What follows belongs to an exercise in optimizing a design on an open flow for small area and a short achievable clock period; a production flow would make more cautious choices.
RTL that was checked went through simulation tests only; none was proved equivalent to the original.
Some runs may be left out. An edit can pass the tests and still lose a function that they never use.
The RTL of runs 1, 6 and 7 was laid out without a check of its function.
Power is estimated from default activity; no workload was simulated.

[run.sh]
#!/bin/bash
# synth_recipe.tcl (not shown) runs the flow's synth.tcl, then flattens the netlist and writes it again
# the make line also repeats each setting of config.mk as NAME=value (left out here)
make -C /OpenROAD-flow-scripts/flow DESIGN_CONFIG=/design/flow/config.mk WORK_HOME=/design/flow/orfs CLKGATE_MAP_FILE= SYNTH_SCRIPT=/design/flow/synth_recipe.tcl finish
[design.v]
module DSP48A1_simplified (P, A, B, D, C, clk, rst_n);
  parameter OPERATION = "ADD";
  input [17:0] A, B, D;
  input [47:0] C;
  input clk, rst_n;
  output reg [47:0] P;
  reg [18:0] S;
  always @(posedge clk) S <= D + B;
  reg [9:0] BN, B1, B2;   
  reg [17:0] A_r;
  wire [21:0] sx = {2'b00, S, 1'b0};
  wire [2:0] bw0 = sx[2:0];
  wire [2:0] bw1 = sx[4:2];
  wire [2:0] bw2 = sx[6:4];
  wire [2:0] bw3 = sx[8:6];
  wire [2:0] bw4 = sx[10:8];
  wire [2:0] bw5 = sx[12:10];
  wire [2:0] bw6 = sx[14:12];
  wire [2:0] bw7 = sx[16:14];
  wire [2:0] bw8 = sx[18:16];
  wire [2:0] bw9 = sx[20:18];
  always @(posedge clk) begin
    A_r <= A;
    BN[0] <= rst_n & bw0[2] & ~(bw0[1] & bw0[0]);
    BN[1] <= rst_n & bw1[2] & ~(bw1[1] & bw1[0]);
    BN[2] <= rst_n & bw2[2] & ~(bw2[1] & bw2[0]);
    BN[3] <= rst_n & bw3[2] & ~(bw3[1] & bw3[0]);
    BN[4] <= rst_n & bw4[2] & ~(bw4[1] & bw4[0]);
    BN[5] <= rst_n & bw5[2] & ~(bw5[1] & bw5[0]);
    BN[6] <= rst_n & bw6[2] & ~(bw6[1] & bw6[0]);
    BN[7] <= rst_n & bw7[2] & ~(bw7[1] & bw7[0]);
    BN[8] <= rst_n & bw8[2] & ~(bw8[1] & bw8[0]);
    BN[9] <= rst_n & bw9[2] & ~(bw9[1] & bw9[0]);
    B1[0] <= rst_n & (bw0[1] ^ bw0[0]);
    B1[1] <= rst_n & (bw1[1] ^ bw1[0]);
    B1[2] <= rst_n & (bw2[1] ^ bw2[0]);
    B1[3] <= rst_n & (bw3[1] ^ bw3[0]);
    B1[4] <= rst_n & (bw4[1] ^ bw4[0]);
    B1[5] <= rst_n & (bw5[1] ^ bw5[0]);
    B1[6] <= rst_n & (bw6[1] ^ bw6[0]);
    B1[7] <= rst_n & (bw7[1] ^ bw7[0]);
    B1[8] <= rst_n & (bw8[1] ^ bw8[0]);
    B1[9] <= rst_n & (bw9[1] ^ bw9[0]);
    B2[0] <= rst_n & ((bw0[2] & ~bw0[1] & ~bw0[0]) | (~bw0[2] & bw0[1] & bw0[0]));
    B2[1] <= rst_n & ((bw1[2] & ~bw1[1] & ~bw1[0]) | (~bw1[2] & bw1[1] & bw1[0]));
    B2[2] <= rst_n & ((bw2[2] & ~bw2[1] & ~bw2[0]) | (~bw2[2] & bw2[1] & bw2[0]));
    B2[3] <= rst_n & ((bw3[2] & ~bw3[1] & ~bw3[0]) | (~bw3[2] & bw3[1] & bw3[0]));
    B2[4] <= rst_n & ((bw4[2] & ~bw4[1] & ~bw4[0]) | (~bw4[2] & bw4[1] & bw4[0]));
    B2[5] <= rst_n & ((bw5[2] & ~bw5[1] & ~bw5[0]) | (~bw5[2] & bw5[1] & bw5[0]));
    B2[6] <= rst_n & ((bw6[2] & ~bw6[1] & ~bw6[0]) | (~bw6[2] & bw6[1] & bw6[0]));
    B2[7] <= rst_n & ((bw7[2] & ~bw7[1] & ~bw7[0]) | (~bw7[2] & bw7[1] & bw7[0]));
    B2[8] <= rst_n & ((bw8[2] & ~bw8[1] & ~bw8[0]) | (~bw8[2] & bw8[1] & bw8[0]));
    B2[9] <= rst_n & ((bw9[2] & ~bw9[1] & ~bw9[0]) | (~bw9[2] & bw9[1] & bw9[0]));
  end
  wire [19:0] ax = {1'b0, A_r, 1'b0};   
  wire pp_0_0 = ((B1[0] & ax[1]) | (B2[0] & ax[0])) ^ BN[0];
  wire pp_0_1 = ((B1[0] & ax[2]) | (B2[0] & ax[1])) ^ BN[0];
  wire pp_0_2 = ((B1[0] & ax[3]) | (B2[0] & ax[2])) ^ BN[0];
  wire pp_0_3 = ((B1[0] & ax[4]) | (B2[0] & ax[3])) ^ BN[0];
  wire pp_0_4 = ((B1[0] & ax[5]) | (B2[0] & ax[4])) ^ BN[0];
  wire pp_0_5 = ((B1[0] & ax[6]) | (B2[0] & ax[5])) ^ BN[0];
  wire pp_0_6 = ((B1[0] & ax[7]) | (B2[0] & ax[6])) ^ BN[0];
  wire pp_0_7 = ((B1[0] & ax[8]) | (B2[0] & ax[7])) ^ BN[0];
  wire pp_0_8 = ((B1[0] & ax[9]) | (B2[0] & ax[8])) ^ BN[0];
  wire pp_0_9 = ((B1[0] & ax[10]) | (B2[0] & ax[9])) ^ BN[0];
  wire pp_0_10 = ((B1[0] & ax[11]) | (B2[0] & ax[10])) ^ BN[0];
  wire pp_0_11 = ((B1[0] & ax[12]) | (B2[0] & ax[11])) ^ BN[0];
  wire pp_0_12 = ((B1[0] & ax[13]) | (B2[0] & ax[12])) ^ BN[0];
  wire pp_0_13 = ((B1[0] & ax[14]) | (B2[0] & ax[13])) ^ BN[0];
  wire pp_0_14 = ((B1[0] & ax[15]) | (B2[0] & ax[14])) ^ BN[0];
  wire pp_0_15 = ((B1[0] & ax[16]) | (B2[0] & ax[15])) ^ BN[0];
  wire pp_0_16 = ((B1[0] & ax[17]) | (B2[0] & ax[16])) ^ BN[0];
  wire pp_0_17 = ((B1[0] & ax[18]) | (B2[0] & ax[17])) ^ BN[0];
  wire pp_0_18 = ((B1[0] & ax[19]) | (B2[0] & ax[18])) ^ BN[0];
  wire pp_1_0 = ((B1[1] & ax[1]) | (B2[1] & ax[0])) ^ BN[1];
  wire pp_1_1 = ((B1[1] & ax[2]) | (B2[1] & ax[1])) ^ BN[1];
  wire pp_1_2 = ((B1[1] & ax[3]) | (B2[1] & ax[2])) ^ BN[1];
  wire pp_1_3 = ((B1[1] & ax[4]) | (B2[1] & ax[3])) ^ BN[1];
  wire pp_1_4 = ((B1[1] & ax[5]) | (B2[1] & ax[4])) ^ BN[1];
  wire pp_1_5 = ((B1[1] & ax[6]) | (B2[1] & ax[5])) ^ BN[1];
  wire pp_1_6 = ((B1[1] & ax[7]) | (B2[1] & ax[6])) ^ BN[1];
  wire pp_1_7 = ((B1[1] & ax[8]) | (B2[1] & ax[7])) ^ BN[1];
  wire pp_1_8 = ((B1[1] & ax[9]) | (B2[1] & ax[8])) ^ BN[1];
  wire pp_1_9 = ((B1[1] & ax[10]) | (B2[1] & ax[9])) ^ BN[1];
  wire pp_1_10 = ((B1[1] & ax[11]) | (B2[1] & ax[10])) ^ BN[1];
  wire pp_1_11 = ((B1[1] & ax[12]) | (B2[1] & ax[11])) ^ BN[1];
  wire pp_1_12 = ((B1[1] & ax[13]) | (B2[1] & ax[12])) ^ BN[1];
  wire pp_1_13 = ((B1[1] & ax[14]) | (B2[1] & ax[13])) ^ BN[1];
  wire pp_1_14 = ((B1[1] & ax[15]) | (B2[1] & ax[14])) ^ BN[1];
  wire pp_1_15 = ((B1[1] & ax[16]) | (B2[1] & ax[15])) ^ BN[1];
  wire pp_1_16 = ((B1[1] & ax[17]) | (B2[1] & ax[16])) ^ BN[1];
  wire pp_1_17 = ((B1[1] & ax[18]) | (B2[1] & ax[17])) ^ BN[1];
  wire pp_1_18 = ((B1[1] & ax[19]) | (B2[1] & ax[18])) ^ BN[1];
  wire pp_2_0 = ((B1[2] & ax[1]) | (B2[2] & ax[0])) ^ BN[2];
  wire pp_2_1 = ((B1[2] & ax[2]) | (B2[2] & ax[1])) ^ BN[2];
  wire pp_2_2 = ((B1[2] & ax[3]) | (B2[2] & ax[2])) ^ BN[2];
  wire pp_2_3 = ((B1[2] & ax[4]) | (B2[2] & ax[3])) ^ BN[2];
  wire pp_2_4 = ((B1[2] & ax[5]) | (B2[2] & ax[4])) ^ BN[2];
  wire pp_2_5 = ((B1[2] & ax[6]) | (B2[2] & ax[5])) ^ BN[2];
  wire pp_2_6 = ((B1[2] & ax[7]) | (B2[2] & ax[6])) ^ BN[2];
  wire pp_2_7 = ((B1[2] & ax[8]) | (B2[2] & ax[7])) ^ BN[2];
  wire pp_2_8 = ((B1[2] & ax[9]) | (B2[2] & ax[8])) ^ BN[2];
  wire pp_2_9 = ((B1[2] & ax[10]) | (B2[2] & ax[9])) ^ BN[2];
  wire pp_2_10 = ((B1[2] & ax[11]) | (B2[2] & ax[10])) ^ BN[2];
  wire pp_2_11 = ((B1[2] & ax[12]) | (B2[2] & ax[11])) ^ BN[2];
  wire pp_2_12 = ((B1[2] & ax[13]) | (B2[2] & ax[12])) ^ BN[2];
  wire pp_2_13 = ((B1[2] & ax[14]) | (B2[2] & ax[13])) ^ BN[2];
  wire pp_2_14 = ((B1[2] & ax[15]) | (B2[2] & ax[14])) ^ BN[2];
  wire pp_2_15 = ((B1[2] & ax[16]) | (B2[2] & ax[15])) ^ BN[2];
  wire pp_2_16 = ((B1[2] & ax[17]) | (B2[2] & ax[16])) ^ BN[2];
  wire pp_2_17 = ((B1[2] & ax[18]) | (B2[2] & ax[17])) ^ BN[2];
  wire pp_2_18 = ((B1[2] & ax[19]) | (B2[2] & ax[18])) ^ BN[2];
  wire pp_3_0 = ((B1[3] & ax[1]) | (B2[3] & ax[0])) ^ BN[3];
  wire pp_3_1 = ((B1[3] & ax[2]) | (B2[3] & ax[1])) ^ BN[3];
  wire pp_3_2 = ((B1[3] & ax[3]) | (B2[3] & ax[2])) ^ BN[3];
  wire pp_3_3 = ((B1[3] & ax[4]) | (B2[3] & ax[3])) ^ BN[3];
  wire pp_3_4 = ((B1[3] & ax[5]) | (B2[3] & ax[4])) ^ BN[3];
  wire pp_3_5 = ((B1[3] & ax[6]) | (B2[3] & ax[5])) ^ BN[3];
  wire pp_3_6 = ((B1[3] & ax[7]) | (B2[3] & ax[6])) ^ BN[3];
  wire pp_3_7 = ((B1[3] & ax[8]) | (B2[3] & ax[7])) ^ BN[3];
  wire pp_3_8 = ((B1[3] & ax[9]) | (B2[3] & ax[8])) ^ BN[3];
  wire pp_3_9 = ((B1[3] & ax[10]) | (B2[3] & ax[9])) ^ BN[3];
  wire pp_3_10 = ((B1[3] & ax[11]) | (B2[3] & ax[10])) ^ BN[3];
  wire pp_3_11 = ((B1[3] & ax[12]) | (B2[3] & ax[11])) ^ BN[3];
  wire pp_3_12 = ((B1[3] & ax[13]) | (B2[3] & ax[12])) ^ BN[3];
  wire pp_3_13 = ((B1[3] & ax[14]) | (B2[3] & ax[13])) ^ BN[3];
  wire pp_3_14 = ((B1[3] & ax[15]) | (B2[3] & ax[14])) ^ BN[3];
  wire pp_3_15 = ((B1[3] & ax[16]) | (B2[3] & ax[15])) ^ BN[3];
  wire pp_3_16 = ((B1[3] & ax[17]) | (B2[3] & ax[16])) ^ BN[3];
  wire pp_3_17 = ((B1[3] & ax[18]) | (B2[3] & ax[17])) ^ BN[3];
  wire pp_3_18 = ((B1[3] & ax[19]) | (B2[3] & ax[18])) ^ BN[3];
  wire pp_4_0 = ((B1[4] & ax[1]) | (B2[4] & ax[0])) ^ BN[4];
  wire pp_4_1 = ((B1[4] & ax[2]) | (B2[4] & ax[1])) ^ BN[4];
  wire pp_4_2 = ((B1[4] & ax[3]) | (B2[4] & ax[2])) ^ BN[4];
  wire pp_4_3 = ((B1[4] & ax[4]) | (B2[4] & ax[3])) ^ BN[4];
  wire pp_4_4 = ((B1[4] & ax[5]) | (B2[4] & ax[4])) ^ BN[4];
  wire pp_4_5 = ((B1[4] & ax[6]) | (B2[4] & ax[5])) ^ BN[4];
  wire pp_4_6 = ((B1[4] & ax[7]) | (B2[4] & ax[6])) ^ BN[4];
  wire pp_4_7 = ((B1[4] & ax[8]) | (B2[4] & ax[7])) ^ BN[4];
  wire pp_4_8 = ((B1[4] & ax[9]) | (B2[4] & ax[8])) ^ BN[4];
  wire pp_4_9 = ((B1[4] & ax[10]) | (B2[4] & ax[9])) ^ BN[4];
  wire pp_4_10 = ((B1[4] & ax[11]) | (B2[4] & ax[10])) ^ BN[4];
  wire pp_4_11 = ((B1[4] & ax[12]) | (B2[4] & ax[11])) ^ BN[4];
  wire pp_4_12 = ((B1[4] & ax[13]) | (B2[4] & ax[12])) ^ BN[4];
  wire pp_4_13 = ((B1[4] & ax[14]) | (B2[4] & ax[13])) ^ BN[4];
  wire pp_4_14 = ((B1[4] & ax[15]) | (B2[4] & ax[14])) ^ BN[4];
  wire pp_4_15 = ((B1[4] & ax[16]) | (B2[4] & ax[15])) ^ BN[4];
  wire pp_4_16 = ((B1[4] & ax[17]) | (B2[4] & ax[16])) ^ BN[4];
  wire pp_4_17 = ((B1[4] & ax[18]) | (B2[4] & ax[17])) ^ BN[4];
  wire pp_4_18 = ((B1[4] & ax[19]) | (B2[4] & ax[18])) ^ BN[4];
  wire pp_5_0 = ((B1[5] & ax[1]) | (B2[5] & ax[0])) ^ BN[5];
  wire pp_5_1 = ((B1[5] & ax[2]) | (B2[5] & ax[1])) ^ BN[5];
  wire pp_5_2 = ((B1[5] & ax[3]) | (B2[5] & ax[2])) ^ BN[5];
  wire pp_5_3 = ((B1[5] & ax[4]) | (B2[5] & ax[3])) ^ BN[5];
  wire pp_5_4 = ((B1[5] & ax[5]) | (B2[5] & ax[4])) ^ BN[5];
  wire pp_5_5 = ((B1[5] & ax[6]) | (B2[5] & ax[5])) ^ BN[5];
  wire pp_5_6 = ((B1[5] & ax[7]) | (B2[5] & ax[6])) ^ BN[5];
  wire pp_5_7 = ((B1[5] & ax[8]) | (B2[5] & ax[7])) ^ BN[5];
  wire pp_5_8 = ((B1[5] & ax[9]) | (B2[5] & ax[8])) ^ BN[5];
  wire pp_5_9 = ((B1[5] & ax[10]) | (B2[5] & ax[9])) ^ BN[5];
  wire pp_5_10 = ((B1[5] & ax[11]) | (B2[5] & ax[10])) ^ BN[5];
  wire pp_5_11 = ((B1[5] & ax[12]) | (B2[5] & ax[11])) ^ BN[5];
  wire pp_5_12 = ((B1[5] & ax[13]) | (B2[5] & ax[12])) ^ BN[5];
  wire pp_5_13 = ((B1[5] & ax[14]) | (B2[5] & ax[13])) ^ BN[5];
  wire pp_5_14 = ((B1[5] & ax[15]) | (B2[5] & ax[14])) ^ BN[5];
  wire pp_5_15 = ((B1[5] & ax[16]) | (B2[5] & ax[15])) ^ BN[5];
  wire pp_5_16 = ((B1[5] & ax[17]) | (B2[5] & ax[16])) ^ BN[5];
  wire pp_5_17 = ((B1[5] & ax[18]) | (B2[5] & ax[17])) ^ BN[5];
  wire pp_5_18 = ((B1[5] & ax[19]) | (B2[5] & ax[18])) ^ BN[5];
  wire pp_6_0 = ((B1[6] & ax[1]) | (B2[6] & ax[0])) ^ BN[6];
  wire pp_6_1 = ((B1[6] & ax[2]) | (B2[6] & ax[1])) ^ BN[6];
  wire pp_6_2 = ((B1[6] & ax[3]) | (B2[6] & ax[2])) ^ BN[6];
  wire pp_6_3 = ((B1[6] & ax[4]) | (B2[6] & ax[3])) ^ BN[6];
  wire pp_6_4 = ((B1[6] & ax[5]) | (B2[6] & ax[4])) ^ BN[6];
  wire pp_6_5 = ((B1[6] & ax[6]) | (B2[6] & ax[5])) ^ BN[6];
  wire pp_6_6 = ((B1[6] & ax[7]) | (B2[6] & ax[6])) ^ BN[6];
  wire pp_6_7 = ((B1[6] & ax[8]) | (B2[6] & ax[7])) ^ BN[6];
  wire pp_6_8 = ((B1[6] & ax[9]) | (B2[6] & ax[8])) ^ BN[6];
  wire pp_6_9 = ((B1[6] & ax[10]) | (B2[6] & ax[9])) ^ BN[6];
  wire pp_6_10 = ((B1[6] & ax[11]) | (B2[6] & ax[10])) ^ BN[6];
  wire pp_6_11 = ((B1[6] & ax[12]) | (B2[6] & ax[11])) ^ BN[6];
  wire pp_6_12 = ((B1[6] & ax[13]) | (B2[6] & ax[12])) ^ BN[6];
  wire pp_6_13 = ((B1[6] & ax[14]) | (B2[6] & ax[13])) ^ BN[6];
  wire pp_6_14 = ((B1[6] & ax[15]) | (B2[6] & ax[14])) ^ BN[6];
  wire pp_6_15 = ((B1[6] & ax[16]) | (B2[6] & ax[15])) ^ BN[6];
  wire pp_6_16 = ((B1[6] & ax[17]) | (B2[6] & ax[16])) ^ BN[6];
  wire pp_6_17 = ((B1[6] & ax[18]) | (B2[6] & ax[17])) ^ BN[6];
  wire pp_6_18 = ((B1[6] & ax[19]) | (B2[6] & ax[18])) ^ BN[6];
  wire pp_7_0 = ((B1[7] & ax[1]) | (B2[7] & ax[0])) ^ BN[7];
  wire pp_7_1 = ((B1[7] & ax[2]) | (B2[7] & ax[1])) ^ BN[7];
  wire pp_7_2 = ((B1[7] & ax[3]) | (B2[7] & ax[2])) ^ BN[7];
  wire pp_7_3 = ((B1[7] & ax[4]) | (B2[7] & ax[3])) ^ BN[7];
  wire pp_7_4 = ((B1[7] & ax[5]) | (B2[7] & ax[4])) ^ BN[7];
  wire pp_7_5 = ((B1[7] & ax[6]) | (B2[7] & ax[5])) ^ BN[7];
  wire pp_7_6 = ((B1[7] & ax[7]) | (B2[7] & ax[6])) ^ BN[7];
  wire pp_7_7 = ((B1[7] & ax[8]) | (B2[7] & ax[7])) ^ BN[7];
  wire pp_7_8 = ((B1[7] & ax[9]) | (B2[7] & ax[8])) ^ BN[7];
  wire pp_7_9 = ((B1[7] & ax[10]) | (B2[7] & ax[9])) ^ BN[7];
  wire pp_7_10 = ((B1[7] & ax[11]) | (B2[7] & ax[10])) ^ BN[7];
  wire pp_7_11 = ((B1[7] & ax[12]) | (B2[7] & ax[11])) ^ BN[7];
  wire pp_7_12 = ((B1[7] & ax[13]) | (B2[7] & ax[12])) ^ BN[7];
  wire pp_7_13 = ((B1[7] & ax[14]) | (B2[7] & ax[13])) ^ BN[7];
  wire pp_7_14 = ((B1[7] & ax[15]) | (B2[7] & ax[14])) ^ BN[7];
  wire pp_7_15 = ((B1[7] & ax[16]) | (B2[7] & ax[15])) ^ BN[7];
  wire pp_7_16 = ((B1[7] & ax[17]) | (B2[7] & ax[16])) ^ BN[7];
  wire pp_7_17 = ((B1[7] & ax[18]) | (B2[7] & ax[17])) ^ BN[7];
  wire pp_7_18 = ((B1[7] & ax[19]) | (B2[7] & ax[18])) ^ BN[7];
  wire pp_8_0 = ((B1[8] & ax[1]) | (B2[8] & ax[0])) ^ BN[8];
  wire pp_8_1 = ((B1[8] & ax[2]) | (B2[8] & ax[1])) ^ BN[8];
  wire pp_8_2 = ((B1[8] & ax[3]) | (B2[8] & ax[2])) ^ BN[8];
  wire pp_8_3 = ((B1[8] & ax[4]) | (B2[8] & ax[3])) ^ BN[8];
  wire pp_8_4 = ((B1[8] & ax[5]) | (B2[8] & ax[4])) ^ BN[8];
  wire pp_8_5 = ((B1[8] & ax[6]) | (B2[8] & ax[5])) ^ BN[8];
  wire pp_8_6 = ((B1[8] & ax[7]) | (B2[8] & ax[6])) ^ BN[8];
  wire pp_8_7 = ((B1[8] & ax[8]) | (B2[8] & ax[7])) ^ BN[8];
  wire pp_8_8 = ((B1[8] & ax[9]) | (B2[8] & ax[8])) ^ BN[8];
  wire pp_8_9 = ((B1[8] & ax[10]) | (B2[8] & ax[9])) ^ BN[8];
  wire pp_8_10 = ((B1[8] & ax[11]) | (B2[8] & ax[10])) ^ BN[8];
  wire pp_8_11 = ((B1[8] & ax[12]) | (B2[8] & ax[11])) ^ BN[8];
  wire pp_8_12 = ((B1[8] & ax[13]) | (B2[8] & ax[12])) ^ BN[8];
  wire pp_8_13 = ((B1[8] & ax[14]) | (B2[8] & ax[13])) ^ BN[8];
  wire pp_8_14 = ((B1[8] & ax[15]) | (B2[8] & ax[14])) ^ BN[8];
  wire pp_8_15 = ((B1[8] & ax[16]) | (B2[8] & ax[15])) ^ BN[8];
  wire pp_8_16 = ((B1[8] & ax[17]) | (B2[8] & ax[16])) ^ BN[8];
  wire pp_8_17 = ((B1[8] & ax[18]) | (B2[8] & ax[17])) ^ BN[8];
  wire pp_8_18 = ((B1[8] & ax[19]) | (B2[8] & ax[18])) ^ BN[8];
  wire pp_9_0 = ((B1[9] & ax[1]) | (B2[9] & ax[0])) ^ BN[9];
  wire pp_9_1 = ((B1[9] & ax[2]) | (B2[9] & ax[1])) ^ BN[9];
  wire pp_9_2 = ((B1[9] & ax[3]) | (B2[9] & ax[2])) ^ BN[9];
  wire pp_9_3 = ((B1[9] & ax[4]) | (B2[9] & ax[3])) ^ BN[9];
  wire pp_9_4 = ((B1[9] & ax[5]) | (B2[9] & ax[4])) ^ BN[9];
  wire pp_9_5 = ((B1[9] & ax[6]) | (B2[9] & ax[5])) ^ BN[9];
  wire pp_9_6 = ((B1[9] & ax[7]) | (B2[9] & ax[6])) ^ BN[9];
  wire pp_9_7 = ((B1[9] & ax[8]) | (B2[9] & ax[7])) ^ BN[9];
  wire pp_9_8 = ((B1[9] & ax[9]) | (B2[9] & ax[8])) ^ BN[9];
  wire pp_9_9 = ((B1[9] & ax[10]) | (B2[9] & ax[9])) ^ BN[9];
  wire pp_9_10 = ((B1[9] & ax[11]) | (B2[9] & ax[10])) ^ BN[9];
  wire pp_9_11 = ((B1[9] & ax[12]) | (B2[9] & ax[11])) ^ BN[9];
  wire pp_9_12 = ((B1[9] & ax[13]) | (B2[9] & ax[12])) ^ BN[9];
  wire pp_9_13 = ((B1[9] & ax[14]) | (B2[9] & ax[13])) ^ BN[9];
  wire pp_9_14 = ((B1[9] & ax[15]) | (B2[9] & ax[14])) ^ BN[9];
  wire pp_9_15 = ((B1[9] & ax[16]) | (B2[9] & ax[15])) ^ BN[9];
  wire pp_9_16 = ((B1[9] & ax[17]) | (B2[9] & ax[16])) ^ BN[9];
  wire pp_9_17 = ((B1[9] & ax[18]) | (B2[9] & ax[17])) ^ BN[9];
  wire pp_9_18 = ((B1[9] & ax[19]) | (B2[9] & ax[18])) ^ BN[9];
  wire ms1;
  wire mc2;
  wire ms3;
  wire mc4;
  wire ms5;
  wire mc6;
  wire ms7;
  wire mc8;
  wire ms9;
  wire mc10;
  wire ms11;
  wire mc12;
  wire ms13;
  wire mc14;
  wire ms15;
  wire mc16;
  wire ms17;
  wire mc18;
  wire ms19;
  wire mc20;
  wire ms21;
  wire mc22;
  wire ms23;
  wire mc24;
  wire ms25;
  wire mc26;
  wire ms27;
  wire mc28;
  wire ms29;
  wire mc30;
  wire ms31;
  wire mc32;
  wire ms33;
  wire mc34;
  wire ms35;
  wire mc36;
  wire ms37;
  wire mc38;
  wire ms39;
  wire mc40;
  wire ms41;
  wire mc42;
  wire ms43;
  wire mc44;
  wire ms45;
  wire mc46;
  wire ms47;
  wire mc48;
  wire ms49;
  wire mc50;
  wire ms51;
  wire mc52;
  wire ms53;
  wire mc54;
  wire ms55;
  wire mc56;
  wire ms57;
  wire mc58;
  wire ms59;
  wire mc60;
  wire ms61;
  wire mc62;
  wire ms63;
  wire mc64;
  wire ms65;
  wire mc66;
  wire ms67;
  wire mc68;
  wire ms69;
  wire mc70;
  wire ms71;
  wire mc72;
  wire ms73;
  wire mc74;
  wire ms75;
  wire mc76;
  wire ms77;
  wire mc78;
  wire ms79;
  wire mc80;
  wire ms81;
  wire mc82;
  wire ms83;
  wire mc84;
  wire ms85;
  wire mc86;
  wire ms87;
  wire mc88;
  wire ms89;
  wire mc90;
  wire ms91;
  wire mc92;
  wire ms93;
  wire mc94;
  wire ms95;
  wire mc96;
  wire ms97;
  wire mc98;
  wire ms99;
  wire mc100;
  wire ms101;
  wire mc102;
  wire ms103;
  wire mc104;
  wire ms105;
  wire mc106;
  wire ms107;
  wire mc108;
  wire ms109;
  wire mc110;
  wire ms111;
  wire mc112;
  wire ms113;
  wire mc114;
  wire ms115;
  wire mc116;
  wire ms117;
  wire mc118;
  wire ms119;
  wire mc120;
  wire ms121;
  wire mc122;
  wire ms123;
  wire mc124;
  wire ms125;
  wire mc126;
  wire ms127;
  wire mc128;
  wire ms129;
  wire mc130;
  wire ms131;
  wire mc132;
  wire ms133;
  wire mc134;
  wire ms135;
  wire mc136;
  wire ms137;
  wire mc138;
  wire ms139;
  wire mc140;
  wire ms141;
  wire mc142;
  wire ms143;
  wire mc144;
  wire ms145;
  wire mc146;
  wire ms147;
  wire mc148;
  wire ms149;
  wire mc150;
  wire ms151;
  wire mc152;
  wire ms153;
  wire mc154;
  wire ms155;
  wire mc156;
  wire ms157;
  wire mc158;
  wire ms159;
  wire mc160;
  wire ms161;
  wire mc162;
  wire ms163;
  wire mc164;
  wire ms165;
  wire mc166;
  wire ms167;
  wire mc168;
  wire ms169;
  wire mc170;
  wire ms171;
  wire mc172;
  wire ms173;
  wire mc174;
  wire ms175;
  wire mc176;
  wire ms177;
  wire mc178;
  wire ms179;
  wire mc180;
  wire ms181;
  wire mc182;
  wire ms183;
  wire mc184;
  wire ms185;
  wire mc186;
  wire ms187;
  wire mc188;
  wire ms189;
  wire mc190;
  wire ms191;
  wire mc192;
  wire ms193;
  wire mc194;
  wire ms195;
  wire mc196;
  wire ms197;
  wire mc198;
  wire ms199;
  wire mc200;
  wire ms201;
  wire mc202;
  wire ms203;
  wire mc204;
  wire ms205;
  wire mc206;
  wire ms207;
  wire mc208;
  wire ms209;
  wire mc210;
  wire ms211;
  wire mc212;
  wire ms213;
  wire mc214;
  wire ms215;
  wire mc216;
  wire ms217;
  wire mc218;
  wire ms219;
  wire mc220;
  wire ms221;
  wire mc222;
  wire ms223;
  wire mc224;
  wire ms225;
  wire mc226;
  wire ms227;
  wire mc228;
  wire ms229;
  wire mc230;
  wire ms231;
  wire mc232;
  wire ms233;
  wire mc234;
  wire ms235;
  wire mc236;
  wire ms237;
  wire mc238;
  wire ms239;
  wire mc240;
  wire ms241;
  wire mc242;
  wire ms243;
  wire mc244;
  wire ms245;
  wire mc246;
  wire ms247;
  wire mc248;
  wire ms249;
  wire mc250;
  wire ms251;
  wire mc252;
  wire ms253;
  wire mc254;
  wire ms255;
  wire mc256;
  wire ms257;
  wire mc258;
  wire ms259;
  wire mc260;
  wire ms261;
  wire mc262;
  wire ms263;
  wire mc264;
  wire ms265;
  wire mc266;
  wire ms267;
  wire mc268;
  wire ms269;
  wire mc270;
  wire ms271;
  wire mc272;
  wire ms273;
  wire mc274;
  wire ms275;
  wire mc276;
  wire ms277;
  wire mc278;
  wire ms279;
  wire mc280;
  wire ms281;
  wire mc282;
  wire ms283;
  wire mc284;
  wire ms285;
  wire mc286;
  wire ms287;
  wire mc288;
  wire ms289;
  wire mc290;
  wire ms291;
  wire mc292;
  wire ms293;
  wire mc294;
  wire ms295;
  wire mc296;
  wire ms297;
  wire mc298;
  wire ms299;
  wire mc300;
  wire ms301;
  wire mc302;
  wire ms303;
  wire mc304;
  wire ms305;
  wire mc306;
  wire ms307;
  wire mc308;
  wire ms309;
  wire mc310;
  wire ms311;
  wire mc312;
  wire ms313;
  wire mc314;
  wire ms315;
  wire mc316;
  wire ms317;
  wire mc318;
  wire ms319;
  wire mc320;
  wire ms321;
  wire mc322;
  wire ms323;
  wire mc324;
  wire ms325;
  wire mc326;
  wire ms327;
  wire mc328;
  wire ms329;
  wire mc330;
  wire ms331;
  wire mc332;
  wire ms333;
  wire mc334;
  wire ms335;
  wire mc336;
  wire ms337;
  wire mc338;
  dsp_ha u_ms1 (.a(Cx[14]), .b(pp_0_14), .s(ms1), .co(mc2));
  dsp_ha u_ms3 (.a(Cx[15]), .b(pp_0_15), .s(ms3), .co(mc4));
  dsp_fa u_ms5 (.a(Cx[16]), .b(pp_0_16), .c(pp_1_14), .s(ms5), .co(mc6));
  dsp_ha u_ms7 (.a(pp_2_12), .b(pp_3_10), .s(ms7), .co(mc8));
  dsp_fa u_ms9 (.a(Cx[17]), .b(pp_0_17), .c(pp_1_15), .s(ms9), .co(mc10));
  dsp_ha u_ms11 (.a(pp_2_13), .b(pp_3_11), .s(ms11), .co(mc12));
  dsp_fa u_ms13 (.a(Cx[18]), .b(pp_0_18), .c(pp_1_16), .s(ms13), .co(mc14));
  dsp_fa u_ms15 (.a(pp_2_14), .b(pp_3_12), .c(pp_4_10), .s(ms15), .co(mc16));
  dsp_fa u_ms17 (.a(Cx[19]), .b(~BN[0]), .c(pp_1_17), .s(ms17), .co(mc18));
  dsp_fa u_ms19 (.a(pp_2_15), .b(pp_3_13), .c(pp_4_11), .s(ms19), .co(mc20));
  dsp_ha u_ms21 (.a(pp_5_9), .b(pp_6_7), .s(ms21), .co(mc22));
  dsp_fa u_ms23 (.a(Cx[20]), .b(pp_1_18), .c(pp_2_16), .s(ms23), .co(mc24));
  dsp_fa u_ms25 (.a(pp_3_14), .b(pp_4_12), .c(pp_5_10), .s(ms25), .co(mc26));
  dsp_ha u_ms27 (.a(pp_6_8), .b(pp_7_6), .s(ms27), .co(mc28));
  dsp_fa u_ms29 (.a(Cx[21]), .b(~BN[1]), .c(pp_2_17), .s(ms29), .co(mc30));
  dsp_fa u_ms31 (.a(pp_3_15), .b(pp_4_13), .c(pp_5_11), .s(ms31), .co(mc32));
  dsp_fa u_ms33 (.a(Cx[22]), .b(pp_2_18), .c(pp_3_16), .s(ms33), .co(mc34));
  dsp_ha u_ms35 (.a(pp_4_14), .b(pp_5_12), .s(ms35), .co(mc36));
  dsp_fa u_ms37 (.a(Cx[23]), .b(~BN[2]), .c(pp_3_17), .s(ms37), .co(mc38));
  dsp_ha u_ms39 (.a(Cx[24]), .b(pp_3_18), .s(ms39), .co(mc40));
  dsp_ha u_ms41 (.a(Cx[8]), .b(pp_0_8), .s(ms41), .co(mc42));
  dsp_ha u_ms43 (.a(Cx[9]), .b(pp_0_9), .s(ms43), .co(mc44));
  dsp_fa u_ms45 (.a(Cx[10]), .b(pp_0_10), .c(pp_1_8), .s(ms45), .co(mc46));
  dsp_ha u_ms47 (.a(pp_2_6), .b(pp_3_4), .s(ms47), .co(mc48));
  dsp_fa u_ms49 (.a(Cx[11]), .b(pp_0_11), .c(pp_1_9), .s(ms49), .co(mc50));
  dsp_ha u_ms51 (.a(pp_2_7), .b(pp_3_5), .s(ms51), .co(mc52));
  dsp_fa u_ms53 (.a(Cx[12]), .b(pp_0_12), .c(pp_1_10), .s(ms53), .co(mc54));
  dsp_fa u_ms55 (.a(pp_2_8), .b(pp_3_6), .c(pp_4_4), .s(ms55), .co(mc56));
  dsp_ha u_ms57 (.a(pp_5_2), .b(pp_6_0), .s(ms57), .co(mc58));
  dsp_fa u_ms59 (.a(Cx[13]), .b(pp_0_13), .c(pp_1_11), .s(ms59), .co(mc60));
  dsp_fa u_ms61 (.a(pp_2_9), .b(pp_3_7), .c(pp_4_5), .s(ms61), .co(mc62));
  dsp_ha u_ms63 (.a(pp_5_3), .b(pp_6_1), .s(ms63), .co(mc64));
  dsp_fa u_ms65 (.a(pp_1_12), .b(pp_2_10), .c(pp_3_8), .s(ms65), .co(mc66));
  dsp_fa u_ms67 (.a(pp_4_6), .b(pp_5_4), .c(pp_6_2), .s(ms67), .co(mc68));
  dsp_fa u_ms69 (.a(pp_7_0), .b(BN[7]), .c(ms1), .s(ms69), .co(mc70));
  dsp_fa u_ms71 (.a(pp_1_13), .b(pp_2_11), .c(pp_3_9), .s(ms71), .co(mc72));
  dsp_fa u_ms73 (.a(pp_4_7), .b(pp_5_5), .c(pp_6_3), .s(ms73), .co(mc74));
  dsp_fa u_ms75 (.a(pp_7_1), .b(ms3), .c(mc2), .s(ms75), .co(mc76));
  dsp_fa u_ms77 (.a(pp_4_8), .b(pp_5_6), .c(pp_6_4), .s(ms77), .co(mc78));
  dsp_fa u_ms79 (.a(pp_7_2), .b(pp_8_0), .c(BN[8]), .s(ms79), .co(mc80));
  dsp_fa u_ms81 (.a(ms5), .b(ms7), .c(mc4), .s(ms81), .co(mc82));
  dsp_fa u_ms83 (.a(pp_4_9), .b(pp_5_7), .c(pp_6_5), .s(ms83), .co(mc84));
  dsp_fa u_ms85 (.a(pp_7_3), .b(pp_8_1), .c(ms9), .s(ms85), .co(mc86));
  dsp_fa u_ms87 (.a(ms11), .b(mc6), .c(mc8), .s(ms87), .co(mc88));
  dsp_fa u_ms89 (.a(pp_5_8), .b(pp_6_6), .c(pp_7_4), .s(ms89), .co(mc90));
  dsp_fa u_ms91 (.a(pp_8_2), .b(pp_9_0), .c(ms13), .s(ms91), .co(mc92));
  dsp_fa u_ms93 (.a(ms15), .b(mc10), .c(mc12), .s(ms93), .co(mc94));
  dsp_fa u_ms95 (.a(pp_7_5), .b(pp_8_3), .c(pp_9_1), .s(ms95), .co(mc96));
  dsp_fa u_ms97 (.a(ms17), .b(ms19), .c(ms21), .s(ms97), .co(mc98));
  assign ms99 = ~(mc14 ^ mc16);
  assign mc100 = mc14 | mc16;
  dsp_fa u_ms101 (.a(pp_8_4), .b(pp_9_2), .c(ms23), .s(ms101), .co(mc102));
  dsp_fa u_ms103 (.a(ms25), .b(ms27), .c(mc18), .s(ms103), .co(mc104));
  assign ms105 = ~(mc20 ^ mc22);
  assign mc106 = mc20 | mc22;
  dsp_fa u_ms107 (.a(pp_6_9), .b(pp_7_7), .c(pp_8_5), .s(ms107), .co(mc108));
  dsp_fa u_ms109 (.a(pp_9_3), .b(ms29), .c(ms31), .s(ms109), .co(mc110));
  dsp_fa u_ms111 (.a(mc24), .b(mc26), .c(mc28), .s(ms111), .co(mc112));
  dsp_fa u_ms113 (.a(pp_6_10), .b(pp_7_8), .c(pp_8_6), .s(ms113), .co(mc114));
  dsp_fa u_ms115 (.a(pp_9_4), .b(ms33), .c(ms35), .s(ms115), .co(mc116));
  assign ms117 = ~(mc30 ^ mc32);
  assign mc118 = mc30 | mc32;
  dsp_fa u_ms119 (.a(pp_4_15), .b(pp_5_13), .c(pp_6_11), .s(ms119), .co(mc120));
  dsp_fa u_ms121 (.a(pp_7_9), .b(pp_8_7), .c(pp_9_5), .s(ms121), .co(mc122));
  dsp_fa u_ms123 (.a(ms37), .b(mc34), .c(mc36), .s(ms123), .co(mc124));
  dsp_fa u_ms125 (.a(pp_4_16), .b(pp_5_14), .c(pp_6_12), .s(ms125), .co(mc126));
  dsp_fa u_ms127 (.a(pp_7_10), .b(pp_8_8), .c(pp_9_6), .s(ms127), .co(mc128));
  assign ms129 = ~(ms39 ^ mc38);
  assign mc130 = ms39 | mc38;
  dsp_fa u_ms131 (.a(Cx[25]), .b(~BN[3]), .c(pp_4_17), .s(ms131), .co(mc132));
  dsp_fa u_ms133 (.a(pp_5_15), .b(pp_6_13), .c(pp_7_11), .s(ms133), .co(mc134));
  dsp_fa u_ms135 (.a(pp_8_9), .b(pp_9_7), .c(mc40), .s(ms135), .co(mc136));
  dsp_fa u_ms137 (.a(Cx[26]), .b(pp_4_18), .c(pp_5_16), .s(ms137), .co(mc138));
  dsp_fa u_ms139 (.a(pp_6_14), .b(pp_7_12), .c(pp_8_10), .s(ms139), .co(mc140));
  assign ms141 = ~pp_9_8;
  assign mc142 = pp_9_8;
  dsp_fa u_ms143 (.a(Cx[27]), .b(~BN[4]), .c(pp_5_17), .s(ms143), .co(mc144));
  dsp_fa u_ms145 (.a(pp_6_15), .b(pp_7_13), .c(pp_8_11), .s(ms145), .co(mc146));
  dsp_fa u_ms147 (.a(Cx[28]), .b(pp_5_18), .c(pp_6_16), .s(ms147), .co(mc148));
  dsp_ha u_ms149 (.a(pp_7_14), .b(pp_8_12), .s(ms149), .co(mc150));
  dsp_fa u_ms151 (.a(Cx[29]), .b(~BN[5]), .c(pp_6_17), .s(ms151), .co(mc152));
  dsp_ha u_ms153 (.a(Cx[30]), .b(pp_6_18), .s(ms153), .co(mc154));
  dsp_ha u_ms155 (.a(Cx[4]), .b(pp_0_4), .s(ms155), .co(mc156));
  dsp_ha u_ms157 (.a(Cx[5]), .b(pp_0_5), .s(ms157), .co(mc158));
  dsp_fa u_ms159 (.a(Cx[6]), .b(pp_0_6), .c(pp_1_4), .s(ms159), .co(mc160));
  dsp_ha u_ms161 (.a(pp_2_2), .b(pp_3_0), .s(ms161), .co(mc162));
  dsp_fa u_ms163 (.a(Cx[7]), .b(pp_0_7), .c(pp_1_5), .s(ms163), .co(mc164));
  dsp_ha u_ms165 (.a(pp_2_3), .b(pp_3_1), .s(ms165), .co(mc166));
  dsp_fa u_ms167 (.a(pp_1_6), .b(pp_2_4), .c(pp_3_2), .s(ms167), .co(mc168));
  dsp_fa u_ms169 (.a(pp_4_0), .b(BN[4]), .c(ms41), .s(ms169), .co(mc170));
  dsp_fa u_ms171 (.a(pp_1_7), .b(pp_2_5), .c(pp_3_3), .s(ms171), .co(mc172));
  dsp_fa u_ms173 (.a(pp_4_1), .b(ms43), .c(mc42), .s(ms173), .co(mc174));
  dsp_fa u_ms175 (.a(pp_4_2), .b(pp_5_0), .c(BN[5]), .s(ms175), .co(mc176));
  dsp_fa u_ms177 (.a(ms45), .b(ms47), .c(mc44), .s(ms177), .co(mc178));
  dsp_fa u_ms179 (.a(pp_4_3), .b(pp_5_1), .c(ms49), .s(ms179), .co(mc180));
  dsp_fa u_ms181 (.a(ms51), .b(mc46), .c(mc48), .s(ms181), .co(mc182));
  dsp_fa u_ms183 (.a(BN[6]), .b(ms53), .c(ms55), .s(ms183), .co(mc184));
  dsp_fa u_ms185 (.a(ms57), .b(mc50), .c(mc52), .s(ms185), .co(mc186));
  dsp_fa u_ms187 (.a(ms59), .b(ms61), .c(ms63), .s(ms187), .co(mc188));
  dsp_fa u_ms189 (.a(mc54), .b(mc56), .c(mc58), .s(ms189), .co(mc190));
  dsp_fa u_ms191 (.a(ms65), .b(ms67), .c(ms69), .s(ms191), .co(mc192));
  dsp_fa u_ms193 (.a(mc60), .b(mc62), .c(mc64), .s(ms193), .co(mc194));
  dsp_fa u_ms195 (.a(ms71), .b(ms73), .c(ms75), .s(ms195), .co(mc196));
  dsp_fa u_ms197 (.a(mc66), .b(mc68), .c(mc70), .s(ms197), .co(mc198));
  dsp_fa u_ms199 (.a(ms77), .b(ms79), .c(ms81), .s(ms199), .co(mc200));
  dsp_fa u_ms201 (.a(mc72), .b(mc74), .c(mc76), .s(ms201), .co(mc202));
  dsp_fa u_ms203 (.a(ms83), .b(ms85), .c(ms87), .s(ms203), .co(mc204));
  dsp_fa u_ms205 (.a(mc78), .b(mc80), .c(mc82), .s(ms205), .co(mc206));
  dsp_fa u_ms207 (.a(ms89), .b(ms91), .c(ms93), .s(ms207), .co(mc208));
  dsp_fa u_ms209 (.a(mc84), .b(mc86), .c(mc88), .s(ms209), .co(mc210));
  dsp_fa u_ms211 (.a(ms95), .b(ms97), .c(ms99), .s(ms211), .co(mc212));
  dsp_fa u_ms213 (.a(mc90), .b(mc92), .c(mc94), .s(ms213), .co(mc214));
  dsp_fa u_ms215 (.a(ms101), .b(ms103), .c(ms105), .s(ms215), .co(mc216));
  dsp_fa u_ms217 (.a(mc96), .b(mc98), .c(mc100), .s(ms217), .co(mc218));
  dsp_fa u_ms219 (.a(ms107), .b(ms109), .c(ms111), .s(ms219), .co(mc220));
  dsp_fa u_ms221 (.a(mc102), .b(mc104), .c(mc106), .s(ms221), .co(mc222));
  dsp_fa u_ms223 (.a(ms113), .b(ms115), .c(ms117), .s(ms223), .co(mc224));
  dsp_fa u_ms225 (.a(mc108), .b(mc110), .c(mc112), .s(ms225), .co(mc226));
  dsp_fa u_ms227 (.a(ms119), .b(ms121), .c(ms123), .s(ms227), .co(mc228));
  dsp_fa u_ms229 (.a(mc114), .b(mc116), .c(mc118), .s(ms229), .co(mc230));
  dsp_fa u_ms231 (.a(ms125), .b(ms127), .c(ms129), .s(ms231), .co(mc232));
  dsp_fa u_ms233 (.a(mc120), .b(mc122), .c(mc124), .s(ms233), .co(mc234));
  dsp_fa u_ms235 (.a(ms131), .b(ms133), .c(ms135), .s(ms235), .co(mc236));
  dsp_fa u_ms237 (.a(mc126), .b(mc128), .c(mc130), .s(ms237), .co(mc238));
  dsp_fa u_ms239 (.a(ms137), .b(ms139), .c(ms141), .s(ms239), .co(mc240));
  dsp_fa u_ms241 (.a(mc132), .b(mc134), .c(mc136), .s(ms241), .co(mc242));
  dsp_fa u_ms243 (.a(pp_9_9), .b(ms143), .c(ms145), .s(ms243), .co(mc244));
  dsp_fa u_ms245 (.a(mc138), .b(mc140), .c(mc142), .s(ms245), .co(mc246));
  dsp_fa u_ms247 (.a(pp_9_10), .b(ms147), .c(ms149), .s(ms247), .co(mc248));
  assign ms249 = ~(mc144 ^ mc146);
  assign mc250 = mc144 | mc146;
  dsp_fa u_ms251 (.a(pp_7_15), .b(pp_8_13), .c(pp_9_11), .s(ms251), .co(mc252));
  dsp_fa u_ms253 (.a(ms151), .b(mc148), .c(mc150), .s(ms253), .co(mc254));
  dsp_fa u_ms255 (.a(pp_7_16), .b(pp_8_14), .c(pp_9_12), .s(ms255), .co(mc256));
  assign ms257 = ~(ms153 ^ mc152);
  assign mc258 = ms153 | mc152;
  dsp_fa u_ms259 (.a(Cx[31]), .b(~BN[6]), .c(pp_7_17), .s(ms259), .co(mc260));
  dsp_fa u_ms261 (.a(pp_8_15), .b(pp_9_13), .c(mc154), .s(ms261), .co(mc262));
  dsp_fa u_ms263 (.a(Cx[32]), .b(pp_7_18), .c(pp_8_16), .s(ms263), .co(mc264));
  assign ms265 = ~pp_9_14;
  assign mc266 = pp_9_14;
  dsp_fa u_ms267 (.a(Cx[33]), .b(~BN[7]), .c(pp_8_17), .s(ms267), .co(mc268));
  dsp_ha u_ms269 (.a(Cx[34]), .b(pp_8_18), .s(ms269), .co(mc270));
  dsp_ha u_ms271 (.a(Cx[2]), .b(pp_0_2), .s(ms271), .co(mc272));
  dsp_ha u_ms273 (.a(Cx[3]), .b(pp_0_3), .s(ms273), .co(mc274));
  dsp_fa u_ms275 (.a(pp_1_2), .b(pp_2_0), .c(BN[2]), .s(ms275), .co(mc276));
  dsp_fa u_ms277 (.a(pp_1_3), .b(pp_2_1), .c(ms157), .s(ms277), .co(mc278));
  dsp_fa u_ms279 (.a(BN[3]), .b(ms159), .c(ms161), .s(ms279), .co(mc280));
  dsp_fa u_ms281 (.a(ms163), .b(ms165), .c(mc160), .s(ms281), .co(mc282));
  dsp_fa u_ms283 (.a(ms167), .b(ms169), .c(mc164), .s(ms283), .co(mc284));
  dsp_fa u_ms285 (.a(ms171), .b(ms173), .c(mc168), .s(ms285), .co(mc286));
  dsp_fa u_ms287 (.a(ms175), .b(ms177), .c(mc172), .s(ms287), .co(mc288));
  dsp_fa u_ms289 (.a(ms179), .b(ms181), .c(mc176), .s(ms289), .co(mc290));
  dsp_fa u_ms291 (.a(ms183), .b(ms185), .c(mc180), .s(ms291), .co(mc292));
  dsp_fa u_ms293 (.a(ms187), .b(ms189), .c(mc184), .s(ms293), .co(mc294));
  dsp_fa u_ms295 (.a(ms191), .b(ms193), .c(mc188), .s(ms295), .co(mc296));
  dsp_fa u_ms297 (.a(ms195), .b(ms197), .c(mc192), .s(ms297), .co(mc298));
  dsp_fa u_ms299 (.a(ms199), .b(ms201), .c(mc196), .s(ms299), .co(mc300));
  dsp_fa u_ms301 (.a(ms203), .b(ms205), .c(mc200), .s(ms301), .co(mc302));
  dsp_fa u_ms303 (.a(ms207), .b(ms209), .c(mc204), .s(ms303), .co(mc304));
  dsp_fa u_ms305 (.a(ms211), .b(ms213), .c(mc208), .s(ms305), .co(mc306));
  dsp_fa u_ms307 (.a(ms215), .b(ms217), .c(mc212), .s(ms307), .co(mc308));
  dsp_fa u_ms309 (.a(ms219), .b(ms221), .c(mc216), .s(ms309), .co(mc310));
  dsp_fa u_ms311 (.a(ms223), .b(ms225), .c(mc220), .s(ms311), .co(mc312));
  dsp_fa u_ms313 (.a(ms227), .b(ms229), .c(mc224), .s(ms313), .co(mc314));
  dsp_fa u_ms315 (.a(ms231), .b(ms233), .c(mc228), .s(ms315), .co(mc316));
  dsp_fa u_ms317 (.a(ms235), .b(ms237), .c(mc232), .s(ms317), .co(mc318));
  dsp_fa u_ms319 (.a(ms239), .b(ms241), .c(mc236), .s(ms319), .co(mc320));
  dsp_fa u_ms321 (.a(ms243), .b(ms245), .c(mc240), .s(ms321), .co(mc322));
  dsp_fa u_ms323 (.a(ms247), .b(ms249), .c(mc244), .s(ms323), .co(mc324));
  dsp_fa u_ms325 (.a(ms251), .b(ms253), .c(mc248), .s(ms325), .co(mc326));
  dsp_fa u_ms327 (.a(ms255), .b(ms257), .c(mc252), .s(ms327), .co(mc328));
  dsp_fa u_ms329 (.a(ms259), .b(ms261), .c(mc256), .s(ms329), .co(mc330));
  dsp_fa u_ms331 (.a(ms263), .b(ms265), .c(mc260), .s(ms331), .co(mc332));
  dsp_fa u_ms333 (.a(pp_9_15), .b(ms267), .c(mc264), .s(ms333), .co(mc334));
  dsp_fa u_ms335 (.a(pp_9_16), .b(ms269), .c(mc268), .s(ms335), .co(mc336));
  dsp_fa u_ms337 (.a(Cx[35]), .b(~BN[8]), .c(pp_9_17), .s(ms337), .co(mc338));
  wire [47:0] Cx = C - (48'd1 << 36);
  reg R0_0;
  reg R1_0;
  reg R2_0;
  reg R0_1;
  reg R1_1;
  reg R0_2;
  reg R1_2;
  reg R2_2;
  reg R0_3;
  reg R1_3;
  reg R2_3;
  reg R0_4;
  reg R1_4;
  reg R2_4;
  reg R0_5;
  reg R1_5;
  reg R2_5;
  reg R0_6;
  reg R1_6;
  reg R2_6;
  reg R0_7;
  reg R1_7;
  reg R2_7;
  reg R0_8;
  reg R1_8;
  reg R2_8;
  reg R0_9;
  reg R1_9;
  reg R2_9;
  reg R0_10;
  reg R1_10;
  reg R2_10;
  reg R0_11;
  reg R1_11;
  reg R2_11;
  reg R0_12;
  reg R1_12;
  reg R2_12;
  reg R0_13;
  reg R1_13;
  reg R2_13;
  reg R0_14;
  reg R1_14;
  reg R2_14;
  reg R0_15;
  reg R1_15;
  reg R2_15;
  reg R0_16;
  reg R1_16;
  reg R2_16;
  reg R0_17;
  reg R1_17;
  reg R2_17;
  reg R0_18;
  reg R1_18;
  reg R2_18;
  reg R0_19;
  reg R1_19;
  reg R2_19;
  reg R0_20;
  reg R1_20;
  reg R2_20;
  reg R0_21;
  reg R1_21;
  reg R2_21;
  reg R0_22;
  reg R1_22;
  reg R2_22;
  reg R0_23;
  reg R1_23;
  reg R2_23;
  reg R0_24;
  reg R1_24;
  reg R2_24;
  reg R0_25;
  reg R1_25;
  reg R2_25;
  reg R0_26;
  reg R1_26;
  reg R2_26;
  reg R0_27;
  reg R1_27;
  reg R2_27;
  reg R0_28;
  reg R1_28;
  reg R2_28;
  reg R0_29;
  reg R1_29;
  reg R2_29;
  reg R0_30;
  reg R1_30;
  reg R2_30;
  reg R0_31;
  reg R1_31;
  reg R2_31;
  reg R0_32;
  reg R1_32;
  reg R2_32;
  reg R0_33;
  reg R1_33;
  reg R2_33;
  reg R0_34;
  reg R1_34;
  reg R2_34;
  reg R0_35;
  reg R1_35;
  reg R2_35;
  reg R0_36;
  reg R1_36;
  reg R2_36;
  reg R0_37;
  reg R0_38;
  reg R0_39;
  reg R0_40;
  reg R0_41;
  reg R0_42;
  reg R0_43;
  reg R0_44;
  reg R0_45;
  reg R0_46;
  reg R0_47;
  always @(posedge clk) begin
    R0_0 <= rst_n ? Cx[0] : C[0];
    R1_0 <= rst_n & pp_0_0;
    R2_0 <= rst_n & BN[0];
    R0_1 <= rst_n ? Cx[1] : C[1];
    R1_1 <= rst_n & pp_0_1;
    R0_2 <= rst_n ? pp_1_0 : C[2];
    R1_2 <= rst_n & BN[1];
    R2_2 <= rst_n & ms271;
    R0_3 <= rst_n ? pp_1_1 : C[3];
    R1_3 <= rst_n & ms273;
    R2_3 <= rst_n & mc272;
    R0_4 <= rst_n ? ms155 : C[4];
    R1_4 <= rst_n & ms275;
    R2_4 <= rst_n & mc274;
    R0_5 <= rst_n ? mc156 : C[5];
    R1_5 <= rst_n & ms277;
    R2_5 <= rst_n & mc276;
    R0_6 <= rst_n ? mc158 : C[6];
    R1_6 <= rst_n & ms279;
    R2_6 <= rst_n & mc278;
    R0_7 <= rst_n ? mc162 : C[7];
    R1_7 <= rst_n & ms281;
    R2_7 <= rst_n & mc280;
    R0_8 <= rst_n ? mc166 : C[8];
    R1_8 <= rst_n & ms283;
    R2_8 <= rst_n & mc282;
    R0_9 <= rst_n ? mc170 : C[9];
    R1_9 <= rst_n & ms285;
    R2_9 <= rst_n & mc284;
    R0_10 <= rst_n ? mc174 : C[10];
    R1_10 <= rst_n & ms287;
    R2_10 <= rst_n & mc286;
    R0_11 <= rst_n ? mc178 : C[11];
    R1_11 <= rst_n & ms289;
    R2_11 <= rst_n & mc288;
    R0_12 <= rst_n ? mc182 : C[12];
    R1_12 <= rst_n & ms291;
    R2_12 <= rst_n & mc290;
    R0_13 <= rst_n ? mc186 : C[13];
    R1_13 <= rst_n & ms293;
    R2_13 <= rst_n & mc292;
    R0_14 <= rst_n ? mc190 : C[14];
    R1_14 <= rst_n & ms295;
    R2_14 <= rst_n & mc294;
    R0_15 <= rst_n ? mc194 : C[15];
    R1_15 <= rst_n & ms297;
    R2_15 <= rst_n & mc296;
    R0_16 <= rst_n ? mc198 : C[16];
    R1_16 <= rst_n & ms299;
    R2_16 <= rst_n & mc298;
    R0_17 <= rst_n ? mc202 : C[17];
    R1_17 <= rst_n & ms301;
    R2_17 <= rst_n & mc300;
    R0_18 <= rst_n ? mc206 : C[18];
    R1_18 <= rst_n & ms303;
    R2_18 <= rst_n & mc302;
    R0_19 <= rst_n ? mc210 : C[19];
    R1_19 <= rst_n & ms305;
    R2_19 <= rst_n & mc304;
    R0_20 <= rst_n ? mc214 : C[20];
    R1_20 <= rst_n & ms307;
    R2_20 <= rst_n & mc306;
    R0_21 <= rst_n ? mc218 : C[21];
    R1_21 <= rst_n & ms309;
    R2_21 <= rst_n & mc308;
    R0_22 <= rst_n ? mc222 : C[22];
    R1_22 <= rst_n & ms311;
    R2_22 <= rst_n & mc310;
    R0_23 <= rst_n ? mc226 : C[23];
    R1_23 <= rst_n & ms313;
    R2_23 <= rst_n & mc312;
    R0_24 <= rst_n ? mc230 : C[24];
    R1_24 <= rst_n & ms315;
    R2_24 <= rst_n & mc314;
    R0_25 <= rst_n ? mc234 : C[25];
    R1_25 <= rst_n & ms317;
    R2_25 <= rst_n & mc316;
    R0_26 <= rst_n ? mc238 : C[26];
    R1_26 <= rst_n & ms319;
    R2_26 <= rst_n & mc318;
    R0_27 <= rst_n ? mc242 : C[27];
    R1_27 <= rst_n & ms321;
    R2_27 <= rst_n & mc320;
    R0_28 <= rst_n ? mc246 : C[28];
    R1_28 <= rst_n & ms323;
    R2_28 <= rst_n & mc322;
    R0_29 <= rst_n ? mc250 : C[29];
    R1_29 <= rst_n & ms325;
    R2_29 <= rst_n & mc324;
    R0_30 <= rst_n ? mc254 : C[30];
    R1_30 <= rst_n & ms327;
    R2_30 <= rst_n & mc326;
    R0_31 <= rst_n ? mc258 : C[31];
    R1_31 <= rst_n & ms329;
    R2_31 <= rst_n & mc328;
    R0_32 <= rst_n ? mc262 : C[32];
    R1_32 <= rst_n & ms331;
    R2_32 <= rst_n & mc330;
    R0_33 <= rst_n ? mc266 : C[33];
    R1_33 <= rst_n & ms333;
    R2_33 <= rst_n & mc332;
    R0_34 <= rst_n ? 1'b1 : C[34];
    R1_34 <= rst_n & ms335;
    R2_34 <= rst_n & mc334;
    R0_35 <= rst_n ? mc270 : C[35];
    R1_35 <= rst_n & ms337;
    R2_35 <= rst_n & mc336;
    R0_36 <= rst_n ? Cx[36] : C[36];
    R1_36 <= rst_n & pp_9_18;
    R2_36 <= rst_n & mc338;
    R0_37 <= rst_n ? Cx[37] : C[37];
    R0_38 <= rst_n ? Cx[38] : C[38];
    R0_39 <= rst_n ? Cx[39] : C[39];
    R0_40 <= rst_n ? Cx[40] : C[40];
    R0_41 <= rst_n ? Cx[41] : C[41];
    R0_42 <= rst_n ? Cx[42] : C[42];
    R0_43 <= rst_n ? Cx[43] : C[43];
    R0_44 <= rst_n ? Cx[44] : C[44];
    R0_45 <= rst_n ? Cx[45] : C[45];
    R0_46 <= rst_n ? Cx[46] : C[46];
    R0_47 <= rst_n ? Cx[47] : C[47];
  end
  wire fs339;
  wire fc340;
  wire fs341;
  wire fc342;
  wire fs343;
  wire fc344;
  wire fs345;
  wire fc346;
  wire fs347;
  wire fc348;
  wire fs349;
  wire fc350;
  wire fs351;
  wire fc352;
  wire fs353;
  wire fc354;
  wire fs355;
  wire fc356;
  wire fs357;
  wire fc358;
  wire fs359;
  wire fc360;
  wire fs361;
  wire fc362;
  wire fs363;
  wire fc364;
  wire fs365;
  wire fc366;
  wire fs367;
  wire fc368;
  wire fs369;
  wire fc370;
  wire fs371;
  wire fc372;
  wire fs373;
  wire fc374;
  wire fs375;
  wire fc376;
  wire fs377;
  wire fc378;
  wire fs379;
  wire fc380;
  wire fs381;
  wire fc382;
  wire fs383;
  wire fc384;
  wire fs385;
  wire fc386;
  wire fs387;
  wire fc388;
  wire fs389;
  wire fc390;
  wire fs391;
  wire fc392;
  wire fs393;
  wire fc394;
  wire fs395;
  wire fc396;
  wire fs397;
  wire fc398;
  wire fs399;
  wire fc400;
  wire fs401;
  wire fc402;
  wire fs403;
  wire fc404;
  wire fs405;
  wire fc406;
  wire fs407;
  wire fc408;
  wire fs409;
  wire fc410;
  wire fs411;
  wire fc412;
  dsp_ha u_fs339 (.a(R0_0), .b(R1_0), .s(fs339), .co(fc340));
  dsp_ha u_fs341 (.a(R0_1), .b(R1_1), .s(fs341), .co(fc342));
  dsp_fa u_fs343 (.a(R0_2), .b(R1_2), .c(R2_2), .s(fs343), .co(fc344));
  dsp_fa u_fs345 (.a(R0_3), .b(R1_3), .c(R2_3), .s(fs345), .co(fc346));
  dsp_fa u_fs347 (.a(R0_4), .b(R1_4), .c(R2_4), .s(fs347), .co(fc348));
  dsp_fa u_fs349 (.a(R0_5), .b(R1_5), .c(R2_5), .s(fs349), .co(fc350));
  dsp_fa u_fs351 (.a(R0_6), .b(R1_6), .c(R2_6), .s(fs351), .co(fc352));
  dsp_fa u_fs353 (.a(R0_7), .b(R1_7), .c(R2_7), .s(fs353), .co(fc354));
  dsp_fa u_fs355 (.a(R0_8), .b(R1_8), .c(R2_8), .s(fs355), .co(fc356));
  dsp_fa u_fs357 (.a(R0_9), .b(R1_9), .c(R2_9), .s(fs357), .co(fc358));
  dsp_fa u_fs359 (.a(R0_10), .b(R1_10), .c(R2_10), .s(fs359), .co(fc360));
  dsp_fa u_fs361 (.a(R0_11), .b(R1_11), .c(R2_11), .s(fs361), .co(fc362));
  dsp_fa u_fs363 (.a(R0_12), .b(R1_12), .c(R2_12), .s(fs363), .co(fc364));
  dsp_fa u_fs365 (.a(R0_13), .b(R1_13), .c(R2_13), .s(fs365), .co(fc366));
  dsp_fa u_fs367 (.a(R0_14), .b(R1_14), .c(R2_14), .s(fs367), .co(fc368));
  dsp_fa u_fs369 (.a(R0_15), .b(R1_15), .c(R2_15), .s(fs369), .co(fc370));
  dsp_fa u_fs371 (.a(R0_16), .b(R1_16), .c(R2_16), .s(fs371), .co(fc372));
  dsp_fa u_fs373 (.a(R0_17), .b(R1_17), .c(R2_17), .s(fs373), .co(fc374));
  dsp_fa u_fs375 (.a(R0_18), .b(R1_18), .c(R2_18), .s(fs375), .co(fc376));
  dsp_fa u_fs377 (.a(R0_19), .b(R1_19), .c(R2_19), .s(fs377), .co(fc378));
  dsp_fa u_fs379 (.a(R0_20), .b(R1_20), .c(R2_20), .s(fs379), .co(fc380));
  dsp_fa u_fs381 (.a(R0_21), .b(R1_21), .c(R2_21), .s(fs381), .co(fc382));
  dsp_fa u_fs383 (.a(R0_22), .b(R1_22), .c(R2_22), .s(fs383), .co(fc384));
  dsp_fa u_fs385 (.a(R0_23), .b(R1_23), .c(R2_23), .s(fs385), .co(fc386));
  dsp_fa u_fs387 (.a(R0_24), .b(R1_24), .c(R2_24), .s(fs387), .co(fc388));
  dsp_fa u_fs389 (.a(R0_25), .b(R1_25), .c(R2_25), .s(fs389), .co(fc390));
  dsp_fa u_fs391 (.a(R0_26), .b(R1_26), .c(R2_26), .s(fs391), .co(fc392));
  dsp_fa u_fs393 (.a(R0_27), .b(R1_27), .c(R2_27), .s(fs393), .co(fc394));
  dsp_fa u_fs395 (.a(R0_28), .b(R1_28), .c(R2_28), .s(fs395), .co(fc396));
  dsp_fa u_fs397 (.a(R0_29), .b(R1_29), .c(R2_29), .s(fs397), .co(fc398));
  dsp_fa u_fs399 (.a(R0_30), .b(R1_30), .c(R2_30), .s(fs399), .co(fc400));
  dsp_fa u_fs401 (.a(R0_31), .b(R1_31), .c(R2_31), .s(fs401), .co(fc402));
  dsp_fa u_fs403 (.a(R0_32), .b(R1_32), .c(R2_32), .s(fs403), .co(fc404));
  dsp_fa u_fs405 (.a(R0_33), .b(R1_33), .c(R2_33), .s(fs405), .co(fc406));
  dsp_fa u_fs407 (.a(R0_34), .b(R1_34), .c(R2_34), .s(fs407), .co(fc408));
  dsp_fa u_fs409 (.a(R0_35), .b(R1_35), .c(R2_35), .s(fs409), .co(fc410));
  dsp_fa u_fs411 (.a(R0_36), .b(R1_36), .c(R2_36), .s(fs411), .co(fc412));
  wire [47:0] xa = {R0_47, R0_46, R0_45, R0_44, R0_43, R0_42, R0_41, R0_40, R0_39, R0_38, R0_37, fs411, fs409, fs407, fs405, fs403, fs401, fs399, fs397, fs395, fs393, fs391, fs389, fs387, fs385, fs383, fs381, fs379, fs377, fs375, fs373, fs371, fs369, fs367, fs365, fs363, fs361, fs359, fs357, fs355, fs353, fs351, fs349, fs347, fs345, fs343, fs341, R2_0};
  wire [47:0] xb = {1'b0, 1'b0, 1'b0, 1'b0, 1'b0, 1'b0, 1'b0, 1'b0, 1'b0, 1'b0, fc412, fc410, fc408, fc406, fc404, fc402, fc400, fc398, fc396, fc394, fc392, fc390, fc388, fc386, fc384, fc382, fc380, fc378, fc376, fc374, fc372, fc370, fc368, fc366, fc364, fc362, fc360, fc358, fc356, fc354, fc352, fc350, fc348, fc346, fc344, fc342, fc340, fs339};
  always @(posedge clk) P <= rst_n ? xa + xb : 48'd0;
endmodule
module dsp_fa (input a, input b, input c, output s, output co);
  assign s = a ^ b ^ c;
  assign co = (a & b) | (a & c) | (b & c);
endmodule
module dsp_ha (input a, input b, output s, output co);
  assign s = a ^ b;
  assign co = a & b;
endmodule
[constraint.sdc]
create_clock -name core_clock -period 6.5 [get_ports {clk}]
set_input_delay 1.3000 -clock core_clock [delete_from_list [all_inputs] [get_ports {clk}]]
set_output_delay 1.3000 -clock core_clock [all_outputs]
set_load 0.01 [all_outputs]
[config.mk]
export PLATFORM = sky130hd
export DESIGN_NAME = DSP48A1_simplified
export DESIGN_NICKNAME = DSP48A1_simplified
export VERILOG_FILES = /design/flow/design.v
export SDC_FILE = /design/flow/constraint.sdc
export NUM_CORES = 4
export LEC_CHECK = 0
export CAP_MARGIN = 20
export CORE_MARGIN = 2
export CORE_UTILIZATION = 40
export SETUP_SLACK_MARGIN = 3.5
export SLEW_MARGIN = 20
export SYNTH_HIERARCHICAL = 1
**Run 1: cell classes on the final placement**

Drawn at 2 px/um.
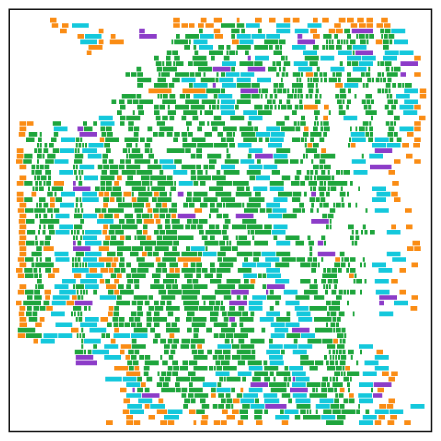
Key: combinational and other logic = green [cells 1,344, share of their area 61%]; remaining buffers and delay cells = orange [cells 244, share of their area 12%]; sequential cells = cyan [cells 235, share of their area 23%]; clock drivers and dummy loads = purple [cells 48, share of their area 4.4%]

**Run 1: signal metal coverage by tile**

Drawn at 2 px/um. 21 x 21 tiles, from white (low) to dark blue (high), scaled to the fullest tile. Values are wire area over tile area, all layers added.
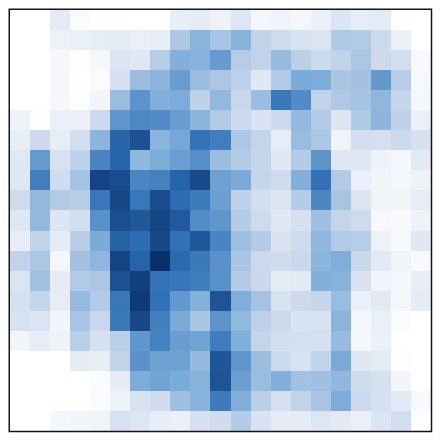
The mean over all tiles is 0.18. The densest ninth of the die: centre. The emptiest ninth of the die: north-west. 9.5% of the tiles are nearly empty. The fullest tile reaches 0.59. 20% of the tiles are over half the peak.

**Run 1: routed clock nets over the placement**

Drawn at 3 px/um.
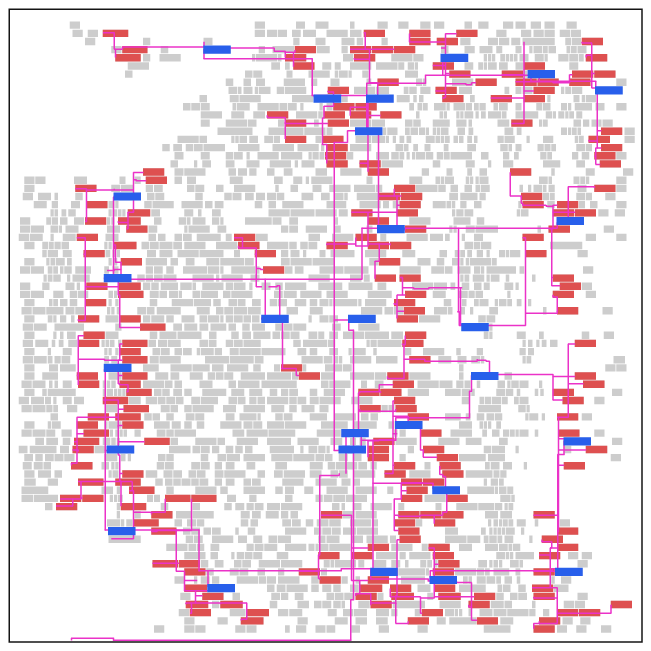
Key: clock wires = magenta [length 3,230 um]; flip-flops = red [count 235]; clock drivers = blue [count 27]
There are 28 routed clock nets.

==> summary.md, run 1 <==
| Metric | Value |
|---|---|
| Status | no timing/DRC/antenna violations |
| Antenna viol nets, final | 0 |
| Post-Synth Simple-Gate Area | 11.45% |
| Post-synthesis xor/xnor area fraction | a little under an eighth |
| Chip Width | 210.4 um |
| Fin. max-slew vios | 0 |
| Worst Hold Depth | 1 |
| Finished Cell Area | 21,360 um2 |
| CTS clk-pin slew, worst paths | approximately 60 ps |
| M1 GR Usage | approximately 30% |
| Commonest cells after routing, fill and taps aside | 199 x dfxtp_1, 189 x xnor2_1, 144 x fa_1 |
| Core ar. | 42,040 um2 |
| Total power | 10.99 mW |
| Final worst path period need | 3195 ps |
| Initial core utilization | between 40% and 50% |
| Sequential share of power | roughly a fifth |
| Largest net degree at the start of global routing | 106 |
| Initial antenna violation count | 0 |
| Max Used Layer | met4 |
| Routed length on met3 | approximately 3400 um |
| Clk pwr | 1.56 mW |
| Diodes inserted | 0 |
| Seq/Total Area, Yosys | between 20% and 30% |
| Hold Crit Start | S[0] |
| Reg2Reg Depth | 10 |
| CP top delay family | compound AO/OA/AOI/OAI gates |
| Hold Path End | B2[0] |
| Highest Clock Rate | roughly 310 MHz |
| Synth cell count leaders | 235 x dfxtp_1, 202 x xnor2_1, 175 x fa_1, 154 x a22oi_1, 120 x clkbuf_1 |
| Multi-input gates | approximately 1,300 |
| WL met1 | 21,420 um |
| Clock Skew | approximately 18 ps |
| Worst Path Buf+Inv | 0 |
| Register share of the cell area | a little under a quarter |
| Vias in the first global route | around 13,000 |
| Placed Instance Area | roughly 19,000 um2 |
| FP Rows | 75 |
| Largest area contributor in the netlist | dfxtp_1 |
| Post-route non-filler standard cell count | roughly 2,400 |
| Top_reg_cell synth | dfxtp_1 |
| Mux cell area share after synthesis | under 10% |
| Placed cells | around 2,300 |
| FF-to-FF setup slack | 3310 ps |
| Non-clock inverter total of the final layout | 57 |
| CP required | between 6000 and 7000 ps |
| Combinational cell power | 7.23 mW |
| CTS HTree Levels | 1 |
| Synth Instances | around 1,700 |
| Max-Slew Margin vs Limit | 28.67% |
| Clk sink count | approximately 240 |
| Largest reg by FF count | P |
| Total internal power | between 6 and 7 mW |
| Max stage delay on crit path | between 500 and 600 ps |
--- run 2 (diff from run 1) ---
--- a/design.v
+++ b/design.v
@@ -1116,7 +1116,680 @@
   dsp_fa u_fs411 (.a(R0_36), .b(R1_36), .c(R2_36), .s(fs411), .co(fc412));
   wire [47:0] xa = {R0_47, R0_46, R0_45, R0_44, R0_43, R0_42, R0_41, R0_40, R0_39, R0_38, R0_37, fs411, fs409, fs407, fs405, fs403, fs401, fs399, fs397, fs395, fs393, fs391, fs389, fs387, fs385, fs383, fs381, fs379, fs377, fs375, fs373, fs371, fs369, fs367, fs365, fs363, fs361, fs359, fs357, fs355, fs353, fs351, fs349, fs347, fs345, fs343, fs341, R2_0};
   wire [47:0] xb = {1'b0, 1'b0, 1'b0, 1'b0, 1'b0, 1'b0, 1'b0, 1'b0, 1'b0, 1'b0, fc412, fc410, fc408, fc406, fc404, fc402, fc400, fc398, fc396, fc394, fc392, fc390, fc388, fc386, fc384, fc382, fc380, fc378, fc376, fc374, fc372, fc370, fc368, fc366, fc364, fc362, fc360, fc358, fc356, fc354, fc352, fc350, fc348, fc346, fc344, fc342, fc340, fs339};
-  always @(posedge clk) P <= rst_n ? xa + xb : 48'd0;
+  wire kg0_0 = xa[0] & xb[0];
+  wire kp0_0 = xa[0] ^ xb[0];
+  wire kg0_1 = xa[1] & xb[1];
+  wire kp0_1 = xa[1] ^ xb[1];
+  wire kg0_2 = xa[2] & xb[2];
+  wire kp0_2 = xa[2] ^ xb[2];
+  wire kg0_3 = xa[3] & xb[3];
+  wire kp0_3 = xa[3] ^ xb[3];
+  wire kg0_4 = xa[4] & xb[4];
+  wire kp0_4 = xa[4] ^ xb[4];
+  wire kg0_5 = xa[5] & xb[5];
+  wire kp0_5 = xa[5] ^ xb[5];
+  wire kg0_6 = xa[6] & xb[6];
+  wire kp0_6 = xa[6] ^ xb[6];
+  wire kg0_7 = xa[7] & xb[7];
+  wire kp0_7 = xa[7] ^ xb[7];
+  wire kg0_8 = xa[8] & xb[8];
+  wire kp0_8 = xa[8] ^ xb[8];
+  wire kg0_9 = xa[9] & xb[9];
+  wire kp0_9 = xa[9] ^ xb[9];
+  wire kg0_10 = xa[10] & xb[10];
+  wire kp0_10 = xa[10] ^ xb[10];
+  wire kg0_11 = xa[11] & xb[11];
+  wire kp0_11 = xa[11] ^ xb[11];
+  wire kg0_12 = xa[12] & xb[12];
+  wire kp0_12 = xa[12] ^ xb[12];
+  wire kg0_13 = xa[13] & xb[13];
+  wire kp0_13 = xa[13] ^ xb[13];
+  wire kg0_14 = xa[14] & xb[14];
+  wire kp0_14 = xa[14] ^ xb[14];
+  wire kg0_15 = xa[15] & xb[15];
+  wire kp0_15 = xa[15] ^ xb[15];
+  wire kg0_16 = xa[16] & xb[16];
+  wire kp0_16 = xa[16] ^ xb[16];
+  wire kg0_17 = xa[17] & xb[17];
+  wire kp0_17 = xa[17] ^ xb[17];
+  wire kg0_18 = xa[18] & xb[18];
+  wire kp0_18 = xa[18] ^ xb[18];
+  wire kg0_19 = xa[19] & xb[19];
+  wire kp0_19 = xa[19] ^ xb[19];
+  wire kg0_20 = xa[20] & xb[20];
+  wire kp0_20 = xa[20] ^ xb[20];
+  wire kg0_21 = xa[21] & xb[21];
+  wire kp0_21 = xa[21] ^ xb[21];
+  wire kg0_22 = xa[22] & xb[22];
+  wire kp0_22 = xa[22] ^ xb[22];
+  wire kg0_23 = xa[23] & xb[23];
+  wire kp0_23 = xa[23] ^ xb[23];
+  wire kg0_24 = xa[24] & xb[24];
+  wire kp0_24 = xa[24] ^ xb[24];
+  wire kg0_25 = xa[25] & xb[25];
+  wire kp0_25 = xa[25] ^ xb[25];
+  wire kg0_26 = xa[26] & xb[26];
+  wire kp0_26 = xa[26] ^ xb[26];
+  wire kg0_27 = xa[27] & xb[27];
+  wire kp0_27 = xa[27] ^ xb[27];
+  wire kg0_28 = xa[28] & xb[28];
+  wire kp0_28 = xa[28] ^ xb[28];
+  wire kg0_29 = xa[29] & xb[29];
+  wire kp0_29 = xa[29] ^ xb[29];
+  wire kg0_30 = xa[30] & xb[30];
+  wire kp0_30 = xa[30] ^ xb[30];
+  wire kg0_31 = xa[31] & xb[31];
+  wire kp0_31 = xa[31] ^ xb[31];
+  wire kg0_32 = xa[32] & xb[32];
+  wire kp0_32 = xa[32] ^ xb[32];
+  wire kg0_33 = xa[33] & xb[33];
+  wire kp0_33 = xa[33] ^ xb[33];
+  wire kg0_34 = xa[34] & xb[34];
+  wire kp0_34 = xa[34] ^ xb[34];
+  wire kg0_35 = xa[35] & xb[35];
+  wire kp0_35 = xa[35] ^ xb[35];
+  wire kg0_36 = xa[36] & xb[36];
+  wire kp0_36 = xa[36] ^ xb[36];
+  wire kg0_37 = xa[37] & xb[37];
+  wire kp0_37 = xa[37] ^ xb[37];
+  wire kg0_38 = xa[38] & xb[38];
+  wire kp0_38 = xa[38] ^ xb[38];
+  wire kg0_39 = xa[39] & xb[39];
+  wire kp0_39 = xa[39] ^ xb[39];
+  wire kg0_40 = xa[40] & xb[40];
+  wire kp0_40 = xa[40] ^ xb[40];
+  wire kg0_41 = xa[41] & xb[41];
+  wire kp0_41 = xa[41] ^ xb[41];
+  wire kg0_42 = xa[42] & xb[42];
+  wire kp0_42 = xa[42] ^ xb[42];
+  wire kg0_43 = xa[43] & xb[43];
+  wire kp0_43 = xa[43] ^ xb[43];
+  wire kg0_44 = xa[44] & xb[44];
+  wire kp0_44 = xa[44] ^ xb[44];
+  wire kg0_45 = xa[45] & xb[45];
+  wire kp0_45 = xa[45] ^ xb[45];
+  wire kg0_46 = xa[46] & xb[46];
+  wire kp0_46 = xa[46] ^ xb[46];
+  wire kg0_47 = xa[47] & xb[47];
+  wire kp0_47 = xa[47] ^ xb[47];
+  wire kg1_0 = kg0_0;
+  wire kp1_0 = kp0_0;
+  wire kg1_1 = kg0_1 | (kp0_1 & kg0_0);
+  wire kp1_1 = kp0_1 & kp0_0;
+  wire kg1_2 = kg0_2;
+  wire kp1_2 = kp0_2;
+  wire kg1_3 = kg0_3 | (kp0_3 & kg0_2);
+  wire kp1_3 = kp0_3 & kp0_2;
+  wire kg1_4 = kg0_4;
+  wire kp1_4 = kp0_4;
+  wire kg1_5 = kg0_5 | (kp0_5 & kg0_4);
+  wire kp1_5 = kp0_5 & kp0_4;
+  wire kg1_6 = kg0_6;
+  wire kp1_6 = kp0_6;
+  wire kg1_7 = kg0_7 | (kp0_7 & kg0_6);
+  wire kp1_7 = kp0_7 & kp0_6;
+  wire kg1_8 = kg0_8;
+  wire kp1_8 = kp0_8;
+  wire kg1_9 = kg0_9 | (kp0_9 & kg0_8);
+  wire kp1_9 = kp0_9 & kp0_8;
+  wire kg1_10 = kg0_10;
+  wire kp1_10 = kp0_10;
+  wire kg1_11 = kg0_11 | (kp0_11 & kg0_10);
+  wire kp1_11 = kp0_11 & kp0_10;
+  wire kg1_12 = kg0_12;
+  wire kp1_12 = kp0_12;
+  wire kg1_13 = kg0_13 | (kp0_13 & kg0_12);
+  wire kp1_13 = kp0_13 & kp0_12;
+  wire kg1_14 = kg0_14;
+  wire kp1_14 = kp0_14;
+  wire kg1_15 = kg0_15 | (kp0_15 & kg0_14);
+  wire kp1_15 = kp0_15 & kp0_14;
+  wire kg1_16 = kg0_16;
+  wire kp1_16 = kp0_16;
+  wire kg1_17 = kg0_17 | (kp0_17 & kg0_16);
+  wire kp1_17 = kp0_17 & kp0_16;
+  wire kg1_18 = kg0_18;
+  wire kp1_18 = kp0_18;
+  wire kg1_19 = kg0_19 | (kp0_19 & kg0_18);
+  wire kp1_19 = kp0_19 & kp0_18;
+  wire kg1_20 = kg0_20;
+  wire kp1_20 = kp0_20;
+  wire kg1_21 = kg0_21 | (kp0_21 & kg0_20);
+  wire kp1_21 = kp0_21 & kp0_20;
+  wire kg1_22 = kg0_22;
+  wire kp1_22 = kp0_22;
+  wire kg1_23 = kg0_23 | (kp0_23 & kg0_22);
+  wire kp1_23 = kp0_23 & kp0_22;
+  wire kg1_24 = kg0_24;
+  wire kp1_24 = kp0_24;
+  wire kg1_25 = kg0_25 | (kp0_25 & kg0_24);
+  wire kp1_25 = kp0_25 & kp0_24;
+  wire kg1_26 = kg0_26;
+  wire kp1_26 = kp0_26;
+  wire kg1_27 = kg0_27 | (kp0_27 & kg0_26);
+  wire kp1_27 = kp0_27 & kp0_26;
+  wire kg1_28 = kg0_28;
+  wire kp1_28 = kp0_28;
+  wire kg1_29 = kg0_29 | (kp0_29 & kg0_28);
+  wire kp1_29 = kp0_29 & kp0_28;
+  wire kg1_30 = kg0_30;
+  wire kp1_30 = kp0_30;
+  wire kg1_31 = kg0_31 | (kp0_31 & kg0_30);
+  wire kp1_31 = kp0_31 & kp0_30;
+  wire kg1_32 = kg0_32;
+  wire kp1_32 = kp0_32;
+  wire kg1_33 = kg0_33 | (kp0_33 & kg0_32);
+  wire kp1_33 = kp0_33 & kp0_32;
+  wire kg1_34 = kg0_34;
+  wire kp1_34 = kp0_34;
+  wire kg1_35 = kg0_35 | (kp0_35 & kg0_34);
+  wire kp1_35 = kp0_35 & kp0_34;
+  wire kg1_36 = kg0_36;
+  wire kp1_36 = kp0_36;
+  wire kg1_37 = kg0_37 | (kp0_37 & kg0_36);
+  wire kp1_37 = kp0_37 & kp0_36;
+  wire kg1_38 = kg0_38;
+  wire kp1_38 = kp0_38;
+  wire kg1_39 = kg0_39 | (kp0_39 & kg0_38);
+  wire kp1_39 = kp0_39 & kp0_38;
+  wire kg1_40 = kg0_40;
+  wire kp1_40 = kp0_40;
+  wire kg1_41 = kg0_41 | (kp0_41 & kg0_40);
+  wire kp1_41 = kp0_41 & kp0_40;
+  wire kg1_42 = kg0_42;
+  wire kp1_42 = kp0_42;
+  wire kg1_43 = kg0_43 | (kp0_43 & kg0_42);
+  wire kp1_43 = kp0_43 & kp0_42;
+  wire kg1_44 = kg0_44;
+  wire kp1_44 = kp0_44;
+  wire kg1_45 = kg0_45 | (kp0_45 & kg0_44);
+  wire kp1_45 = kp0_45 & kp0_44;
+  wire kg1_46 = kg0_46;
+  wire kp1_46 = kp0_46;
+  wire kg1_47 = kg0_47 | (kp0_47 & kg0_46);
+  wire kp1_47 = kp0_47 & kp0_46;
+  wire kg2_0 = kg1_0;
+  wire kp2_0 = kp1_0;
+  wire kg2_1 = kg1_1;
+  wire kp2_1 = kp1_1;
+  wire kg2_2 = kg1_2 | (kp1_2 & kg1_1);
+  wire kp2_2 = kp1_2 & kp1_1;
+  wire kg2_3 = kg1_3 | (kp1_3 & kg1_1);
+  wire kp2_3 = kp1_3 & kp1_1;
+  wire kg2_4 = kg1_4;
+  wire kp2_4 = kp1_4;
+  wire kg2_5 = kg1_5;
+  wire kp2_5 = kp1_5;
+  wire kg2_6 = kg1_6 | (kp1_6 & kg1_5);
+  wire kp2_6 = kp1_6 & kp1_5;
+  wire kg2_7 = kg1_7 | (kp1_7 & kg1_5);
+  wire kp2_7 = kp1_7 & kp1_5;
+  wire kg2_8 = kg1_8;
+  wire kp2_8 = kp1_8;
+  wire kg2_9 = kg1_9;
+  wire kp2_9 = kp1_9;
+  wire kg2_10 = kg1_10 | (kp1_10 & kg1_9);
+  wire kp2_10 = kp1_10 & kp1_9;
+  wire kg2_11 = kg1_11 | (kp1_11 & kg1_9);
+  wire kp2_11 = kp1_11 & kp1_9;
+  wire kg2_12 = kg1_12;
+  wire kp2_12 = kp1_12;
+  wire kg2_13 = kg1_13;
+  wire kp2_13 = kp1_13;
+  wire kg2_14 = kg1_14 | (kp1_14 & kg1_13);
+  wire kp2_14 = kp1_14 & kp1_13;
+  wire kg2_15 = kg1_15 | (kp1_15 & kg1_13);
+  wire kp2_15 = kp1_15 & kp1_13;
+  wire kg2_16 = kg1_16;
+  wire kp2_16 = kp1_16;
+  wire kg2_17 = kg1_17;
+  wire kp2_17 = kp1_17;
+  wire kg2_18 = kg1_18 | (kp1_18 & kg1_17);
+  wire kp2_18 = kp1_18 & kp1_17;
+  wire kg2_19 = kg1_19 | (kp1_19 & kg1_17);
+  wire kp2_19 = kp1_19 & kp1_17;
+  wire kg2_20 = kg1_20;
+  wire kp2_20 = kp1_20;
+  wire kg2_21 = kg1_21;
+  wire kp2_21 = kp1_21;
+  wire kg2_22 = kg1_22 | (kp1_22 & kg1_21);
+  wire kp2_22 = kp1_22 & kp1_21;
+  wire kg2_23 = kg1_23 | (kp1_23 & kg1_21);
+  wire kp2_23 = kp1_23 & kp1_21;
+  wire kg2_24 = kg1_24;
+  wire kp2_24 = kp1_24;
+  wire kg2_25 = kg1_25;
+  wire kp2_25 = kp1_25;
+  wire kg2_26 = kg1_26 | (kp1_26 & kg1_25);
+  wire kp2_26 = kp1_26 & kp1_25;
+  wire kg2_27 = kg1_27 | (kp1_27 & kg1_25);
+  wire kp2_27 = kp1_27 & kp1_25;
+  wire kg2_28 = kg1_28;
+  wire kp2_28 = kp1_28;
+  wire kg2_29 = kg1_29;
+  wire kp2_29 = kp1_29;
+  wire kg2_30 = kg1_30 | (kp1_30 & kg1_29);
+  wire kp2_30 = kp1_30 & kp1_29;
+  wire kg2_31 = kg1_31 | (kp1_31 & kg1_29);
+  wire kp2_31 = kp1_31 & kp1_29;
+  wire kg2_32 = kg1_32;
+  wire kp2_32 = kp1_32;
+  wire kg2_33 = kg1_33;
+  wire kp2_33 = kp1_33;
+  wire kg2_34 = kg1_34 | (kp1_34 & kg1_33);
+  wire kp2_34 = kp1_34 & kp1_33;
+  wire kg2_35 = kg1_35 | (kp1_35 & kg1_33);
+  wire kp2_35 = kp1_35 & kp1_33;
+  wire kg2_36 = kg1_36;
+  wire kp2_36 = kp1_36;
+  wire kg2_37 = kg1_37;
+  wire kp2_37 = kp1_37;
+  wire kg2_38 = kg1_38 | (kp1_38 & kg1_37);
+  wire kp2_38 = kp1_38 & kp1_37;
+  wire kg2_39 = kg1_39 | (kp1_39 & kg1_37);
+  wire kp2_39 = kp1_39 & kp1_37;
+  wire kg2_40 = kg1_40;
+  wire kp2_40 = kp1_40;
+  wire kg2_41 = kg1_41;
+  wire kp2_41 = kp1_41;
+  wire kg2_42 = kg1_42 | (kp1_42 & kg1_41);
+  wire kp2_42 = kp1_42 & kp1_41;
+  wire kg2_43 = kg1_43 | (kp1_43 & kg1_41);
+  wire kp2_43 = kp1_43 & kp1_41;
+  wire kg2_44 = kg1_44;
+  wire kp2_44 = kp1_44;
+  wire kg2_45 = kg1_45;
+  wire kp2_45 = kp1_45;
+  wire kg2_46 = kg1_46 | (kp1_46 & kg1_45);
+  wire kp2_46 = kp1_46 & kp1_45;
+  wire kg2_47 = kg1_47 | (kp1_47 & kg1_45);
+  wire kp2_47 = kp1_47 & kp1_45;
+  wire kg3_0 = kg2_0;
+  wire kp3_0 = kp2_0;
+  wire kg3_1 = kg2_1;
+  wire kp3_1 = kp2_1;
+  wire kg3_2 = kg2_2;
+  wire kp3_2 = kp2_2;
+  wire kg3_3 = kg2_3;
+  wire kp3_3 = kp2_3;
+  wire kg3_4 = kg2_4 | (kp2_4 & kg2_3);
+  wire kp3_4 = kp2_4 & kp2_3;
+  wire kg3_5 = kg2_5 | (kp2_5 & kg2_3);
+  wire kp3_5 = kp2_5 & kp2_3;
+  wire kg3_6 = kg2_6 | (kp2_6 & kg2_3);
+  wire kp3_6 = kp2_6 & kp2_3;
+  wire kg3_7 = kg2_7 | (kp2_7 & kg2_3);
+  wire kp3_7 = kp2_7 & kp2_3;
+  wire kg3_8 = kg2_8;
+  wire kp3_8 = kp2_8;
+  wire kg3_9 = kg2_9;
+  wire kp3_9 = kp2_9;
+  wire kg3_10 = kg2_10;
+  wire kp3_10 = kp2_10;
+  wire kg3_11 = kg2_11;
+  wire kp3_11 = kp2_11;
+  wire kg3_12 = kg2_12 | (kp2_12 & kg2_11);
+  wire kp3_12 = kp2_12 & kp2_11;
+  wire kg3_13 = kg2_13 | (kp2_13 & kg2_11);
+  wire kp3_13 = kp2_13 & kp2_11;
+  wire kg3_14 = kg2_14 | (kp2_14 & kg2_11);
+  wire kp3_14 = kp2_14 & kp2_11;
+  wire kg3_15 = kg2_15 | (kp2_15 & kg2_11);
+  wire kp3_15 = kp2_15 & kp2_11;
+  wire kg3_16 = kg2_16;
+  wire kp3_16 = kp2_16;
+  wire kg3_17 = kg2_17;
+  wire kp3_17 = kp2_17;
+  wire kg3_18 = kg2_18;
+  wire kp3_18 = kp2_18;
+  wire kg3_19 = kg2_19;
+  wire kp3_19 = kp2_19;
+  wire kg3_20 = kg2_20 | (kp2_20 & kg2_19);
+  wire kp3_20 = kp2_20 & kp2_19;
+  wire kg3_21 = kg2_21 | (kp2_21 & kg2_19);
+  wire kp3_21 = kp2_21 & kp2_19;
+  wire kg3_22 = kg2_22 | (kp2_22 & kg2_19);
+  wire kp3_22 = kp2_22 & kp2_19;
+  wire kg3_23 = kg2_23 | (kp2_23 & kg2_19);
+  wire kp3_23 = kp2_23 & kp2_19;
+  wire kg3_24 = kg2_24;
+  wire kp3_24 = kp2_24;
+  wire kg3_25 = kg2_25;
+  wire kp3_25 = kp2_25;
+  wire kg3_26 = kg2_26;
+  wire kp3_26 = kp2_26;
+  wire kg3_27 = kg2_27;
+  wire kp3_27 = kp2_27;
+  wire kg3_28 = kg2_28 | (kp2_28 & kg2_27);
+  wire kp3_28 = kp2_28 & kp2_27;
+  wire kg3_29 = kg2_29 | (kp2_29 & kg2_27);
+  wire kp3_29 = kp2_29 & kp2_27;
+  wire kg3_30 = kg2_30 | (kp2_30 & kg2_27);
+  wire kp3_30 = kp2_30 & kp2_27;
+  wire kg3_31 = kg2_31 | (kp2_31 & kg2_27);
+  wire kp3_31 = kp2_31 & kp2_27;
+  wire kg3_32 = kg2_32;
+  wire kp3_32 = kp2_32;
+  wire kg3_33 = kg2_33;
+  wire kp3_33 = kp2_33;
+  wire kg3_34 = kg2_34;
+  wire kp3_34 = kp2_34;
+  wire kg3_35 = kg2_35;
+  wire kp3_35 = kp2_35;
+  wire kg3_36 = kg2_36 | (kp2_36 & kg2_35);
+  wire kp3_36 = kp2_36 & kp2_35;
+  wire kg3_37 = kg2_37 | (kp2_37 & kg2_35);
+  wire kp3_37 = kp2_37 & kp2_35;
+  wire kg3_38 = kg2_38 | (kp2_38 & kg2_35);
+  wire kp3_38 = kp2_38 & kp2_35;
+  wire kg3_39 = kg2_39 | (kp2_39 & kg2_35);
+  wire kp3_39 = kp2_39 & kp2_35;
+  wire kg3_40 = kg2_40;
+  wire kp3_40 = kp2_40;
+  wire kg3_41 = kg2_41;
+  wire kp3_41 = kp2_41;
+  wire kg3_42 = kg2_42;
+  wire kp3_42 = kp2_42;
+  wire kg3_43 = kg2_43;
+  wire kp3_43 = kp2_43;
+  wire kg3_44 = kg2_44 | (kp2_44 & kg2_43);
+  wire kp3_44 = kp2_44 & kp2_43;
+  wire kg3_45 = kg2_45 | (kp2_45 & kg2_43);
+  wire kp3_45 = kp2_45 & kp2_43;
+  wire kg3_46 = kg2_46 | (kp2_46 & kg2_43);
+  wire kp3_46 = kp2_46 & kp2_43;
+  wire kg3_47 = kg2_47 | (kp2_47 & kg2_43);
+  wire kp3_47 = kp2_47 & kp2_43;
+  wire kg4_0 = kg3_0;
+  wire kp4_0 = kp3_0;
+  wire kg4_1 = kg3_1;
+  wire kp4_1 = kp3_1;
+  wire kg4_2 = kg3_2;
+  wire kp4_2 = kp3_2;
+  wire kg4_3 = kg3_3;
+  wire kp4_3 = kp3_3;
+  wire kg4_4 = kg3_4;
+  wire kp4_4 = kp3_4;
+  wire kg4_5 = kg3_5;
+  wire kp4_5 = kp3_5;
+  wire kg4_6 = kg3_6;
+  wire kp4_6 = kp3_6;
+  wire kg4_7 = kg3_7;
+  wire kp4_7 = kp3_7;
+  wire kg4_8 = kg3_8 | (kp3_8 & kg3_7);
+  wire kp4_8 = kp3_8 & kp3_7;
+  wire kg4_9 = kg3_9 | (kp3_9 & kg3_7);
+  wire kp4_9 = kp3_9 & kp3_7;
+  wire kg4_10 = kg3_10 | (kp3_10 & kg3_7);
+  wire kp4_10 = kp3_10 & kp3_7;
+  wire kg4_11 = kg3_11 | (kp3_11 & kg3_7);
+  wire kp4_11 = kp3_11 & kp3_7;
+  wire kg4_12 = kg3_12 | (kp3_12 & kg3_7);
+  wire kp4_12 = kp3_12 & kp3_7;
+  wire kg4_13 = kg3_13 | (kp3_13 & kg3_7);
+  wire kp4_13 = kp3_13 & kp3_7;
+  wire kg4_14 = kg3_14 | (kp3_14 & kg3_7);
+  wire kp4_14 = kp3_14 & kp3_7;
+  wire kg4_15 = kg3_15 | (kp3_15 & kg3_7);
+  wire kp4_15 = kp3_15 & kp3_7;
+  wire kg4_16 = kg3_16;
+  wire kp4_16 = kp3_16;
+  wire kg4_17 = kg3_17;
+  wire kp4_17 = kp3_17;
+  wire kg4_18 = kg3_18;
+  wire kp4_18 = kp3_18;
+  wire kg4_19 = kg3_19;
+  wire kp4_19 = kp3_19;
+  wire kg4_20 = kg3_20;
+  wire kp4_20 = kp3_20;
+  wire kg4_21 = kg3_21;
+  wire kp4_21 = kp3_21;
+  wire kg4_22 = kg3_22;
+  wire kp4_22 = kp3_22;
+  wire kg4_23 = kg3_23;
+  wire kp4_23 = kp3_23;
+  wire kg4_24 = kg3_24 | (kp3_24 & kg3_23);
+  wire kp4_24 = kp3_24 & kp3_23;
+  wire kg4_25 = kg3_25 | (kp3_25 & kg3_23);
+  wire kp4_25 = kp3_25 & kp3_23;
+  wire kg4_26 = kg3_26 | (kp3_26 & kg3_23);
+  wire kp4_26 = kp3_26 & kp3_23;
+  wire kg4_27 = kg3_27 | (kp3_27 & kg3_23);
+  wire kp4_27 = kp3_27 & kp3_23;
+  wire kg4_28 = kg3_28 | (kp3_28 & kg3_23);
+  wire kp4_28 = kp3_28 & kp3_23;
+  wire kg4_29 = kg3_29 | (kp3_29 & kg3_23);
+  wire kp4_29 = kp3_29 & kp3_23;
+  wire kg4_30 = kg3_30 | (kp3_30 & kg3_23);
+  wire kp4_30 = kp3_30 & kp3_23;
+  wire kg4_31 = kg3_31 | (kp3_31 & kg3_23);
+  wire kp4_31 = kp3_31 & kp3_23;
+  wire kg4_32 = kg3_32;
+  wire kp4_32 = kp3_32;
+  wire kg4_33 = kg3_33;
+  wire kp4_33 = kp3_33;
+  wire kg4_34 = kg3_34;
+  wire kp4_34 = kp3_34;
+  wire kg4_35 = kg3_35;
+  wire kp4_35 = kp3_35;
+  wire kg4_36 = kg3_36;
+  wire kp4_36 = kp3_36;
+  wire kg4_37 = kg3_37;
+  wire kp4_37 = kp3_37;
+  wire kg4_38 = kg3_38;
+  wire kp4_38 = kp3_38;
+  wire kg4_39 = kg3_39;
+  wire kp4_39 = kp3_39;
+  wire kg4_40 = kg3_40 | (kp3_40 & kg3_39);
+  wire kp4_40 = kp3_40 & kp3_39;
+  wire kg4_41 = kg3_41 | (kp3_41 & kg3_39);
+  wire kp4_41 = kp3_41 & kp3_39;
+  wire kg4_42 = kg3_42 | (kp3_42 & kg3_39);
+  wire kp4_42 = kp3_42 & kp3_39;
+  wire kg4_43 = kg3_43 | (kp3_43 & kg3_39);
+  wire kp4_43 = kp3_43 & kp3_39;
+  wire kg4_44 = kg3_44 | (kp3_44 & kg3_39);
+  wire kp4_44 = kp3_44 & kp3_39;
+  wire kg4_45 = kg3_45 | (kp3_45 & kg3_39);
+  wire kp4_45 = kp3_45 & kp3_39;
+  wire kg4_46 = kg3_46 | (kp3_46 & kg3_39);
+  wire kp4_46 = kp3_46 & kp3_39;
+  wire kg4_47 = kg3_47 | (kp3_47 & kg3_39);
+  wire kp4_47 = kp3_47 & kp3_39;
+  wire kg5_0 = kg4_0;
+  wire kp5_0 = kp4_0;
+  wire kg5_1 = kg4_1;
+  wire kp5_1 = kp4_1;
+  wire kg5_2 = kg4_2;
+  wire kp5_2 = kp4_2;
+  wire kg5_3 = kg4_3;
+  wire kp5_3 = kp4_3;
+  wire kg5_4 = kg4_4;
+  wire kp5_4 = kp4_4;
+  wire kg5_5 = kg4_5;
+  wire kp5_5 = kp4_5;
+  wire kg5_6 = kg4_6;
+  wire kp5_6 = kp4_6;
+  wire kg5_7 = kg4_7;
+  wire kp5_7 = kp4_7;
+  wire kg5_8 = kg4_8;
+  wire kp5_8 = kp4_8;
+  wire kg5_9 = kg4_9;
+  wire kp5_9 = kp4_9;
+  wire kg5_10 = kg4_10;
+  wire kp5_10 = kp4_10;
+  wire kg5_11 = kg4_11;
+  wire kp5_11 = kp4_11;
+  wire kg5_12 = kg4_12;
+  wire kp5_12 = kp4_12;
+  wire kg5_13 = kg4_13;
+  wire kp5_13 = kp4_13;
+  wire kg5_14 = kg4_14;
+  wire kp5_14 = kp4_14;
+  wire kg5_15 = kg4_15;
+  wire kp5_15 = kp4_15;
+  wire kg5_16 = kg4_16 | (kp4_16 & kg4_15);
+  wire kp5_16 = kp4_16 & kp4_15;
+  wire kg5_17 = kg4_17 | (kp4_17 & kg4_15);
+  wire kp5_17 = kp4_17 & kp4_15;
+  wire kg5_18 = kg4_18 | (kp4_18 & kg4_15);
+  wire kp5_18 = kp4_18 & kp4_15;
+  wire kg5_19 = kg4_19 | (kp4_19 & kg4_15);
+  wire kp5_19 = kp4_19 & kp4_15;
+  wire kg5_20 = kg4_20 | (kp4_20 & kg4_15);
+  wire kp5_20 = kp4_20 & kp4_15;
+  wire kg5_21 = kg4_21 | (kp4_21 & kg4_15);
+  wire kp5_21 = kp4_21 & kp4_15;
+  wire kg5_22 = kg4_22 | (kp4_22 & kg4_15);
+  wire kp5_22 = kp4_22 & kp4_15;
+  wire kg5_23 = kg4_23 | (kp4_23 & kg4_15);
+  wire kp5_23 = kp4_23 & kp4_15;
+  wire kg5_24 = kg4_24 | (kp4_24 & kg4_15);
+  wire kp5_24 = kp4_24 & kp4_15;
+  wire kg5_25 = kg4_25 | (kp4_25 & kg4_15);
+  wire kp5_25 = kp4_25 & kp4_15;
+  wire kg5_26 = kg4_26 | (kp4_26 & kg4_15);
+  wire kp5_26 = kp4_26 & kp4_15;
+  wire kg5_27 = kg4_27 | (kp4_27 & kg4_15);
+  wire kp5_27 = kp4_27 & kp4_15;
+  wire kg5_28 = kg4_28 | (kp4_28 & kg4_15);
+  wire kp5_28 = kp4_28 & kp4_15;
+  wire kg5_29 = kg4_29 | (kp4_29 & kg4_15);
+  wire kp5_29 = kp4_29 & kp4_15;
+  wire kg5_30 = kg4_30 | (kp4_30 & kg4_15);
+  wire kp5_30 = kp4_30 & kp4_15;
+  wire kg5_31 = kg4_31 | (kp4_31 & kg4_15);
+  wire kp5_31 = kp4_31 & kp4_15;
+  wire kg5_32 = kg4_32;
+  wire kp5_32 = kp4_32;
+  wire kg5_33 = kg4_33;
+  wire kp5_33 = kp4_33;
+  wire kg5_34 = kg4_34;
+  wire kp5_34 = kp4_34;
+  wire kg5_35 = kg4_35;
+  wire kp5_35 = kp4_35;
+  wire kg5_36 = kg4_36;
+  wire kp5_36 = kp4_36;
+  wire kg5_37 = kg4_37;
+  wire kp5_37 = kp4_37;
+  wire kg5_38 = kg4_38;
+  wire kp5_38 = kp4_38;
+  wire kg5_39 = kg4_39;
+  wire kp5_39 = kp4_39;
+  wire kg5_40 = kg4_40;
+  wire kp5_40 = kp4_40;
+  wire kg5_41 = kg4_41;
+  wire kp5_41 = kp4_41;
+  wire kg5_42 = kg4_42;
+  wire kp5_42 = kp4_42;
+  wire kg5_43 = kg4_43;
+  wire kp5_43 = kp4_43;
+  wire kg5_44 = kg4_44;
+  wire kp5_44 = kp4_44;
+  wire kg5_45 = kg4_45;
+  wire kp5_45 = kp4_45;
+  wire kg5_46 = kg4_46;
+  wire kp5_46 = kp4_46;
+  wire kg5_47 = kg4_47;
+  wire kp5_47 = kp4_47;
+  wire kg6_0 = kg5_0;
+  wire kp6_0 = kp5_0;
+  wire kg6_1 = kg5_1;
+  wire kp6_1 = kp5_1;
+  wire kg6_2 = kg5_2;
+  wire kp6_2 = kp5_2;
+  wire kg6_3 = kg5_3;
+  wire kp6_3 = kp5_3;
+  wire kg6_4 = kg5_4;
+  wire kp6_4 = kp5_4;
+  wire kg6_5 = kg5_5;
+  wire kp6_5 = kp5_5;
+  wire kg6_6 = kg5_6;
+  wire kp6_6 = kp5_6;
+  wire kg6_7 = kg5_7;
+  wire kp6_7 = kp5_7;
+  wire kg6_8 = kg5_8;
+  wire kp6_8 = kp5_8;
+  wire kg6_9 = kg5_9;
+  wire kp6_9 = kp5_9;
+  wire kg6_10 = kg5_10;
+  wire kp6_10 = kp5_10;
+  wire kg6_11 = kg5_11;
+  wire kp6_11 = kp5_11;
+  wire kg6_12 = kg5_12;
+  wire kp6_12 = kp5_12;
+  wire kg6_13 = kg5_13;
+  wire kp6_13 = kp5_13;
+  wire kg6_14 = kg5_14;
+  wire kp6_14 = kp5_14;
+  wire kg6_15 = kg5_15;
+  wire kp6_15 = kp5_15;
+  wire kg6_16 = kg5_16;
+  wire kp6_16 = kp5_16;
+  wire kg6_17 = kg5_17;
+  wire kp6_17 = kp5_17;
+  wire kg6_18 = kg5_18;
+  wire kp6_18 = kp5_18;
+  wire kg6_19 = kg5_19;
+  wire kp6_19 = kp5_19;
+  wire kg6_20 = kg5_20;
+  wire kp6_20 = kp5_20;
+  wire kg6_21 = kg5_21;
+  wire kp6_21 = kp5_21;
+  wire kg6_22 = kg5_22;
+  wire kp6_22 = kp5_22;
+  wire kg6_23 = kg5_23;
+  wire kp6_23 = kp5_23;
+  wire kg6_24 = kg5_24;
+  wire kp6_24 = kp5_24;
+  wire kg6_25 = kg5_25;
+  wire kp6_25 = kp5_25;
+  wire kg6_26 = kg5_26;
+  wire kp6_26 = kp5_26;
+  wire kg6_27 = kg5_27;
+  wire kp6_27 = kp5_27;
+  wire kg6_28 = kg5_28;
+  wire kp6_28 = kp5_28;
+  wire kg6_29 = kg5_29;
+  wire kp6_29 = kp5_29;
+  wire kg6_30 = kg5_30;
+  wire kp6_30 = kp5_30;
+  wire kg6_31 = kg5_31;
+  wire kp6_31 = kp5_31;
+  wire kg6_32 = kg5_32 | (kp5_32 & kg5_31);
+  wire kp6_32 = kp5_32 & kp5_31;
+  wire kg6_33 = kg5_33 | (kp5_33 & kg5_31);
+  wire kp6_33 = kp5_33 & kp5_31;
+  wire kg6_34 = kg5_34 | (kp5_34 & kg5_31);
+  wire kp6_34 = kp5_34 & kp5_31;
+  wire kg6_35 = kg5_35 | (kp5_35 & kg5_31);
+  wire kp6_35 = kp5_35 & kp5_31;
+  wire kg6_36 = kg5_36 | (kp5_36 & kg5_31);
+  wire kp6_36 = kp5_36 & kp5_31;
+  wire kg6_37 = kg5_37 | (kp5_37 & kg5_31);
+  wire kp6_37 = kp5_37 & kp5_31;
+  wire kg6_38 = kg5_38 | (kp5_38 & kg5_31);
+  wire kp6_38 = kp5_38 & kp5_31;
+  wire kg6_39 = kg5_39 | (kp5_39 & kg5_31);
+  wire kp6_39 = kp5_39 & kp5_31;
+  wire kg6_40 = kg5_40 | (kp5_40 & kg5_31);
+  wire kp6_40 = kp5_40 & kp5_31;
+  wire kg6_41 = kg5_41 | (kp5_41 & kg5_31);
+  wire kp6_41 = kp5_41 & kp5_31;
+  wire kg6_42 = kg5_42 | (kp5_42 & kg5_31);
+  wire kp6_42 = kp5_42 & kp5_31;
+  wire kg6_43 = kg5_43 | (kp5_43 & kg5_31);
+  wire kp6_43 = kp5_43 & kp5_31;
+  wire kg6_44 = kg5_44 | (kp5_44 & kg5_31);
+  wire kp6_44 = kp5_44 & kp5_31;
+  wire kg6_45 = kg5_45 | (kp5_45 & kg5_31);
+  wire kp6_45 = kp5_45 & kp5_31;
+  wire kg6_46 = kg5_46 | (kp5_46 & kg5_31);
+  wire kp6_46 = kp5_46 & kp5_31;
+  wire kg6_47 = kg5_47 | (kp5_47 & kg5_31);
+  wire kp6_47 = kp5_47 & kp5_31;
+  wire [47:0] sum = {kp0_47, kp0_46, kp0_45, kp0_44, kp0_43, kp0_42, kp0_41, kp0_40, kp0_39, kp0_38, kp0_37, kp0_36, kp0_35, kp0_34, kp0_33, kp0_32, kp0_31, kp0_30, kp0_29, kp0_28, kp0_27, kp0_26, kp0_25, kp0_24, kp0_23, kp0_22, kp0_21, kp0_20, kp0_19, kp0_18, kp0_17, kp0_16, kp0_15, kp0_14, kp0_13, kp0_12, kp0_11, kp0_10, kp0_9, kp0_8, kp0_7, kp0_6, kp0_5, kp0_4, kp0_3, kp0_2, kp0_1, kp0_0} ^ {kg6_46, kg6_45, kg6_44, kg6_43, kg6_42, kg6_41, kg6_40, kg6_39, kg6_38, kg6_37, kg6_36, kg6_35, kg6_34, kg6_33, kg6_32, kg6_31, kg6_30, kg6_29, kg6_28, kg6_27, kg6_26, kg6_25, kg6_24, kg6_23, kg6_22, kg6_21, kg6_20, kg6_19, kg6_18, kg6_17, kg6_16, kg6_15, kg6_14, kg6_13, kg6_12, kg6_11, kg6_10, kg6_9, kg6_8, kg6_7, kg6_6, kg6_5, kg6_4, kg6_3, kg6_2, kg6_1, kg6_0, 1'b0};
+  always @(posedge clk) P <= rst_n ? sum : 48'd0;
 endmodule
 module dsp_fa (input a, input b, input c, output s, output co);
   assign s = a ^ b ^ c;
**Run 2: signal metal coverage by tile**

Drawn at 2 px/um. 20 x 20 tiles, from white (low) to dark blue (high), scaled to the fullest tile. Values are wire area over tile area, all layers added.
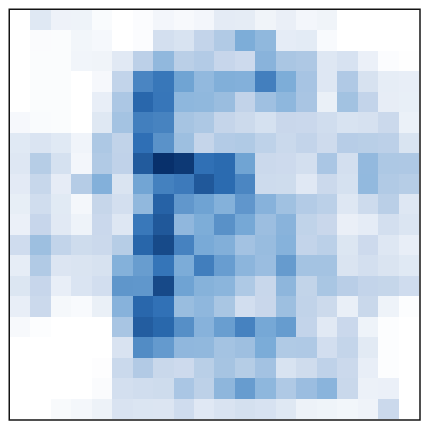
The fullest tile reaches 0.64. The densest ninth of the die: centre. 13% of the tiles are nearly empty.

**Run 2: IR drop map**

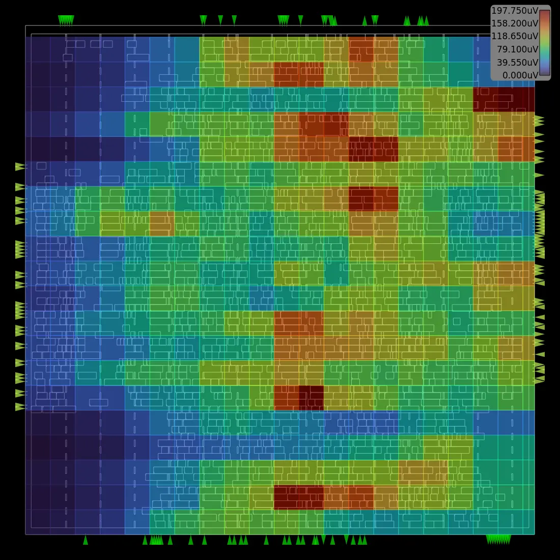
total power: 9.995 mW
total internal power: 5.967 mW
sw power: 4.028 mW
PD cells: 487.7 nW/um2

**Run 2: cell classes on the final placement**

Drawn at 2 px/um.
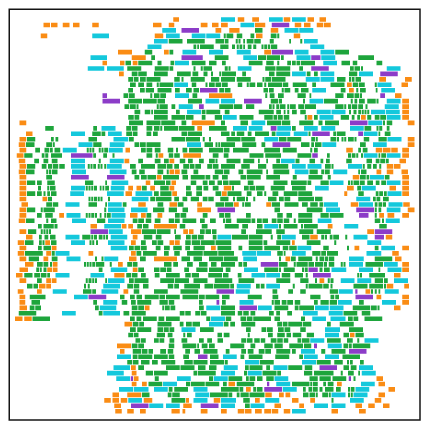
Key: clock drivers and dummy loads = purple [cells 47, share of their area 4.6%]; remaining buffers and delay cells = orange [cells 250, share of their area 12%]; combinational and other logic = green [cells 1,181, share of their area 59%]; sequential cells = cyan [cells 235, share of their area 24%]

==> run 2 against run 1 <==
  * Largest cell class unchanged
  * Still clean
  * Total power shrank 9.0%
  * Via count shrank 11%
  * Clock-buffer cell count grew 5
==> summary.md, run 2 <==
| Metric | Value |
|---|---|
| Status | no timing/DRC/antenna violations |
| Non-clock inverter total of the final layout | 55 |
| Max stage delay on crit path | ~550 ps |
| Core ar. | between 30,000 and 40,000 um2 |
| Register share of the cell area | 23.46% |
| CP required | 6980 ps |
| Routed length on met3 | between 3000 and 4000 um |
| Clk sink count | 235 |
| Clk pwr | roughly 1.5 mW |
| Antenna viol nets, final | 0 |
| Multi-input gates | ~1,100 |
| Finished Cell Area | about 20,000 um2 |
| Seq/Total Area, Yosys | 29.20% |
| Post-synthesis xor/xnor area fraction | approximately an eighth |
| Largest net degree at the start of global routing | 75 |
| Post-route non-filler standard cell count | ~2,200 |
| Placed cells | 2,114 |
| Clock Skew | 10.28 ps |
| Number of clock-tree buffers in the layout | 36 |
| Hold Crit Start | S[0] |
| FF-to-FF setup slack | 3290 ps |
| Top_reg_cell synth | dfxtp_1 |
| Final worst path period need | ~3200 ps |
| M1 GR Usage | between 20% and 30% |
| Highest Clock Rate | roughly 310 MHz |
| Combinational cell power | 6.27 mW |
| Fin. max-slew vios | 0 |
| Worst setup path end | P[41] |
| Netlist Area Pre-Place | between 15,000 and 20,000 um2 |
| FP Rows | 73 |
| Ys async rst share | 0% |
| Mean Syn Cell Area | 10.52 um2 |
| Max Used Layer | met5 |
| Vias in the first global route | around 12,000 |
| CTS HTree Levels | 1 |
| Largest area contributor in the netlist | dfxtp_1 |
| Worst setup SP type | flop |
| Synth cell count leaders | 235 x dfxtp_1, 204 x xnor2_1, 180 x fa_1, 154 x a22oi_1, 101 x clkbuf_1 |
| Mux cell area share after synthesis | approximately 2.3% |
| CP top delay family | compound AO/OA/AOI/OAI gates |
| Max-Slew Margin vs Limit | 40.05% |
| Initial antenna violation count | 1 |
| Reg2Reg Depth | 12 |
| WL met1 | 19,260 um |
| Critical Path Source | R0_14 |
| Chip Width | just over 200 um |
| Placed Instance Area | roughly 18,000 um2 |
| Largest reg by FF count | P |
| RD Place Congestion | a little under 0.9 |
--- run 3 (diff from run 2) ---
--- a/config.mk
+++ b/config.mk
@@ -8,6 +8,7 @@
 export CAP_MARGIN = 20
 export CORE_MARGIN = 2
 export CORE_UTILIZATION = 40
+export CTS_BUF_LIST = sky130_fd_sc_hd__clkbuf_4 sky130_fd_sc_hd__clkbuf_8
 export SETUP_SLACK_MARGIN = 3.5
 export SLEW_MARGIN = 20
 export SYNTH_HIERARCHICAL = 1
**Run 3: routed clock nets over the placement**

Drawn at 3 px/um.
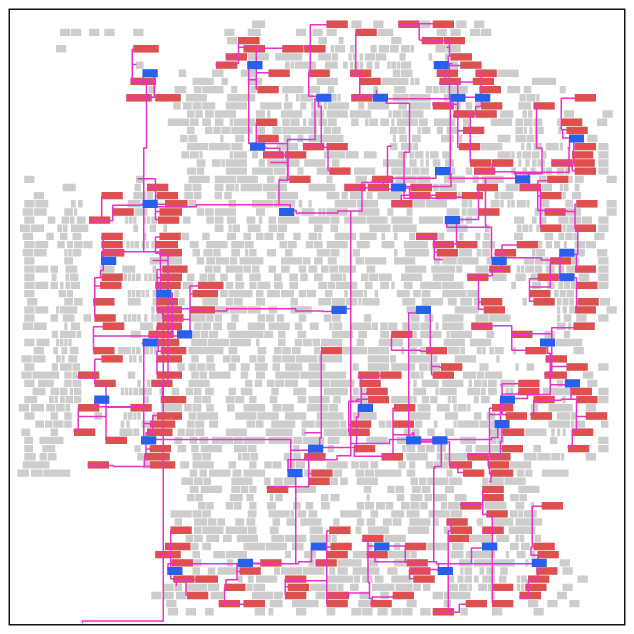
Key: clock wires = magenta [length 3,400 um]; clock drivers = blue [count 42]; flip-flops = red [count 235]
Position of the flops: spread over the die.

**Run 3: M2 wires**

Drawn at 3 px/um. Cells faint in the background.
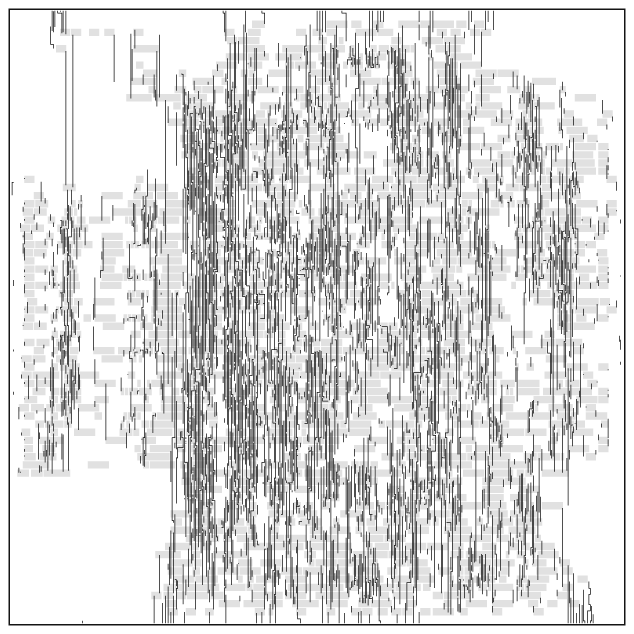
The longest straight run is 66.6 um. The layer carries 19,900 um of wire. The layer holds 46% of the routed length.

**Run 3: cell classes on the final placement**

Drawn at 2 px/um.
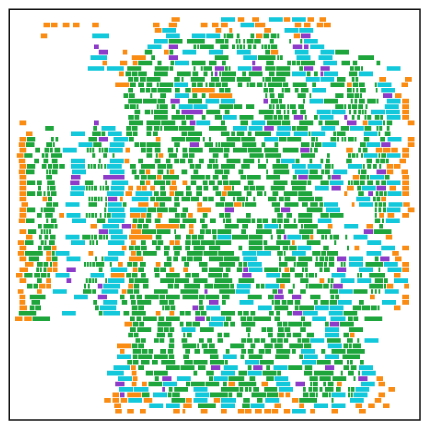
Key: clock drivers and dummy loads = purple [cells 72, share of their area 4.5%]; sequential cells = cyan [cells 235, share of their area 24%]; combinational and other logic = green [cells 1,181, share of their area 59%]; remaining buffers and delay cells = orange [cells 249, share of their area 12%]

==> run 3 against run 2 <==
  * Sequential cell count unchanged
  * Sequential share of layout area hardly changed
  * First-iteration DRC count is 4.0% higher
  * Total power fell by 0.95%
  * Synthesized cell count unchanged
  * Routed wire length up 0.21%
  * Cell count increased by 1.1%
  * Non-clock buffer count decreased by 1
  * Fmax shrank 0.28%
  * Combinational power hardly changed
  * Worst hold slack better by 0.56 ps
  * Sequential power about the same
==> summary.md, run 3 <==
| Metric | Value |
|---|---|
| GRT Total Usage | between 20% and 30% |
| Diodes inserted | 0 |
| Total internal power | about 6 mW |
| Unrepaired setup endpoints after global routing | true |
| I/O pins | 152 |
| CTS buffer count | 42 |
| Worst setup SP type | flop |
| Synth cell count leaders | 235 x dfxtp_1, 204 x xnor2_1, 180 x fa_1, 154 x a22oi_1, 101 x clkbuf_1 |
| Post-synthesis xor/xnor area fraction | ~12% |
| Ys async rst share | 0% |
| RD Place Congestion | just under 0.9 |
| Largest family of logic cells by synthesized area | adder cells |
| Netlist cell types | 60 |
| Max Used Layer | met5 |
| Chip Width | slightly above 200 um |
| Worst Tran Pin Value | a little over 900 ps |
| Drt total wl | between 40,000 and 50,000 um |
| Mux cell area share after synthesis | about 2.3% |
| Vias in the first global route | roughly 12,000 |
| Biggest consumer | combinational cells |
| Largest area contributor in the netlist | dfxtp_1 |
| Core Util, Final | between 50 and 60% |
| Count of non-CTS buffers in the layout | between 200 and 250 |
| Non-clock inverter total of the final layout | between 50 and 60 |
| WL met1 | about 19,000 um |
| Mean Syn Cell Area | between 10 and 15 um2 |
| Multi-input gates | about 1,100 |
| Tcrit/Tclk final | a little under 50% |
| Worst path cell trace | fa_1 -> ha_4 -> nand2_2 -> a2111oi_4 -> a21oi_4 -> a211oi_4 -> o211ai_1 -> a21bo_2 -> buf_6 -> or3_1 -> a21oi_1 |
| Net Sw Frac | a little over 40% |
| Syn-to-layout area delta | 26.87% |
| Total power | ~10 mW |
| Post-route non-filler standard cell count | between 2,000 and 2,500 |
| Finished Cell Area | between 20,000 and 25,000 um2 |
| Synth Instances | between 1,500 and 2,000 |
| Clock latency on the worst-skew pair | between 500 and 600 ps |
| Clk pwr | roughly 1.5 mW |
| Hold_ws | roughly 400 ps |
| Largest reg by FF count | P |
| Cts repair resizes | about 200 |
| Commonest cells after routing, fill and taps aside | 203 x dfxtp_1, 194 x xnor2_1, 152 x fa_1 |
| CP arrival | 3700 ps |
| CP Max Fanout | 9 |
| CTS clk-pin slew, worst paths | ~60 ps |
| FP Rows | 73 |
| Post-Synth Simple-Gate Area | 9.212% |
| Hold Crit Start | S[0] |
| Sw power | just over 4 mW |
| Reg2reg end | P[43] |
| Initial core utilization | about two fifths |
| Highest Clock Rate | ~310 MHz |
| M1 GR Usage | 27.71% |
| Clk sink count | about 240 |
| Longest Clk Path Bufs | 3 |
| Drt wl/cell | roughly 19 um |
| Initial antenna violation count | 1 |
| Max stage delay on crit path | about 520 ps |
| Largest net degree at the start of global routing | 75 |
| Final worst path period need | roughly 3200 ps |
| Top_reg_cell synth | dfxtp_1 |
| Reg2Reg Depth | 11 |
| Port Buffers | between 150 and 200 |
| Status | no timing/DRC/antenna violations |
| WS Path Type | flop to flop |
| Seq_cells | 235 |
| Die H | approximately 200 um |
| Global-route wire length before repair | just under 70,000 um |
| Hold Path End | B2[0] |
| LEAKAGE | approximately 8.2 nW |
| Cts hold-fix bufs | 0 |
| Critical Path Source | R0_11 |
| CTS HTree Levels | 2 |
| Number of clock-tree buffers in the layout | 60 |
| PD cells | 484.4 nW/um2 |
| Clock Skew | between 20 and 25 ps |
| Antenna viol nets, final | 0 |
| FF-to-FF setup slack | between 3000 and 4000 ps |
| Post-CTS Setup Bufs | 50 |
| DRC violations left | 0 |
| Worst Path Buf+Inv | 1 |
| Routed length on met3 | around 3500 um |
| Fin nets | 2,089 |
| Most frequent cell after synthesis | dfxtp_1 |
| Combinational cell power | ~6.3 mW |
| Layout fillers | 3,579 |
| CP required | ~7000 ps |
| Post-synth EDFFs | 0 |
| Placed Instance Area | ~18,000 um2 |
| Seq/Total Area, Yosys | approximately 30% |
| Maximum VDD drop | about 0.00019 V |
| Met2 Usage GRT | between 30% and 40% |
| Placed cells | 2,114 |
| Netlist Area Pre-Place | 16,110 um2 |
| CP top delay family | compound AO/OA/AOI/OAI gates |
| Worst Hold Depth | 1 |
| Fin. max-slew vios | 0 |
| Die ar. | around 42,000 um2 |
| Worst r2r src | R0_11 |
| Via/cell ratio | approximately 5.3 |
| Synth Net Count | 1,912 |
| Signal buf overhead | roughly an eighth |
| Core ar. | between 30,000 and 40,000 um2 |
| Endpoints failing hold | 0 |
| Fin Setup TNS | 0 ps |
| Worst setup path end | P[43] |
| Max-Slew Margin vs Limit | a little under 40% |
| Complex-gate fraction of the synthesized area | between 10% and 20% |
| Sequential share of power | around 22% |
| Register share of the cell area | a little under a quarter |
| CTS Root Cell | clkbuf_8 |
--- run 4 (diff from run 3) ---
--- a/config.mk
+++ b/config.mk
@@ -7,8 +7,8 @@
 export LEC_CHECK = 0
 export CAP_MARGIN = 20
 export CORE_MARGIN = 2
-export CORE_UTILIZATION = 40
-export CTS_BUF_LIST = sky130_fd_sc_hd__clkbuf_4 sky130_fd_sc_hd__clkbuf_8
+export CORE_UTILIZATION = 70
+export PLACE_DENSITY = 0.8
 export SETUP_SLACK_MARGIN = 3.5
 export SLEW_MARGIN = 20
 export SYNTH_HIERARCHICAL = 1
**Run 4: signal metal coverage by tile**

Drawn at 2 px/um. 31 x 31 tiles, from white (low) to dark blue (high), scaled to the fullest tile. Values are wire area over tile area, all layers added.
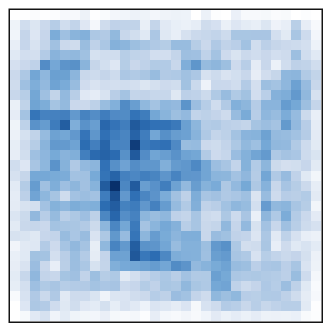
19% of the tiles are over half the peak. The mean over all tiles is 0.36. 1.7% of the tiles are nearly empty.

**Run 4: IR drop map**

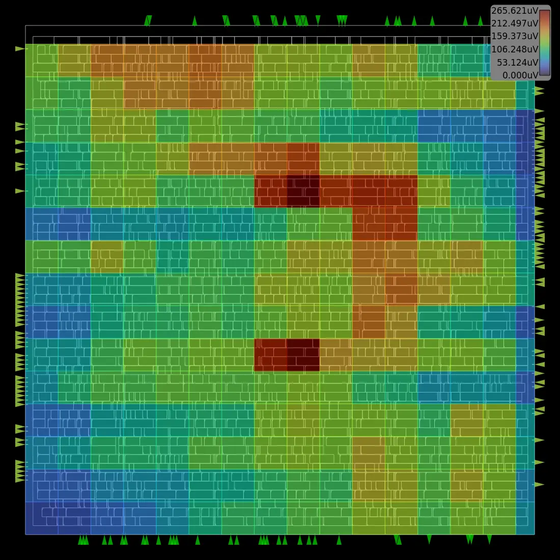
total internal power: 6.210 mW
PD cells: 522.0 nW/um2
total power: 10.66 mW

**Run 4: cell classes on the final placement**

Drawn at 3 px/um.
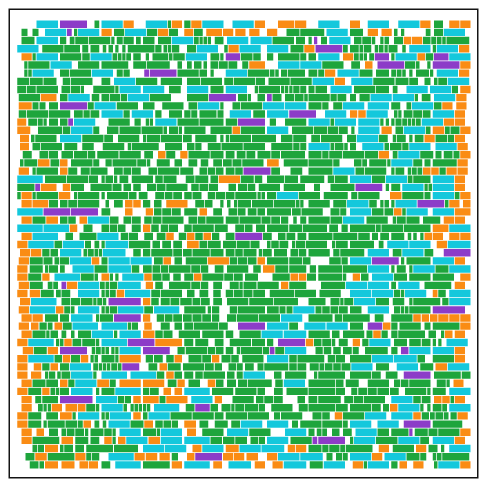
Key: clock drivers and dummy loads = purple [cells 47, share of their area 4.5%]; sequential cells = cyan [cells 235, share of their area 24%]; remaining buffers and delay cells = orange [cells 260, share of their area 13%]; combinational and other logic = green [cells 1,181, share of their area 59%]

==> run 4 against run 3 <==
  * Critical endpoint is now P[41]
  * Clock power grew 7%
  * Die area down 42%
  * Non-clock buffer count increased by 11
  * Fmax down 5.3%
  * Routed wire length rose by 15%
  * Sequential power increased by 2%
  * Largest power group unchanged
  * Area after synthesis did not move
  * Still clean on timing, DRC and antenna
  * Cell count down 11%
  * Utilization grew 39 points
  * Combinational power rose by 9.7%
  * Clock skew shrank 2.9 ps
  * Setup slack worse by 180 ps
  * Critical path type unchanged
==> summary.md, run 4 <==
| Metric | Value |
|---|---|
| Drt wl/cell | about 25 um |
| FP Rows | 55 |
| Unrepaired setup endpoints after global routing | true |
| CTS Root Cell | clkbuf_16 |
| Complex-gate fraction of the synthesized area | between 10% and 20% |
| Core ar. | roughly 23,000 um2 |
| Ys async rst share | 0% |
| Post-synthesis xor/xnor area fraction | between 10 and 15% |
| Die ar. | about 24,000 um2 |
| Worst Tran Pin Value | 872.5 ps |
| Clk pwr | about 1.6 mW |
| Routed length on met3 | ~5700 um |
| Synth cell count leaders | 235 x dfxtp_1, 204 x xnor2_1, 180 x fa_1, 154 x a22oi_1, 101 x clkbuf_1 |
| Clock Skew | approximately 19 ps |
| Via/cell ratio | between 6 and 7 |
| Multi-input gates | approximately 1,100 |
| Top_reg_cell synth | dfxtp_1 |
| Seq_cells | ~240 |
| Chip Width | 155.7 um |
| CTS clk-pin slew, worst paths | 60 ps |
| Fin. max-slew vios | 0 |
| Commonest cells after routing, fill and taps aside | 198 x dfxtp_1, 192 x xnor2_1, 147 x fa_1 |
| Max stage delay on crit path | between 400 and 500 ps |
| Combinational cell power | about 6.9 mW |
| Post-route non-filler standard cell count | about 2,000 |
| Signal buf overhead | between 10% and 20% |
| Max Used Layer | met4 |
| Max-Slew Margin vs Limit | 41.75% |
| Initial antenna violation count | 0 |
| Worst Hold Depth | 1 |
| Largest area contributor in the netlist | dfxtp_1 |
| Global-route wire length before repair | 70,990 um |
| Initial core utilization | a little under three quarters |
| Worst setup path end | P[41] |
| Vias in the first global route | approximately 13,000 |
| Antenna viol nets, final | 0 |
| Synth Instances | roughly 1,500 |
| I/O pins | around 150 |
| Met2 Usage GRT | 63.51% |
| Drt total wl | 50,380 um |
| Reg2Reg Depth | 11 |
| Core Util, Final | around nine tenths |
| Most frequent cell after synthesis | dfxtp_1 |
| Worst setup SP type | flop |
| Endpoints failing hold | 0 |
| Biggest consumer | combinational cells |
| M1 GR Usage | a little under half |
| Clk sink count | about 240 |
| CTS buffer count | 26 |
| CP Max Fanout | 8 |
| Number of clock-tree buffers in the layout | 34 |
| Seq/Total Area, Yosys | 29.20% |
| Placed Instance Area | 17,740 um2 |
| DRC violations left | 0 |
| Non-clock inverter total of the final layout | 55 |
| CP arrival | around 3900 ps |
| Status | no timing/DRC/antenna violations |
| Critical Path Source | R1_17 |
| Longest Clk Path Bufs | 3 |
| Count of non-CTS buffers in the layout | 260 |
| Highest Clock Rate | 294.5 MHz |
| Worst Path Buf+Inv | 1 |
| Fin Setup TNS | 0 ps |
| Netlist cell types | 60 |
--- run 5 (diff from run 4) ---
--- a/config.mk
+++ b/config.mk
@@ -7,8 +7,8 @@
 export LEC_CHECK = 0
 export CAP_MARGIN = 20
 export CORE_MARGIN = 2
-export CORE_UTILIZATION = 70
-export PLACE_DENSITY = 0.8
+export CORE_UTILIZATION = 60
+export PLACE_DENSITY = 0.7
 export SETUP_SLACK_MARGIN = 3.5
 export SLEW_MARGIN = 20
 export SYNTH_HIERARCHICAL = 1
**Run 5: cell classes on the final placement**

Drawn at 3 px/um.
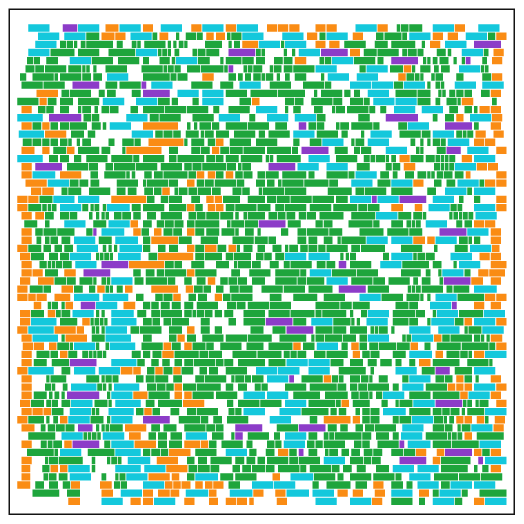
Key: sequential cells = cyan [cells 235, share of their area 23%]; clock drivers and dummy loads = purple [cells 48, share of their area 4.4%]; combinational and other logic = green [cells 1,181, share of their area 58%]; remaining buffers and delay cells = orange [cells 280, share of their area 14%]

**Run 5: routed clock nets over the placement**

Drawn at 3 px/um.
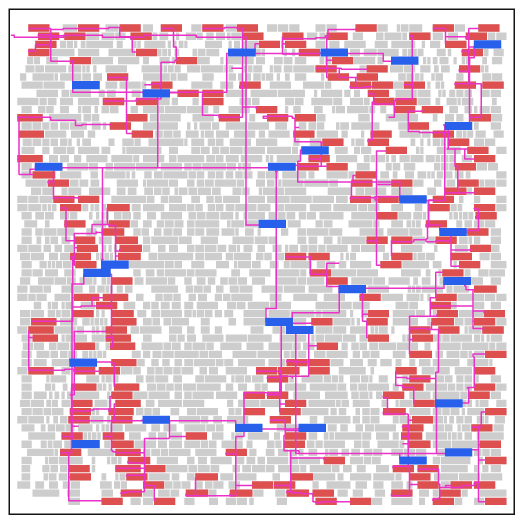
Key: clock drivers = blue [count 27]; clock wires = magenta [length 2,970 um]; flip-flops = red [count 235]
Position of the flops: spread over the die.

**Run 5: signal metal coverage by tile**

Drawn at 2 px/um. 34 x 34 tiles, from white (low) to dark blue (high), scaled to the fullest tile. Values are wire area over tile area, all layers added.
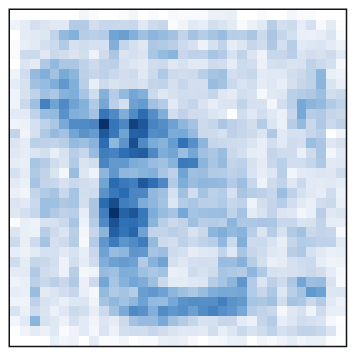
The fullest tile reaches 0.93. 3.0% of the tiles are nearly empty. The mean over all tiles is 0.26. 12% of the tiles are over half the peak.

==> run 5 against run 4 <==
  * Non-clock buffer count rose by 20
  * Sequential cell count did not move
  * Routed wire length down 13%
  * Register-to-register slack gained 250 ps
  * Setup slack better by 250 ps
  * Area after synthesis stayed put
  * Clock skew up 2.8 ps
==> summary.md, run 5 <==
| Metric | Value |
|---|---|
| Antenna viol nets, final | 0 |
| Diodes inserted | 0 |
| Multi-input gates | between 1,000 and 1,500 |
| Clock latency on the worst-skew pair | 540 ps |
| M1 GR Usage | a little over 40% |
| Fin. max-slew vios | 0 |
| PD cells | just under 500 nW/um2 |
| Post-CTS Setup Bufs | 42 |
| FP Rows | between 50 and 60 |
| Max-Slew Margin vs Limit | around a third |
| Post-synthesis xor/xnor area fraction | around an eighth |
| Global-route wire length before repair | just under 70,000 um |
| Largest net degree at the start of global routing | between 100 and 150 |
| FF-to-FF setup slack | about 3400 ps |
| Number of clock-tree buffers in the layout | 33 |
| Synth Net Count | around 1,900 |
| Mux cell area share after synthesis | about 2.3% |
| Highest Clock Rate | between 300 and 400 MHz |
| Reg2reg end | P[42] |
| Top_reg_cell synth | dfxtp_1 |
| Non-clock inverter total of the final layout | 55 |
| Reg2Reg Depth | 12 |
| Status | no timing/DRC/antenna violations |
| Met2 Usage GRT | about half |
| I/O pins | approximately 150 |
| Clk pwr | around 1.5 mW |
| Initial antenna violation count | 0 |
| Complex-gate fraction of the synthesized area | between 10% and 20% |
| Die ar. | roughly 28,000 um2 |
| Synth cell count leaders | 235 x dfxtp_1, 204 x xnor2_1, 180 x fa_1, 154 x a22oi_1, 101 x clkbuf_1 |
| Fin Setup TNS | 0 ps |
| Worst path cell trace | fa_1 -> ha_4 -> nand3_1 -> a21boi_2 -> nor4_4 -> buf_4 -> a211oi_4 -> o211ai_1 -> a21bo_2 -> buf_6 -> or3_1 -> a21oi_1 |
| Worst r2r src | R0_14 |
| WL met1 | 18,080 um |
| Hold Path End | B2[0] |
| Net Sw Frac | 39.76% |
| Commonest cells after routing, fill and taps aside | 197 x dfxtp_1, 183 x xnor2_1, 144 x fa_1 |
| Hold_ws | 401.5 ps |
| Signal buf overhead | 14.00% |
| LEAKAGE | between 8 and 9 nW |
| Post-Synth Simple-Gate Area | just over 9% |
| Placed Instance Area | approximately 18,000 um2 |
| Post-route non-filler standard cell count | about 2,100 |
| CTS clk-pin slew, worst paths | ~60 ps |
| DRC violations left | 0 |
| Worst setup SP type | flop |
| Largest area contributor in the netlist | dfxtp_1 |
| Count of non-CTS buffers in the layout | 280 |
| Sw power | 4.143 mW |
| Vias in the first global route | around 13,000 |
--- run 6 (diff from run 5) ---
--- a/design.v
+++ b/design.v
@@ -5,7 +5,238 @@
   input clk, rst_n;
   output reg [47:0] P;
   reg [18:0] S;
-  always @(posedge clk) S <= D + B;
+  wire [18:0] dx = {1'b0, D};
+  wire [18:0] bx = {1'b0, B};
+  wire qg0_0 = dx[0] & bx[0];
+  wire qp0_0 = dx[0] ^ bx[0];
+  wire qg0_1 = dx[1] & bx[1];
+  wire qp0_1 = dx[1] ^ bx[1];
+  wire qg0_2 = dx[2] & bx[2];
+  wire qp0_2 = dx[2] ^ bx[2];
+  wire qg0_3 = dx[3] & bx[3];
+  wire qp0_3 = dx[3] ^ bx[3];
+  wire qg0_4 = dx[4] & bx[4];
+  wire qp0_4 = dx[4] ^ bx[4];
+  wire qg0_5 = dx[5] & bx[5];
+  wire qp0_5 = dx[5] ^ bx[5];
+  wire qg0_6 = dx[6] & bx[6];
+  wire qp0_6 = dx[6] ^ bx[6];
+  wire qg0_7 = dx[7] & bx[7];
+  wire qp0_7 = dx[7] ^ bx[7];
+  wire qg0_8 = dx[8] & bx[8];
+  wire qp0_8 = dx[8] ^ bx[8];
+  wire qg0_9 = dx[9] & bx[9];
+  wire qp0_9 = dx[9] ^ bx[9];
+  wire qg0_10 = dx[10] & bx[10];
+  wire qp0_10 = dx[10] ^ bx[10];
+  wire qg0_11 = dx[11] & bx[11];
+  wire qp0_11 = dx[11] ^ bx[11];
+  wire qg0_12 = dx[12] & bx[12];
+  wire qp0_12 = dx[12] ^ bx[12];
+  wire qg0_13 = dx[13] & bx[13];
+  wire qp0_13 = dx[13] ^ bx[13];
+  wire qg0_14 = dx[14] & bx[14];
+  wire qp0_14 = dx[14] ^ bx[14];
+  wire qg0_15 = dx[15] & bx[15];
+  wire qp0_15 = dx[15] ^ bx[15];
+  wire qg0_16 = dx[16] & bx[16];
+  wire qp0_16 = dx[16] ^ bx[16];
+  wire qg0_17 = dx[17] & bx[17];
+  wire qp0_17 = dx[17] ^ bx[17];
+  wire qg0_18 = dx[18] & bx[18];
+  wire qp0_18 = dx[18] ^ bx[18];
+  wire qg1_0 = qg0_0;
+  wire qp1_0 = qp0_0;
+  wire qg1_1 = qg0_1 | (qp0_1 & qg0_0);
+  wire qp1_1 = qp0_1 & qp0_0;
+  wire qg1_2 = qg0_2;
+  wire qp1_2 = qp0_2;
+  wire qg1_3 = qg0_3 | (qp0_3 & qg0_2);
+  wire qp1_3 = qp0_3 & qp0_2;
+  wire qg1_4 = qg0_4;
+  wire qp1_4 = qp0_4;
+  wire qg1_5 = qg0_5 | (qp0_5 & qg0_4);
+  wire qp1_5 = qp0_5 & qp0_4;
+  wire qg1_6 = qg0_6;
+  wire qp1_6 = qp0_6;
+  wire qg1_7 = qg0_7 | (qp0_7 & qg0_6);
+  wire qp1_7 = qp0_7 & qp0_6;
+  wire qg1_8 = qg0_8;
+  wire qp1_8 = qp0_8;
+  wire qg1_9 = qg0_9 | (qp0_9 & qg0_8);
+  wire qp1_9 = qp0_9 & qp0_8;
+  wire qg1_10 = qg0_10;
+  wire qp1_10 = qp0_10;
+  wire qg1_11 = qg0_11 | (qp0_11 & qg0_10);
+  wire qp1_11 = qp0_11 & qp0_10;
+  wire qg1_12 = qg0_12;
+  wire qp1_12 = qp0_12;
+  wire qg1_13 = qg0_13 | (qp0_13 & qg0_12);
+  wire qp1_13 = qp0_13 & qp0_12;
+  wire qg1_14 = qg0_14;
+  wire qp1_14 = qp0_14;
+  wire qg1_15 = qg0_15 | (qp0_15 & qg0_14);
+  wire qp1_15 = qp0_15 & qp0_14;
+  wire qg1_16 = qg0_16;
+  wire qp1_16 = qp0_16;
+  wire qg1_17 = qg0_17 | (qp0_17 & qg0_16);
+  wire qp1_17 = qp0_17 & qp0_16;
+  wire qg1_18 = qg0_18;
+  wire qp1_18 = qp0_18;
+  wire qg2_0 = qg1_0;
+  wire qp2_0 = qp1_0;
+  wire qg2_1 = qg1_1;
+  wire qp2_1 = qp1_1;
+  wire qg2_2 = qg1_2 | (qp1_2 & qg1_1);
+  wire qp2_2 = qp1_2 & qp1_1;
+  wire qg2_3 = qg1_3 | (qp1_3 & qg1_1);
+  wire qp2_3 = qp1_3 & qp1_1;
+  wire qg2_4 = qg1_4;
+  wire qp2_4 = qp1_4;
+  wire qg2_5 = qg1_5;
+  wire qp2_5 = qp1_5;
+  wire qg2_6 = qg1_6 | (qp1_6 & qg1_5);
+  wire qp2_6 = qp1_6 & qp1_5;
+  wire qg2_7 = qg1_7 | (qp1_7 & qg1_5);
+  wire qp2_7 = qp1_7 & qp1_5;
+  wire qg2_8 = qg1_8;
+  wire qp2_8 = qp1_8;
+  wire qg2_9 = qg1_9;
+  wire qp2_9 = qp1_9;
+  wire qg2_10 = qg1_10 | (qp1_10 & qg1_9);
+  wire qp2_10 = qp1_10 & qp1_9;
+  wire qg2_11 = qg1_11 | (qp1_11 & qg1_9);
+  wire qp2_11 = qp1_11 & qp1_9;
+  wire qg2_12 = qg1_12;
+  wire qp2_12 = qp1_12;
+  wire qg2_13 = qg1_13;
+  wire qp2_13 = qp1_13;
+  wire qg2_14 = qg1_14 | (qp1_14 & qg1_13);
+  wire qp2_14 = qp1_14 & qp1_13;
+  wire qg2_15 = qg1_15 | (qp1_15 & qg1_13);
+  wire qp2_15 = qp1_15 & qp1_13;
+  wire qg2_16 = qg1_16;
+  wire qp2_16 = qp1_16;
+  wire qg2_17 = qg1_17;
+  wire qp2_17 = qp1_17;
+  wire qg2_18 = qg1_18 | (qp1_18 & qg1_17);
+  wire qp2_18 = qp1_18 & qp1_17;
+  wire qg3_0 = qg2_0;
+  wire qp3_0 = qp2_0;
+  wire qg3_1 = qg2_1;
+  wire qp3_1 = qp2_1;
+  wire qg3_2 = qg2_2;
+  wire qp3_2 = qp2_2;
+  wire qg3_3 = qg2_3;
+  wire qp3_3 = qp2_3;
+  wire qg3_4 = qg2_4 | (qp2_4 & qg2_3);
+  wire qp3_4 = qp2_4 & qp2_3;
+  wire qg3_5 = qg2_5 | (qp2_5 & qg2_3);
+  wire qp3_5 = qp2_5 & qp2_3;
+  wire qg3_6 = qg2_6 | (qp2_6 & qg2_3);
+  wire qp3_6 = qp2_6 & qp2_3;
+  wire qg3_7 = qg2_7 | (qp2_7 & qg2_3);
+  wire qp3_7 = qp2_7 & qp2_3;
+  wire qg3_8 = qg2_8;
+  wire qp3_8 = qp2_8;
+  wire qg3_9 = qg2_9;
+  wire qp3_9 = qp2_9;
+  wire qg3_10 = qg2_10;
+  wire qp3_10 = qp2_10;
+  wire qg3_11 = qg2_11;
+  wire qp3_11 = qp2_11;
+  wire qg3_12 = qg2_12 | (qp2_12 & qg2_11);
+  wire qp3_12 = qp2_12 & qp2_11;
+  wire qg3_13 = qg2_13 | (qp2_13 & qg2_11);
+  wire qp3_13 = qp2_13 & qp2_11;
+  wire qg3_14 = qg2_14 | (qp2_14 & qg2_11);
+  wire qp3_14 = qp2_14 & qp2_11;
+  wire qg3_15 = qg2_15 | (qp2_15 & qg2_11);
+  wire qp3_15 = qp2_15 & qp2_11;
+  wire qg3_16 = qg2_16;
+  wire qp3_16 = qp2_16;
+  wire qg3_17 = qg2_17;
+  wire qp3_17 = qp2_17;
+  wire qg3_18 = qg2_18;
+  wire qp3_18 = qp2_18;
+  wire qg4_0 = qg3_0;
+  wire qp4_0 = qp3_0;
+  wire qg4_1 = qg3_1;
+  wire qp4_1 = qp3_1;
+  wire qg4_2 = qg3_2;
+  wire qp4_2 = qp3_2;
+  wire qg4_3 = qg3_3;
+  wire qp4_3 = qp3_3;
+  wire qg4_4 = qg3_4;
+  wire qp4_4 = qp3_4;
+  wire qg4_5 = qg3_5;
+  wire qp4_5 = qp3_5;
+  wire qg4_6 = qg3_6;
+  wire qp4_6 = qp3_6;
+  wire qg4_7 = qg3_7;
+  wire qp4_7 = qp3_7;
+  wire qg4_8 = qg3_8 | (qp3_8 & qg3_7);
+  wire qp4_8 = qp3_8 & qp3_7;
+  wire qg4_9 = qg3_9 | (qp3_9 & qg3_7);
+  wire qp4_9 = qp3_9 & qp3_7;
+  wire qg4_10 = qg3_10 | (qp3_10 & qg3_7);
+  wire qp4_10 = qp3_10 & qp3_7;
+  wire qg4_11 = qg3_11 | (qp3_11 & qg3_7);
+  wire qp4_11 = qp3_11 & qp3_7;
+  wire qg4_12 = qg3_12 | (qp3_12 & qg3_7);
+  wire qp4_12 = qp3_12 & qp3_7;
+  wire qg4_13 = qg3_13 | (qp3_13 & qg3_7);
+  wire qp4_13 = qp3_13 & qp3_7;
+  wire qg4_14 = qg3_14 | (qp3_14 & qg3_7);
+  wire qp4_14 = qp3_14 & qp3_7;
+  wire qg4_15 = qg3_15 | (qp3_15 & qg3_7);
+  wire qp4_15 = qp3_15 & qp3_7;
+  wire qg4_16 = qg3_16;
+  wire qp4_16 = qp3_16;
+  wire qg4_17 = qg3_17;
+  wire qp4_17 = qp3_17;
+  wire qg4_18 = qg3_18;
+  wire qp4_18 = qp3_18;
+  wire qg5_0 = qg4_0;
+  wire qp5_0 = qp4_0;
+  wire qg5_1 = qg4_1;
+  wire qp5_1 = qp4_1;
+  wire qg5_2 = qg4_2;
+  wire qp5_2 = qp4_2;
+  wire qg5_3 = qg4_3;
+  wire qp5_3 = qp4_3;
+  wire qg5_4 = qg4_4;
+  wire qp5_4 = qp4_4;
+  wire qg5_5 = qg4_5;
+  wire qp5_5 = qp4_5;
+  wire qg5_6 = qg4_6;
+  wire qp5_6 = qp4_6;
+  wire qg5_7 = qg4_7;
+  wire qp5_7 = qp4_7;
+  wire qg5_8 = qg4_8;
+  wire qp5_8 = qp4_8;
+  wire qg5_9 = qg4_9;
+  wire qp5_9 = qp4_9;
+  wire qg5_10 = qg4_10;
+  wire qp5_10 = qp4_10;
+  wire qg5_11 = qg4_11;
+  wire qp5_11 = qp4_11;
+  wire qg5_12 = qg4_12;
+  wire qp5_12 = qp4_12;
+  wire qg5_13 = qg4_13;
+  wire qp5_13 = qp4_13;
+  wire qg5_14 = qg4_14;
+  wire qp5_14 = qp4_14;
+  wire qg5_15 = qg4_15;
+  wire qp5_15 = qp4_15;
+  wire qg5_16 = qg4_16 | (qp4_16 & qg4_15);
+  wire qp5_16 = qp4_16 & qp4_15;
+  wire qg5_17 = qg4_17 | (qp4_17 & qg4_15);
+  wire qp5_17 = qp4_17 & qp4_15;
+  wire qg5_18 = qg4_18 | (qp4_18 & qg4_15);
+  wire qp5_18 = qp4_18 & qp4_15;
+  wire [18:0] dbsum = {qp0_18, qp0_17, qp0_16, qp0_15, qp0_14, qp0_13, qp0_12, qp0_11, qp0_10, qp0_9, qp0_8, qp0_7, qp0_6, qp0_5, qp0_4, qp0_3, qp0_2, qp0_1, qp0_0} ^ {qg5_17, qg5_16, qg5_15, qg5_14, qg5_13, qg5_12, qg5_11, qg5_10, qg5_9, qg5_8, qg5_7, qg5_6, qg5_5, qg5_4, qg5_3, qg5_2, qg5_1, qg5_0, 1'b0};
+  always @(posedge clk) S <= dbsum;
   reg [9:0] BN, B1, B2;   
   reg [17:0] A_r;
   wire [21:0] sx = {2'b00, S, 1'b0};
--- a/config.mk
+++ b/config.mk
@@ -7,8 +7,7 @@
 export LEC_CHECK = 0
 export CAP_MARGIN = 20
 export CORE_MARGIN = 2
-export CORE_UTILIZATION = 60
-export PLACE_DENSITY = 0.7
-export SETUP_SLACK_MARGIN = 3.5
+export CORE_UTILIZATION = 40
+export SETUP_SLACK_MARGIN = 3.8
 export SLEW_MARGIN = 20
 export SYNTH_HIERARCHICAL = 1
**Run 6: signal metal coverage by tile**

Drawn at 2 px/um. 20 x 20 tiles, from white (low) to dark blue (high), scaled to the fullest tile. Values are wire area over tile area, all layers added.
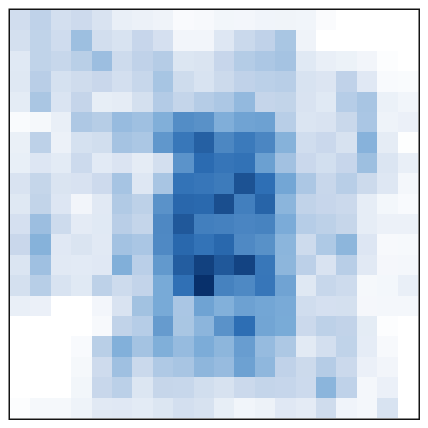
8.5% of the tiles are nearly empty. The mean over all tiles is 0.17. The densest ninth of the die: centre. 15% of the tiles are over half the peak. The fullest tile reaches 0.64.

**Run 6: IR drop map**

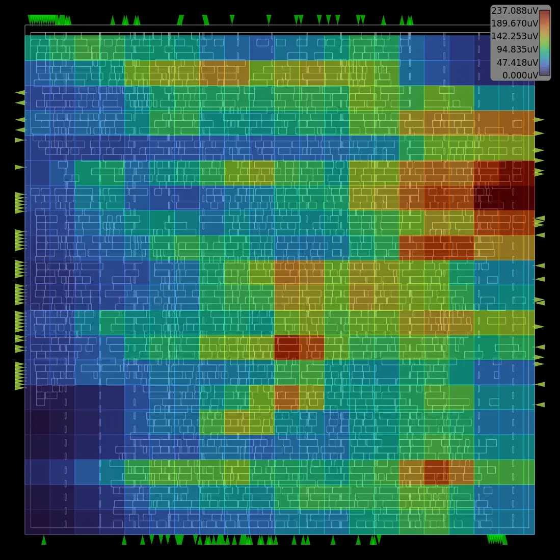
sw power: 4.227 mW
total power: 10.58 mW

**Run 6: M2 wires**

Drawn at 3 px/um. Cells faint in the background.
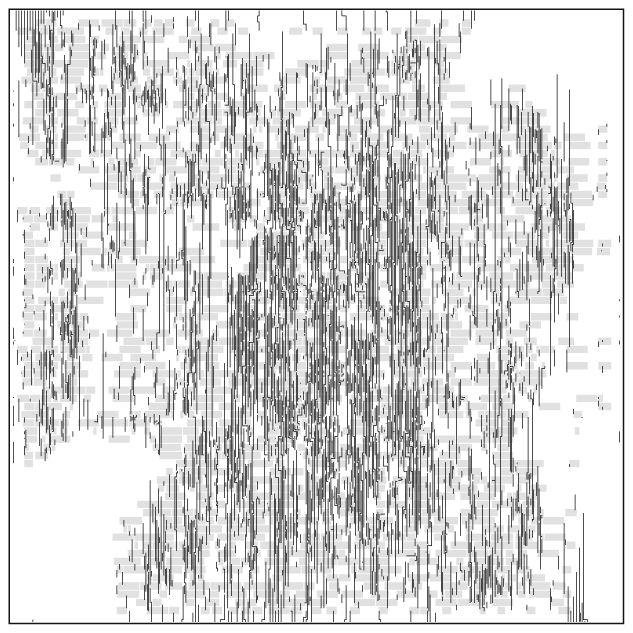
The layer holds 48% of the routed length. The wires run mostly vertical. 1,789 nets have wire on it.

==> run 6 against run 5 <==
  * Still clean
  * Combinational power up 4.9%
  * Critical path depth up 1
  * Clock skew down 8.4 ps
  * Area after synthesis down 0.43%
  * Global-route usage down 9.1 points
  * Fmax down 8.4%
  * Routed wire length up 2.3%
  * Critical endpoint is now S[17]
  * Highest routed layer unchanged
==> summary.md, run 6 <==
| Metric | Value |
|---|---|
| Antenna viol nets, final | 0 |
| DR WL met2 | 21,240 um |
| Endpoints failing hold | 0 |
| CP top delay family | compound AO/OA/AOI/OAI gates |
| Die ar. | 41,720 um2 |
| WS Path Type | input pin to flop |
| Largest family of logic cells by synthesized area | adder cells |
| Sequential share of power | between 20 and 25% |
| CTS tree | built |
| Unrepaired setup endpoints after global routing | true |
| DRC violations left | 0 |
| Max stage delay on crit path | around 410 ps |
| Mux cell area share after synthesis | roughly 2.2% |
| Clock latency on the worst-skew pair | 550 ps |
| Status | no timing/DRC/antenna violations |
| RD Place Congestion | 0.8739 |
| Placed Instance Area | 18,180 um2 |
| Diodes inserted | 0 |
| Detailed placement HPWL | 28,800 um |
| Final worst path period need | 3439 ps |
| Netlist cell types | between 60 and 70 |
| Register share of the cell area | between 20% and 30% |
| Layout fillers | 3,484 |
| Syn-to-layout area delta | 36.01% |
| Port Buffers | around 150 |
| CP required | about 6900 ps |
| Non-clock inverter total of the final layout | 58 |
| M1 GR Usage | between 20% and 30% |
| I/O pins | around 150 |
| Cts repair resizes | roughly 370 |
| PD cells | between 400 and 500 nW/um2 |
| Worst path cell trace | buf_6 -> ha_4 -> fa_2 -> a21o_1 -> a21o_1 -> a2111o_1 -> a31oi_4 -> o21ai_2 -> a211oi_2 -> nand2b_4 -> nand2b_4 -> fa_2 -> xor2_1 |
| Clk sink count | ~240 |
| Met2 Usage GRT | 34.88% |
| Post-synth EDFFs | 0 |
| GRT Total Usage | 21.20% |
| Tcrit/Tclk final | 52.91% |
| Worst setup path end | S[17] |
| CP arrival | ~3900 ps |
| Placed cells | roughly 2,100 |
| Critical Path Source | B[0] |
| Reg2Reg Depth | 8 |
| Core Util, Final | about 55% |
| WL met1 | ~19,000 um |
| Worst Tran Pin Value | between 800 and 900 ps |
| Largest net degree at the start of global routing | a little over 90 |
| Commonest cells after routing, fill and taps aside | 196 x dfxtp_1, 165 x xnor2_1, 108 x fa_1 |
| CTS Root Cell | clkbuf_16 |
| Drt wl/cell | ~20 um |
| Netlist Area Pre-Place | roughly 16,000 um2 |
| Finished Cell Area | between 20,000 and 25,000 um2 |
| Clk pwr | about 1.4 mW |
| Die H | ~200 um |
| Hold_ws | 402.0 ps |
| Initial core utilization | approximately 40% |
| Via/cell ratio | roughly 5.2 |
| Post-Synth Simple-Gate Area | a little under a tenth |
| Maximum VDD drop | 0.0002138 V |
| Core ar. | between 30,000 and 40,000 um2 |
| Max Used Layer | met4 |
| Largest area contributor in the netlist | dfxtp_1 |
| Hold Path End | B2[0] |
| Worst setup SP type | input pin |
| Cts hold-fix bufs | 0 |
| Routed length on met3 | 2950 um |
| Synth Instances | around 1,500 |
| Combinational cell power | about 7 mW |
| Drt total wl | 44,660 um |
| Seq/Total Area, Yosys | approximately 29% |
| Synth Net Count | approximately 1,900 |
| Post-CTS Setup Bufs | between 80 and 90 |
| Highest Clock Rate | just under 300 MHz |
| FP Rows | 73 |
| Ys async rst share | 0% |
| CTS clk-pin slew, worst paths | about 60 ps |
| Post-synthesis xor/xnor area fraction | between 10% and 20% |
| Worst Path Buf+Inv | 1 |
| Multi-input gates | approximately 1,100 |
| CTS buffer count | 27 |
| Largest reg by FF count | P |
| Fin nets | between 2,000 and 2,500 |
| Longest Clk Path Bufs | 3 |
| Mean Syn Cell Area | ~11 um2 |
| Net Sw Frac | approximately two fifths |
| LEAKAGE | 8.919 nW |
| Biggest consumer | combinational cells |
| Hold Crit Start | S[0] |
| Post-route non-filler standard cell count | around 2,300 |
| FF-to-FF setup slack | ~3400 ps |
| Count of non-CTS buffers in the layout | slightly above 300 |
| Most frequent cell after synthesis | dfxtp_1 |
| Synth cell count leaders | 235 x dfxtp_1, 198 x xnor2_1, 184 x fa_1, 154 x a22oi_1, 97 x clkbuf_1 |
| CP Max Fanout | 2 |
| Top_reg_cell synth | dfxtp_1 |
| Seq_cells | about 240 |
| Signal buf overhead | between 10% and 20% |
| Global-route wire length before repair | 69,100 um |
| Initial antenna violation count | 0 |
| Total internal power | 6.355 mW |
| Clock Skew | ~13 ps |
| Chip Width | around 200 um |
| Fin. max-slew vios | 0 |
| CTS HTree Levels | 1 |
| Reg2reg end | R1_19 |
| Number of clock-tree buffers in the layout | 36 |
--- run 7 (diff from run 6) ---
--- a/design.v
+++ b/design.v
@@ -744,74 +744,6 @@
   wire mc268;
   wire ms269;
   wire mc270;
-  wire ms271;
-  wire mc272;
-  wire ms273;
-  wire mc274;
-  wire ms275;
-  wire mc276;
-  wire ms277;
-  wire mc278;
-  wire ms279;
-  wire mc280;
-  wire ms281;
-  wire mc282;
-  wire ms283;
-  wire mc284;
-  wire ms285;
-  wire mc286;
-  wire ms287;
-  wire mc288;
-  wire ms289;
-  wire mc290;
-  wire ms291;
-  wire mc292;
-  wire ms293;
-  wire mc294;
-  wire ms295;
-  wire mc296;
-  wire ms297;
-  wire mc298;
-  wire ms299;
-  wire mc300;
-  wire ms301;
-  wire mc302;
-  wire ms303;
-  wire mc304;
-  wire ms305;
-  wire mc306;
-  wire ms307;
-  wire mc308;
-  wire ms309;
-  wire mc310;
-  wire ms311;
-  wire mc312;
-  wire ms313;
-  wire mc314;
-  wire ms315;
-  wire mc316;
-  wire ms317;
-  wire mc318;
-  wire ms319;
-  wire mc320;
-  wire ms321;
-  wire mc322;
-  wire ms323;
-  wire mc324;
-  wire ms325;
-  wire mc326;
-  wire ms327;
-  wire mc328;
-  wire ms329;
-  wire mc330;
-  wire ms331;
-  wire mc332;
-  wire ms333;
-  wire mc334;
-  wire ms335;
-  wire mc336;
-  wire ms337;
-  wire mc338;
   dsp_ha u_ms1 (.a(Cx[14]), .b(pp_0_14), .s(ms1), .co(mc2));
   dsp_ha u_ms3 (.a(Cx[15]), .b(pp_0_15), .s(ms3), .co(mc4));
   dsp_fa u_ms5 (.a(Cx[16]), .b(pp_0_16), .c(pp_1_14), .s(ms5), .co(mc6));
@@ -955,40 +887,6 @@
   assign mc266 = pp_9_14;
   dsp_fa u_ms267 (.a(Cx[33]), .b(~BN[7]), .c(pp_8_17), .s(ms267), .co(mc268));
   dsp_ha u_ms269 (.a(Cx[34]), .b(pp_8_18), .s(ms269), .co(mc270));
-  dsp_ha u_ms271 (.a(Cx[2]), .b(pp_0_2), .s(ms271), .co(mc272));
-  dsp_ha u_ms273 (.a(Cx[3]), .b(pp_0_3), .s(ms273), .co(mc274));
-  dsp_fa u_ms275 (.a(pp_1_2), .b(pp_2_0), .c(BN[2]), .s(ms275), .co(mc276));
-  dsp_fa u_ms277 (.a(pp_1_3), .b(pp_2_1), .c(ms157), .s(ms277), .co(mc278));
-  dsp_fa u_ms279 (.a(BN[3]), .b(ms159), .c(ms161), .s(ms279), .co(mc280));
-  dsp_fa u_ms281 (.a(ms163), .b(ms165), .c(mc160), .s(ms281), .co(mc282));
-  dsp_fa u_ms283 (.a(ms167), .b(ms169), .c(mc164), .s(ms283), .co(mc284));
-  dsp_fa u_ms285 (.a(ms171), .b(ms173), .c(mc168), .s(ms285), .co(mc286));
-  dsp_fa u_ms287 (.a(ms175), .b(ms177), .c(mc172), .s(ms287), .co(mc288));
-  dsp_fa u_ms289 (.a(ms179), .b(ms181), .c(mc176), .s(ms289), .co(mc290));
-  dsp_fa u_ms291 (.a(ms183), .b(ms185), .c(mc180), .s(ms291), .co(mc292));
-  dsp_fa u_ms293 (.a(ms187), .b(ms189), .c(mc184), .s(ms293), .co(mc294));
-  dsp_fa u_ms295 (.a(ms191), .b(ms193), .c(mc188), .s(ms295), .co(mc296));
-  dsp_fa u_ms297 (.a(ms195), .b(ms197), .c(mc192), .s(ms297), .co(mc298));
-  dsp_fa u_ms299 (.a(ms199), .b(ms201), .c(mc196), .s(ms299), .co(mc300));
-  dsp_fa u_ms301 (.a(ms203), .b(ms205), .c(mc200), .s(ms301), .co(mc302));
-  dsp_fa u_ms303 (.a(ms207), .b(ms209), .c(mc204), .s(ms303), .co(mc304));
-  dsp_fa u_ms305 (.a(ms211), .b(ms213), .c(mc208), .s(ms305), .co(mc306));
-  dsp_fa u_ms307 (.a(ms215), .b(ms217), .c(mc212), .s(ms307), .co(mc308));
-  dsp_fa u_ms309 (.a(ms219), .b(ms221), .c(mc216), .s(ms309), .co(mc310));
-  dsp_fa u_ms311 (.a(ms223), .b(ms225), .c(mc220), .s(ms311), .co(mc312));
-  dsp_fa u_ms313 (.a(ms227), .b(ms229), .c(mc224), .s(ms313), .co(mc314));
-  dsp_fa u_ms315 (.a(ms231), .b(ms233), .c(mc228), .s(ms315), .co(mc316));
-  dsp_fa u_ms317 (.a(ms235), .b(ms237), .c(mc232), .s(ms317), .co(mc318));
-  dsp_fa u_ms319 (.a(ms239), .b(ms241), .c(mc236), .s(ms319), .co(mc320));
-  dsp_fa u_ms321 (.a(ms243), .b(ms245), .c(mc240), .s(ms321), .co(mc322));
-  dsp_fa u_ms323 (.a(ms247), .b(ms249), .c(mc244), .s(ms323), .co(mc324));
-  dsp_fa u_ms325 (.a(ms251), .b(ms253), .c(mc248), .s(ms325), .co(mc326));
-  dsp_fa u_ms327 (.a(ms255), .b(ms257), .c(mc252), .s(ms327), .co(mc328));
-  dsp_fa u_ms329 (.a(ms259), .b(ms261), .c(mc256), .s(ms329), .co(mc330));
-  dsp_fa u_ms331 (.a(ms263), .b(ms265), .c(mc260), .s(ms331), .co(mc332));
-  dsp_fa u_ms333 (.a(pp_9_15), .b(ms267), .c(mc264), .s(ms333), .co(mc334));
-  dsp_fa u_ms335 (.a(pp_9_16), .b(ms269), .c(mc268), .s(ms335), .co(mc336));
-  dsp_fa u_ms337 (.a(Cx[35]), .b(~BN[8]), .c(pp_9_17), .s(ms337), .co(mc338));
   wire [47:0] Cx = C - (48'd1 << 36);
   reg R0_0;
   reg R1_0;
@@ -998,108 +896,140 @@
   reg R0_2;
   reg R1_2;
   reg R2_2;
+  reg R3_2;
   reg R0_3;
   reg R1_3;
   reg R2_3;
   reg R0_4;
   reg R1_4;
   reg R2_4;
+  reg R3_4;
   reg R0_5;
   reg R1_5;
   reg R2_5;
+  reg R3_5;
   reg R0_6;
   reg R1_6;
   reg R2_6;
+  reg R3_6;
   reg R0_7;
   reg R1_7;
   reg R2_7;
+  reg R3_7;
   reg R0_8;
   reg R1_8;
   reg R2_8;
+  reg R3_8;
   reg R0_9;
   reg R1_9;
   reg R2_9;
+  reg R3_9;
   reg R0_10;
   reg R1_10;
   reg R2_10;
+  reg R3_10;
   reg R0_11;
   reg R1_11;
   reg R2_11;
+  reg R3_11;
   reg R0_12;
   reg R1_12;
   reg R2_12;
+  reg R3_12;
   reg R0_13;
   reg R1_13;
   reg R2_13;
+  reg R3_13;
   reg R0_14;
   reg R1_14;
   reg R2_14;
+  reg R3_14;
   reg R0_15;
   reg R1_15;
   reg R2_15;
+  reg R3_15;
   reg R0_16;
   reg R1_16;
   reg R2_16;
+  reg R3_16;
   reg R0_17;
   reg R1_17;
   reg R2_17;
+  reg R3_17;
   reg R0_18;
   reg R1_18;
   reg R2_18;
+  reg R3_18;
   reg R0_19;
   reg R1_19;
   reg R2_19;
+  reg R3_19;
   reg R0_20;
   reg R1_20;
   reg R2_20;
+  reg R3_20;
   reg R0_21;
   reg R1_21;
   reg R2_21;
+  reg R3_21;
   reg R0_22;
   reg R1_22;
   reg R2_22;
+  reg R3_22;
   reg R0_23;
   reg R1_23;
   reg R2_23;
+  reg R3_23;
   reg R0_24;
   reg R1_24;
   reg R2_24;
+  reg R3_24;
   reg R0_25;
   reg R1_25;
   reg R2_25;
+  reg R3_25;
   reg R0_26;
   reg R1_26;
   reg R2_26;
+  reg R3_26;
   reg R0_27;
   reg R1_27;
   reg R2_27;
+  reg R3_27;
   reg R0_28;
   reg R1_28;
   reg R2_28;
+  reg R3_28;
   reg R0_29;
   reg R1_29;
   reg R2_29;
+  reg R3_29;
   reg R0_30;
   reg R1_30;
   reg R2_30;
+  reg R3_30;
   reg R0_31;
   reg R1_31;
   reg R2_31;
+  reg R3_31;
   reg R0_32;
   reg R1_32;
   reg R2_32;
+  reg R3_32;
   reg R0_33;
   reg R1_33;
   reg R2_33;
+  reg R3_33;
   reg R0_34;
   reg R1_34;
   reg R2_34;
+  reg R3_34;
   reg R0_35;
   reg R1_35;
   reg R2_35;
+  reg R3_35;
   reg R0_36;
   reg R1_36;
-  reg R2_36;
   reg R0_37;
   reg R0_38;
   reg R0_39;
@@ -1117,111 +1047,143 @@
     R2_0 <= rst_n & BN[0];
     R0_1 <= rst_n ? Cx[1] : C[1];
     R1_1 <= rst_n & pp_0_1;
-    R0_2 <= rst_n ? pp_1_0 : C[2];
-    R1_2 <= rst_n & BN[1];
-    R2_2 <= rst_n & ms271;
-    R0_3 <= rst_n ? pp_1_1 : C[3];
-    R1_3 <= rst_n & ms273;
-    R2_3 <= rst_n & mc272;
-    R0_4 <= rst_n ? ms155 : C[4];
-    R1_4 <= rst_n & ms275;
-    R2_4 <= rst_n & mc274;
-    R0_5 <= rst_n ? mc156 : C[5];
-    R1_5 <= rst_n & ms277;
-    R2_5 <= rst_n & mc276;
-    R0_6 <= rst_n ? mc158 : C[6];
-    R1_6 <= rst_n & ms279;
-    R2_6 <= rst_n & mc278;
-    R0_7 <= rst_n ? mc162 : C[7];
-    R1_7 <= rst_n & ms281;
-    R2_7 <= rst_n & mc280;
-    R0_8 <= rst_n ? mc166 : C[8];
-    R1_8 <= rst_n & ms283;
-    R2_8 <= rst_n & mc282;
-    R0_9 <= rst_n ? mc170 : C[9];
-    R1_9 <= rst_n & ms285;
-    R2_9 <= rst_n & mc284;
-    R0_10 <= rst_n ? mc174 : C[10];
-    R1_10 <= rst_n & ms287;
-    R2_10 <= rst_n & mc286;
-    R0_11 <= rst_n ? mc178 : C[11];
-    R1_11 <= rst_n & ms289;
-    R2_11 <= rst_n & mc288;
-    R0_12 <= rst_n ? mc182 : C[12];
-    R1_12 <= rst_n & ms291;
-    R2_12 <= rst_n & mc290;
-    R0_13 <= rst_n ? mc186 : C[13];
-    R1_13 <= rst_n & ms293;
-    R2_13 <= rst_n & mc292;
-    R0_14 <= rst_n ? mc190 : C[14];
-    R1_14 <= rst_n & ms295;
-    R2_14 <= rst_n & mc294;
-    R0_15 <= rst_n ? mc194 : C[15];
-    R1_15 <= rst_n & ms297;
-    R2_15 <= rst_n & mc296;
-    R0_16 <= rst_n ? mc198 : C[16];
-    R1_16 <= rst_n & ms299;
-    R2_16 <= rst_n & mc298;
-    R0_17 <= rst_n ? mc202 : C[17];
-    R1_17 <= rst_n & ms301;
-    R2_17 <= rst_n & mc300;
-    R0_18 <= rst_n ? mc206 : C[18];
-    R1_18 <= rst_n & ms303;
-    R2_18 <= rst_n & mc302;
-    R0_19 <= rst_n ? mc210 : C[19];
-    R1_19 <= rst_n & ms305;
-    R2_19 <= rst_n & mc304;
-    R0_20 <= rst_n ? mc214 : C[20];
-    R1_20 <= rst_n & ms307;
-    R2_20 <= rst_n & mc306;
-    R0_21 <= rst_n ? mc218 : C[21];
-    R1_21 <= rst_n & ms309;
-    R2_21 <= rst_n & mc308;
-    R0_22 <= rst_n ? mc222 : C[22];
-    R1_22 <= rst_n & ms311;
-    R2_22 <= rst_n & mc310;
-    R0_23 <= rst_n ? mc226 : C[23];
-    R1_23 <= rst_n & ms313;
-    R2_23 <= rst_n & mc312;
-    R0_24 <= rst_n ? mc230 : C[24];
-    R1_24 <= rst_n & ms315;
-    R2_24 <= rst_n & mc314;
-    R0_25 <= rst_n ? mc234 : C[25];
-    R1_25 <= rst_n & ms317;
-    R2_25 <= rst_n & mc316;
-    R0_26 <= rst_n ? mc238 : C[26];
-    R1_26 <= rst_n & ms319;
-    R2_26 <= rst_n & mc318;
-    R0_27 <= rst_n ? mc242 : C[27];
-    R1_27 <= rst_n & ms321;
-    R2_27 <= rst_n & mc320;
-    R0_28 <= rst_n ? mc246 : C[28];
-    R1_28 <= rst_n & ms323;
-    R2_28 <= rst_n & mc322;
-    R0_29 <= rst_n ? mc250 : C[29];
-    R1_29 <= rst_n & ms325;
-    R2_29 <= rst_n & mc324;
-    R0_30 <= rst_n ? mc254 : C[30];
-    R1_30 <= rst_n & ms327;
-    R2_30 <= rst_n & mc326;
-    R0_31 <= rst_n ? mc258 : C[31];
-    R1_31 <= rst_n & ms329;
-    R2_31 <= rst_n & mc328;
-    R0_32 <= rst_n ? mc262 : C[32];
-    R1_32 <= rst_n & ms331;
-    R2_32 <= rst_n & mc330;
-    R0_33 <= rst_n ? mc266 : C[33];
-    R1_33 <= rst_n & ms333;
-    R2_33 <= rst_n & mc332;
-    R0_34 <= rst_n ? 1'b1 : C[34];
-    R1_34 <= rst_n & ms335;
-    R2_34 <= rst_n & mc334;
-    R0_35 <= rst_n ? mc270 : C[35];
-    R1_35 <= rst_n & ms337;
-    R2_35 <= rst_n & mc336;
+    R0_2 <= rst_n ? Cx[2] : C[2];
+    R1_2 <= rst_n & pp_0_2;
+    R2_2 <= rst_n & pp_1_0;
+    R3_2 <= rst_n & BN[1];
+    R0_3 <= rst_n ? Cx[3] : C[3];
+    R1_3 <= rst_n & pp_0_3;
+    R2_3 <= rst_n & pp_1_1;
+    R0_4 <= rst_n ? pp_1_2 : C[4];
+    R1_4 <= rst_n & pp_2_0;
+    R2_4 <= rst_n & BN[2];
+    R3_4 <= rst_n & ms155;
+    R0_5 <= rst_n ? pp_1_3 : C[5];
+    R1_5 <= rst_n & pp_2_1;
+    R2_5 <= rst_n & ms157;
+    R3_5 <= rst_n & mc156;
+    R0_6 <= rst_n ? BN[3] : C[6];
+    R1_6 <= rst_n & ms159;
+    R2_6 <= rst_n & ms161;
+    R3_6 <= rst_n & mc158;
+    R0_7 <= rst_n ? ms163 : C[7];
+    R1_7 <= rst_n & ms165;
+    R2_7 <= rst_n & mc160;
+    R3_7 <= rst_n & mc162;
+    R0_8 <= rst_n ? ms167 : C[8];
+    R1_8 <= rst_n & ms169;
+    R2_8 <= rst_n & mc164;
+    R3_8 <= rst_n & mc166;
+    R0_9 <= rst_n ? ms171 : C[9];
+    R1_9 <= rst_n & ms173;
+    R2_9 <= rst_n & mc168;
+    R3_9 <= rst_n & mc170;
+    R0_10 <= rst_n ? ms175 : C[10];
+    R1_10 <= rst_n & ms177;
+    R2_10 <= rst_n & mc172;
+    R3_10 <= rst_n & mc174;
+    R0_11 <= rst_n ? ms179 : C[11];
+    R1_11 <= rst_n & ms181;
+    R2_11 <= rst_n & mc176;
+    R3_11 <= rst_n & mc178;
+    R0_12 <= rst_n ? ms183 : C[12];
+    R1_12 <= rst_n & ms185;
+    R2_12 <= rst_n & mc180;
+    R3_12 <= rst_n & mc182;
+    R0_13 <= rst_n ? ms187 : C[13];
+    R1_13 <= rst_n & ms189;
+    R2_13 <= rst_n & mc184;
+    R3_13 <= rst_n & mc186;
+    R0_14 <= rst_n ? ms191 : C[14];
+    R1_14 <= rst_n & ms193;
+    R2_14 <= rst_n & mc188;
+    R3_14 <= rst_n & mc190;
+    R0_15 <= rst_n ? ms195 : C[15];
+    R1_15 <= rst_n & ms197;
+    R2_15 <= rst_n & mc192;
+    R3_15 <= rst_n & mc194;
+    R0_16 <= rst_n ? ms199 : C[16];
+    R1_16 <= rst_n & ms201;
+    R2_16 <= rst_n & mc196;
+    R3_16 <= rst_n & mc198;
+    R0_17 <= rst_n ? ms203 : C[17];
+    R1_17 <= rst_n & ms205;
+    R2_17 <= rst_n & mc200;
+    R3_17 <= rst_n & mc202;
+    R0_18 <= rst_n ? ms207 : C[18];
+    R1_18 <= rst_n & ms209;
+    R2_18 <= rst_n & mc204;
+    R3_18 <= rst_n & mc206;
+    R0_19 <= rst_n ? ms211 : C[19];
+    R1_19 <= rst_n & ms213;
+    R2_19 <= rst_n & mc208;
+    R3_19 <= rst_n & mc210;
+    R0_20 <= rst_n ? ms215 : C[20];
+    R1_20 <= rst_n & ms217;
+    R2_20 <= rst_n & mc212;
+    R3_20 <= rst_n & mc214;
+    R0_21 <= rst_n ? ms219 : C[21];
+    R1_21 <= rst_n & ms221;
+    R2_21 <= rst_n & mc216;
+    R3_21 <= rst_n & mc218;
+    R0_22 <= rst_n ? ms223 : C[22];
+    R1_22 <= rst_n & ms225;
+    R2_22 <= rst_n & mc220;
+    R3_22 <= rst_n & mc222;
+    R0_23 <= rst_n ? ms227 : C[23];
+    R1_23 <= rst_n & ms229;
+    R2_23 <= rst_n & mc224;
+    R3_23 <= rst_n & mc226;
+    R0_24 <= rst_n ? ms231 : C[24];
+    R1_24 <= rst_n & ms233;
+    R2_24 <= rst_n & mc228;
+    R3_24 <= rst_n & mc230;
+    R0_25 <= rst_n ? ms235 : C[25];
+    R1_25 <= rst_n & ms237;
+    R2_25 <= rst_n & mc232;
+    R3_25 <= rst_n & mc234;
+    R0_26 <= rst_n ? ms239 : C[26];
+    R1_26 <= rst_n & ms241;
+    R2_26 <= rst_n & mc236;
+    R3_26 <= rst_n & mc238;
+    R0_27 <= rst_n ? ms243 : C[27];
+    R1_27 <= rst_n & ms245;
+    R2_27 <= rst_n & mc240;
+    R3_27 <= rst_n & mc242;
+    R0_28 <= rst_n ? ms247 : C[28];
+    R1_28 <= rst_n & ms249;
+    R2_28 <= rst_n & mc244;
+    R3_28 <= rst_n & mc246;
+    R0_29 <= rst_n ? ms251 : C[29];
+    R1_29 <= rst_n & ms253;
+    R2_29 <= rst_n & mc248;
+    R3_29 <= rst_n & mc250;
+    R0_30 <= rst_n ? ms255 : C[30];
+    R1_30 <= rst_n & ms257;
+    R2_30 <= rst_n & mc252;
+    R3_30 <= rst_n & mc254;
+    R0_31 <= rst_n ? ms259 : C[31];
+    R1_31 <= rst_n & ms261;
+    R2_31 <= rst_n & mc256;
+    R3_31 <= rst_n & mc258;
+    R0_32 <= rst_n ? ms263 : C[32];
+    R1_32 <= rst_n & ms265;
+    R2_32 <= rst_n & mc260;
+    R3_32 <= rst_n & mc262;
+    R0_33 <= rst_n ? pp_9_15 : C[33];
+    R1_33 <= rst_n & ms267;
+    R2_33 <= rst_n & mc264;
+    R3_33 <= rst_n & mc266;
+    R0_34 <= rst_n ? pp_9_16 : C[34];
+    R1_34 <= rst_n & 1'b1;
+    R2_34 <= rst_n & ms269;
+    R3_34 <= rst_n & mc268;
+    R0_35 <= rst_n ? Cx[35] : C[35];
+    R1_35 <= rst_n & ~BN[8];
+    R2_35 <= rst_n & pp_9_17;
+    R3_35 <= rst_n & mc270;
     R0_36 <= rst_n ? Cx[36] : C[36];
     R1_36 <= rst_n & pp_9_18;
-    R2_36 <= rst_n & mc338;
     R0_37 <= rst_n ? Cx[37] : C[37];
     R0_38 <= rst_n ? Cx[38] : C[38];
     R0_39 <= rst_n ? Cx[39] : C[39];
@@ -1234,6 +1196,74 @@
     R0_46 <= rst_n ? Cx[46] : C[46];
     R0_47 <= rst_n ? Cx[47] : C[47];
   end
+  wire fs271;
+  wire fc272;
+  wire fs273;
+  wire fc274;
+  wire fs275;
+  wire fc276;
+  wire fs277;
+  wire fc278;
+  wire fs279;
+  wire fc280;
+  wire fs281;
+  wire fc282;
+  wire fs283;
+  wire fc284;
+  wire fs285;
+  wire fc286;
+  wire fs287;
+  wire fc288;
+  wire fs289;
+  wire fc290;
+  wire fs291;
+  wire fc292;
+  wire fs293;
+  wire fc294;
+  wire fs295;
+  wire fc296;
+  wire fs297;
+  wire fc298;
+  wire fs299;
+  wire fc300;
+  wire fs301;
+  wire fc302;
+  wire fs303;
+  wire fc304;
+  wire fs305;
+  wire fc306;
+  wire fs307;
+  wire fc308;
+  wire fs309;
+  wire fc310;
+  wire fs311;
+  wire fc312;
+  wire fs313;
+  wire fc314;
+  wire fs315;
+  wire fc316;
+  wire fs317;
+  wire fc318;
+  wire fs319;
+  wire fc320;
+  wire fs321;
+  wire fc322;
+  wire fs323;
+  wire fc324;
+  wire fs325;
+  wire fc326;
+  wire fs327;
+  wire fc328;
+  wire fs329;
+  wire fc330;
+  wire fs331;
+  wire fc332;
+  wire fs333;
+  wire fc334;
+  wire fs335;
+  wire fc336;
+  wire fs337;
+  wire fc338;
   wire fs339;
   wire fc340;
   wire fs341;
@@ -1308,43 +1338,77 @@
   wire fc410;
   wire fs411;
   wire fc412;
+  dsp_ha u_fs271 (.a(R0_2), .b(R1_2), .s(fs271), .co(fc272));
+  dsp_ha u_fs273 (.a(R0_3), .b(R1_3), .s(fs273), .co(fc274));
+  dsp_fa u_fs275 (.a(R0_4), .b(R1_4), .c(R2_4), .s(fs275), .co(fc276));
+  dsp_fa u_fs277 (.a(R0_5), .b(R1_5), .c(R2_5), .s(fs277), .co(fc278));
+  dsp_fa u_fs279 (.a(R0_6), .b(R1_6), .c(R2_6), .s(fs279), .co(fc280));
+  dsp_fa u_fs281 (.a(R0_7), .b(R1_7), .c(R2_7), .s(fs281), .co(fc282));
+  dsp_fa u_fs283 (.a(R0_8), .b(R1_8), .c(R2_8), .s(fs283), .co(fc284));
+  dsp_fa u_fs285 (.a(R0_9), .b(R1_9), .c(R2_9), .s(fs285), .co(fc286));
+  dsp_fa u_fs287 (.a(R0_10), .b(R1_10), .c(R2_10), .s(fs287), .co(fc288));
+  dsp_fa u_fs289 (.a(R0_11), .b(R1_11), .c(R2_11), .s(fs289), .co(fc290));
+  dsp_fa u_fs291 (.a(R0_12), .b(R1_12), .c(R2_12), .s(fs291), .co(fc292));
+  dsp_fa u_fs293 (.a(R0_13), .b(R1_13), .c(R2_13), .s(fs293), .co(fc294));
+  dsp_fa u_fs295 (.a(R0_14), .b(R1_14), .c(R2_14), .s(fs295), .co(fc296));
+  dsp_fa u_fs297 (.a(R0_15), .b(R1_15), .c(R2_15), .s(fs297), .co(fc298));
+  dsp_fa u_fs299 (.a(R0_16), .b(R1_16), .c(R2_16), .s(fs299), .co(fc300));
+  dsp_fa u_fs301 (.a(R0_17), .b(R1_17), .c(R2_17), .s(fs301), .co(fc302));
+  dsp_fa u_fs303 (.a(R0_18), .b(R1_18), .c(R2_18), .s(fs303), .co(fc304));
+  dsp_fa u_fs305 (.a(R0_19), .b(R1_19), .c(R2_19), .s(fs305), .co(fc306));
+  dsp_fa u_fs307 (.a(R0_20), .b(R1_20), .c(R2_20), .s(fs307), .co(fc308));
+  dsp_fa u_fs309 (.a(R0_21), .b(R1_21), .c(R2_21), .s(fs309), .co(fc310));
+  dsp_fa u_fs311 (.a(R0_22), .b(R1_22), .c(R2_22), .s(fs311), .co(fc312));
+  dsp_fa u_fs313 (.a(R0_23), .b(R1_23), .c(R2_23), .s(fs313), .co(fc314));
+  dsp_fa u_fs315 (.a(R0_24), .b(R1_24), .c(R2_24), .s(fs315), .co(fc316));
+  dsp_fa u_fs317 (.a(R0_25), .b(R1_25), .c(R2_25), .s(fs317), .co(fc318));
+  dsp_fa u_fs319 (.a(R0_26), .b(R1_26), .c(R2_26), .s(fs319), .co(fc320));
+  dsp_fa u_fs321 (.a(R0_27), .b(R1_27), .c(R2_27), .s(fs321), .co(fc322));
+  dsp_fa u_fs323 (.a(R0_28), .b(R1_28), .c(R2_28), .s(fs323), .co(fc324));
+  dsp_fa u_fs325 (.a(R0_29), .b(R1_29), .c(R2_29), .s(fs325), .co(fc326));
+  dsp_fa u_fs327 (.a(R0_30), .b(R1_30), .c(R2_30), .s(fs327), .co(fc328));
+  dsp_fa u_fs329 (.a(R0_31), .b(R1_31), .c(R2_31), .s(fs329), .co(fc330));
+  dsp_fa u_fs331 (.a(R0_32), .b(R1_32), .c(R2_32), .s(fs331), .co(fc332));
+  dsp_fa u_fs333 (.a(R0_33), .b(R1_33), .c(R2_33), .s(fs333), .co(fc334));
+  dsp_fa u_fs335 (.a(R0_34), .b(R1_34), .c(R2_34), .s(fs335), .co(fc336));
+  dsp_fa u_fs337 (.a(R0_35), .b(R1_35), .c(R2_35), .s(fs337), .co(fc338));
   dsp_ha u_fs339 (.a(R0_0), .b(R1_0), .s(fs339), .co(fc340));
   dsp_ha u_fs341 (.a(R0_1), .b(R1_1), .s(fs341), .co(fc342));
-  dsp_fa u_fs343 (.a(R0_2), .b(R1_2), .c(R2_2), .s(fs343), .co(fc344));
-  dsp_fa u_fs345 (.a(R0_3), .b(R1_3), .c(R2_3), .s(fs345), .co(fc346));
-  dsp_fa u_fs347 (.a(R0_4), .b(R1_4), .c(R2_4), .s(fs347), .co(fc348));
-  dsp_fa u_fs349 (.a(R0_5), .b(R1_5), .c(R2_5), .s(fs349), .co(fc350));
-  dsp_fa u_fs351 (.a(R0_6), .b(R1_6), .c(R2_6), .s(fs351), .co(fc352));
-  dsp_fa u_fs353 (.a(R0_7), .b(R1_7), .c(R2_7), .s(fs353), .co(fc354));
-  dsp_fa u_fs355 (.a(R0_8), .b(R1_8), .c(R2_8), .s(fs355), .co(fc356));
-  dsp_fa u_fs357 (.a(R0_9), .b(R1_9), .c(R2_9), .s(fs357), .co(fc358));
-  dsp_fa u_fs359 (.a(R0_10), .b(R1_10), .c(R2_10), .s(fs359), .co(fc360));
-  dsp_fa u_fs361 (.a(R0_11), .b(R1_11), .c(R2_11), .s(fs361), .co(fc362));
-  dsp_fa u_fs363 (.a(R0_12), .b(R1_12), .c(R2_12), .s(fs363), .co(fc364));
-  dsp_fa u_fs365 (.a(R0_13), .b(R1_13), .c(R2_13), .s(fs365), .co(fc366));
-  dsp_fa u_fs367 (.a(R0_14), .b(R1_14), .c(R2_14), .s(fs367), .co(fc368));
-  dsp_fa u_fs369 (.a(R0_15), .b(R1_15), .c(R2_15), .s(fs369), .co(fc370));
-  dsp_fa u_fs371 (.a(R0_16), .b(R1_16), .c(R2_16), .s(fs371), .co(fc372));
-  dsp_fa u_fs373 (.a(R0_17), .b(R1_17), .c(R2_17), .s(fs373), .co(fc374));
-  dsp_fa u_fs375 (.a(R0_18), .b(R1_18), .c(R2_18), .s(fs375), .co(fc376));
-  dsp_fa u_fs377 (.a(R0_19), .b(R1_19), .c(R2_19), .s(fs377), .co(fc378));
-  dsp_fa u_fs379 (.a(R0_20), .b(R1_20), .c(R2_20), .s(fs379), .co(fc380));
-  dsp_fa u_fs381 (.a(R0_21), .b(R1_21), .c(R2_21), .s(fs381), .co(fc382));
-  dsp_fa u_fs383 (.a(R0_22), .b(R1_22), .c(R2_22), .s(fs383), .co(fc384));
-  dsp_fa u_fs385 (.a(R0_23), .b(R1_23), .c(R2_23), .s(fs385), .co(fc386));
-  dsp_fa u_fs387 (.a(R0_24), .b(R1_24), .c(R2_24), .s(fs387), .co(fc388));
-  dsp_fa u_fs389 (.a(R0_25), .b(R1_25), .c(R2_25), .s(fs389), .co(fc390));
-  dsp_fa u_fs391 (.a(R0_26), .b(R1_26), .c(R2_26), .s(fs391), .co(fc392));
-  dsp_fa u_fs393 (.a(R0_27), .b(R1_27), .c(R2_27), .s(fs393), .co(fc394));
-  dsp_fa u_fs395 (.a(R0_28), .b(R1_28), .c(R2_28), .s(fs395), .co(fc396));
-  dsp_fa u_fs397 (.a(R0_29), .b(R1_29), .c(R2_29), .s(fs397), .co(fc398));
-  dsp_fa u_fs399 (.a(R0_30), .b(R1_30), .c(R2_30), .s(fs399), .co(fc400));
-  dsp_fa u_fs401 (.a(R0_31), .b(R1_31), .c(R2_31), .s(fs401), .co(fc402));
-  dsp_fa u_fs403 (.a(R0_32), .b(R1_32), .c(R2_32), .s(fs403), .co(fc404));
-  dsp_fa u_fs405 (.a(R0_33), .b(R1_33), .c(R2_33), .s(fs405), .co(fc406));
-  dsp_fa u_fs407 (.a(R0_34), .b(R1_34), .c(R2_34), .s(fs407), .co(fc408));
-  dsp_fa u_fs409 (.a(R0_35), .b(R1_35), .c(R2_35), .s(fs409), .co(fc410));
-  dsp_fa u_fs411 (.a(R0_36), .b(R1_36), .c(R2_36), .s(fs411), .co(fc412));
+  dsp_fa u_fs343 (.a(R2_2), .b(R3_2), .c(fs271), .s(fs343), .co(fc344));
+  dsp_fa u_fs345 (.a(R2_3), .b(fs273), .c(fc272), .s(fs345), .co(fc346));
+  dsp_fa u_fs347 (.a(R3_4), .b(fs275), .c(fc274), .s(fs347), .co(fc348));
+  dsp_fa u_fs349 (.a(R3_5), .b(fs277), .c(fc276), .s(fs349), .co(fc350));
+  dsp_fa u_fs351 (.a(R3_6), .b(fs279), .c(fc278), .s(fs351), .co(fc352));
+  dsp_fa u_fs353 (.a(R3_7), .b(fs281), .c(fc280), .s(fs353), .co(fc354));
+  dsp_fa u_fs355 (.a(R3_8), .b(fs283), .c(fc282), .s(fs355), .co(fc356));
+  dsp_fa u_fs357 (.a(R3_9), .b(fs285), .c(fc284), .s(fs357), .co(fc358));
+  dsp_fa u_fs359 (.a(R3_10), .b(fs287), .c(fc286), .s(fs359), .co(fc360));
+  dsp_fa u_fs361 (.a(R3_11), .b(fs289), .c(fc288), .s(fs361), .co(fc362));
+  dsp_fa u_fs363 (.a(R3_12), .b(fs291), .c(fc290), .s(fs363), .co(fc364));
+  dsp_fa u_fs365 (.a(R3_13), .b(fs293), .c(fc292), .s(fs365), .co(fc366));
+  dsp_fa u_fs367 (.a(R3_14), .b(fs295), .c(fc294), .s(fs367), .co(fc368));
+  dsp_fa u_fs369 (.a(R3_15), .b(fs297), .c(fc296), .s(fs369), .co(fc370));
+  dsp_fa u_fs371 (.a(R3_16), .b(fs299), .c(fc298), .s(fs371), .co(fc372));
+  dsp_fa u_fs373 (.a(R3_17), .b(fs301), .c(fc300), .s(fs373), .co(fc374));
+  dsp_fa u_fs375 (.a(R3_18), .b(fs303), .c(fc302), .s(fs375), .co(fc376));
+  dsp_fa u_fs377 (.a(R3_19), .b(fs305), .c(fc304), .s(fs377), .co(fc378));
+  dsp_fa u_fs379 (.a(R3_20), .b(fs307), .c(fc306), .s(fs379), .co(fc380));
+  dsp_fa u_fs381 (.a(R3_21), .b(fs309), .c(fc308), .s(fs381), .co(fc382));
+  dsp_fa u_fs383 (.a(R3_22), .b(fs311), .c(fc310), .s(fs383), .co(fc384));
+  dsp_fa u_fs385 (.a(R3_23), .b(fs313), .c(fc312), .s(fs385), .co(fc386));
+  dsp_fa u_fs387 (.a(R3_24), .b(fs315), .c(fc314), .s(fs387), .co(fc388));
+  dsp_fa u_fs389 (.a(R3_25), .b(fs317), .c(fc316), .s(fs389), .co(fc390));
+  dsp_fa u_fs391 (.a(R3_26), .b(fs319), .c(fc318), .s(fs391), .co(fc392));
+  dsp_fa u_fs393 (.a(R3_27), .b(fs321), .c(fc320), .s(fs393), .co(fc394));
+  dsp_fa u_fs395 (.a(R3_28), .b(fs323), .c(fc322), .s(fs395), .co(fc396));
+  dsp_fa u_fs397 (.a(R3_29), .b(fs325), .c(fc324), .s(fs397), .co(fc398));
+  dsp_fa u_fs399 (.a(R3_30), .b(fs327), .c(fc326), .s(fs399), .co(fc400));
+  dsp_fa u_fs401 (.a(R3_31), .b(fs329), .c(fc328), .s(fs401), .co(fc402));
+  dsp_fa u_fs403 (.a(R3_32), .b(fs331), .c(fc330), .s(fs403), .co(fc404));
+  dsp_fa u_fs405 (.a(R3_33), .b(fs333), .c(fc332), .s(fs405), .co(fc406));
+  dsp_fa u_fs407 (.a(R3_34), .b(fs335), .c(fc334), .s(fs407), .co(fc408));
+  dsp_fa u_fs409 (.a(R3_35), .b(fs337), .c(fc336), .s(fs409), .co(fc410));
+  dsp_fa u_fs411 (.a(R0_36), .b(R1_36), .c(fc338), .s(fs411), .co(fc412));
   wire [47:0] xa = {R0_47, R0_46, R0_45, R0_44, R0_43, R0_42, R0_41, R0_40, R0_39, R0_38, R0_37, fs411, fs409, fs407, fs405, fs403, fs401, fs399, fs397, fs395, fs393, fs391, fs389, fs387, fs385, fs383, fs381, fs379, fs377, fs375, fs373, fs371, fs369, fs367, fs365, fs363, fs361, fs359, fs357, fs355, fs353, fs351, fs349, fs347, fs345, fs343, fs341, R2_0};
   wire [47:0] xb = {1'b0, 1'b0, 1'b0, 1'b0, 1'b0, 1'b0, 1'b0, 1'b0, 1'b0, 1'b0, fc412, fc410, fc408, fc406, fc404, fc402, fc400, fc398, fc396, fc394, fc392, fc390, fc388, fc386, fc384, fc382, fc380, fc378, fc376, fc374, fc372, fc370, fc368, fc366, fc364, fc362, fc360, fc358, fc356, fc354, fc352, fc350, fc348, fc346, fc344, fc342, fc340, fs339};
   wire kg0_0 = xa[0] & xb[0];
**Run 7: cell classes on the final placement**

Drawn at 2 px/um.
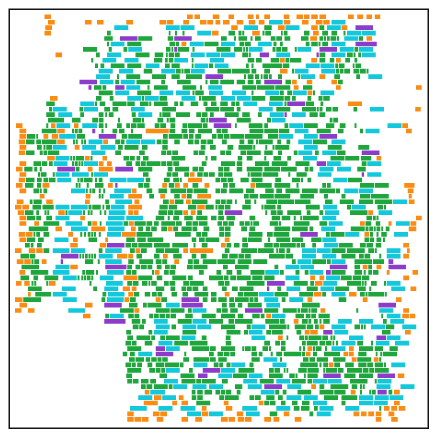
Key: remaining buffers and delay cells = orange [cells 272, share of their area 12%]; clock drivers and dummy loads = purple [cells 54, share of their area 5.0%]; combinational and other logic = green [cells 1,177, share of their area 57%]; sequential cells = cyan [cells 267, share of their area 26%]

**Run 7: signal metal coverage by tile**

Drawn at 2 px/um. 21 x 21 tiles, from white (low) to dark blue (high), scaled to the fullest tile. Values are wire area over tile area, all layers added.
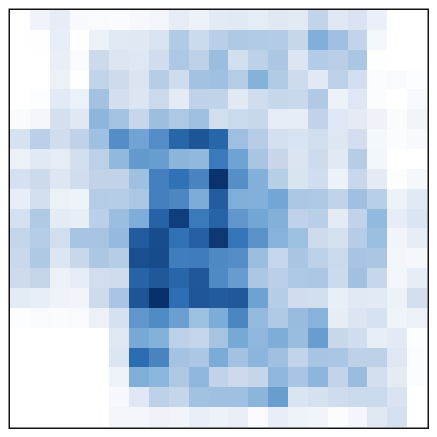
13% of the tiles are nearly empty. The mean over all tiles is 0.18. The emptiest ninth of the die: south-west. The fullest tile reaches 0.66. The densest ninth of the die: centre. 14% of the tiles are over half the peak.

**Run 7: routed clock nets over the placement**

Drawn at 3 px/um.
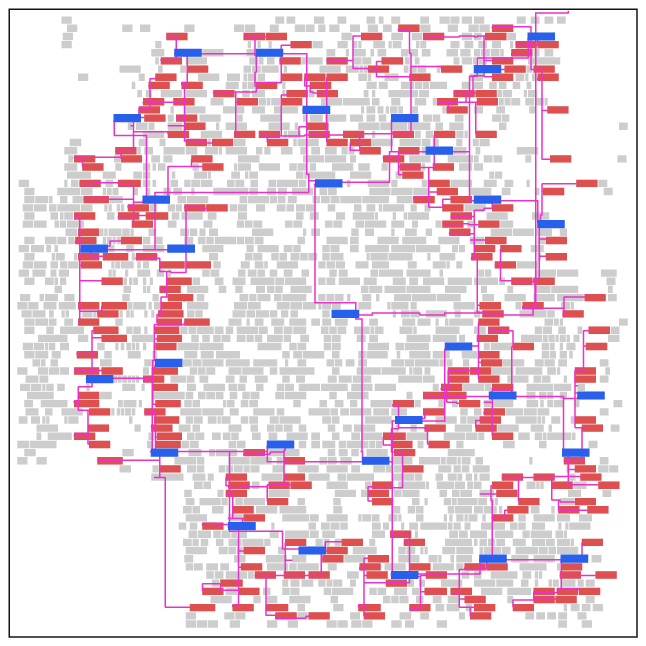
Key: flip-flops = red [count 267]; clock wires = magenta [length 3,340 um]; clock drivers = blue [count 30]
There are 31 routed clock nets. Position of the flops: spread over the die.

==> run 7 against run 6 <==
  * Clock power rose by 27%
  * Critical path depth fell by 2
  * Via count rose by 1.6%
  * Synthesized cell count rose by 3.2%
  * First-iteration DRC count rose by 41%
==> summary.md, run 7 <==
| Metric | Value |
|---|---|
| Total internal power | ~7.2 mW |
| Core ar. | about 42,000 um2 |
| Multi-input gates | 1,124 |
| Largest net degree at the start of global routing | 85 |
| Worst Tran Pin Value | 801.7 ps |
| CP top delay family | adder cells |
| Longest Clk Path Bufs | 3 |
| Drt total wl | between 40,000 and 50,000 um |
| Core Util, Final | ~52% |
| Combinational cell power | ~8 mW |
| Antenna viol nets, final | 0 |
| Worst path cell trace | fa_1 -> fa_1 -> ha_1 -> nand4_1 -> or3_1 -> o22a_2 -> a2111oi_4 -> buf_4 -> o211ai_1 -> xnor2_1 -> and2_1 |
| Number of clock-tree buffers in the layout | between 40 and 50 |
| Via/cell ratio | ~5.3 |
| Top_reg_cell synth | dfxtp_1 |
| Count of non-CTS buffers in the layout | between 200 and 300 |
| Port Buffers | between 150 and 200 |
| Status | no timing/DRC/antenna violations |
| Post-route non-filler standard cell count | roughly 2,300 |
| RD Place Congestion | about 0.82 |
| WL met1 | about 20,000 um |
| Fin Setup TNS | 0 ps |
| CP Max Fanout | 4 |
| Met2 Usage GRT | roughly a third |
| Highest Clock Rate | 264.2 MHz |
| Netlist Area Pre-Place | around 17,000 um2 |
| Most frequent cell after synthesis | dfxtp_1 |
| Biggest consumer | combinational cells |
| Worst r2r src | R0_31 |
| Post-synthesis xor/xnor area fraction | a little under an eighth |
| Initial core utilization | ~40% |
| Layout fillers | ~3,800 |
| Fin. max-slew vios | 0 |
| Final worst path period need | 3785 ps |
| FF-to-FF setup slack | roughly 2700 ps |
| Chip Width | roughly 210 um |
| Largest area contributor in the netlist | dfxtp_1 |
| Largest family of logic cells by synthesized area | adder cells |
| Initial antenna violation count | 1 |
| Total power | approximately 12 mW |
| Global-route wire length before repair | ~72,000 um |
| Syn-to-layout area delta | 29.26% |
| I/O pins | 152 |
| Clock latency on the worst-skew pair | around 560 ps |
| Clk pwr | 1.77 mW |
| Largest reg by FF count | P |
| Vias in the first global route | 12,680 |
| Worst Hold Depth | 1 |
| Sw power | around 4.8 mW |
| Reg2Reg Depth | 11 |
| Non-clock inverter total of the final layout | 53 |
| GRT Total Usage | between 20% and 30% |
| Clock Skew | approximately 8.9 ps |
| Worst setup SP type | flop |
| Worst setup path end | P[45] |
| Sequential share of power | 20.3% |
| CTS Root Cell | clkbuf_16 |
| Diodes inserted | 1 |
| Hold_ws | roughly 400 ps |
| Maximum VDD drop | approximately 0.00027 V |
| Die H | between 200 and 250 um |
==> run 8: too many edits to list; what changed since run 7 <==
design.v: 2096 -> 1801 lines; modules unchanged: 2
  DSP48A1_simplified: edited, 2088 -> 1793 lines
==> flow/run.sh (new file) <==
#!/bin/bash
set -uo pipefail
export BUFFER_PORTS_ARGS="-buffer_cell sky130_fd_sc_hd__buf_1"
export CTS_ARGS="-sink_clustering_enable -repair_clock_nets -dont_use_dummy_load -buf_list sky130_fd_sc_hd__clkbuf_8 -sink_clustering_size 14 -sink_clustering_max_diameter 80"
bash standard.sh > standard.log 2>&1
==> standard.sh (new file) <==
#!/bin/bash
# synth_recipe.tcl (not shown) runs the flow's synth.tcl, then flattens the netlist and writes it again
# the make line also repeats each setting of config.mk as NAME=value (left out here)
make -C /OpenROAD-flow-scripts/flow DESIGN_CONFIG=/design/flow/config.mk WORK_HOME=/design/flow/orfs CLKGATE_MAP_FILE= SYNTH_SCRIPT=/design/flow/synth_recipe.tcl "${@:-finish}"
--- a/config.mk
+++ b/config.mk
@@ -9,5 +9,6 @@
 export CORE_MARGIN = 2
 export CORE_UTILIZATION = 40
-export SETUP_SLACK_MARGIN = 3.8
+export SETUP_SLACK_MARGIN = 3.5
 export SLEW_MARGIN = 20
 export SYNTH_HIERARCHICAL = 1
+export TNS_END_PERCENT = 10
removed: run.sh
**Run 8: routed clock nets over the placement**

Drawn at 3 px/um.
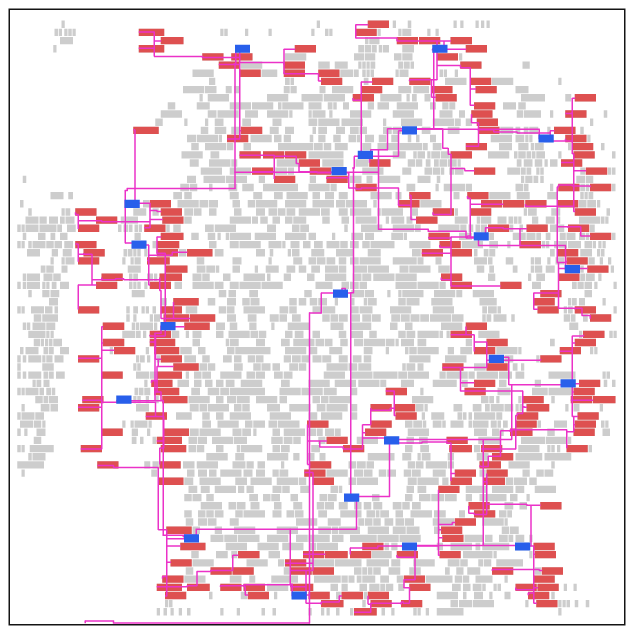
Key: clock drivers = blue [count 21]; clock wires = magenta [length 3,100 um]; flip-flops = red [count 235]
There are 22 routed clock nets.

**Run 8: M2 wires**

Drawn at 3 px/um. Cells faint in the background.
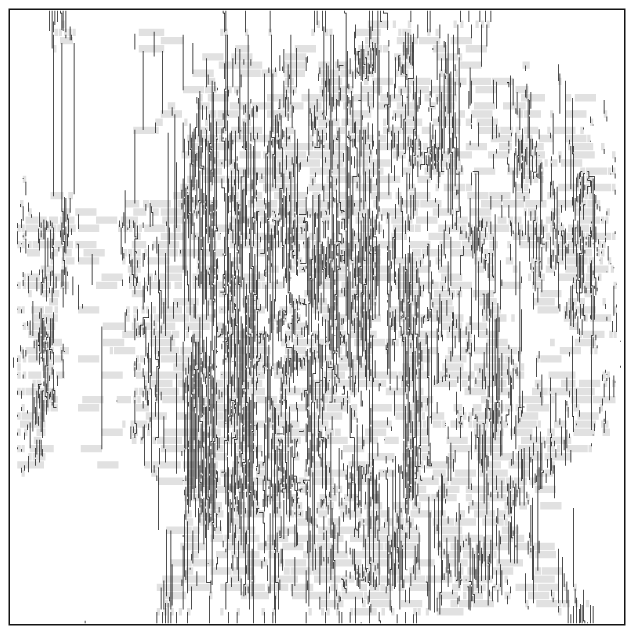
The longest straight run is 92.1 um. The layer holds 46% of the routed length. The layer carries 19,900 um of wire. The wires run mostly vertical. 1,684 nets have wire on it.

**Run 8: signal metal coverage by tile**

Drawn at 2 px/um. 20 x 20 tiles, from white (low) to dark blue (high), scaled to the fullest tile. Values are wire area over tile area, all layers added.
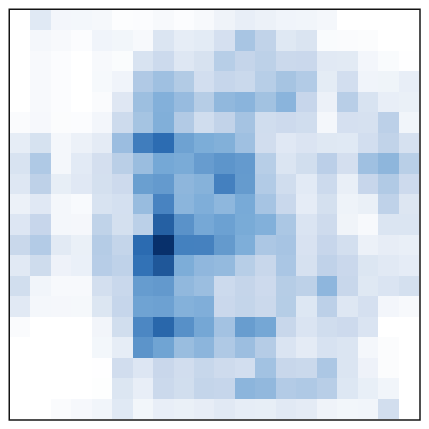
The fullest tile reaches 0.78. The emptiest ninth of the die: north-west. The mean over all tiles is 0.17. The densest ninth of the die: centre. 8.7% of the tiles are over half the peak.

==> run 8 against run 7 <==
  * First-iteration DRC count decreased by 21%
  * Worst hold slack improved by 1.8 ps
  * Utilization decreased by 5.7 points
  * Critical path depth decreased by 2
  * Largest cell class unchanged
  * Highest routed layer is now met4
==> summary.md, run 8 <==
| Metric | Value |
|---|---|
| Post-route non-filler standard cell count | between 2,000 and 2,500 |
| I/O pins | 152 |
| Unrepaired setup endpoints after global routing | true |
| Post-synth EDFFs | 0 |
| Number of clock-tree buffers in the layout | 21 |
| Fin Setup TNS | 0 ps |
| Register share of the cell area | between 20% and 30% |
| DR WL met2 | roughly 20,000 um |
| Initial core utilization | between 40% and 50% |
| CP Max Fanout | 6 |
| Reg2Reg Depth | 9 |
| Worst setup SP type | flop |
| Via/cell ratio | around 5.3 |
| Hold Crit Start | S[0] |
| Tcrit/Tclk final | between 40% and 50% |
| Port Buffers | about 150 |
| Complex-gate fraction of the synthesized area | about an eighth |
| WS Path Type | flop to flop |
| Global-route wire length before repair | around 67,000 um |
| CP arrival | approximately 3700 ps |
| DRC violations left | 0 |
| LEAKAGE | slightly above 7 nW |
| Largest family of logic cells by synthesized area | adder cells |
| Reg2reg end | P[32] |
| Clk pwr | 0.761 mW |
| Met2 Usage GRT | 33.98% |
| Non-clock inverter total of the final layout | 55 |
| Largest reg by FF count | P |
| CTS buffer count | 21 |
| Worst setup path end | P[32] |
| Worst Hold Depth | 1 |
| Antenna viol nets, final | 0 |
| Worst Tran Pin Value | between 800 and 900 ps |
| Status | no timing/DRC/antenna violations |
| Cts repair resizes | ~130 |
| Worst r2r src | R0_28 |
| Netlist cell types | 60 |
| Sw power | ~3.8 mW |
| CTS tree | built |
| Commonest cells after routing, fill and taps aside | 201 x xnor2_1, 199 x dfxtp_1, 171 x fa_1 |
| Drt wl/cell | a little under 20 um |
--- run 9 (diff from run 8) ---
--- a/config.mk
+++ b/config.mk
@@ -8,7 +8,7 @@
 export CAP_MARGIN = 20
 export CORE_MARGIN = 2
 export CORE_UTILIZATION = 40
-export SETUP_SLACK_MARGIN = 3.5
+export SETUP_SLACK_MARGIN = 3.3
 export SLEW_MARGIN = 20
 export SYNTH_HIERARCHICAL = 1
 export TNS_END_PERCENT = 10
**Run 9: cell classes on the final placement**

Drawn at 2 px/um.
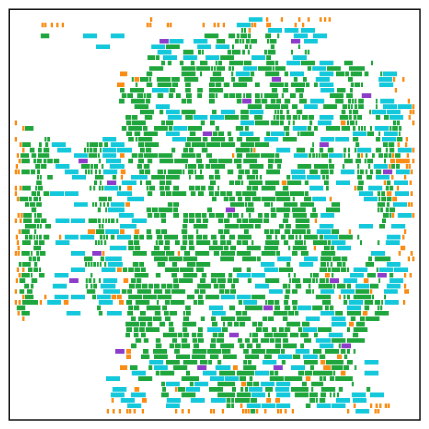
Key: combinational and other logic = green [cells 1,181, share of their area 65%]; remaining buffers and delay cells = orange [cells 193, share of their area 5.3%]; clock drivers = purple [cells 21, share of their area 1.7%]; sequential cells = cyan [cells 235, share of their area 28%]

**Run 9: M2 wires**

Drawn at 3 px/um. Cells faint in the background.
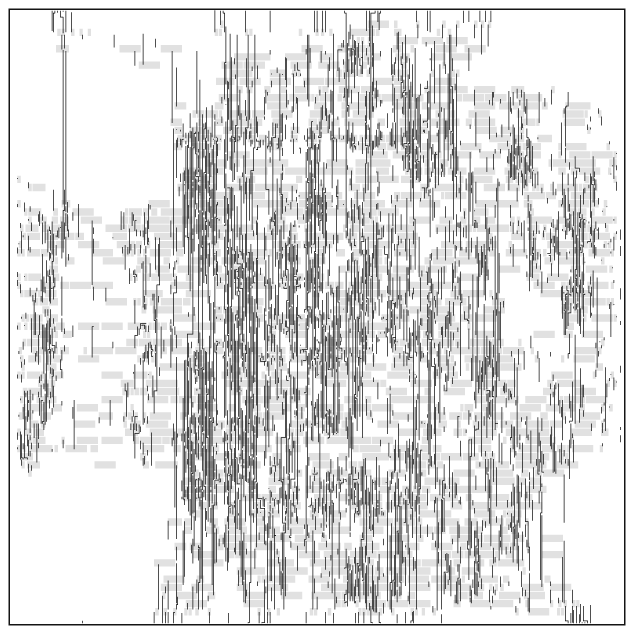
1,634 nets have wire on it. The wires run mostly vertical. The layer carries 18,700 um of wire. The layer holds 45% of the routed length. The longest straight run is 71.6 um.

**Run 9: routed clock nets over the placement**

Drawn at 3 px/um.
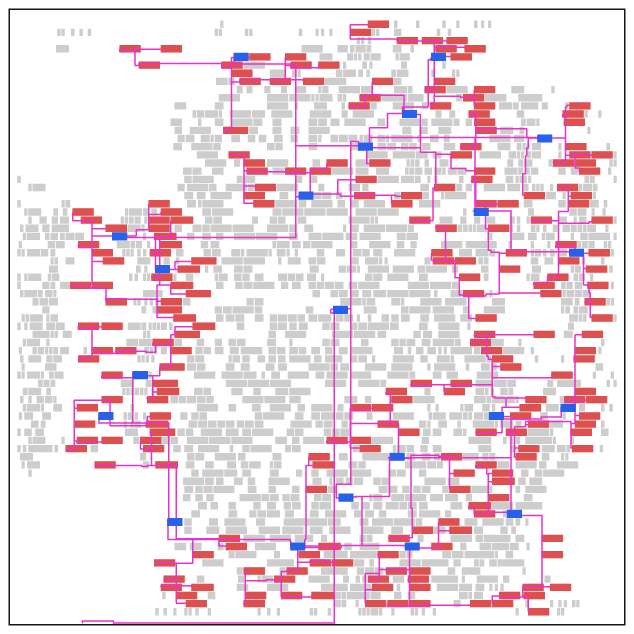
Key: clock wires = magenta [length 3,050 um]; clock drivers = blue [count 21]; flip-flops = red [count 235]
There are 22 routed clock nets. Position of the flops: spread over the die.

==> run 9 against run 8 <==
  * Clock-buffer cell count did not move
  * Utilization shrank 1.3 points
  * Fmax is 1.8% lower
  * Via count down 0.40%
  * First-iteration DRC count fell by 3.3%
  * Clock power barely moved
  * Sequential cell count stayed put
  * Synthesized cell count stayed put
  * Largest cell class unchanged
  * Highest routed layer is now met5
==> summary.md, run 9 <==
| Metric | Value |
|---|---|
| Mux cell area share after synthesis | 2.276% |
| Worst path cell trace | fa_1 -> ha_4 -> a21oi_1 -> a21boi_4 -> nor4_4 -> buf_4 -> a211oi_4 -> buf_4 -> or2_2 -> fa_2 -> and2_1 |
| Routed length on met3 | 3396 um |
| Die ar. | approximately 42,000 um2 |
| Post-synth EDFFs | 0 |
| Chip Width | approximately 200 um |
| Initial antenna violation count | 1 |
| Cts hold-fix bufs | 0 |
| Met2 Usage GRT | approximately a third |
| Drt wl/cell | between 15 and 20 um |
| Post-CTS Setup Bufs | 13 |
| FP Rows | 73 |
| Most frequent cell after synthesis | dfxtp_1 |
| LEAKAGE | 6.983 nW |
| Fin Setup TNS | 0 ps |
| Seq_cells | about 240 |
| Hold Path End | B2[0] |
| CTS clk-pin slew, worst paths | about 90 ps |
| Longest Clk Path Bufs | 3 |
| Register share of the cell area | between 20% and 30% |
| Die H | slightly above 200 um |
| Cts repair resizes | slightly below 60 |
| Status | no timing/DRC/antenna violations |
| FF-to-FF setup slack | 3290 ps |
| Maximum VDD drop | ~0.00017 V |
| Sw power | 3.837 mW |
| CP required | around 7000 ps |
| Post-synthesis xor/xnor area fraction | about an eighth |
| Detailed placement HPWL | 29,000 um |
| M1 GR Usage | between 20% and 30% |
| Synth cell count leaders | 235 x dfxtp_1, 204 x xnor2_1, 180 x fa_1, 154 x a22oi_1, 101 x clkbuf_1 |
| Mean Syn Cell Area | approximately 11 um2 |
| Non-clock inverter total of the final layout | 55 |
| Synth Instances | between 1,500 and 2,000 |
| Largest reg by FF count | P |
| WL met1 | ~18,000 um |
| Worst Hold Depth | 1 |
| Reg2Reg Depth | 11 |
| Final worst path period need | between 3000 and 4000 ps |
| Reg2reg end | P[32] |
| Complex-gate fraction of the synthesized area | a little over an eighth |
| Global-route wire length before repair | 65,930 um |
| DR WL met2 | around 19,000 um |
| DRC violations left | 0 |
--- run 10 (diff from run 9) ---
==> flow/run.sh (replaced) <==
#!/bin/bash
# The standard layout (standard.sh: standard synthesis, then ORFS to the
# routed layout), with one change: the port buffers are plain buf_2 cells
# instead of the delay-cell buffers that port buffering picks by default.
# Every port still gets its own buffer. All make/tool output goes to
# standard.log in this folder.
set -uo pipefail
export BUFFER_PORTS_ARGS="-buffer_cell sky130_fd_sc_hd__buf_2"
bash standard.sh > standard.log 2>&1
--- a/config.mk
+++ b/config.mk
@@ -8,7 +8,7 @@
 export CAP_MARGIN = 20
 export CORE_MARGIN = 2
 export CORE_UTILIZATION = 40
-export SETUP_SLACK_MARGIN = 3.3
+export SETUP_SLACK_MARGIN = 3.5
 export SLEW_MARGIN = 20
 export SYNTH_HIERARCHICAL = 1
 export TNS_END_PERCENT = 10
**Run 10: routed clock nets over the placement**

Drawn at 3 px/um.
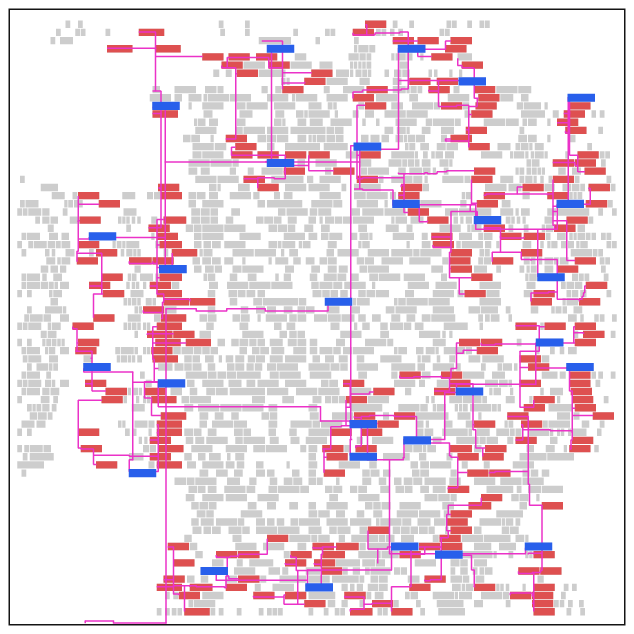
Key: clock wires = magenta [length 3,180 um]; flip-flops = red [count 235]; clock drivers = blue [count 28]
There are 29 routed clock nets. Position of the flops: spread over the die.

**Run 10: IR drop map**

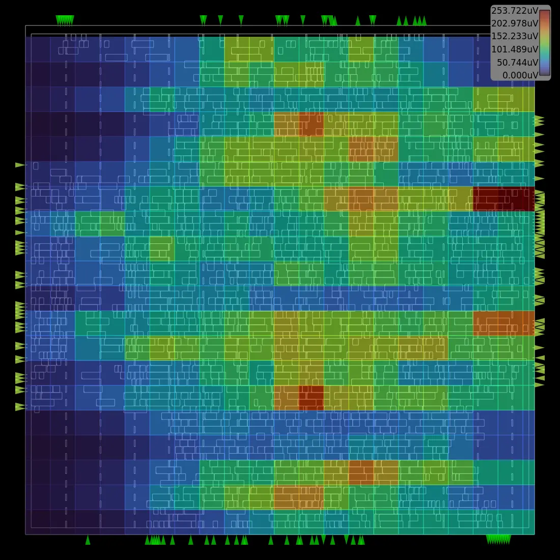
PD cells: 514.0 nW/um2
total internal power: 5.940 mW
sw power: 3.984 mW

**Run 10: signal metal coverage by tile**

Drawn at 2 px/um. 20 x 20 tiles, from white (low) to dark blue (high), scaled to the fullest tile. Values are wire area over tile area, all layers added.
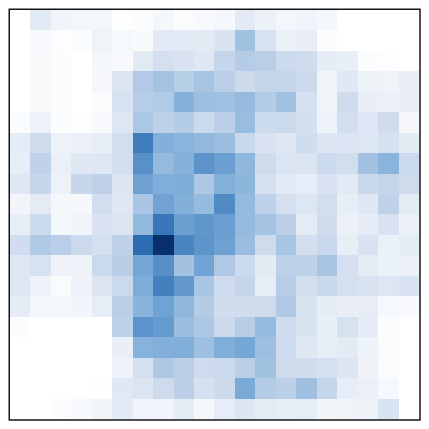
The densest ninth of the die: centre. 15% of the tiles are nearly empty. The emptiest ninth of the die: north-west. The mean over all tiles is 0.17. The fullest tile reaches 0.87. 6.2% of the tiles are over half the peak.

==> run 10 against run 9 <==
  * Still clean on timing, DRC and antenna
  * Setup slack better by 48 ps
  * Area after synthesis stayed put
  * Routed wire length is 5.1% higher
  * Fmax is 1.5% higher
  * Utilization is 3.5 points higher
  * Clock-buffer cell count is 16 higher
  * Die area stayed put
  * Critical path type unchanged
  * Largest cell class unchanged
==> summary.md, run 10 <==
| Metric | Value |
|---|---|
| Status | no timing/DRC/antenna violations |
| Clk sink count | roughly 240 |
| CP arrival | about 3600 ps |
| Finished Cell Area | ~19,000 um2 |
| Ys async rst share | 0% |
| Largest reg by FF count | P |
| Longest Clk Path Bufs | 3 |
| Worst setup SP type | flop |
| FF-to-FF setup slack | 3340 ps |
| Top_reg_cell synth | dfxtp_1 |
| CP required | between 6000 and 7000 ps |
| Worst Hold Depth | 1 |
| CTS Root Cell | clkbuf_16 |
| Synth cell count leaders | 235 x dfxtp_1, 204 x xnor2_1, 180 x fa_1, 154 x a22oi_1, 101 x clkbuf_1 |
| Via/cell ratio | between 5 and 6 |
| WL met1 | between 15,000 and 20,000 um |
| CTS tree | built |
| Final worst path period need | 3161 ps |
| LEAKAGE | 7.970 nW |
| Diodes inserted | 2 |
| Fin Setup TNS | 0 ps |
| I/O pins | roughly 150 |
| Worst Path Buf+Inv | 2 |
| Endpoints failing hold | 0 |
| Largest family of logic cells by synthesized area | adder cells |
| Clk pwr | roughly 1.7 mW |
| Biggest consumer | combinational cells |
| Seq_cells | between 200 and 250 |
| Synth Net Count | 1,912 |
| Combinational cell power | ~6.0 mW |
| Clock latency on the worst-skew pair | roughly 550 ps |
| CTS HTree Levels | 1 |
| Signal buf overhead | between 7 and 8% |
| Die ar. | 41,890 um2 |
| FP Rows | 73 |
| Most frequent cell after synthesis | dfxtp_1 |
| M1 GR Usage | 26.89% |
| Clock Skew | between 8 and 9 ps |
| Highest Clock Rate | roughly 320 MHz |
| Core Util, Final | a little under 50% |
| Vias in the first global route | about 12,000 |
| Non-clock inverter total of the final layout | 55 |
| Commonest cells after routing, fill and taps aside | 203 x dfxtp_1, 203 x xnor2_1, 170 x fa_1 |
| Netlist cell types | 60 |
| Total power | between 9 and 10 mW |
| RD Place Congestion | 0.8819 |
| Largest net degree at the start of global routing | between 100 and 150 |
| Met2 Usage GRT | about a third |
| Drt wl/cell | ~20 um |
| Hold Path End | B2[0] |
| Number of clock-tree buffers in the layout | 37 |
| Initial antenna violation count | 4 |
| Worst r2r src | R2_14 |
| Mean Syn Cell Area | approximately 11 um2 |
| Post-synth EDFFs | 0 |
| Post-synthesis xor/xnor area fraction | approximately 12% |
| CTS buffer count | 28 |
| Reg2Reg Depth | 12 |
| Cts repair resizes | 130 |
| Reg2reg end | P[41] |
| Chip Width | between 200 and 250 um |
| Detailed placement HPWL | around 29,000 um |
| DR WL met2 | between 20,000 and 25,000 um |
| Max-Slew Margin vs Limit | between 30 and 40% |
| CP Max Fanout | 11 |
| WS Path Type | flop to flop |
| CP top delay family | compound AO/OA/AOI/OAI gates |
| Hold_ws | roughly 400 ps |
| Core ar. | roughly 40,000 um2 |
| CTS clk-pin slew, worst paths | 60 ps |
| Fin. max-slew vios | 0 |
## Run 11: large edit since run 10, in outline
design.v: 1801 -> 1819 lines; modules unchanged: 2
  DSP48A1_simplified: edited, 1793 -> 1811 lines
==> run.sh (new file) <==
#!/bin/bash
# synth_recipe.tcl (not shown) runs the flow's synth.tcl, then flattens the netlist and writes it again
# the make line also repeats each setting of config.mk as NAME=value (left out here)
make -C /OpenROAD-flow-scripts/flow DESIGN_CONFIG=/design/flow/config.mk WORK_HOME=/design/flow/orfs CLKGATE_MAP_FILE= SYNTH_SCRIPT=/design/flow/synth_recipe.tcl finish
--- a/config.mk
+++ b/config.mk
@@ -12,3 +12,2 @@
 export SLEW_MARGIN = 20
 export SYNTH_HIERARCHICAL = 1
-export TNS_END_PERCENT = 10
removed: flow/run.sh
removed: standard.sh
**Run 11: IR drop map**

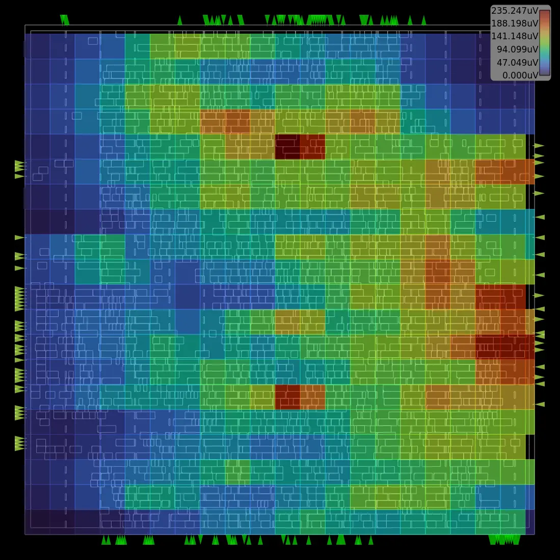
PD cells: 498.2 nW/um2
total power: 10.48 mW
sw power: 4.244 mW

**Run 11: cell classes on the final placement**

Drawn at 2 px/um.
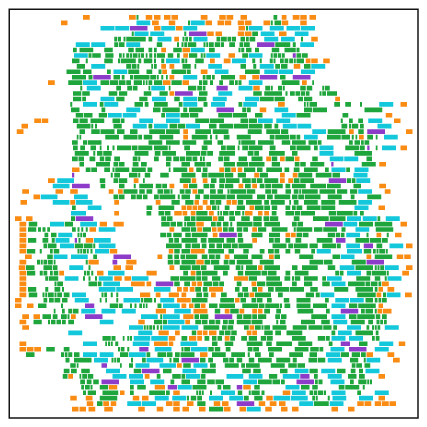
Key: sequential cells = cyan [cells 218, share of their area 22%]; remaining buffers and delay cells = orange [cells 305, share of their area 14%]; clock drivers and dummy loads = purple [cells 42, share of their area 4.0%]; combinational and other logic = green [cells 1,193, share of their area 60%]

**Run 11: signal metal coverage by tile**

Drawn at 2 px/um. 20 x 20 tiles, from white (low) to dark blue (high), scaled to the fullest tile. Values are wire area over tile area, all layers added.
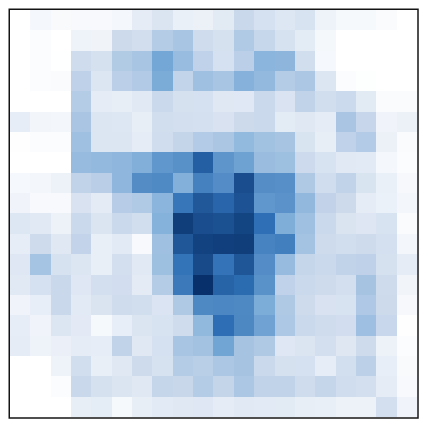
The mean over all tiles is 0.18. The densest ninth of the die: centre. The fullest tile reaches 0.74. 12% of the tiles are over half the peak.

==> run 11 against run 10 <==
  * Still clean on timing, DRC and antenna
  * Cell area is 9.0% higher
  * Sequential cell count down 17
  * Global-route usage increased by 0.35 points
  * Clock skew is 18 ps higher
  * Combinational power is 17% higher
  * Fmax up 0.14%
  * Utilization grew 4.6 points
  * Synthesized cell count decreased by 0.52%
  * Critical path depth shrank 1
  * Highest routed layer is now met4
==> summary.md, run 11 <==
| Metric | Value |
|---|---|
| Commonest cells after routing, fill and taps aside | 181 x xnor2_1, 176 x dfxtp_1, 144 x clkdlybuf4s50_1 |
| CTS Root Cell | clkbuf_16 |
| Placed cells | between 2,000 and 2,500 |
| Drt total wl | 45,180 um |
| Placed Instance Area | about 18,000 um2 |
| Max stage delay on crit path | 520 ps |
| Port Buffers | about 150 |
| Fin. max-slew vios | 0 |
| Status | no timing/DRC/antenna violations |
| LEAKAGE | between 8 and 9 nW |
| WS Path Type | flop to flop |
| Mean Syn Cell Area | approximately 10 um2 |
| Cts repair resizes | ~170 |
| Worst setup SP type | flop |
| Top_reg_cell synth | dfxtp_1 |
| Final worst path period need | 3156 ps |
| Largest reg by FF count | P |
| Mux cell area share after synthesis | about 2.7% |
| Register share of the cell area | between 20 and 25% |
| Count of non-CTS buffers in the layout | 305 |
| Netlist cell types | 53 |
| Post-route non-filler standard cell count | ~2,300 |
| Initial core utilization | roughly 40% |
| Sequential share of power | between 20% and 30% |
| Complex-gate fraction of the synthesized area | 13.17% |
| Via/cell ratio | 5.393 |
| Detailed placement HPWL | approximately 28,000 um |
| Hold Crit Start | S[0] |
| Diodes inserted | 1 |
| Worst Path Buf+Inv | 1 |
| GRT Total Usage | a little over a fifth |
| Largest net degree at the start of global routing | 85 |
| Initial antenna violation count | 1 |
| Top cells by area, synth | dfxtp_1 27%, fa_1 22%, xnor2_1 11% |
| FF-to-FF setup slack | 3340 ps |
| Largest area contributor in the netlist | dfxtp_1 |
| CTS tree | built |
| Synth Instances | roughly 1,500 |
| Total internal power | around 6.2 mW |
| Vias in the first global route | roughly 13,000 |
| Worst Hold Depth | 1 |
| Critical Path Source | R0_15 |
| Net Sw Frac | roughly two fifths |
| WL met1 | 19,530 um |
| RD Place Congestion | 0.8389 |
| FP Rows | 73 |
| CTS buffer count | 26 |
| Post-synth EDFFs | 0 |
| Layout fillers | approximately 3,400 |
| DRC violations left | 0 |
| Worst Tran Pin Value | between 800 and 900 ps |
| Seq/Total Area, Yosys | a little over a quarter |
| Fin Setup TNS | 0 ps |
| P_seq | 2.11 mW |
| Syn-to-layout area delta | 32.01% |
| Ys async rst share | 0% |
| Chip Width | about 200 um |
| Core Util, Final | a little over half |
| Die ar. | just over 40,000 um2 |
| Maximum VDD drop | slightly above 0.0002 V |
| CP arrival | roughly 3600 ps |
| Longest Clk Path Bufs | 3 |
| Worst r2r src | R0_15 |
| Number of clock-tree buffers in the layout | 37 |
| Fin nets | about 2,100 |
| I/O pins | ~150 |
| Synth Net Count | 1,925 |
| Tapcell count | between 500 and 600 |
| Post-Synth Simple-Gate Area | under 10% |
| Clock latency on the worst-skew pair | roughly 560 ps |
| Die H | between 200 and 250 um |
| Biggest consumer | combinational cells |
| Multi-input gates | ~1,100 |
| Reg2Reg Depth | 11 |
| Unrepaired setup endpoints after global routing | true |
| Netlist Area Pre-Place | roughly 16,000 um2 |
| Highest Clock Rate | ~320 MHz |
| Clock Skew | ~26 ps |
| Endpoints failing hold | 0 |
| Clk sink count | between 200 and 250 |
| Most frequent cell after synthesis | dfxtp_1 |
| Reg2reg end | P[46] |
| Cts hold-fix bufs | 0 |
| Hold_ws | just over 400 ps |
| Largest family of logic cells by synthesized area | adder cells |
| Worst setup path end | P[46] |
| CP required | between 6000 and 7000 ps |
| Drt wl/cell | between 15 and 20 um |
| Routed length on met3 | 3707 um |
| Seq_cells | approximately 220 |
| Synth cell count leaders | 218 x dfxtp_1, 198 x xnor2_1, 175 x fa_1, 154 x a22oi_1, 122 x ha_1 |
| Non-clock inverter total of the final layout | a little over 50 |
| Combinational cell power | around 7.0 mW |
| Max Used Layer | met4 |
| CTS clk-pin slew, worst paths | 60 ps |
| Clk pwr | around 1.4 mW |
| Global-route wire length before repair | 69,760 um |
| Signal buf overhead | between 10% and 20% |
| CP top delay family | compound AO/OA/AOI/OAI gates |
--- run 12 (diff from run 11) ---
--- a/config.mk
+++ b/config.mk
@@ -5,6 +5,7 @@
 export SDC_FILE = /design/flow/constraint.sdc
 export NUM_CORES = 4
 export LEC_CHECK = 0
+export ABC_AREA = 1
 export CAP_MARGIN = 20
 export CORE_MARGIN = 2
 export CORE_UTILIZATION = 40
**Run 12: IR drop map**

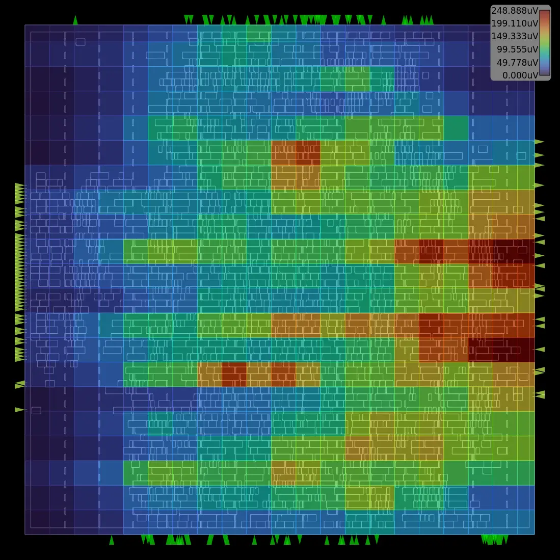
total power: 10.24 mW
total internal power: 5.744 mW
sw power: 4.494 mW

**Run 12: routed clock nets over the placement**

Drawn at 3 px/um.
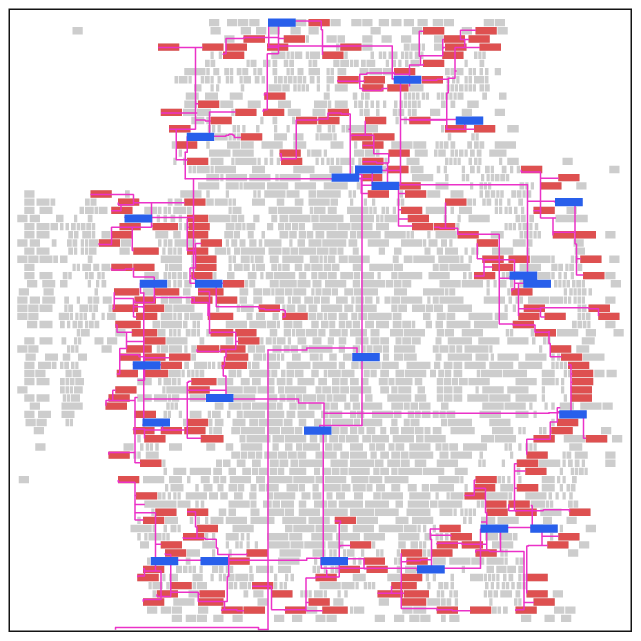
Key: clock wires = magenta [length 2,980 um]; clock drivers = blue [count 25]; flip-flops = red [count 218]
There are 26 routed clock nets. Position of the flops: spread over the die.

**Run 12: M2 wires**

Drawn at 3 px/um. Cells faint in the background.
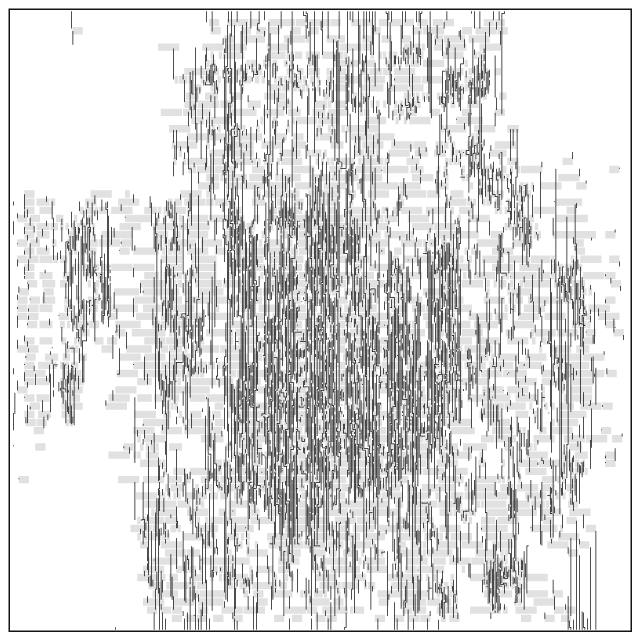
The wires run mostly vertical. 2,067 nets have wire on it. The layer carries 20.4 mm of wire. The longest straight run is 77.5 um. The layer holds 45% of the routed length.

==> run 12 against run 11 <==
  * Setup slack worse by 120 ps
  * Combinational power down 3.4%
  * Worst hold slack better by 4.1 ps
  * Cell count up 16%
  * Sequential cell count unchanged
  * Still clean on timing, DRC and antenna
  * Die area up 3.2%
  * Fmax down 3.6%
  * Routed wire length down 0.64%
  * Largest power group unchanged
  * Global-route usage down 0.61 points
  * Register-to-register slack worse by 120 ps
==> summary.md, run 12 <==
| Metric | Value |
|---|---|
| Worst Tran Pin Value | a little over 700 ps |
| Worst Hold Depth | 1 |
| Critical Path Source | A_r[14] |
| Post-CTS Setup Bufs | 63 |
| M1 GR Usage | between 20% and 30% |
| Largest family of logic cells by synthesized area | adder cells |
| Finished Cell Area | approximately 21,000 um2 |
| Die ar. | 42,790 um2 |
| Largest reg by FF count | P |
| CP top delay family | adder cells |
| Detailed placement HPWL | around 30,000 um |
| Sequential share of power | between 15 and 20% |
| RD Place Congestion | around 0.91 |
| CP Max Fanout | 5 |
| Hold Path End | B2[0] |
| Fin nets | about 2,500 |
| LEAKAGE | between 10 and 15 nW |
| Ys async rst share | 0% |
| Worst r2r src | A_r[14] |
| I/O pins | approximately 150 |
| Mean Syn Cell Area | between 8 and 9 um2 |
| Register share of the cell area | between 20% and 30% |
| P_seq | between 2 and 2.5 mW |
| Port Buffers | about 150 |
| Signal buf overhead | ~12% |
| Post-route non-filler standard cell count | 2,653 |
| CTS Root Cell | clkbuf_16 |
| Non-clock inverter total of the final layout | 266 |
| Top_reg_cell synth | dfxtp_1 |
| Most frequent cell after synthesis | nand2_1 |
| Commonest cells after routing, fill and taps aside | 356 x nand2_1, 207 x inv_1, 192 x dfxtp_1 |
| Routed length on met3 | 4086 um |
| Via/cell ratio | 5.153 |
| WL met1 | between 15,000 and 20,000 um |
| DR WL met2 | 20,400 um |
| Hold_ws | roughly 420 ps |
| Synth Net Count | between 2,000 and 2,500 |
| Cts repair resizes | 174 |
| Layout fillers | about 3,700 |
| Longest Clk Path Bufs | 3 |
| Netlist cell types | 43 |
| Status | no timing/DRC/antenna violations |
| Biggest consumer | combinational cells |
| GRT Total Usage | between 20% and 30% |
| Top cells by area, synth | dfxtp_1 27%, fa_1 21%, xor2_1 10% |
--- run 13 (diff from run 12) ---
==> flow/run.sh (new file) <==
#!/bin/bash
set -uo pipefail
export BUFFER_PORTS_ARGS="-buffer_cell sky130_fd_sc_hd__buf_1"
export CTS_ARGS="-sink_clustering_enable -repair_clock_nets -dont_use_dummy_load -buf_list sky130_fd_sc_hd__clkbuf_8 -sink_clustering_size 14 -sink_clustering_max_diameter 80"
bash standard.sh > standard.log 2>&1
==> standard.sh (new file) <==
#!/bin/bash
# synth_recipe.tcl (not shown) runs the flow's synth.tcl, then flattens the netlist and writes it again
# the make line also repeats each setting of config.mk as NAME=value (left out here)
make -C /OpenROAD-flow-scripts/flow DESIGN_CONFIG=/design/flow/config.mk WORK_HOME=/design/flow/orfs CLKGATE_MAP_FILE= SYNTH_SCRIPT=/design/flow/synth_recipe.tcl "${@:-finish}"
--- a/config.mk
+++ b/config.mk
@@ -5,10 +5,10 @@
 export SDC_FILE = /design/flow/constraint.sdc
 export NUM_CORES = 4
 export LEC_CHECK = 0
-export ABC_AREA = 1
 export CAP_MARGIN = 20
 export CORE_MARGIN = 2
 export CORE_UTILIZATION = 40
 export SETUP_SLACK_MARGIN = 3.5
 export SLEW_MARGIN = 20
 export SYNTH_HIERARCHICAL = 1
+export TNS_END_PERCENT = 10
removed: run.sh
**Run 13: cell classes on the final placement**

Drawn at 2 px/um.
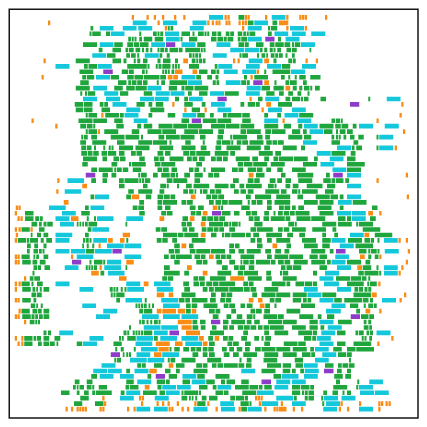
Key: sequential cells = cyan [cells 218, share of their area 26%]; clock drivers = purple [cells 20, share of their area 1.6%]; combinational and other logic = green [cells 1,193, share of their area 66%]; remaining buffers and delay cells = orange [cells 214, share of their area 6.7%]

**Run 13: routed clock nets over the placement**

Drawn at 3 px/um.
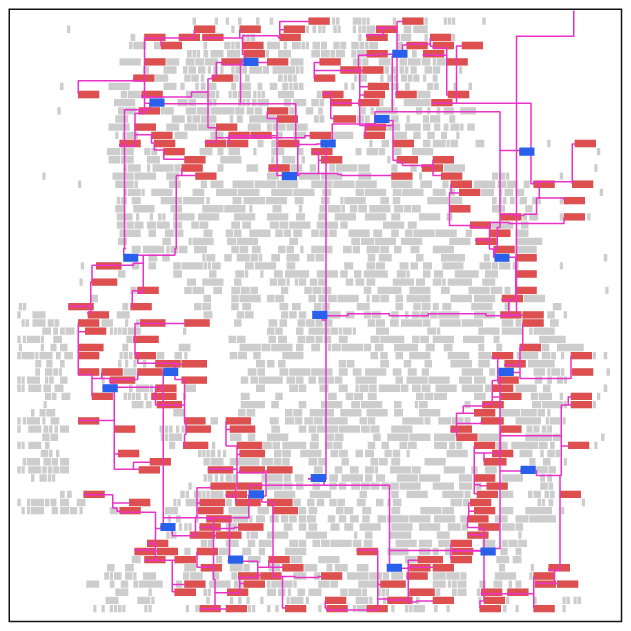
Key: flip-flops = red [count 218]; clock drivers = blue [count 20]; clock wires = magenta [length 2,960 um]
Position of the flops: spread over the die.

**Run 13: signal metal coverage by tile**

Drawn at 2 px/um. 20 x 20 tiles, from white (low) to dark blue (high), scaled to the fullest tile. Values are wire area over tile area, all layers added.
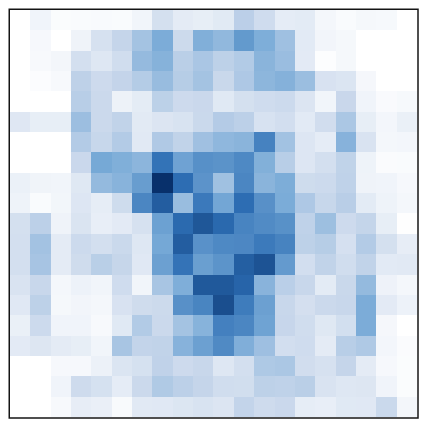
13% of the tiles are over half the peak. 8.3% of the tiles are nearly empty. The fullest tile reaches 0.64. The mean over all tiles is 0.16.

==> run 13 against run 12 <==
  * Still clean on timing, DRC and antenna
  * Sequential cell count did not move
  * Setup slack improved by 170 ps
  * Fmax rose by 5.3%
  * Total power fell by 11%
  * Routed wire length fell by 8.5%
  * Register-to-register slack improved by 170 ps
  * Sequential share of layout area rose by 3.9 points
  * Sequential power rose by 6%
  * Global-route usage fell by 0.46 points
  * Utilization fell by 6.3 points
  * Combinational power fell by 8.0%
  * Non-clock buffer count fell by 49
  * Critical endpoint is now P[45]
==> summary.md, run 13 <==
| Metric | Value |
|---|---|
| CP top delay family | simple AND/OR/NAND/NOR gates |
| Worst setup path end | P[45] |
| Met2 Usage GRT | approximately a third |
| Fin nets | between 2,000 and 2,500 |
| Syn-to-layout area delta | 13.50% |
| Worst path cell trace | fa_1 -> ha_1 -> nand4_2 -> or3_1 -> a21o_4 -> a21o_4 -> a41o_4 -> or4_1 -> a21oi_2 |
| Maximum VDD drop | 0.0001512 V |
| Mux cell area share after synthesis | 2.724% |
| Via/cell ratio | 5.275 |
| Core Util, Final | between 40 and 50% |
| Sequential share of power | a little under a quarter |
| Commonest cells after routing, fill and taps aside | 197 x xnor2_1, 177 x dfxtp_1, 159 x fa_1 |
| Cts repair resizes | around 130 |
| Hold_ws | between 400 and 500 ps |
| M1 GR Usage | 27.31% |
| CTS Root Cell | clkbuf_8 |
| Post-CTS Setup Bufs | 50 |
| PD cells | roughly 500 nW/um2 |
| Clock latency on the worst-skew pair | ~560 ps |
| Placed Instance Area | between 15,000 and 20,000 um2 |
| DRC violations left | 0 |
| GRT Total Usage | roughly 20% |
| Complex-gate fraction of the synthesized area | about an eighth |
| Max Used Layer | met4 |
| Register share of the cell area | approximately a quarter |
| Worst r2r src | R1_26 |
| Initial antenna violation count | 0 |
| CP arrival | 3600 ps |
| Drt total wl | 41,060 um |
| Netlist cell types | 53 |
| CTS buffer count | 20 |
| Biggest consumer | combinational cells |
| Multi-input gates | between 1,000 and 1,500 |
| Non-clock inverter total of the final layout | a little over 50 |
| Critical Path Source | R1_26 |
| Signal buf overhead | around 6.5% |
| Drt wl/cell | between 15 and 20 um |
| Seq_cells | ~220 |
| Sw power | approximately 3.9 mW |
| Layout fillers | around 3,700 |
| LEAKAGE | 7.191 nW |
| Clk pwr | 0.720 mW |
| FP Rows | 73 |
| Status | no timing/DRC/antenna violations |
| Worst Path Buf+Inv | 0 |
--- run 14 (diff from run 13) ---
--- a/config.mk
+++ b/config.mk
@@ -8,7 +8,7 @@
 export CAP_MARGIN = 20
 export CORE_MARGIN = 2
 export CORE_UTILIZATION = 40
-export SETUP_SLACK_MARGIN = 3.5
+export SETUP_SLACK_MARGIN = 3.3
 export SLEW_MARGIN = 20
 export SYNTH_HIERARCHICAL = 1
 export TNS_END_PERCENT = 10
**Run 14: routed clock nets over the placement**

Drawn at 3 px/um.
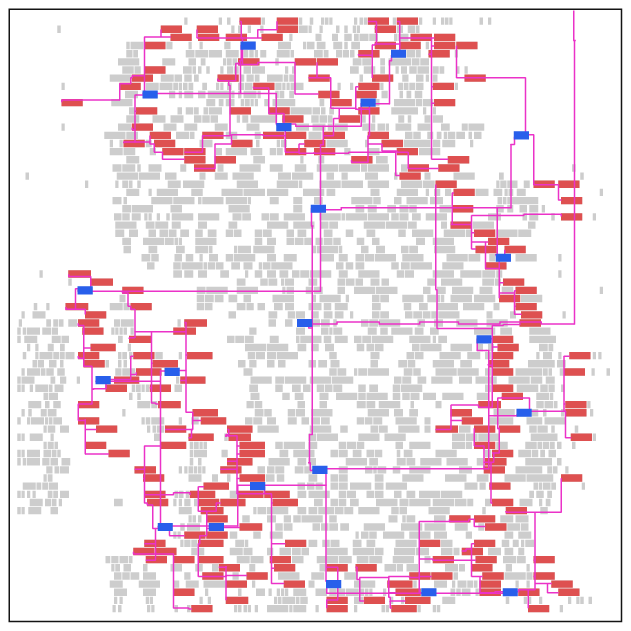
Key: clock drivers = blue [count 21]; clock wires = magenta [length 2,950 um]; flip-flops = red [count 218]
Position of the flops: spread over the die. There are 22 routed clock nets.

**Run 14: IR drop map**

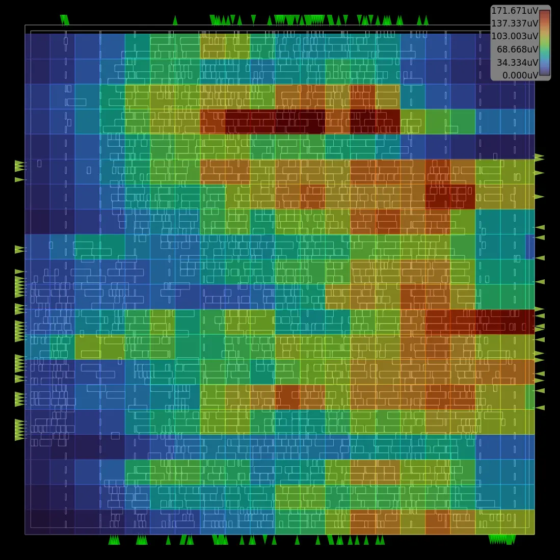
PD cells: 505.3 nW/um2
sw power: 3.803 mW
total power: 8.841 mW
total internal power: 5.038 mW

**Run 14: cell classes on the final placement**

Drawn at 2 px/um.
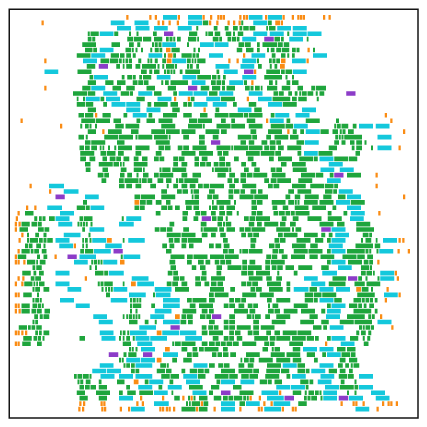
Key: clock drivers = purple [cells 21, share of their area 1.7%]; combinational and other logic = green [cells 1,193, share of their area 68%]; remaining buffers and delay cells = orange [cells 166, share of their area 4.1%]; sequential cells = cyan [cells 218, share of their area 27%]

==> run 14 against run 13 <==
  * Still clean on timing, DRC and antenna
  * First-iteration DRC count shrank 4.8%
  * Sequential cell count is the same
  * Clock skew grew 24 ps
  * Critical path depth grew 2
  * Die area is the same
  * Area after synthesis is the same
  * Total power shrank 2.7%
  * Sequential power is essentially flat
  * Clock power grew 2%
  * Setup slack lost 70 ps
  * Fmax shrank 2.2%
  * Register-to-register slack lost 70 ps
  * Critical path type unchanged
  * Critical endpoint is now P[44]
==> summary.md, run 14 <==
| Metric | Value |
|---|---|
| Seq_cells | ~220 |
| Max Used Layer | met4 |
| Post-synthesis xor/xnor area fraction | about an eighth |
| Netlist cell types | 53 |
| Finished Cell Area | between 15,000 and 20,000 um2 |
| Mux cell area share after synthesis | between 2 and 3% |
| CP required | 6980 ps |
| Worst Hold Depth | 1 |
| Highest Clock Rate | roughly 310 MHz |
| Placed cells | ~2,100 |
| Vias in the first global route | around 12,000 |
| Post-Synth Simple-Gate Area | a little under a tenth |
| Net Sw Frac | between 40% and 50% |
| Seq/Total Area, Yosys | 27.38% |
| CP Max Fanout | 5 |
| Non-clock inverter total of the final layout | between 50 and 60 |
| Die ar. | approximately 41,000 um2 |
| Max stage delay on crit path | between 500 and 600 ps |
| Post-route non-filler standard cell count | 2,123 |
| Largest area contributor in the netlist | dfxtp_1 |
| Largest reg by FF count | P |
| Unrepaired setup endpoints after global routing | true |
| Final worst path period need | approximately 3200 ps |
| LEAKAGE | around 7 nW |
| Post-synth EDFFs | 0 |
| Ys async rst share | 0% |
| Core Util, Final | around 44% |
| CTS buffer count | 21 |
| Worst setup SP type | flop |
| Hold_ws | 421.6 ps |
| Sequential share of power | around 24% |
| Drt wl/cell | 18.39 um |
| Fin. max-slew vios | 0 |
| Synth Net Count | slightly below 2,000 |
| P_seq | 2.16 mW |
| Clk sink count | between 200 and 250 |
| CTS Root Cell | clkbuf_8 |
| Die H | about 200 um |
| Hold Crit Start | S[0] |
| CTS HTree Levels | 1 |
| Register share of the cell area | 25.62% |
| Commonest cells after routing, fill and taps aside | 198 x xnor2_1, 178 x dfxtp_1, 175 x fa_1 |
| Synth Instances | about 1,500 |
| Routed length on met3 | 2456 um |
| Endpoints failing hold | 0 |
| Cts hold-fix bufs | 0 |
| FF-to-FF setup slack | between 3000 and 4000 ps |
| Port Buffers | between 150 and 200 |
| Worst r2r src | R2_14 |
| Tapcell count | between 500 and 600 |
| Initial core utilization | between 40% and 50% |
| Fin Setup TNS | 0 ps |
| CP top delay family | compound AO/OA/AOI/OAI gates |
| Status | no timing/DRC/antenna violations |
| Cts repair resizes | slightly above 60 |
| Tcrit/Tclk final | between 40% and 50% |
| Detailed placement HPWL | approximately 28,000 um |
| Worst Tran Pin Value | 810.3 ps |
| Core ar. | approximately 40,000 um2 |
| Clock latency on the worst-skew pair | 570 ps |
| Hold Path End | B2[0] |
| Largest family of logic cells by synthesized area | adder cells |
| CTS clk-pin slew, worst paths | ~90 ps |
--- run 15 (diff from run 14) ---
==> flow/run.sh (replaced) <==
#!/bin/bash
# The standard layout (standard.sh: the standard synthesis, then ORFS to the
# routed layout), with two changes made through ORFS's own variables:
#  - the port buffers are plain buf_1 cells instead of the delay-cell buffers
#    that port buffering picks by default (every port still gets its own buffer);
#  - clock tree synthesis uses clkbuf_8 buffers with sink clusters of at most
#    14 flip-flops (80 um across) and no dummy loads, instead of clkbuf_16 leaves.
# All make/tool output goes to standard.log in this folder.
set -uo pipefail
export BUFFER_PORTS_ARGS="-buffer_cell sky130_fd_sc_hd__buf_1"
export CTS_ARGS="-sink_clustering_enable -repair_clock_nets -dont_use_dummy_load -buf_list sky130_fd_sc_hd__clkbuf_8 -sink_clustering_size 14 -sink_clustering_max_diameter 80"
bash standard.sh > standard.log 2>&1
**Run 15: M2 wires**

Drawn at 3 px/um. Cells faint in the background.
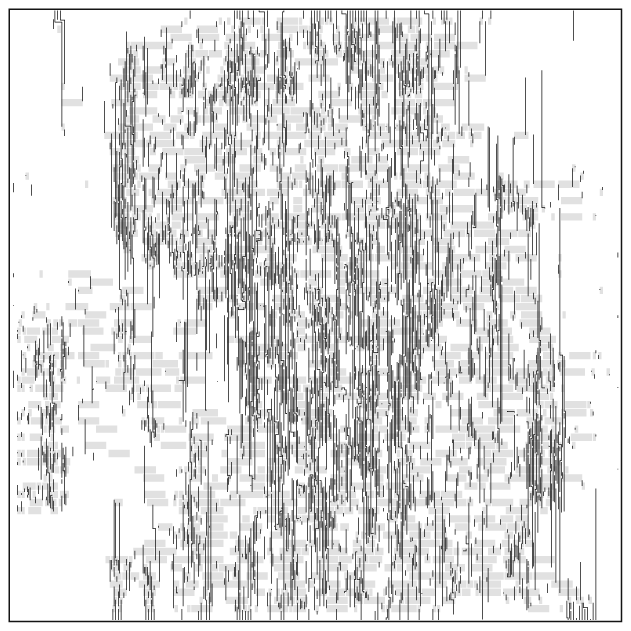
1,639 nets have wire on it. The wires run mostly vertical. The layer carries 18,100 um of wire. The layer holds 46% of the routed length. The longest straight run is 71.7 um.

**Run 15: signal metal coverage by tile**

Drawn at 2 px/um. 20 x 20 tiles, from white (low) to dark blue (high), scaled to the fullest tile. Values are wire area over tile area, all layers added.
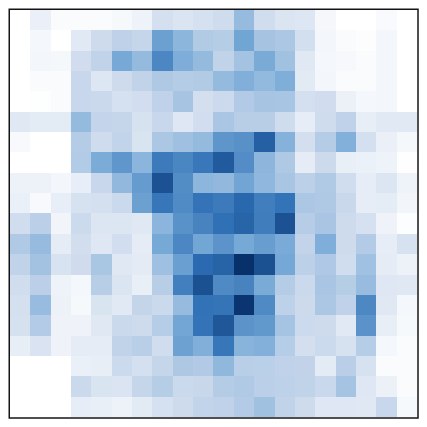
7.7% of the tiles are nearly empty. The fullest tile reaches 0.55. The mean over all tiles is 0.15. The densest ninth of the die: centre.

==> run 15 against run 14 <==
  * Sequential share of layout area did not move
  * Worst hold slack is the same
  * Routed wire length did not move
  * Critical path depth unchanged
  * Die area did not move
  * Register-to-register slack hardly changed
  * Cell area unchanged
  * Synthesized cell count is the same
  * Sequential power barely moved
  * Critical path type unchanged
  * Critical endpoint unchanged
  * Highest routed layer unchanged
==> summary.md, run 15 <==
| Metric | Value |
|---|---|
| Status | no timing/DRC/antenna violations |
| Non-clock inverter total of the final layout | 51 |
| LEAKAGE | approximately 6.9 nW |
| CTS HTree Levels | 1 |
| Post-CTS Setup Bufs | 2 |
| Syn-to-layout area delta | 9.766% |
| Total internal power | 5.038 mW |
| Synth Net Count | just under 2,000 |
| WL met1 | roughly 18,000 um |
| Final worst path period need | approximately 3200 ps |
| Biggest consumer | combinational cells |
| Synth cell count leaders | 218 x dfxtp_1, 198 x xnor2_1, 175 x fa_1, 154 x a22oi_1, 122 x ha_1 |
| Register share of the cell area | about a quarter |
| CTS Root Cell | clkbuf_8 |
| Netlist cell types | between 50 and 60 |
| Largest family of logic cells by synthesized area | adder cells |
| Hold Path End | B2[0] |
| M1 GR Usage | a little over a quarter |
| Via/cell ratio | 5.253 |
| Commonest cells after routing, fill and taps aside | 198 x xnor2_1, 178 x dfxtp_1, 175 x fa_1 |
| Complex-gate fraction of the synthesized area | between 10% and 20% |
| CTS buffer count | 21 |
| Worst r2r src | R2_14 |
| Top cells by area, synth | dfxtp_1 27%, fa_1 22%, xnor2_1 11% |
| Met2 Usage GRT | roughly 31% |
| Most frequent cell after synthesis | dfxtp_1 |
| Chip Width | ~200 um |
| Global-route wire length before repair | 63,270 um |
| Core Util, Final | between 40% and 50% |
| Clk pwr | about 0.73 mW |
| Detailed placement HPWL | between 20,000 and 30,000 um |
| FF-to-FF setup slack | between 3000 and 4000 ps |
| Antenna viol nets, final | 0 |
| Mean Syn Cell Area | roughly 10 um2 |
| Critical Path Source | R2_14 |
| Multi-input gates | approximately 1,100 |
| Post-synth EDFFs | 0 |
| Fin. max-slew vios | 0 |
| FP Rows | 73 |
| Reg2Reg Depth | 11 |
| Longest Clk Path Bufs | 3 |
| DR WL met2 | around 18,000 um |
| Largest reg by FF count | P |
| Max-Slew Margin vs Limit | between 40% and 50% |
| Core ar. | about 40,000 um2 |
| CP arrival | 3660 ps |
| Number of clock-tree buffers in the layout | 21 |
| Port Buffers | 151 |
| Combinational cell power | between 5 and 6 mW |
| CTS tree | built |
| Routed length on met3 | approximately 2500 um |
| Fin Setup TNS | 0 ps |
| Mux cell area share after synthesis | approximately 2.7% |
| CP top delay family | compound AO/OA/AOI/OAI gates |
| Clk sink count | roughly 220 |
| Clock latency on the worst-skew pair | 570 ps |
| Hold Crit Start | S[0] |
| Highest Clock Rate | ~310 MHz |
| Vias in the first global route | 11,760 |
| P_seq | ~2.2 mW |
| Clock Skew | slightly above 50 ps |
| Unrepaired setup endpoints after global routing | true |
| CTS clk-pin slew, worst paths | approximately 90 ps |
| PD cells | 505.3 nW/um2 |
| Count of non-CTS buffers in the layout | between 150 and 200 |
| Worst Tran Pin Value | a little over 800 ps |
| Post-synthesis xor/xnor area fraction | a little under an eighth |
| GRT Total Usage | 19.13% |
| RD Place Congestion | a little over 0.8 |
| Placed cells | between 2,000 and 2,500 |
| Hold_ws | approximately 420 ps |
| Drt total wl | roughly 40,000 um |
| Worst Path Buf+Inv | 1 |
| Diodes inserted | 0 |
| Synth Instances | between 1,500 and 2,000 |
| Drt wl/cell | between 15 and 20 um |
| Tapcell count | between 500 and 600 |
--- run 16 (diff from run 15) ---
--- a/config.mk
+++ b/config.mk
@@ -11,4 +11,4 @@
 export SETUP_SLACK_MARGIN = 3.3
 export SLEW_MARGIN = 20
 export SYNTH_HIERARCHICAL = 1
-export TNS_END_PERCENT = 10
+export TNS_END_PERCENT = 0
**Run 16: cell classes on the final placement**

Drawn at 2 px/um.
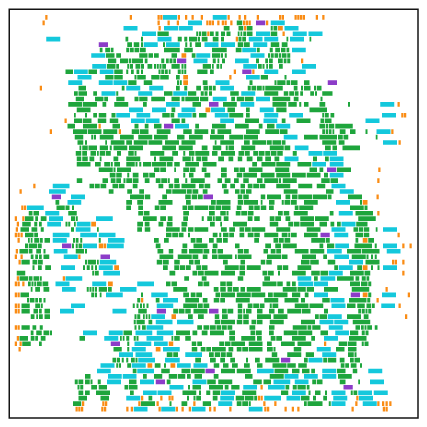
Key: clock drivers = purple [cells 21, share of their area 1.7%]; remaining buffers and delay cells = orange [cells 168, share of their area 4.1%]; sequential cells = cyan [cells 218, share of their area 27%]; combinational and other logic = green [cells 1,193, share of their area 68%]

**Run 16: M2 wires**

Drawn at 3 px/um. Cells faint in the background.
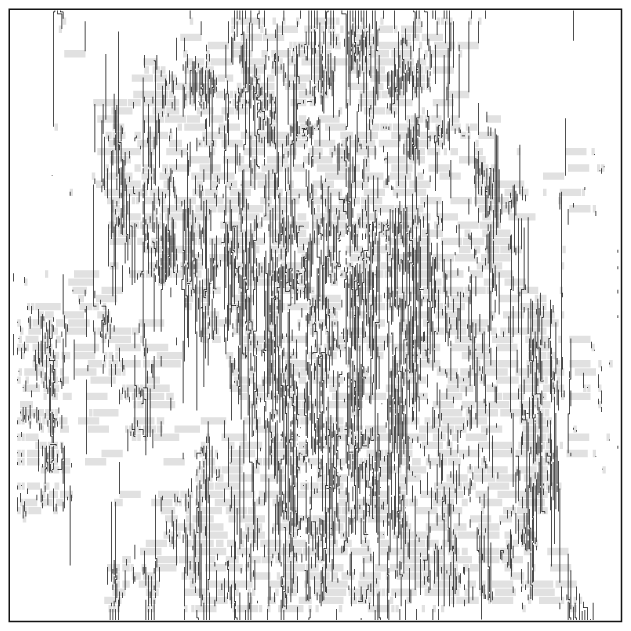
The layer carries 18,200 um of wire. 1,655 nets have wire on it.

**Run 16: routed clock nets over the placement**

Drawn at 3 px/um.
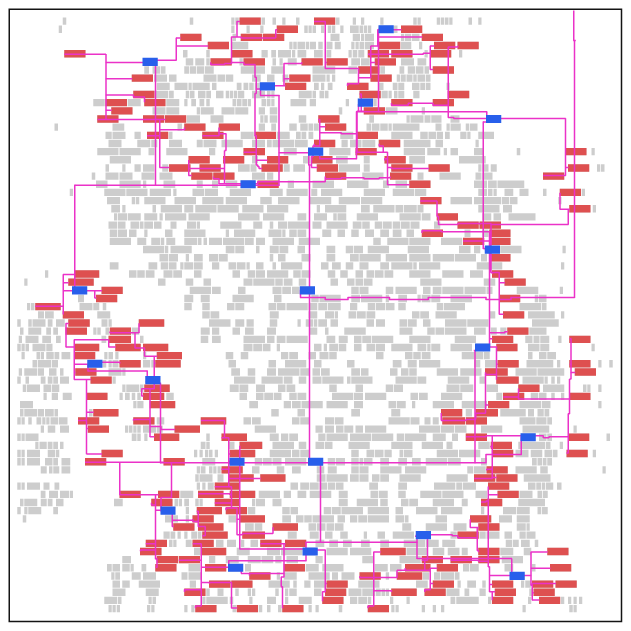
Key: clock drivers = blue [count 21]; clock wires = magenta [length 3,020 um]; flip-flops = red [count 218]
Position of the flops: spread over the die. There are 22 routed clock nets.

==> run 16 against run 15 <==
  * Routed wire length is 0.54% higher
  * Clock skew is 10 ps higher
  * Worst hold slack worse by 16 ps
  * Clock-buffer cell count stayed put
  * Largest cell class unchanged
  * Sequential power hardly changed
==> summary.md, run 16 <==
| Metric | Value |
|---|---|
| Seq_cells | 218 |
| Synth Instances | 1,524 |
| Status | no timing/DRC/antenna violations |
| Hold Crit Start | S[0] |
| Total power | approximately 9.0 mW |
| Sequential share of power | a little under a quarter |
| Sw power | roughly 3.9 mW |
| Total internal power | around 5 mW |
| Largest reg by FF count | P |
| Worst r2r src | R1_15 |
| Worst path cell trace | fa_1 -> ha_4 -> and4_4 -> nand2_2 -> nand4b_4 -> a21o_4 -> a21o_4 -> a41o_4 -> or4_1 -> a21oi_1 |
| RD Place Congestion | 0.8480 |
| Signal buf overhead | under 10% |
| CTS Root Cell | clkbuf_8 |
| Non-clock inverter total of the final layout | 51 |
| Post-route non-filler standard cell count | about 2,100 |
| Most frequent cell after synthesis | dfxtp_1 |
| Max stage delay on crit path | between 500 and 600 ps |
| Clock latency on the worst-skew pair | roughly 570 ps |
| Net Sw Frac | a little over two fifths |
| Largest family of logic cells by synthesized area | adder cells |
| LEAKAGE | ~6.9 nW |
| Tapcell count | 525 |
| Top cells by area, synth | dfxtp_1 27%, fa_1 22%, xnor2_1 11% |
| Max-Slew Margin vs Limit | 31.22% |
| Fin Setup TNS | 0 ps |
| Final worst path period need | roughly 3200 ps |
| GRT Total Usage | 19.08% |
| CP required | about 7000 ps |
| Clk sink count | approximately 220 |
| WS Path Type | flop to flop |
| Hold_ws | around 400 ps |
| Top_reg_cell synth | dfxtp_1 |
| Syn-to-layout area delta | 10.38% |
| Unrepaired setup endpoints after global routing | true |
| Die ar. | 41,460 um2 |
| Number of clock-tree buffers in the layout | 21 |
| Worst Path Buf+Inv | 0 |
| Placed cells | 2,096 |
| Combinational cell power | between 6 and 7 mW |
| Finished Cell Area | approximately 18,000 um2 |
| Worst Hold Depth | 1 |
| Fin. max-slew vios | 0 |
| Global-route wire length before repair | 63,220 um |
| Reg2Reg Depth | 10 |
| PD cells | 510.6 nW/um2 |
| Netlist cell types | 53 |
| Max Used Layer | met5 |
| Longest Clk Path Bufs | 3 |
| Post-synthesis xor/xnor area fraction | 11.76% |
| Tcrit/Tclk final | 48.58% |
| Cts hold-fix bufs | 0 |
| Ys async rst share | 0% |
| FF-to-FF setup slack | around 3300 ps |
| Core Util, Final | between 40% and 50% |
| Commonest cells after routing, fill and taps aside | 197 x xnor2_1, 178 x dfxtp_1, 174 x fa_1 |
| Port Buffers | between 150 and 200 |
--- run 17 (diff from run 16) ---
--- a/config.mk
+++ b/config.mk
@@ -8,7 +8,7 @@
 export CAP_MARGIN = 20
 export CORE_MARGIN = 2
 export CORE_UTILIZATION = 40
-export SETUP_SLACK_MARGIN = 3.3
+export SETUP_SLACK_MARGIN = 3.6
 export SLEW_MARGIN = 20
 export SYNTH_HIERARCHICAL = 1
 export TNS_END_PERCENT = 0
**Run 17: M2 wires**

Drawn at 3 px/um. Cells faint in the background.
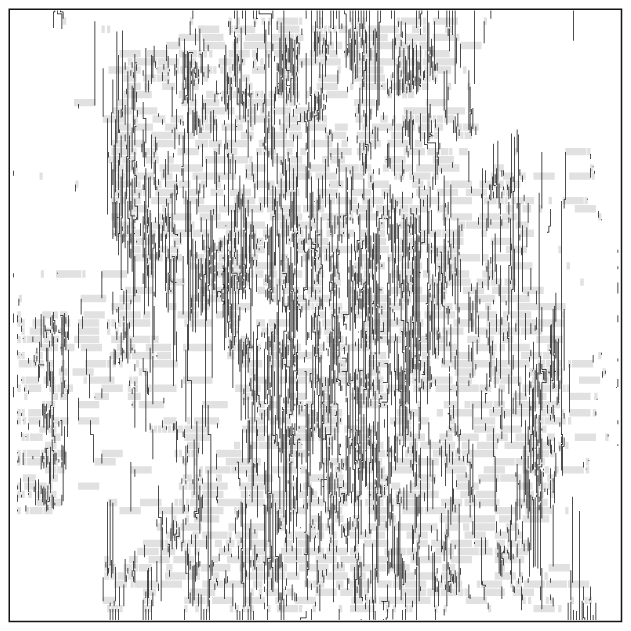
The longest straight run is 99.1 um. 1,630 nets have wire on it. The wires run mostly vertical. The layer holds 48% of the routed length. The layer carries 18,200 um of wire.

**Run 17: routed clock nets over the placement**

Drawn at 3 px/um.
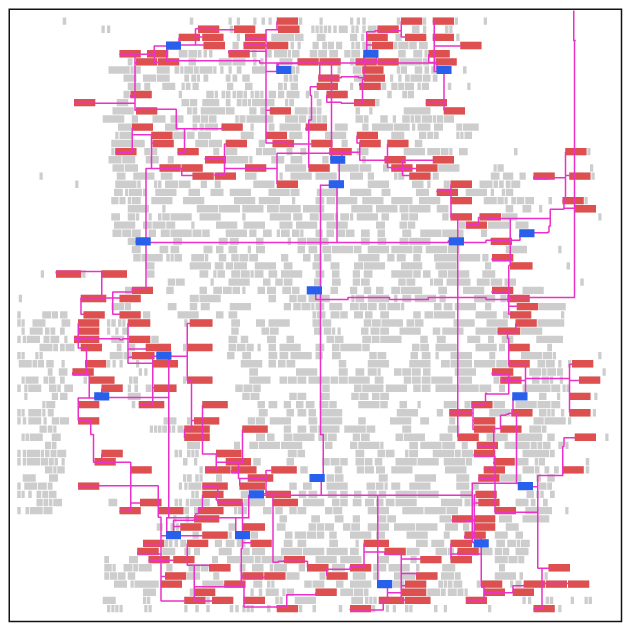
Key: flip-flops = red [count 218]; clock wires = magenta [length 2,980 um]; clock drivers = blue [count 20]
Position of the flops: spread over the die. There are 21 routed clock nets.

**Run 17: IR drop map**

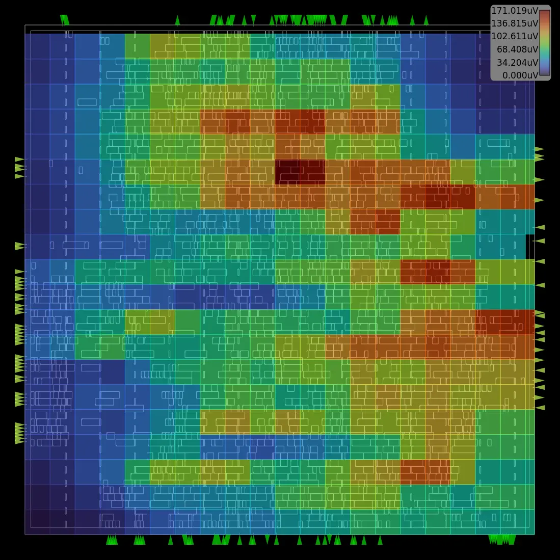
total power: 8.807 mW
total internal power: 5.028 mW
sw power: 3.779 mW

==> run 17 against run 16 <==
  * Worst hold slack gained 20 ps
  * Global-route usage shrank 0.36 points
  * Utilization shrank 0.11 points
  * First-iteration DRC count shrank 0.15%
  * Sequential share of layout area grew 0.10 points
  * Area after synthesis is the same
  * Routed wire length shrank 2.2%
  * Cell area shrank 0.24%
  * Cell count is the same
  * Critical path type unchanged
  * Critical endpoint is now P[32]
==> summary.md, run 17 <==
| Metric | Value |
|---|---|
| Post-Synth Simple-Gate Area | under 10% |
| Number of clock-tree buffers in the layout | 20 |
| Core Util, Final | about 44% |
| P_seq | about 2.2 mW |
| Sequential share of power | 24.7% |
| CP Max Fanout | 3 |
| Cts hold-fix bufs | 0 |
| Combinational cell power | around 6 mW |
| Max Used Layer | met5 |
| Initial antenna violation count | 1 |
| Mean Syn Cell Area | roughly 10 um2 |
| Fin. max-slew vios | 0 |
| Seq/Total Area, Yosys | roughly 27% |
| Core ar. | a little under 40,000 um2 |
| Count of non-CTS buffers in the layout | 170 |
| Unrepaired setup endpoints after global routing | true |
| Routed length on met3 | around 1900 um |
| Fin Setup TNS | 0 ps |
| Most frequent cell after synthesis | dfxtp_1 |
| Global-route wire length before repair | roughly 60,000 um |
| DR WL met2 | 18,240 um |
| FF-to-FF setup slack | ~3300 ps |
| Longest Clk Path Bufs | 3 |
| Port Buffers | ~150 |
| Netlist Area Pre-Place | about 16,000 um2 |
| Post-route non-filler standard cell count | about 2,100 |
| Seq_cells | between 200 and 250 |
| Post-synth EDFFs | 0 |
| Worst path cell trace | fa_1 -> ha_1 -> and4_4 -> buf_4 -> buf_4 -> a2bb2oi_4 -> a21o_4 -> buf_4 -> a31oi_4 -> or2_4 -> fa_2 -> and2_1 |
| Maximum VDD drop | between 0.0001 and 0.00015 V |
| Clk sink count | 218 |
| Status | no timing/DRC/antenna violations |
| FP Rows | 73 |
| Tapcell count | roughly 530 |
| Syn-to-layout area delta | 10.11% |
| RD Place Congestion | between 0.8 and 0.9 |
| Worst setup path end | P[32] |
| Chip Width | about 200 um |
| Cts repair resizes | 91 |
| Post-CTS Setup Bufs | 7 |
| Complex-gate fraction of the synthesized area | between 10% and 20% |
| Clock Skew | approximately 37 ps |
| CP required | around 7000 ps |
| Fin nets | 2,003 |
| Synth Net Count | between 1,500 and 2,000 |
| Vias in the first global route | 11,440 |
| Largest area contributor in the netlist | dfxtp_1 |
| Clk pwr | 0.718 mW |
| Diodes inserted | 0 |
| Placed Instance Area | approximately 17,000 um2 |
| Clock latency on the worst-skew pair | approximately 550 ps |
| CTS HTree Levels | 1 |
| Hold Crit Start | S[0] |
--- run 18 (diff from run 17) ---
--- a/config.mk
+++ b/config.mk
@@ -8,7 +8,7 @@
 export CAP_MARGIN = 20
 export CORE_MARGIN = 2
 export CORE_UTILIZATION = 40
-export SETUP_SLACK_MARGIN = 3.6
+export SETUP_SLACK_MARGIN = 3.5
 export SLEW_MARGIN = 20
 export SYNTH_HIERARCHICAL = 1
 export TNS_END_PERCENT = 0
**Run 18: signal metal coverage by tile**

Drawn at 2 px/um. 20 x 20 tiles, from white (low) to dark blue (high), scaled to the fullest tile. Values are wire area over tile area, all layers added.
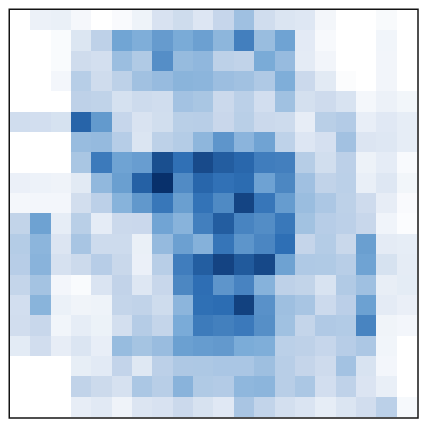
The densest ninth of the die: centre. 11% of the tiles are nearly empty. The mean over all tiles is 0.15.

**Run 18: cell classes on the final placement**

Drawn at 2 px/um.
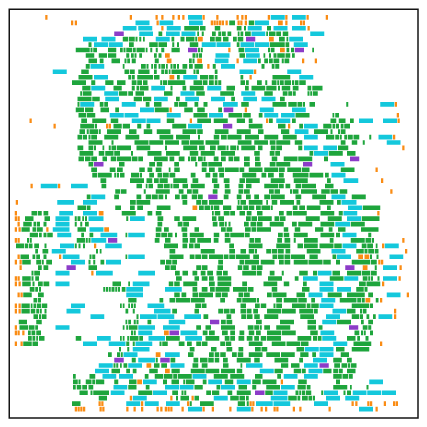
Key: remaining buffers and delay cells = orange [cells 170, share of their area 4.2%]; combinational and other logic = green [cells 1,192, share of their area 67%]; clock drivers = purple [cells 20, share of their area 1.6%]; sequential cells = cyan [cells 218, share of their area 27%]

==> run 18 against run 17 <==
  * Area after synthesis unchanged
  * Worst hold slack unchanged
  * Utilization unchanged
  * Clock skew unchanged
  * Routed wire length unchanged
  * Global-route usage unchanged
  * Sequential cell count unchanged
  * Largest cell class unchanged
  * Critical endpoint unchanged
  * Critical path depth unchanged
  * Register-to-register slack about the same
  * Setup slack unchanged
  * Cell area unchanged
  * Largest power group unchanged
==> summary.md, run 18 <==
| Metric | Value |
|---|---|
| Total power | 8.807 mW |
| Max-Slew Margin vs Limit | between 40% and 50% |
| Complex-gate fraction of the synthesized area | 13.17% |
| Most frequent cell after synthesis | dfxtp_1 |
| Clk pwr | about 0.72 mW |
| I/O pins | approximately 150 |
| WS Path Type | flop to flop |
| Post-CTS Setup Bufs | 7 |
| Seq_cells | around 220 |
| Top_reg_cell synth | dfxtp_1 |
| Worst Tran Pin Value | 786.2 ps |
| Status | no timing/DRC/antenna violations |
| Hold_ws | 425.7 ps |
| Routed length on met3 | 1877 um |
| Post-synth EDFFs | 0 |
| Via/cell ratio | between 5 and 6 |
| M1 GR Usage | 25.54% |
| Net Sw Frac | roughly 43% |
| Met2 Usage GRT | 31.24% |
| Initial antenna violation count | 1 |
| Hold Crit Start | S[0] |
| Die ar. | just over 40,000 um2 |
| Port Buffers | roughly 150 |
| Post-Synth Simple-Gate Area | 9.468% |
| Worst setup SP type | flop |
| Seq/Total Area, Yosys | between 20% and 30% |
| Synth Net Count | roughly 1,900 |
| Fin Setup TNS | 0 ps |
| DR WL met2 | ~18,000 um |
| Layout fillers | approximately 3,700 |
| Drt total wl | around 38,000 um |
| CP required | 6990 ps |
| Signal buf overhead | about 4% |
| Placed cells | approximately 2,100 |
| Synth Instances | 1,524 |
| Antenna viol nets, final | 0 |
| LEAKAGE | between 6 and 7 nW |
| CP Max Fanout | 3 |
| Netlist Area Pre-Place | around 16,000 um2 |
| Fin nets | 2,003 |
| Clock latency on the worst-skew pair | approximately 550 ps |
| Worst Hold Depth | 1 |
| Commonest cells after routing, fill and taps aside | 197 x xnor2_1, 174 x dfxtp_1, 171 x fa_1 |
| Total internal power | between 5 and 6 mW |
| Non-clock inverter total of the final layout | 51 |
| FP Rows | 73 |
| Worst Path Buf+Inv | 3 |
| Netlist cell types | 53 |
| Fin. max-slew vios | 0 |
| Max Used Layer | met5 |
| Cts repair resizes | 91 |
| Reg2Reg Depth | 12 |
| GRT Total Usage | a little under a fifth |
| Maximum VDD drop | between 0.0001 and 0.00015 V |
| Unrepaired setup endpoints after global routing | true |
| Detailed placement HPWL | 27,940 um |
| Top cells by area, synth | dfxtp_1 27%, fa_1 22%, xnor2_1 11% |
| Number of clock-tree buffers in the layout | 20 |
| Register share of the cell area | between 20 and 30% |
| Finished Cell Area | 17,550 um2 |
| FF-to-FF setup slack | 3340 ps |
| CP top delay family | adder cells |
| Hold Path End | B2[0] |
| Drt wl/cell | about 18 um |
| Placed Instance Area | 16,810 um2 |
| Post-synthesis xor/xnor area fraction | 11.76% |
| WL met1 | approximately 18,000 um |
| Multi-input gates | 1,141 |
| Clk sink count | 218 |
| Largest area contributor in the netlist | dfxtp_1 |
| Tcrit/Tclk final | between 40% and 50% |
| Ys async rst share | 0% |
| Count of non-CTS buffers in the layout | 170 |
| CTS Root Cell | clkbuf_8 |
| Sw power | between 3 and 4 mW |
| Cts hold-fix bufs | 0 |
| CTS HTree Levels | 1 |
| CTS buffer count | 20 |
| Core Util, Final | around 44% |
| Reg2reg end | P[32] |
| Endpoints failing hold | 0 |
| Tapcell count | 525 |
--- run 19 (diff from run 18) ---
--- a/config.mk
+++ b/config.mk
@@ -8,7 +8,7 @@
 export CAP_MARGIN = 20
 export CORE_MARGIN = 2
 export CORE_UTILIZATION = 40
-export SETUP_SLACK_MARGIN = 3.5
+export SETUP_SLACK_MARGIN = 3.4
 export SLEW_MARGIN = 20
 export SYNTH_HIERARCHICAL = 1
 export TNS_END_PERCENT = 0
**Run 19: cell classes on the final placement**

Drawn at 2 px/um.
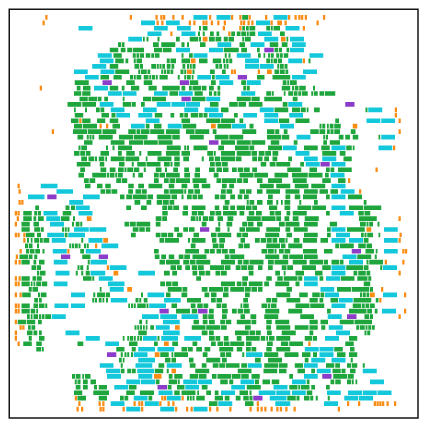
Key: combinational and other logic = green [cells 1,193, share of their area 68%]; sequential cells = cyan [cells 218, share of their area 27%]; clock drivers = purple [cells 20, share of their area 1.6%]; remaining buffers and delay cells = orange [cells 169, share of their area 4.2%]

**Run 19: routed clock nets over the placement**

Drawn at 3 px/um.
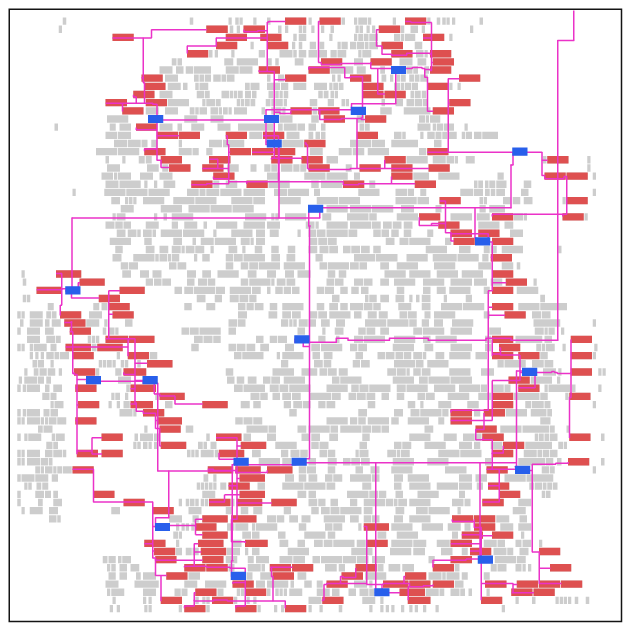
Key: clock drivers = blue [count 20]; flip-flops = red [count 218]; clock wires = magenta [length 2,980 um]
Position of the flops: spread over the die. There are 21 routed clock nets.

**Run 19: signal metal coverage by tile**

Drawn at 2 px/um. 20 x 20 tiles, from white (low) to dark blue (high), scaled to the fullest tile. Values are wire area over tile area, all layers added.
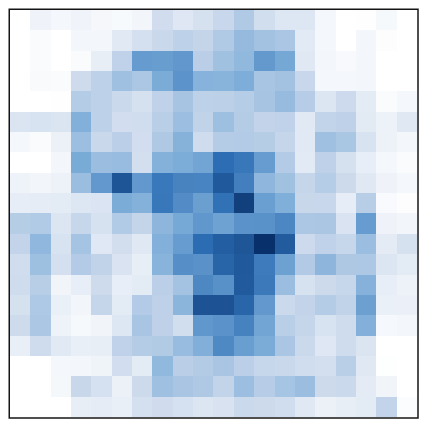
14% of the tiles are over half the peak. 8.7% of the tiles are nearly empty. The fullest tile reaches 0.55. The densest ninth of the die: centre.

==> run 19 against run 18 <==
  * Cell count is essentially flat
  * Combinational power is essentially flat
  * Global-route usage grew 0.22 points
  * Non-clock buffer count shrank 1
  * Clock-buffer cell count is the same
  * Via count grew 0.84%
  * Worst hold slack lost 27 ps
  * Critical endpoint is now R2_18
  * Largest cell class unchanged
==> summary.md, run 19 <==
| Metric | Value |
|---|---|
| Detailed placement HPWL | approximately 28,000 um |
| Post-Synth Simple-Gate Area | under 10% |
| Unrepaired setup endpoints after global routing | true |
| Tapcell count | approximately 530 |
| Top_reg_cell synth | dfxtp_1 |
| Signal buf overhead | around 4% |
| Largest area contributor in the netlist | dfxtp_1 |
| Final worst path period need | ~3100 ps |
| Clk pwr | slightly above 0.7 mW |
| Reg2Reg Depth | 7 |
| Number of clock-tree buffers in the layout | 20 |
| Seq/Total Area, Yosys | a little over a quarter |
| Biggest consumer | combinational cells |
| Clock latency on the worst-skew pair | 550 ps |
| Global-route wire length before repair | just over 60,000 um |
| Hold_ws | ~400 ps |
| Post-CTS Setup Bufs | 7 |
| Core Util, Final | between 40 and 50% |
| WS Path Type | flop to flop |
| Complex-gate fraction of the synthesized area | a little over an eighth |
| Largest family of logic cells by synthesized area | adder cells |
| Combinational cell power | 5.95 mW |
| FP Rows | between 70 and 80 |
| Layout fillers | 3,739 |
| Count of non-CTS buffers in the layout | between 150 and 200 |
| Register share of the cell area | between 20% and 30% |
| Worst Tran Pin Value | about 1000 ps |
| M1 GR Usage | 25.72% |
| Worst setup SP type | flop |
| Worst path cell trace | a22oi_1 -> xnor2_1 -> fa_1 -> fa_1 -> fa_1 -> fa_1 -> and2_1 |
| Die H | 203.6 um |
| Synth Warn # | 7 |
| Total power | just under 9 mW |
| RD Place Congestion | around 0.85 |
| LEAKAGE | about 7 nW |
| Core ar. | approximately 40,000 um2 |
| Post-synthesis xor/xnor area fraction | between 10% and 20% |
| Finished Cell Area | about 17,000 um2 |
| Worst Hold Depth | 1 |
| Clk sink count | 218 |
| CP required | 6940 ps |
| Non-clock inverter total of the final layout | 51 |
| Syn-to-layout area delta | 9.789% |
| Commonest cells after routing, fill and taps aside | 198 x xnor2_1, 182 x dfxtp_1, 173 x fa_1 |
| CTS HTree Levels | 1 |
| Clock Skew | around 45 ps |
| CP top delay family | adder cells |
| WL met1 | roughly 18,000 um |
| Ys async rst share | 0% |
| Synth cell count leaders | 218 x dfxtp_1, 198 x xnor2_1, 175 x fa_1, 154 x a22oi_1, 122 x ha_1 |
| FF-to-FF setup slack | ~3400 ps |
| CP Max Fanout | 20 |
| Max Used Layer | met4 |
| Placed cells | between 2,000 and 2,500 |
| Sequential share of power | around a quarter |
| Max stage delay on crit path | 620 ps |
| Maximum VDD drop | between 0.00015 and 0.0002 V |
| Diodes inserted | 1 |
| Status | no timing/DRC/antenna violations |
| Multi-input gates | between 1,000 and 1,500 |
| Reg2reg end | R2_18 |
| Worst Path Buf+Inv | 0 |
| Hold Path End | B2[0] |
| CP arrival | approximately 3600 ps |
| Drt total wl | 38,740 um |
| CTS Root Cell | clkbuf_8 |
| Synth Net Count | 1,925 |
| Via/cell ratio | around 5.3 |
| I/O pins | about 150 |
| Die ar. | a little over 40,000 um2 |
| Sw power | between 3 and 4 mW |
| Fin Setup TNS | 0 ps |
| Seq_cells | around 220 |
| Tcrit/Tclk final | between 40% and 50% |
| Port Buffers | between 150 and 200 |
| Longest Clk Path Bufs | 3 |
| P_seq | 2.15 mW |
| DRC violations left | 0 |
| Drt wl/cell | approximately 18 um |
| Fin nets | 2,003 |
| Initial core utilization | between 40 and 50% |
| Critical Path Source | A_r[1] |
| Max-Slew Margin vs Limit | 30.46% |
| Cts hold-fix bufs | 0 |
| Post-route non-filler standard cell count | 2,126 |
| CTS clk-pin slew, worst paths | 90 ps |
| Net Sw Frac | around 43% |
| Met2 Usage GRT | 31.09% |
| Vias in the first global route | 11,570 |
| CTS tree | built |
| Initial antenna violation count | 1 |
| Cts repair resizes | about 90 |
| Chip Width | between 200 and 250 um |
| Mean Syn Cell Area | 10.46 um2 |
| Fin. max-slew vios | 0 |
| CTS buffer count | 20 |
| Worst r2r src | A_r[1] |
| Antenna viol nets, final | 0 |
| Largest net degree at the start of global routing | about 120 |
| Top cells by area, synth | dfxtp_1 27%, fa_1 22%, xnor2_1 11% |
| Synth Instances | around 1,500 |
| Routed length on met3 | approximately 2500 um |
| Post-synth EDFFs | 0 |

## port drivers added, routing unchanged
No port has a modelled driver above. Below, the same layouts with a new extraction and two added sets of constraints. Step 1: set_driving_cell puts a clkbuf_16 on clk and a buf_2 on each other input, an assumption about the parent block. Step 2 adds t to the input delays and takes it off the output delays; t is the mean of the earliest and latest rising clock arrival at the registers after step 1. Input paths then give back, and output paths get back, about the clock's delay inside the block. Three values: no drivers, after step 1, after step 2; two values: the first two.
run	shift t [ns]	setup slack, ns	worst data-port slew with drivers (ns)
run 1	0.598	3.305 / 3.305 / 2.754	0.12
run 2	0.589	3.294 / 3.294 / 2.795	0.08
run 3	0.609	3.285 / 3.285 / 2.773	0.07
run 4	0.583	3.104 / 3.104 / 2.748	0.12
run 5	0.580	3.351 / 3.351 / 2.798	0.07
run 6	0.595	3.061 / 3.085 / 2.490	0.08
run 7	0.614	2.715 / 2.715 / 2.559	0.06
run 8	0.607	3.349 / 3.349 / 2.839	0.07
run 9	0.598	3.291 / 3.291 / 2.847	0.08
run 10	0.596	3.339 / 3.339 / 2.803	0.08
run 11	0.603	3.344 / 3.344 / 2.910	0.06
run 12	0.583	3.225 / 3.225 / 2.816	0.06
run 13	0.595	3.390 / 3.390 / 3.050	0.07
run 14	0.589	3.320 / 3.320 / 2.911	0.06
run 15	0.589	3.320 / 3.320 / 2.911	0.06
run 16	0.593	3.342 / 3.342 / 2.938	0.06
run 17	0.576	3.341 / 3.341 / 2.844	0.06
run 18	0.576	3.341 / 3.341 / 2.844	0.06
run 19	0.578	3.375 / 3.375 / 3.044	0.06
After both steps every run listed still meets setup and hold. For run 6, which loses most, drivers alone change the setup slack by +0.024 ns; drivers and shift together by -0.571 ns.
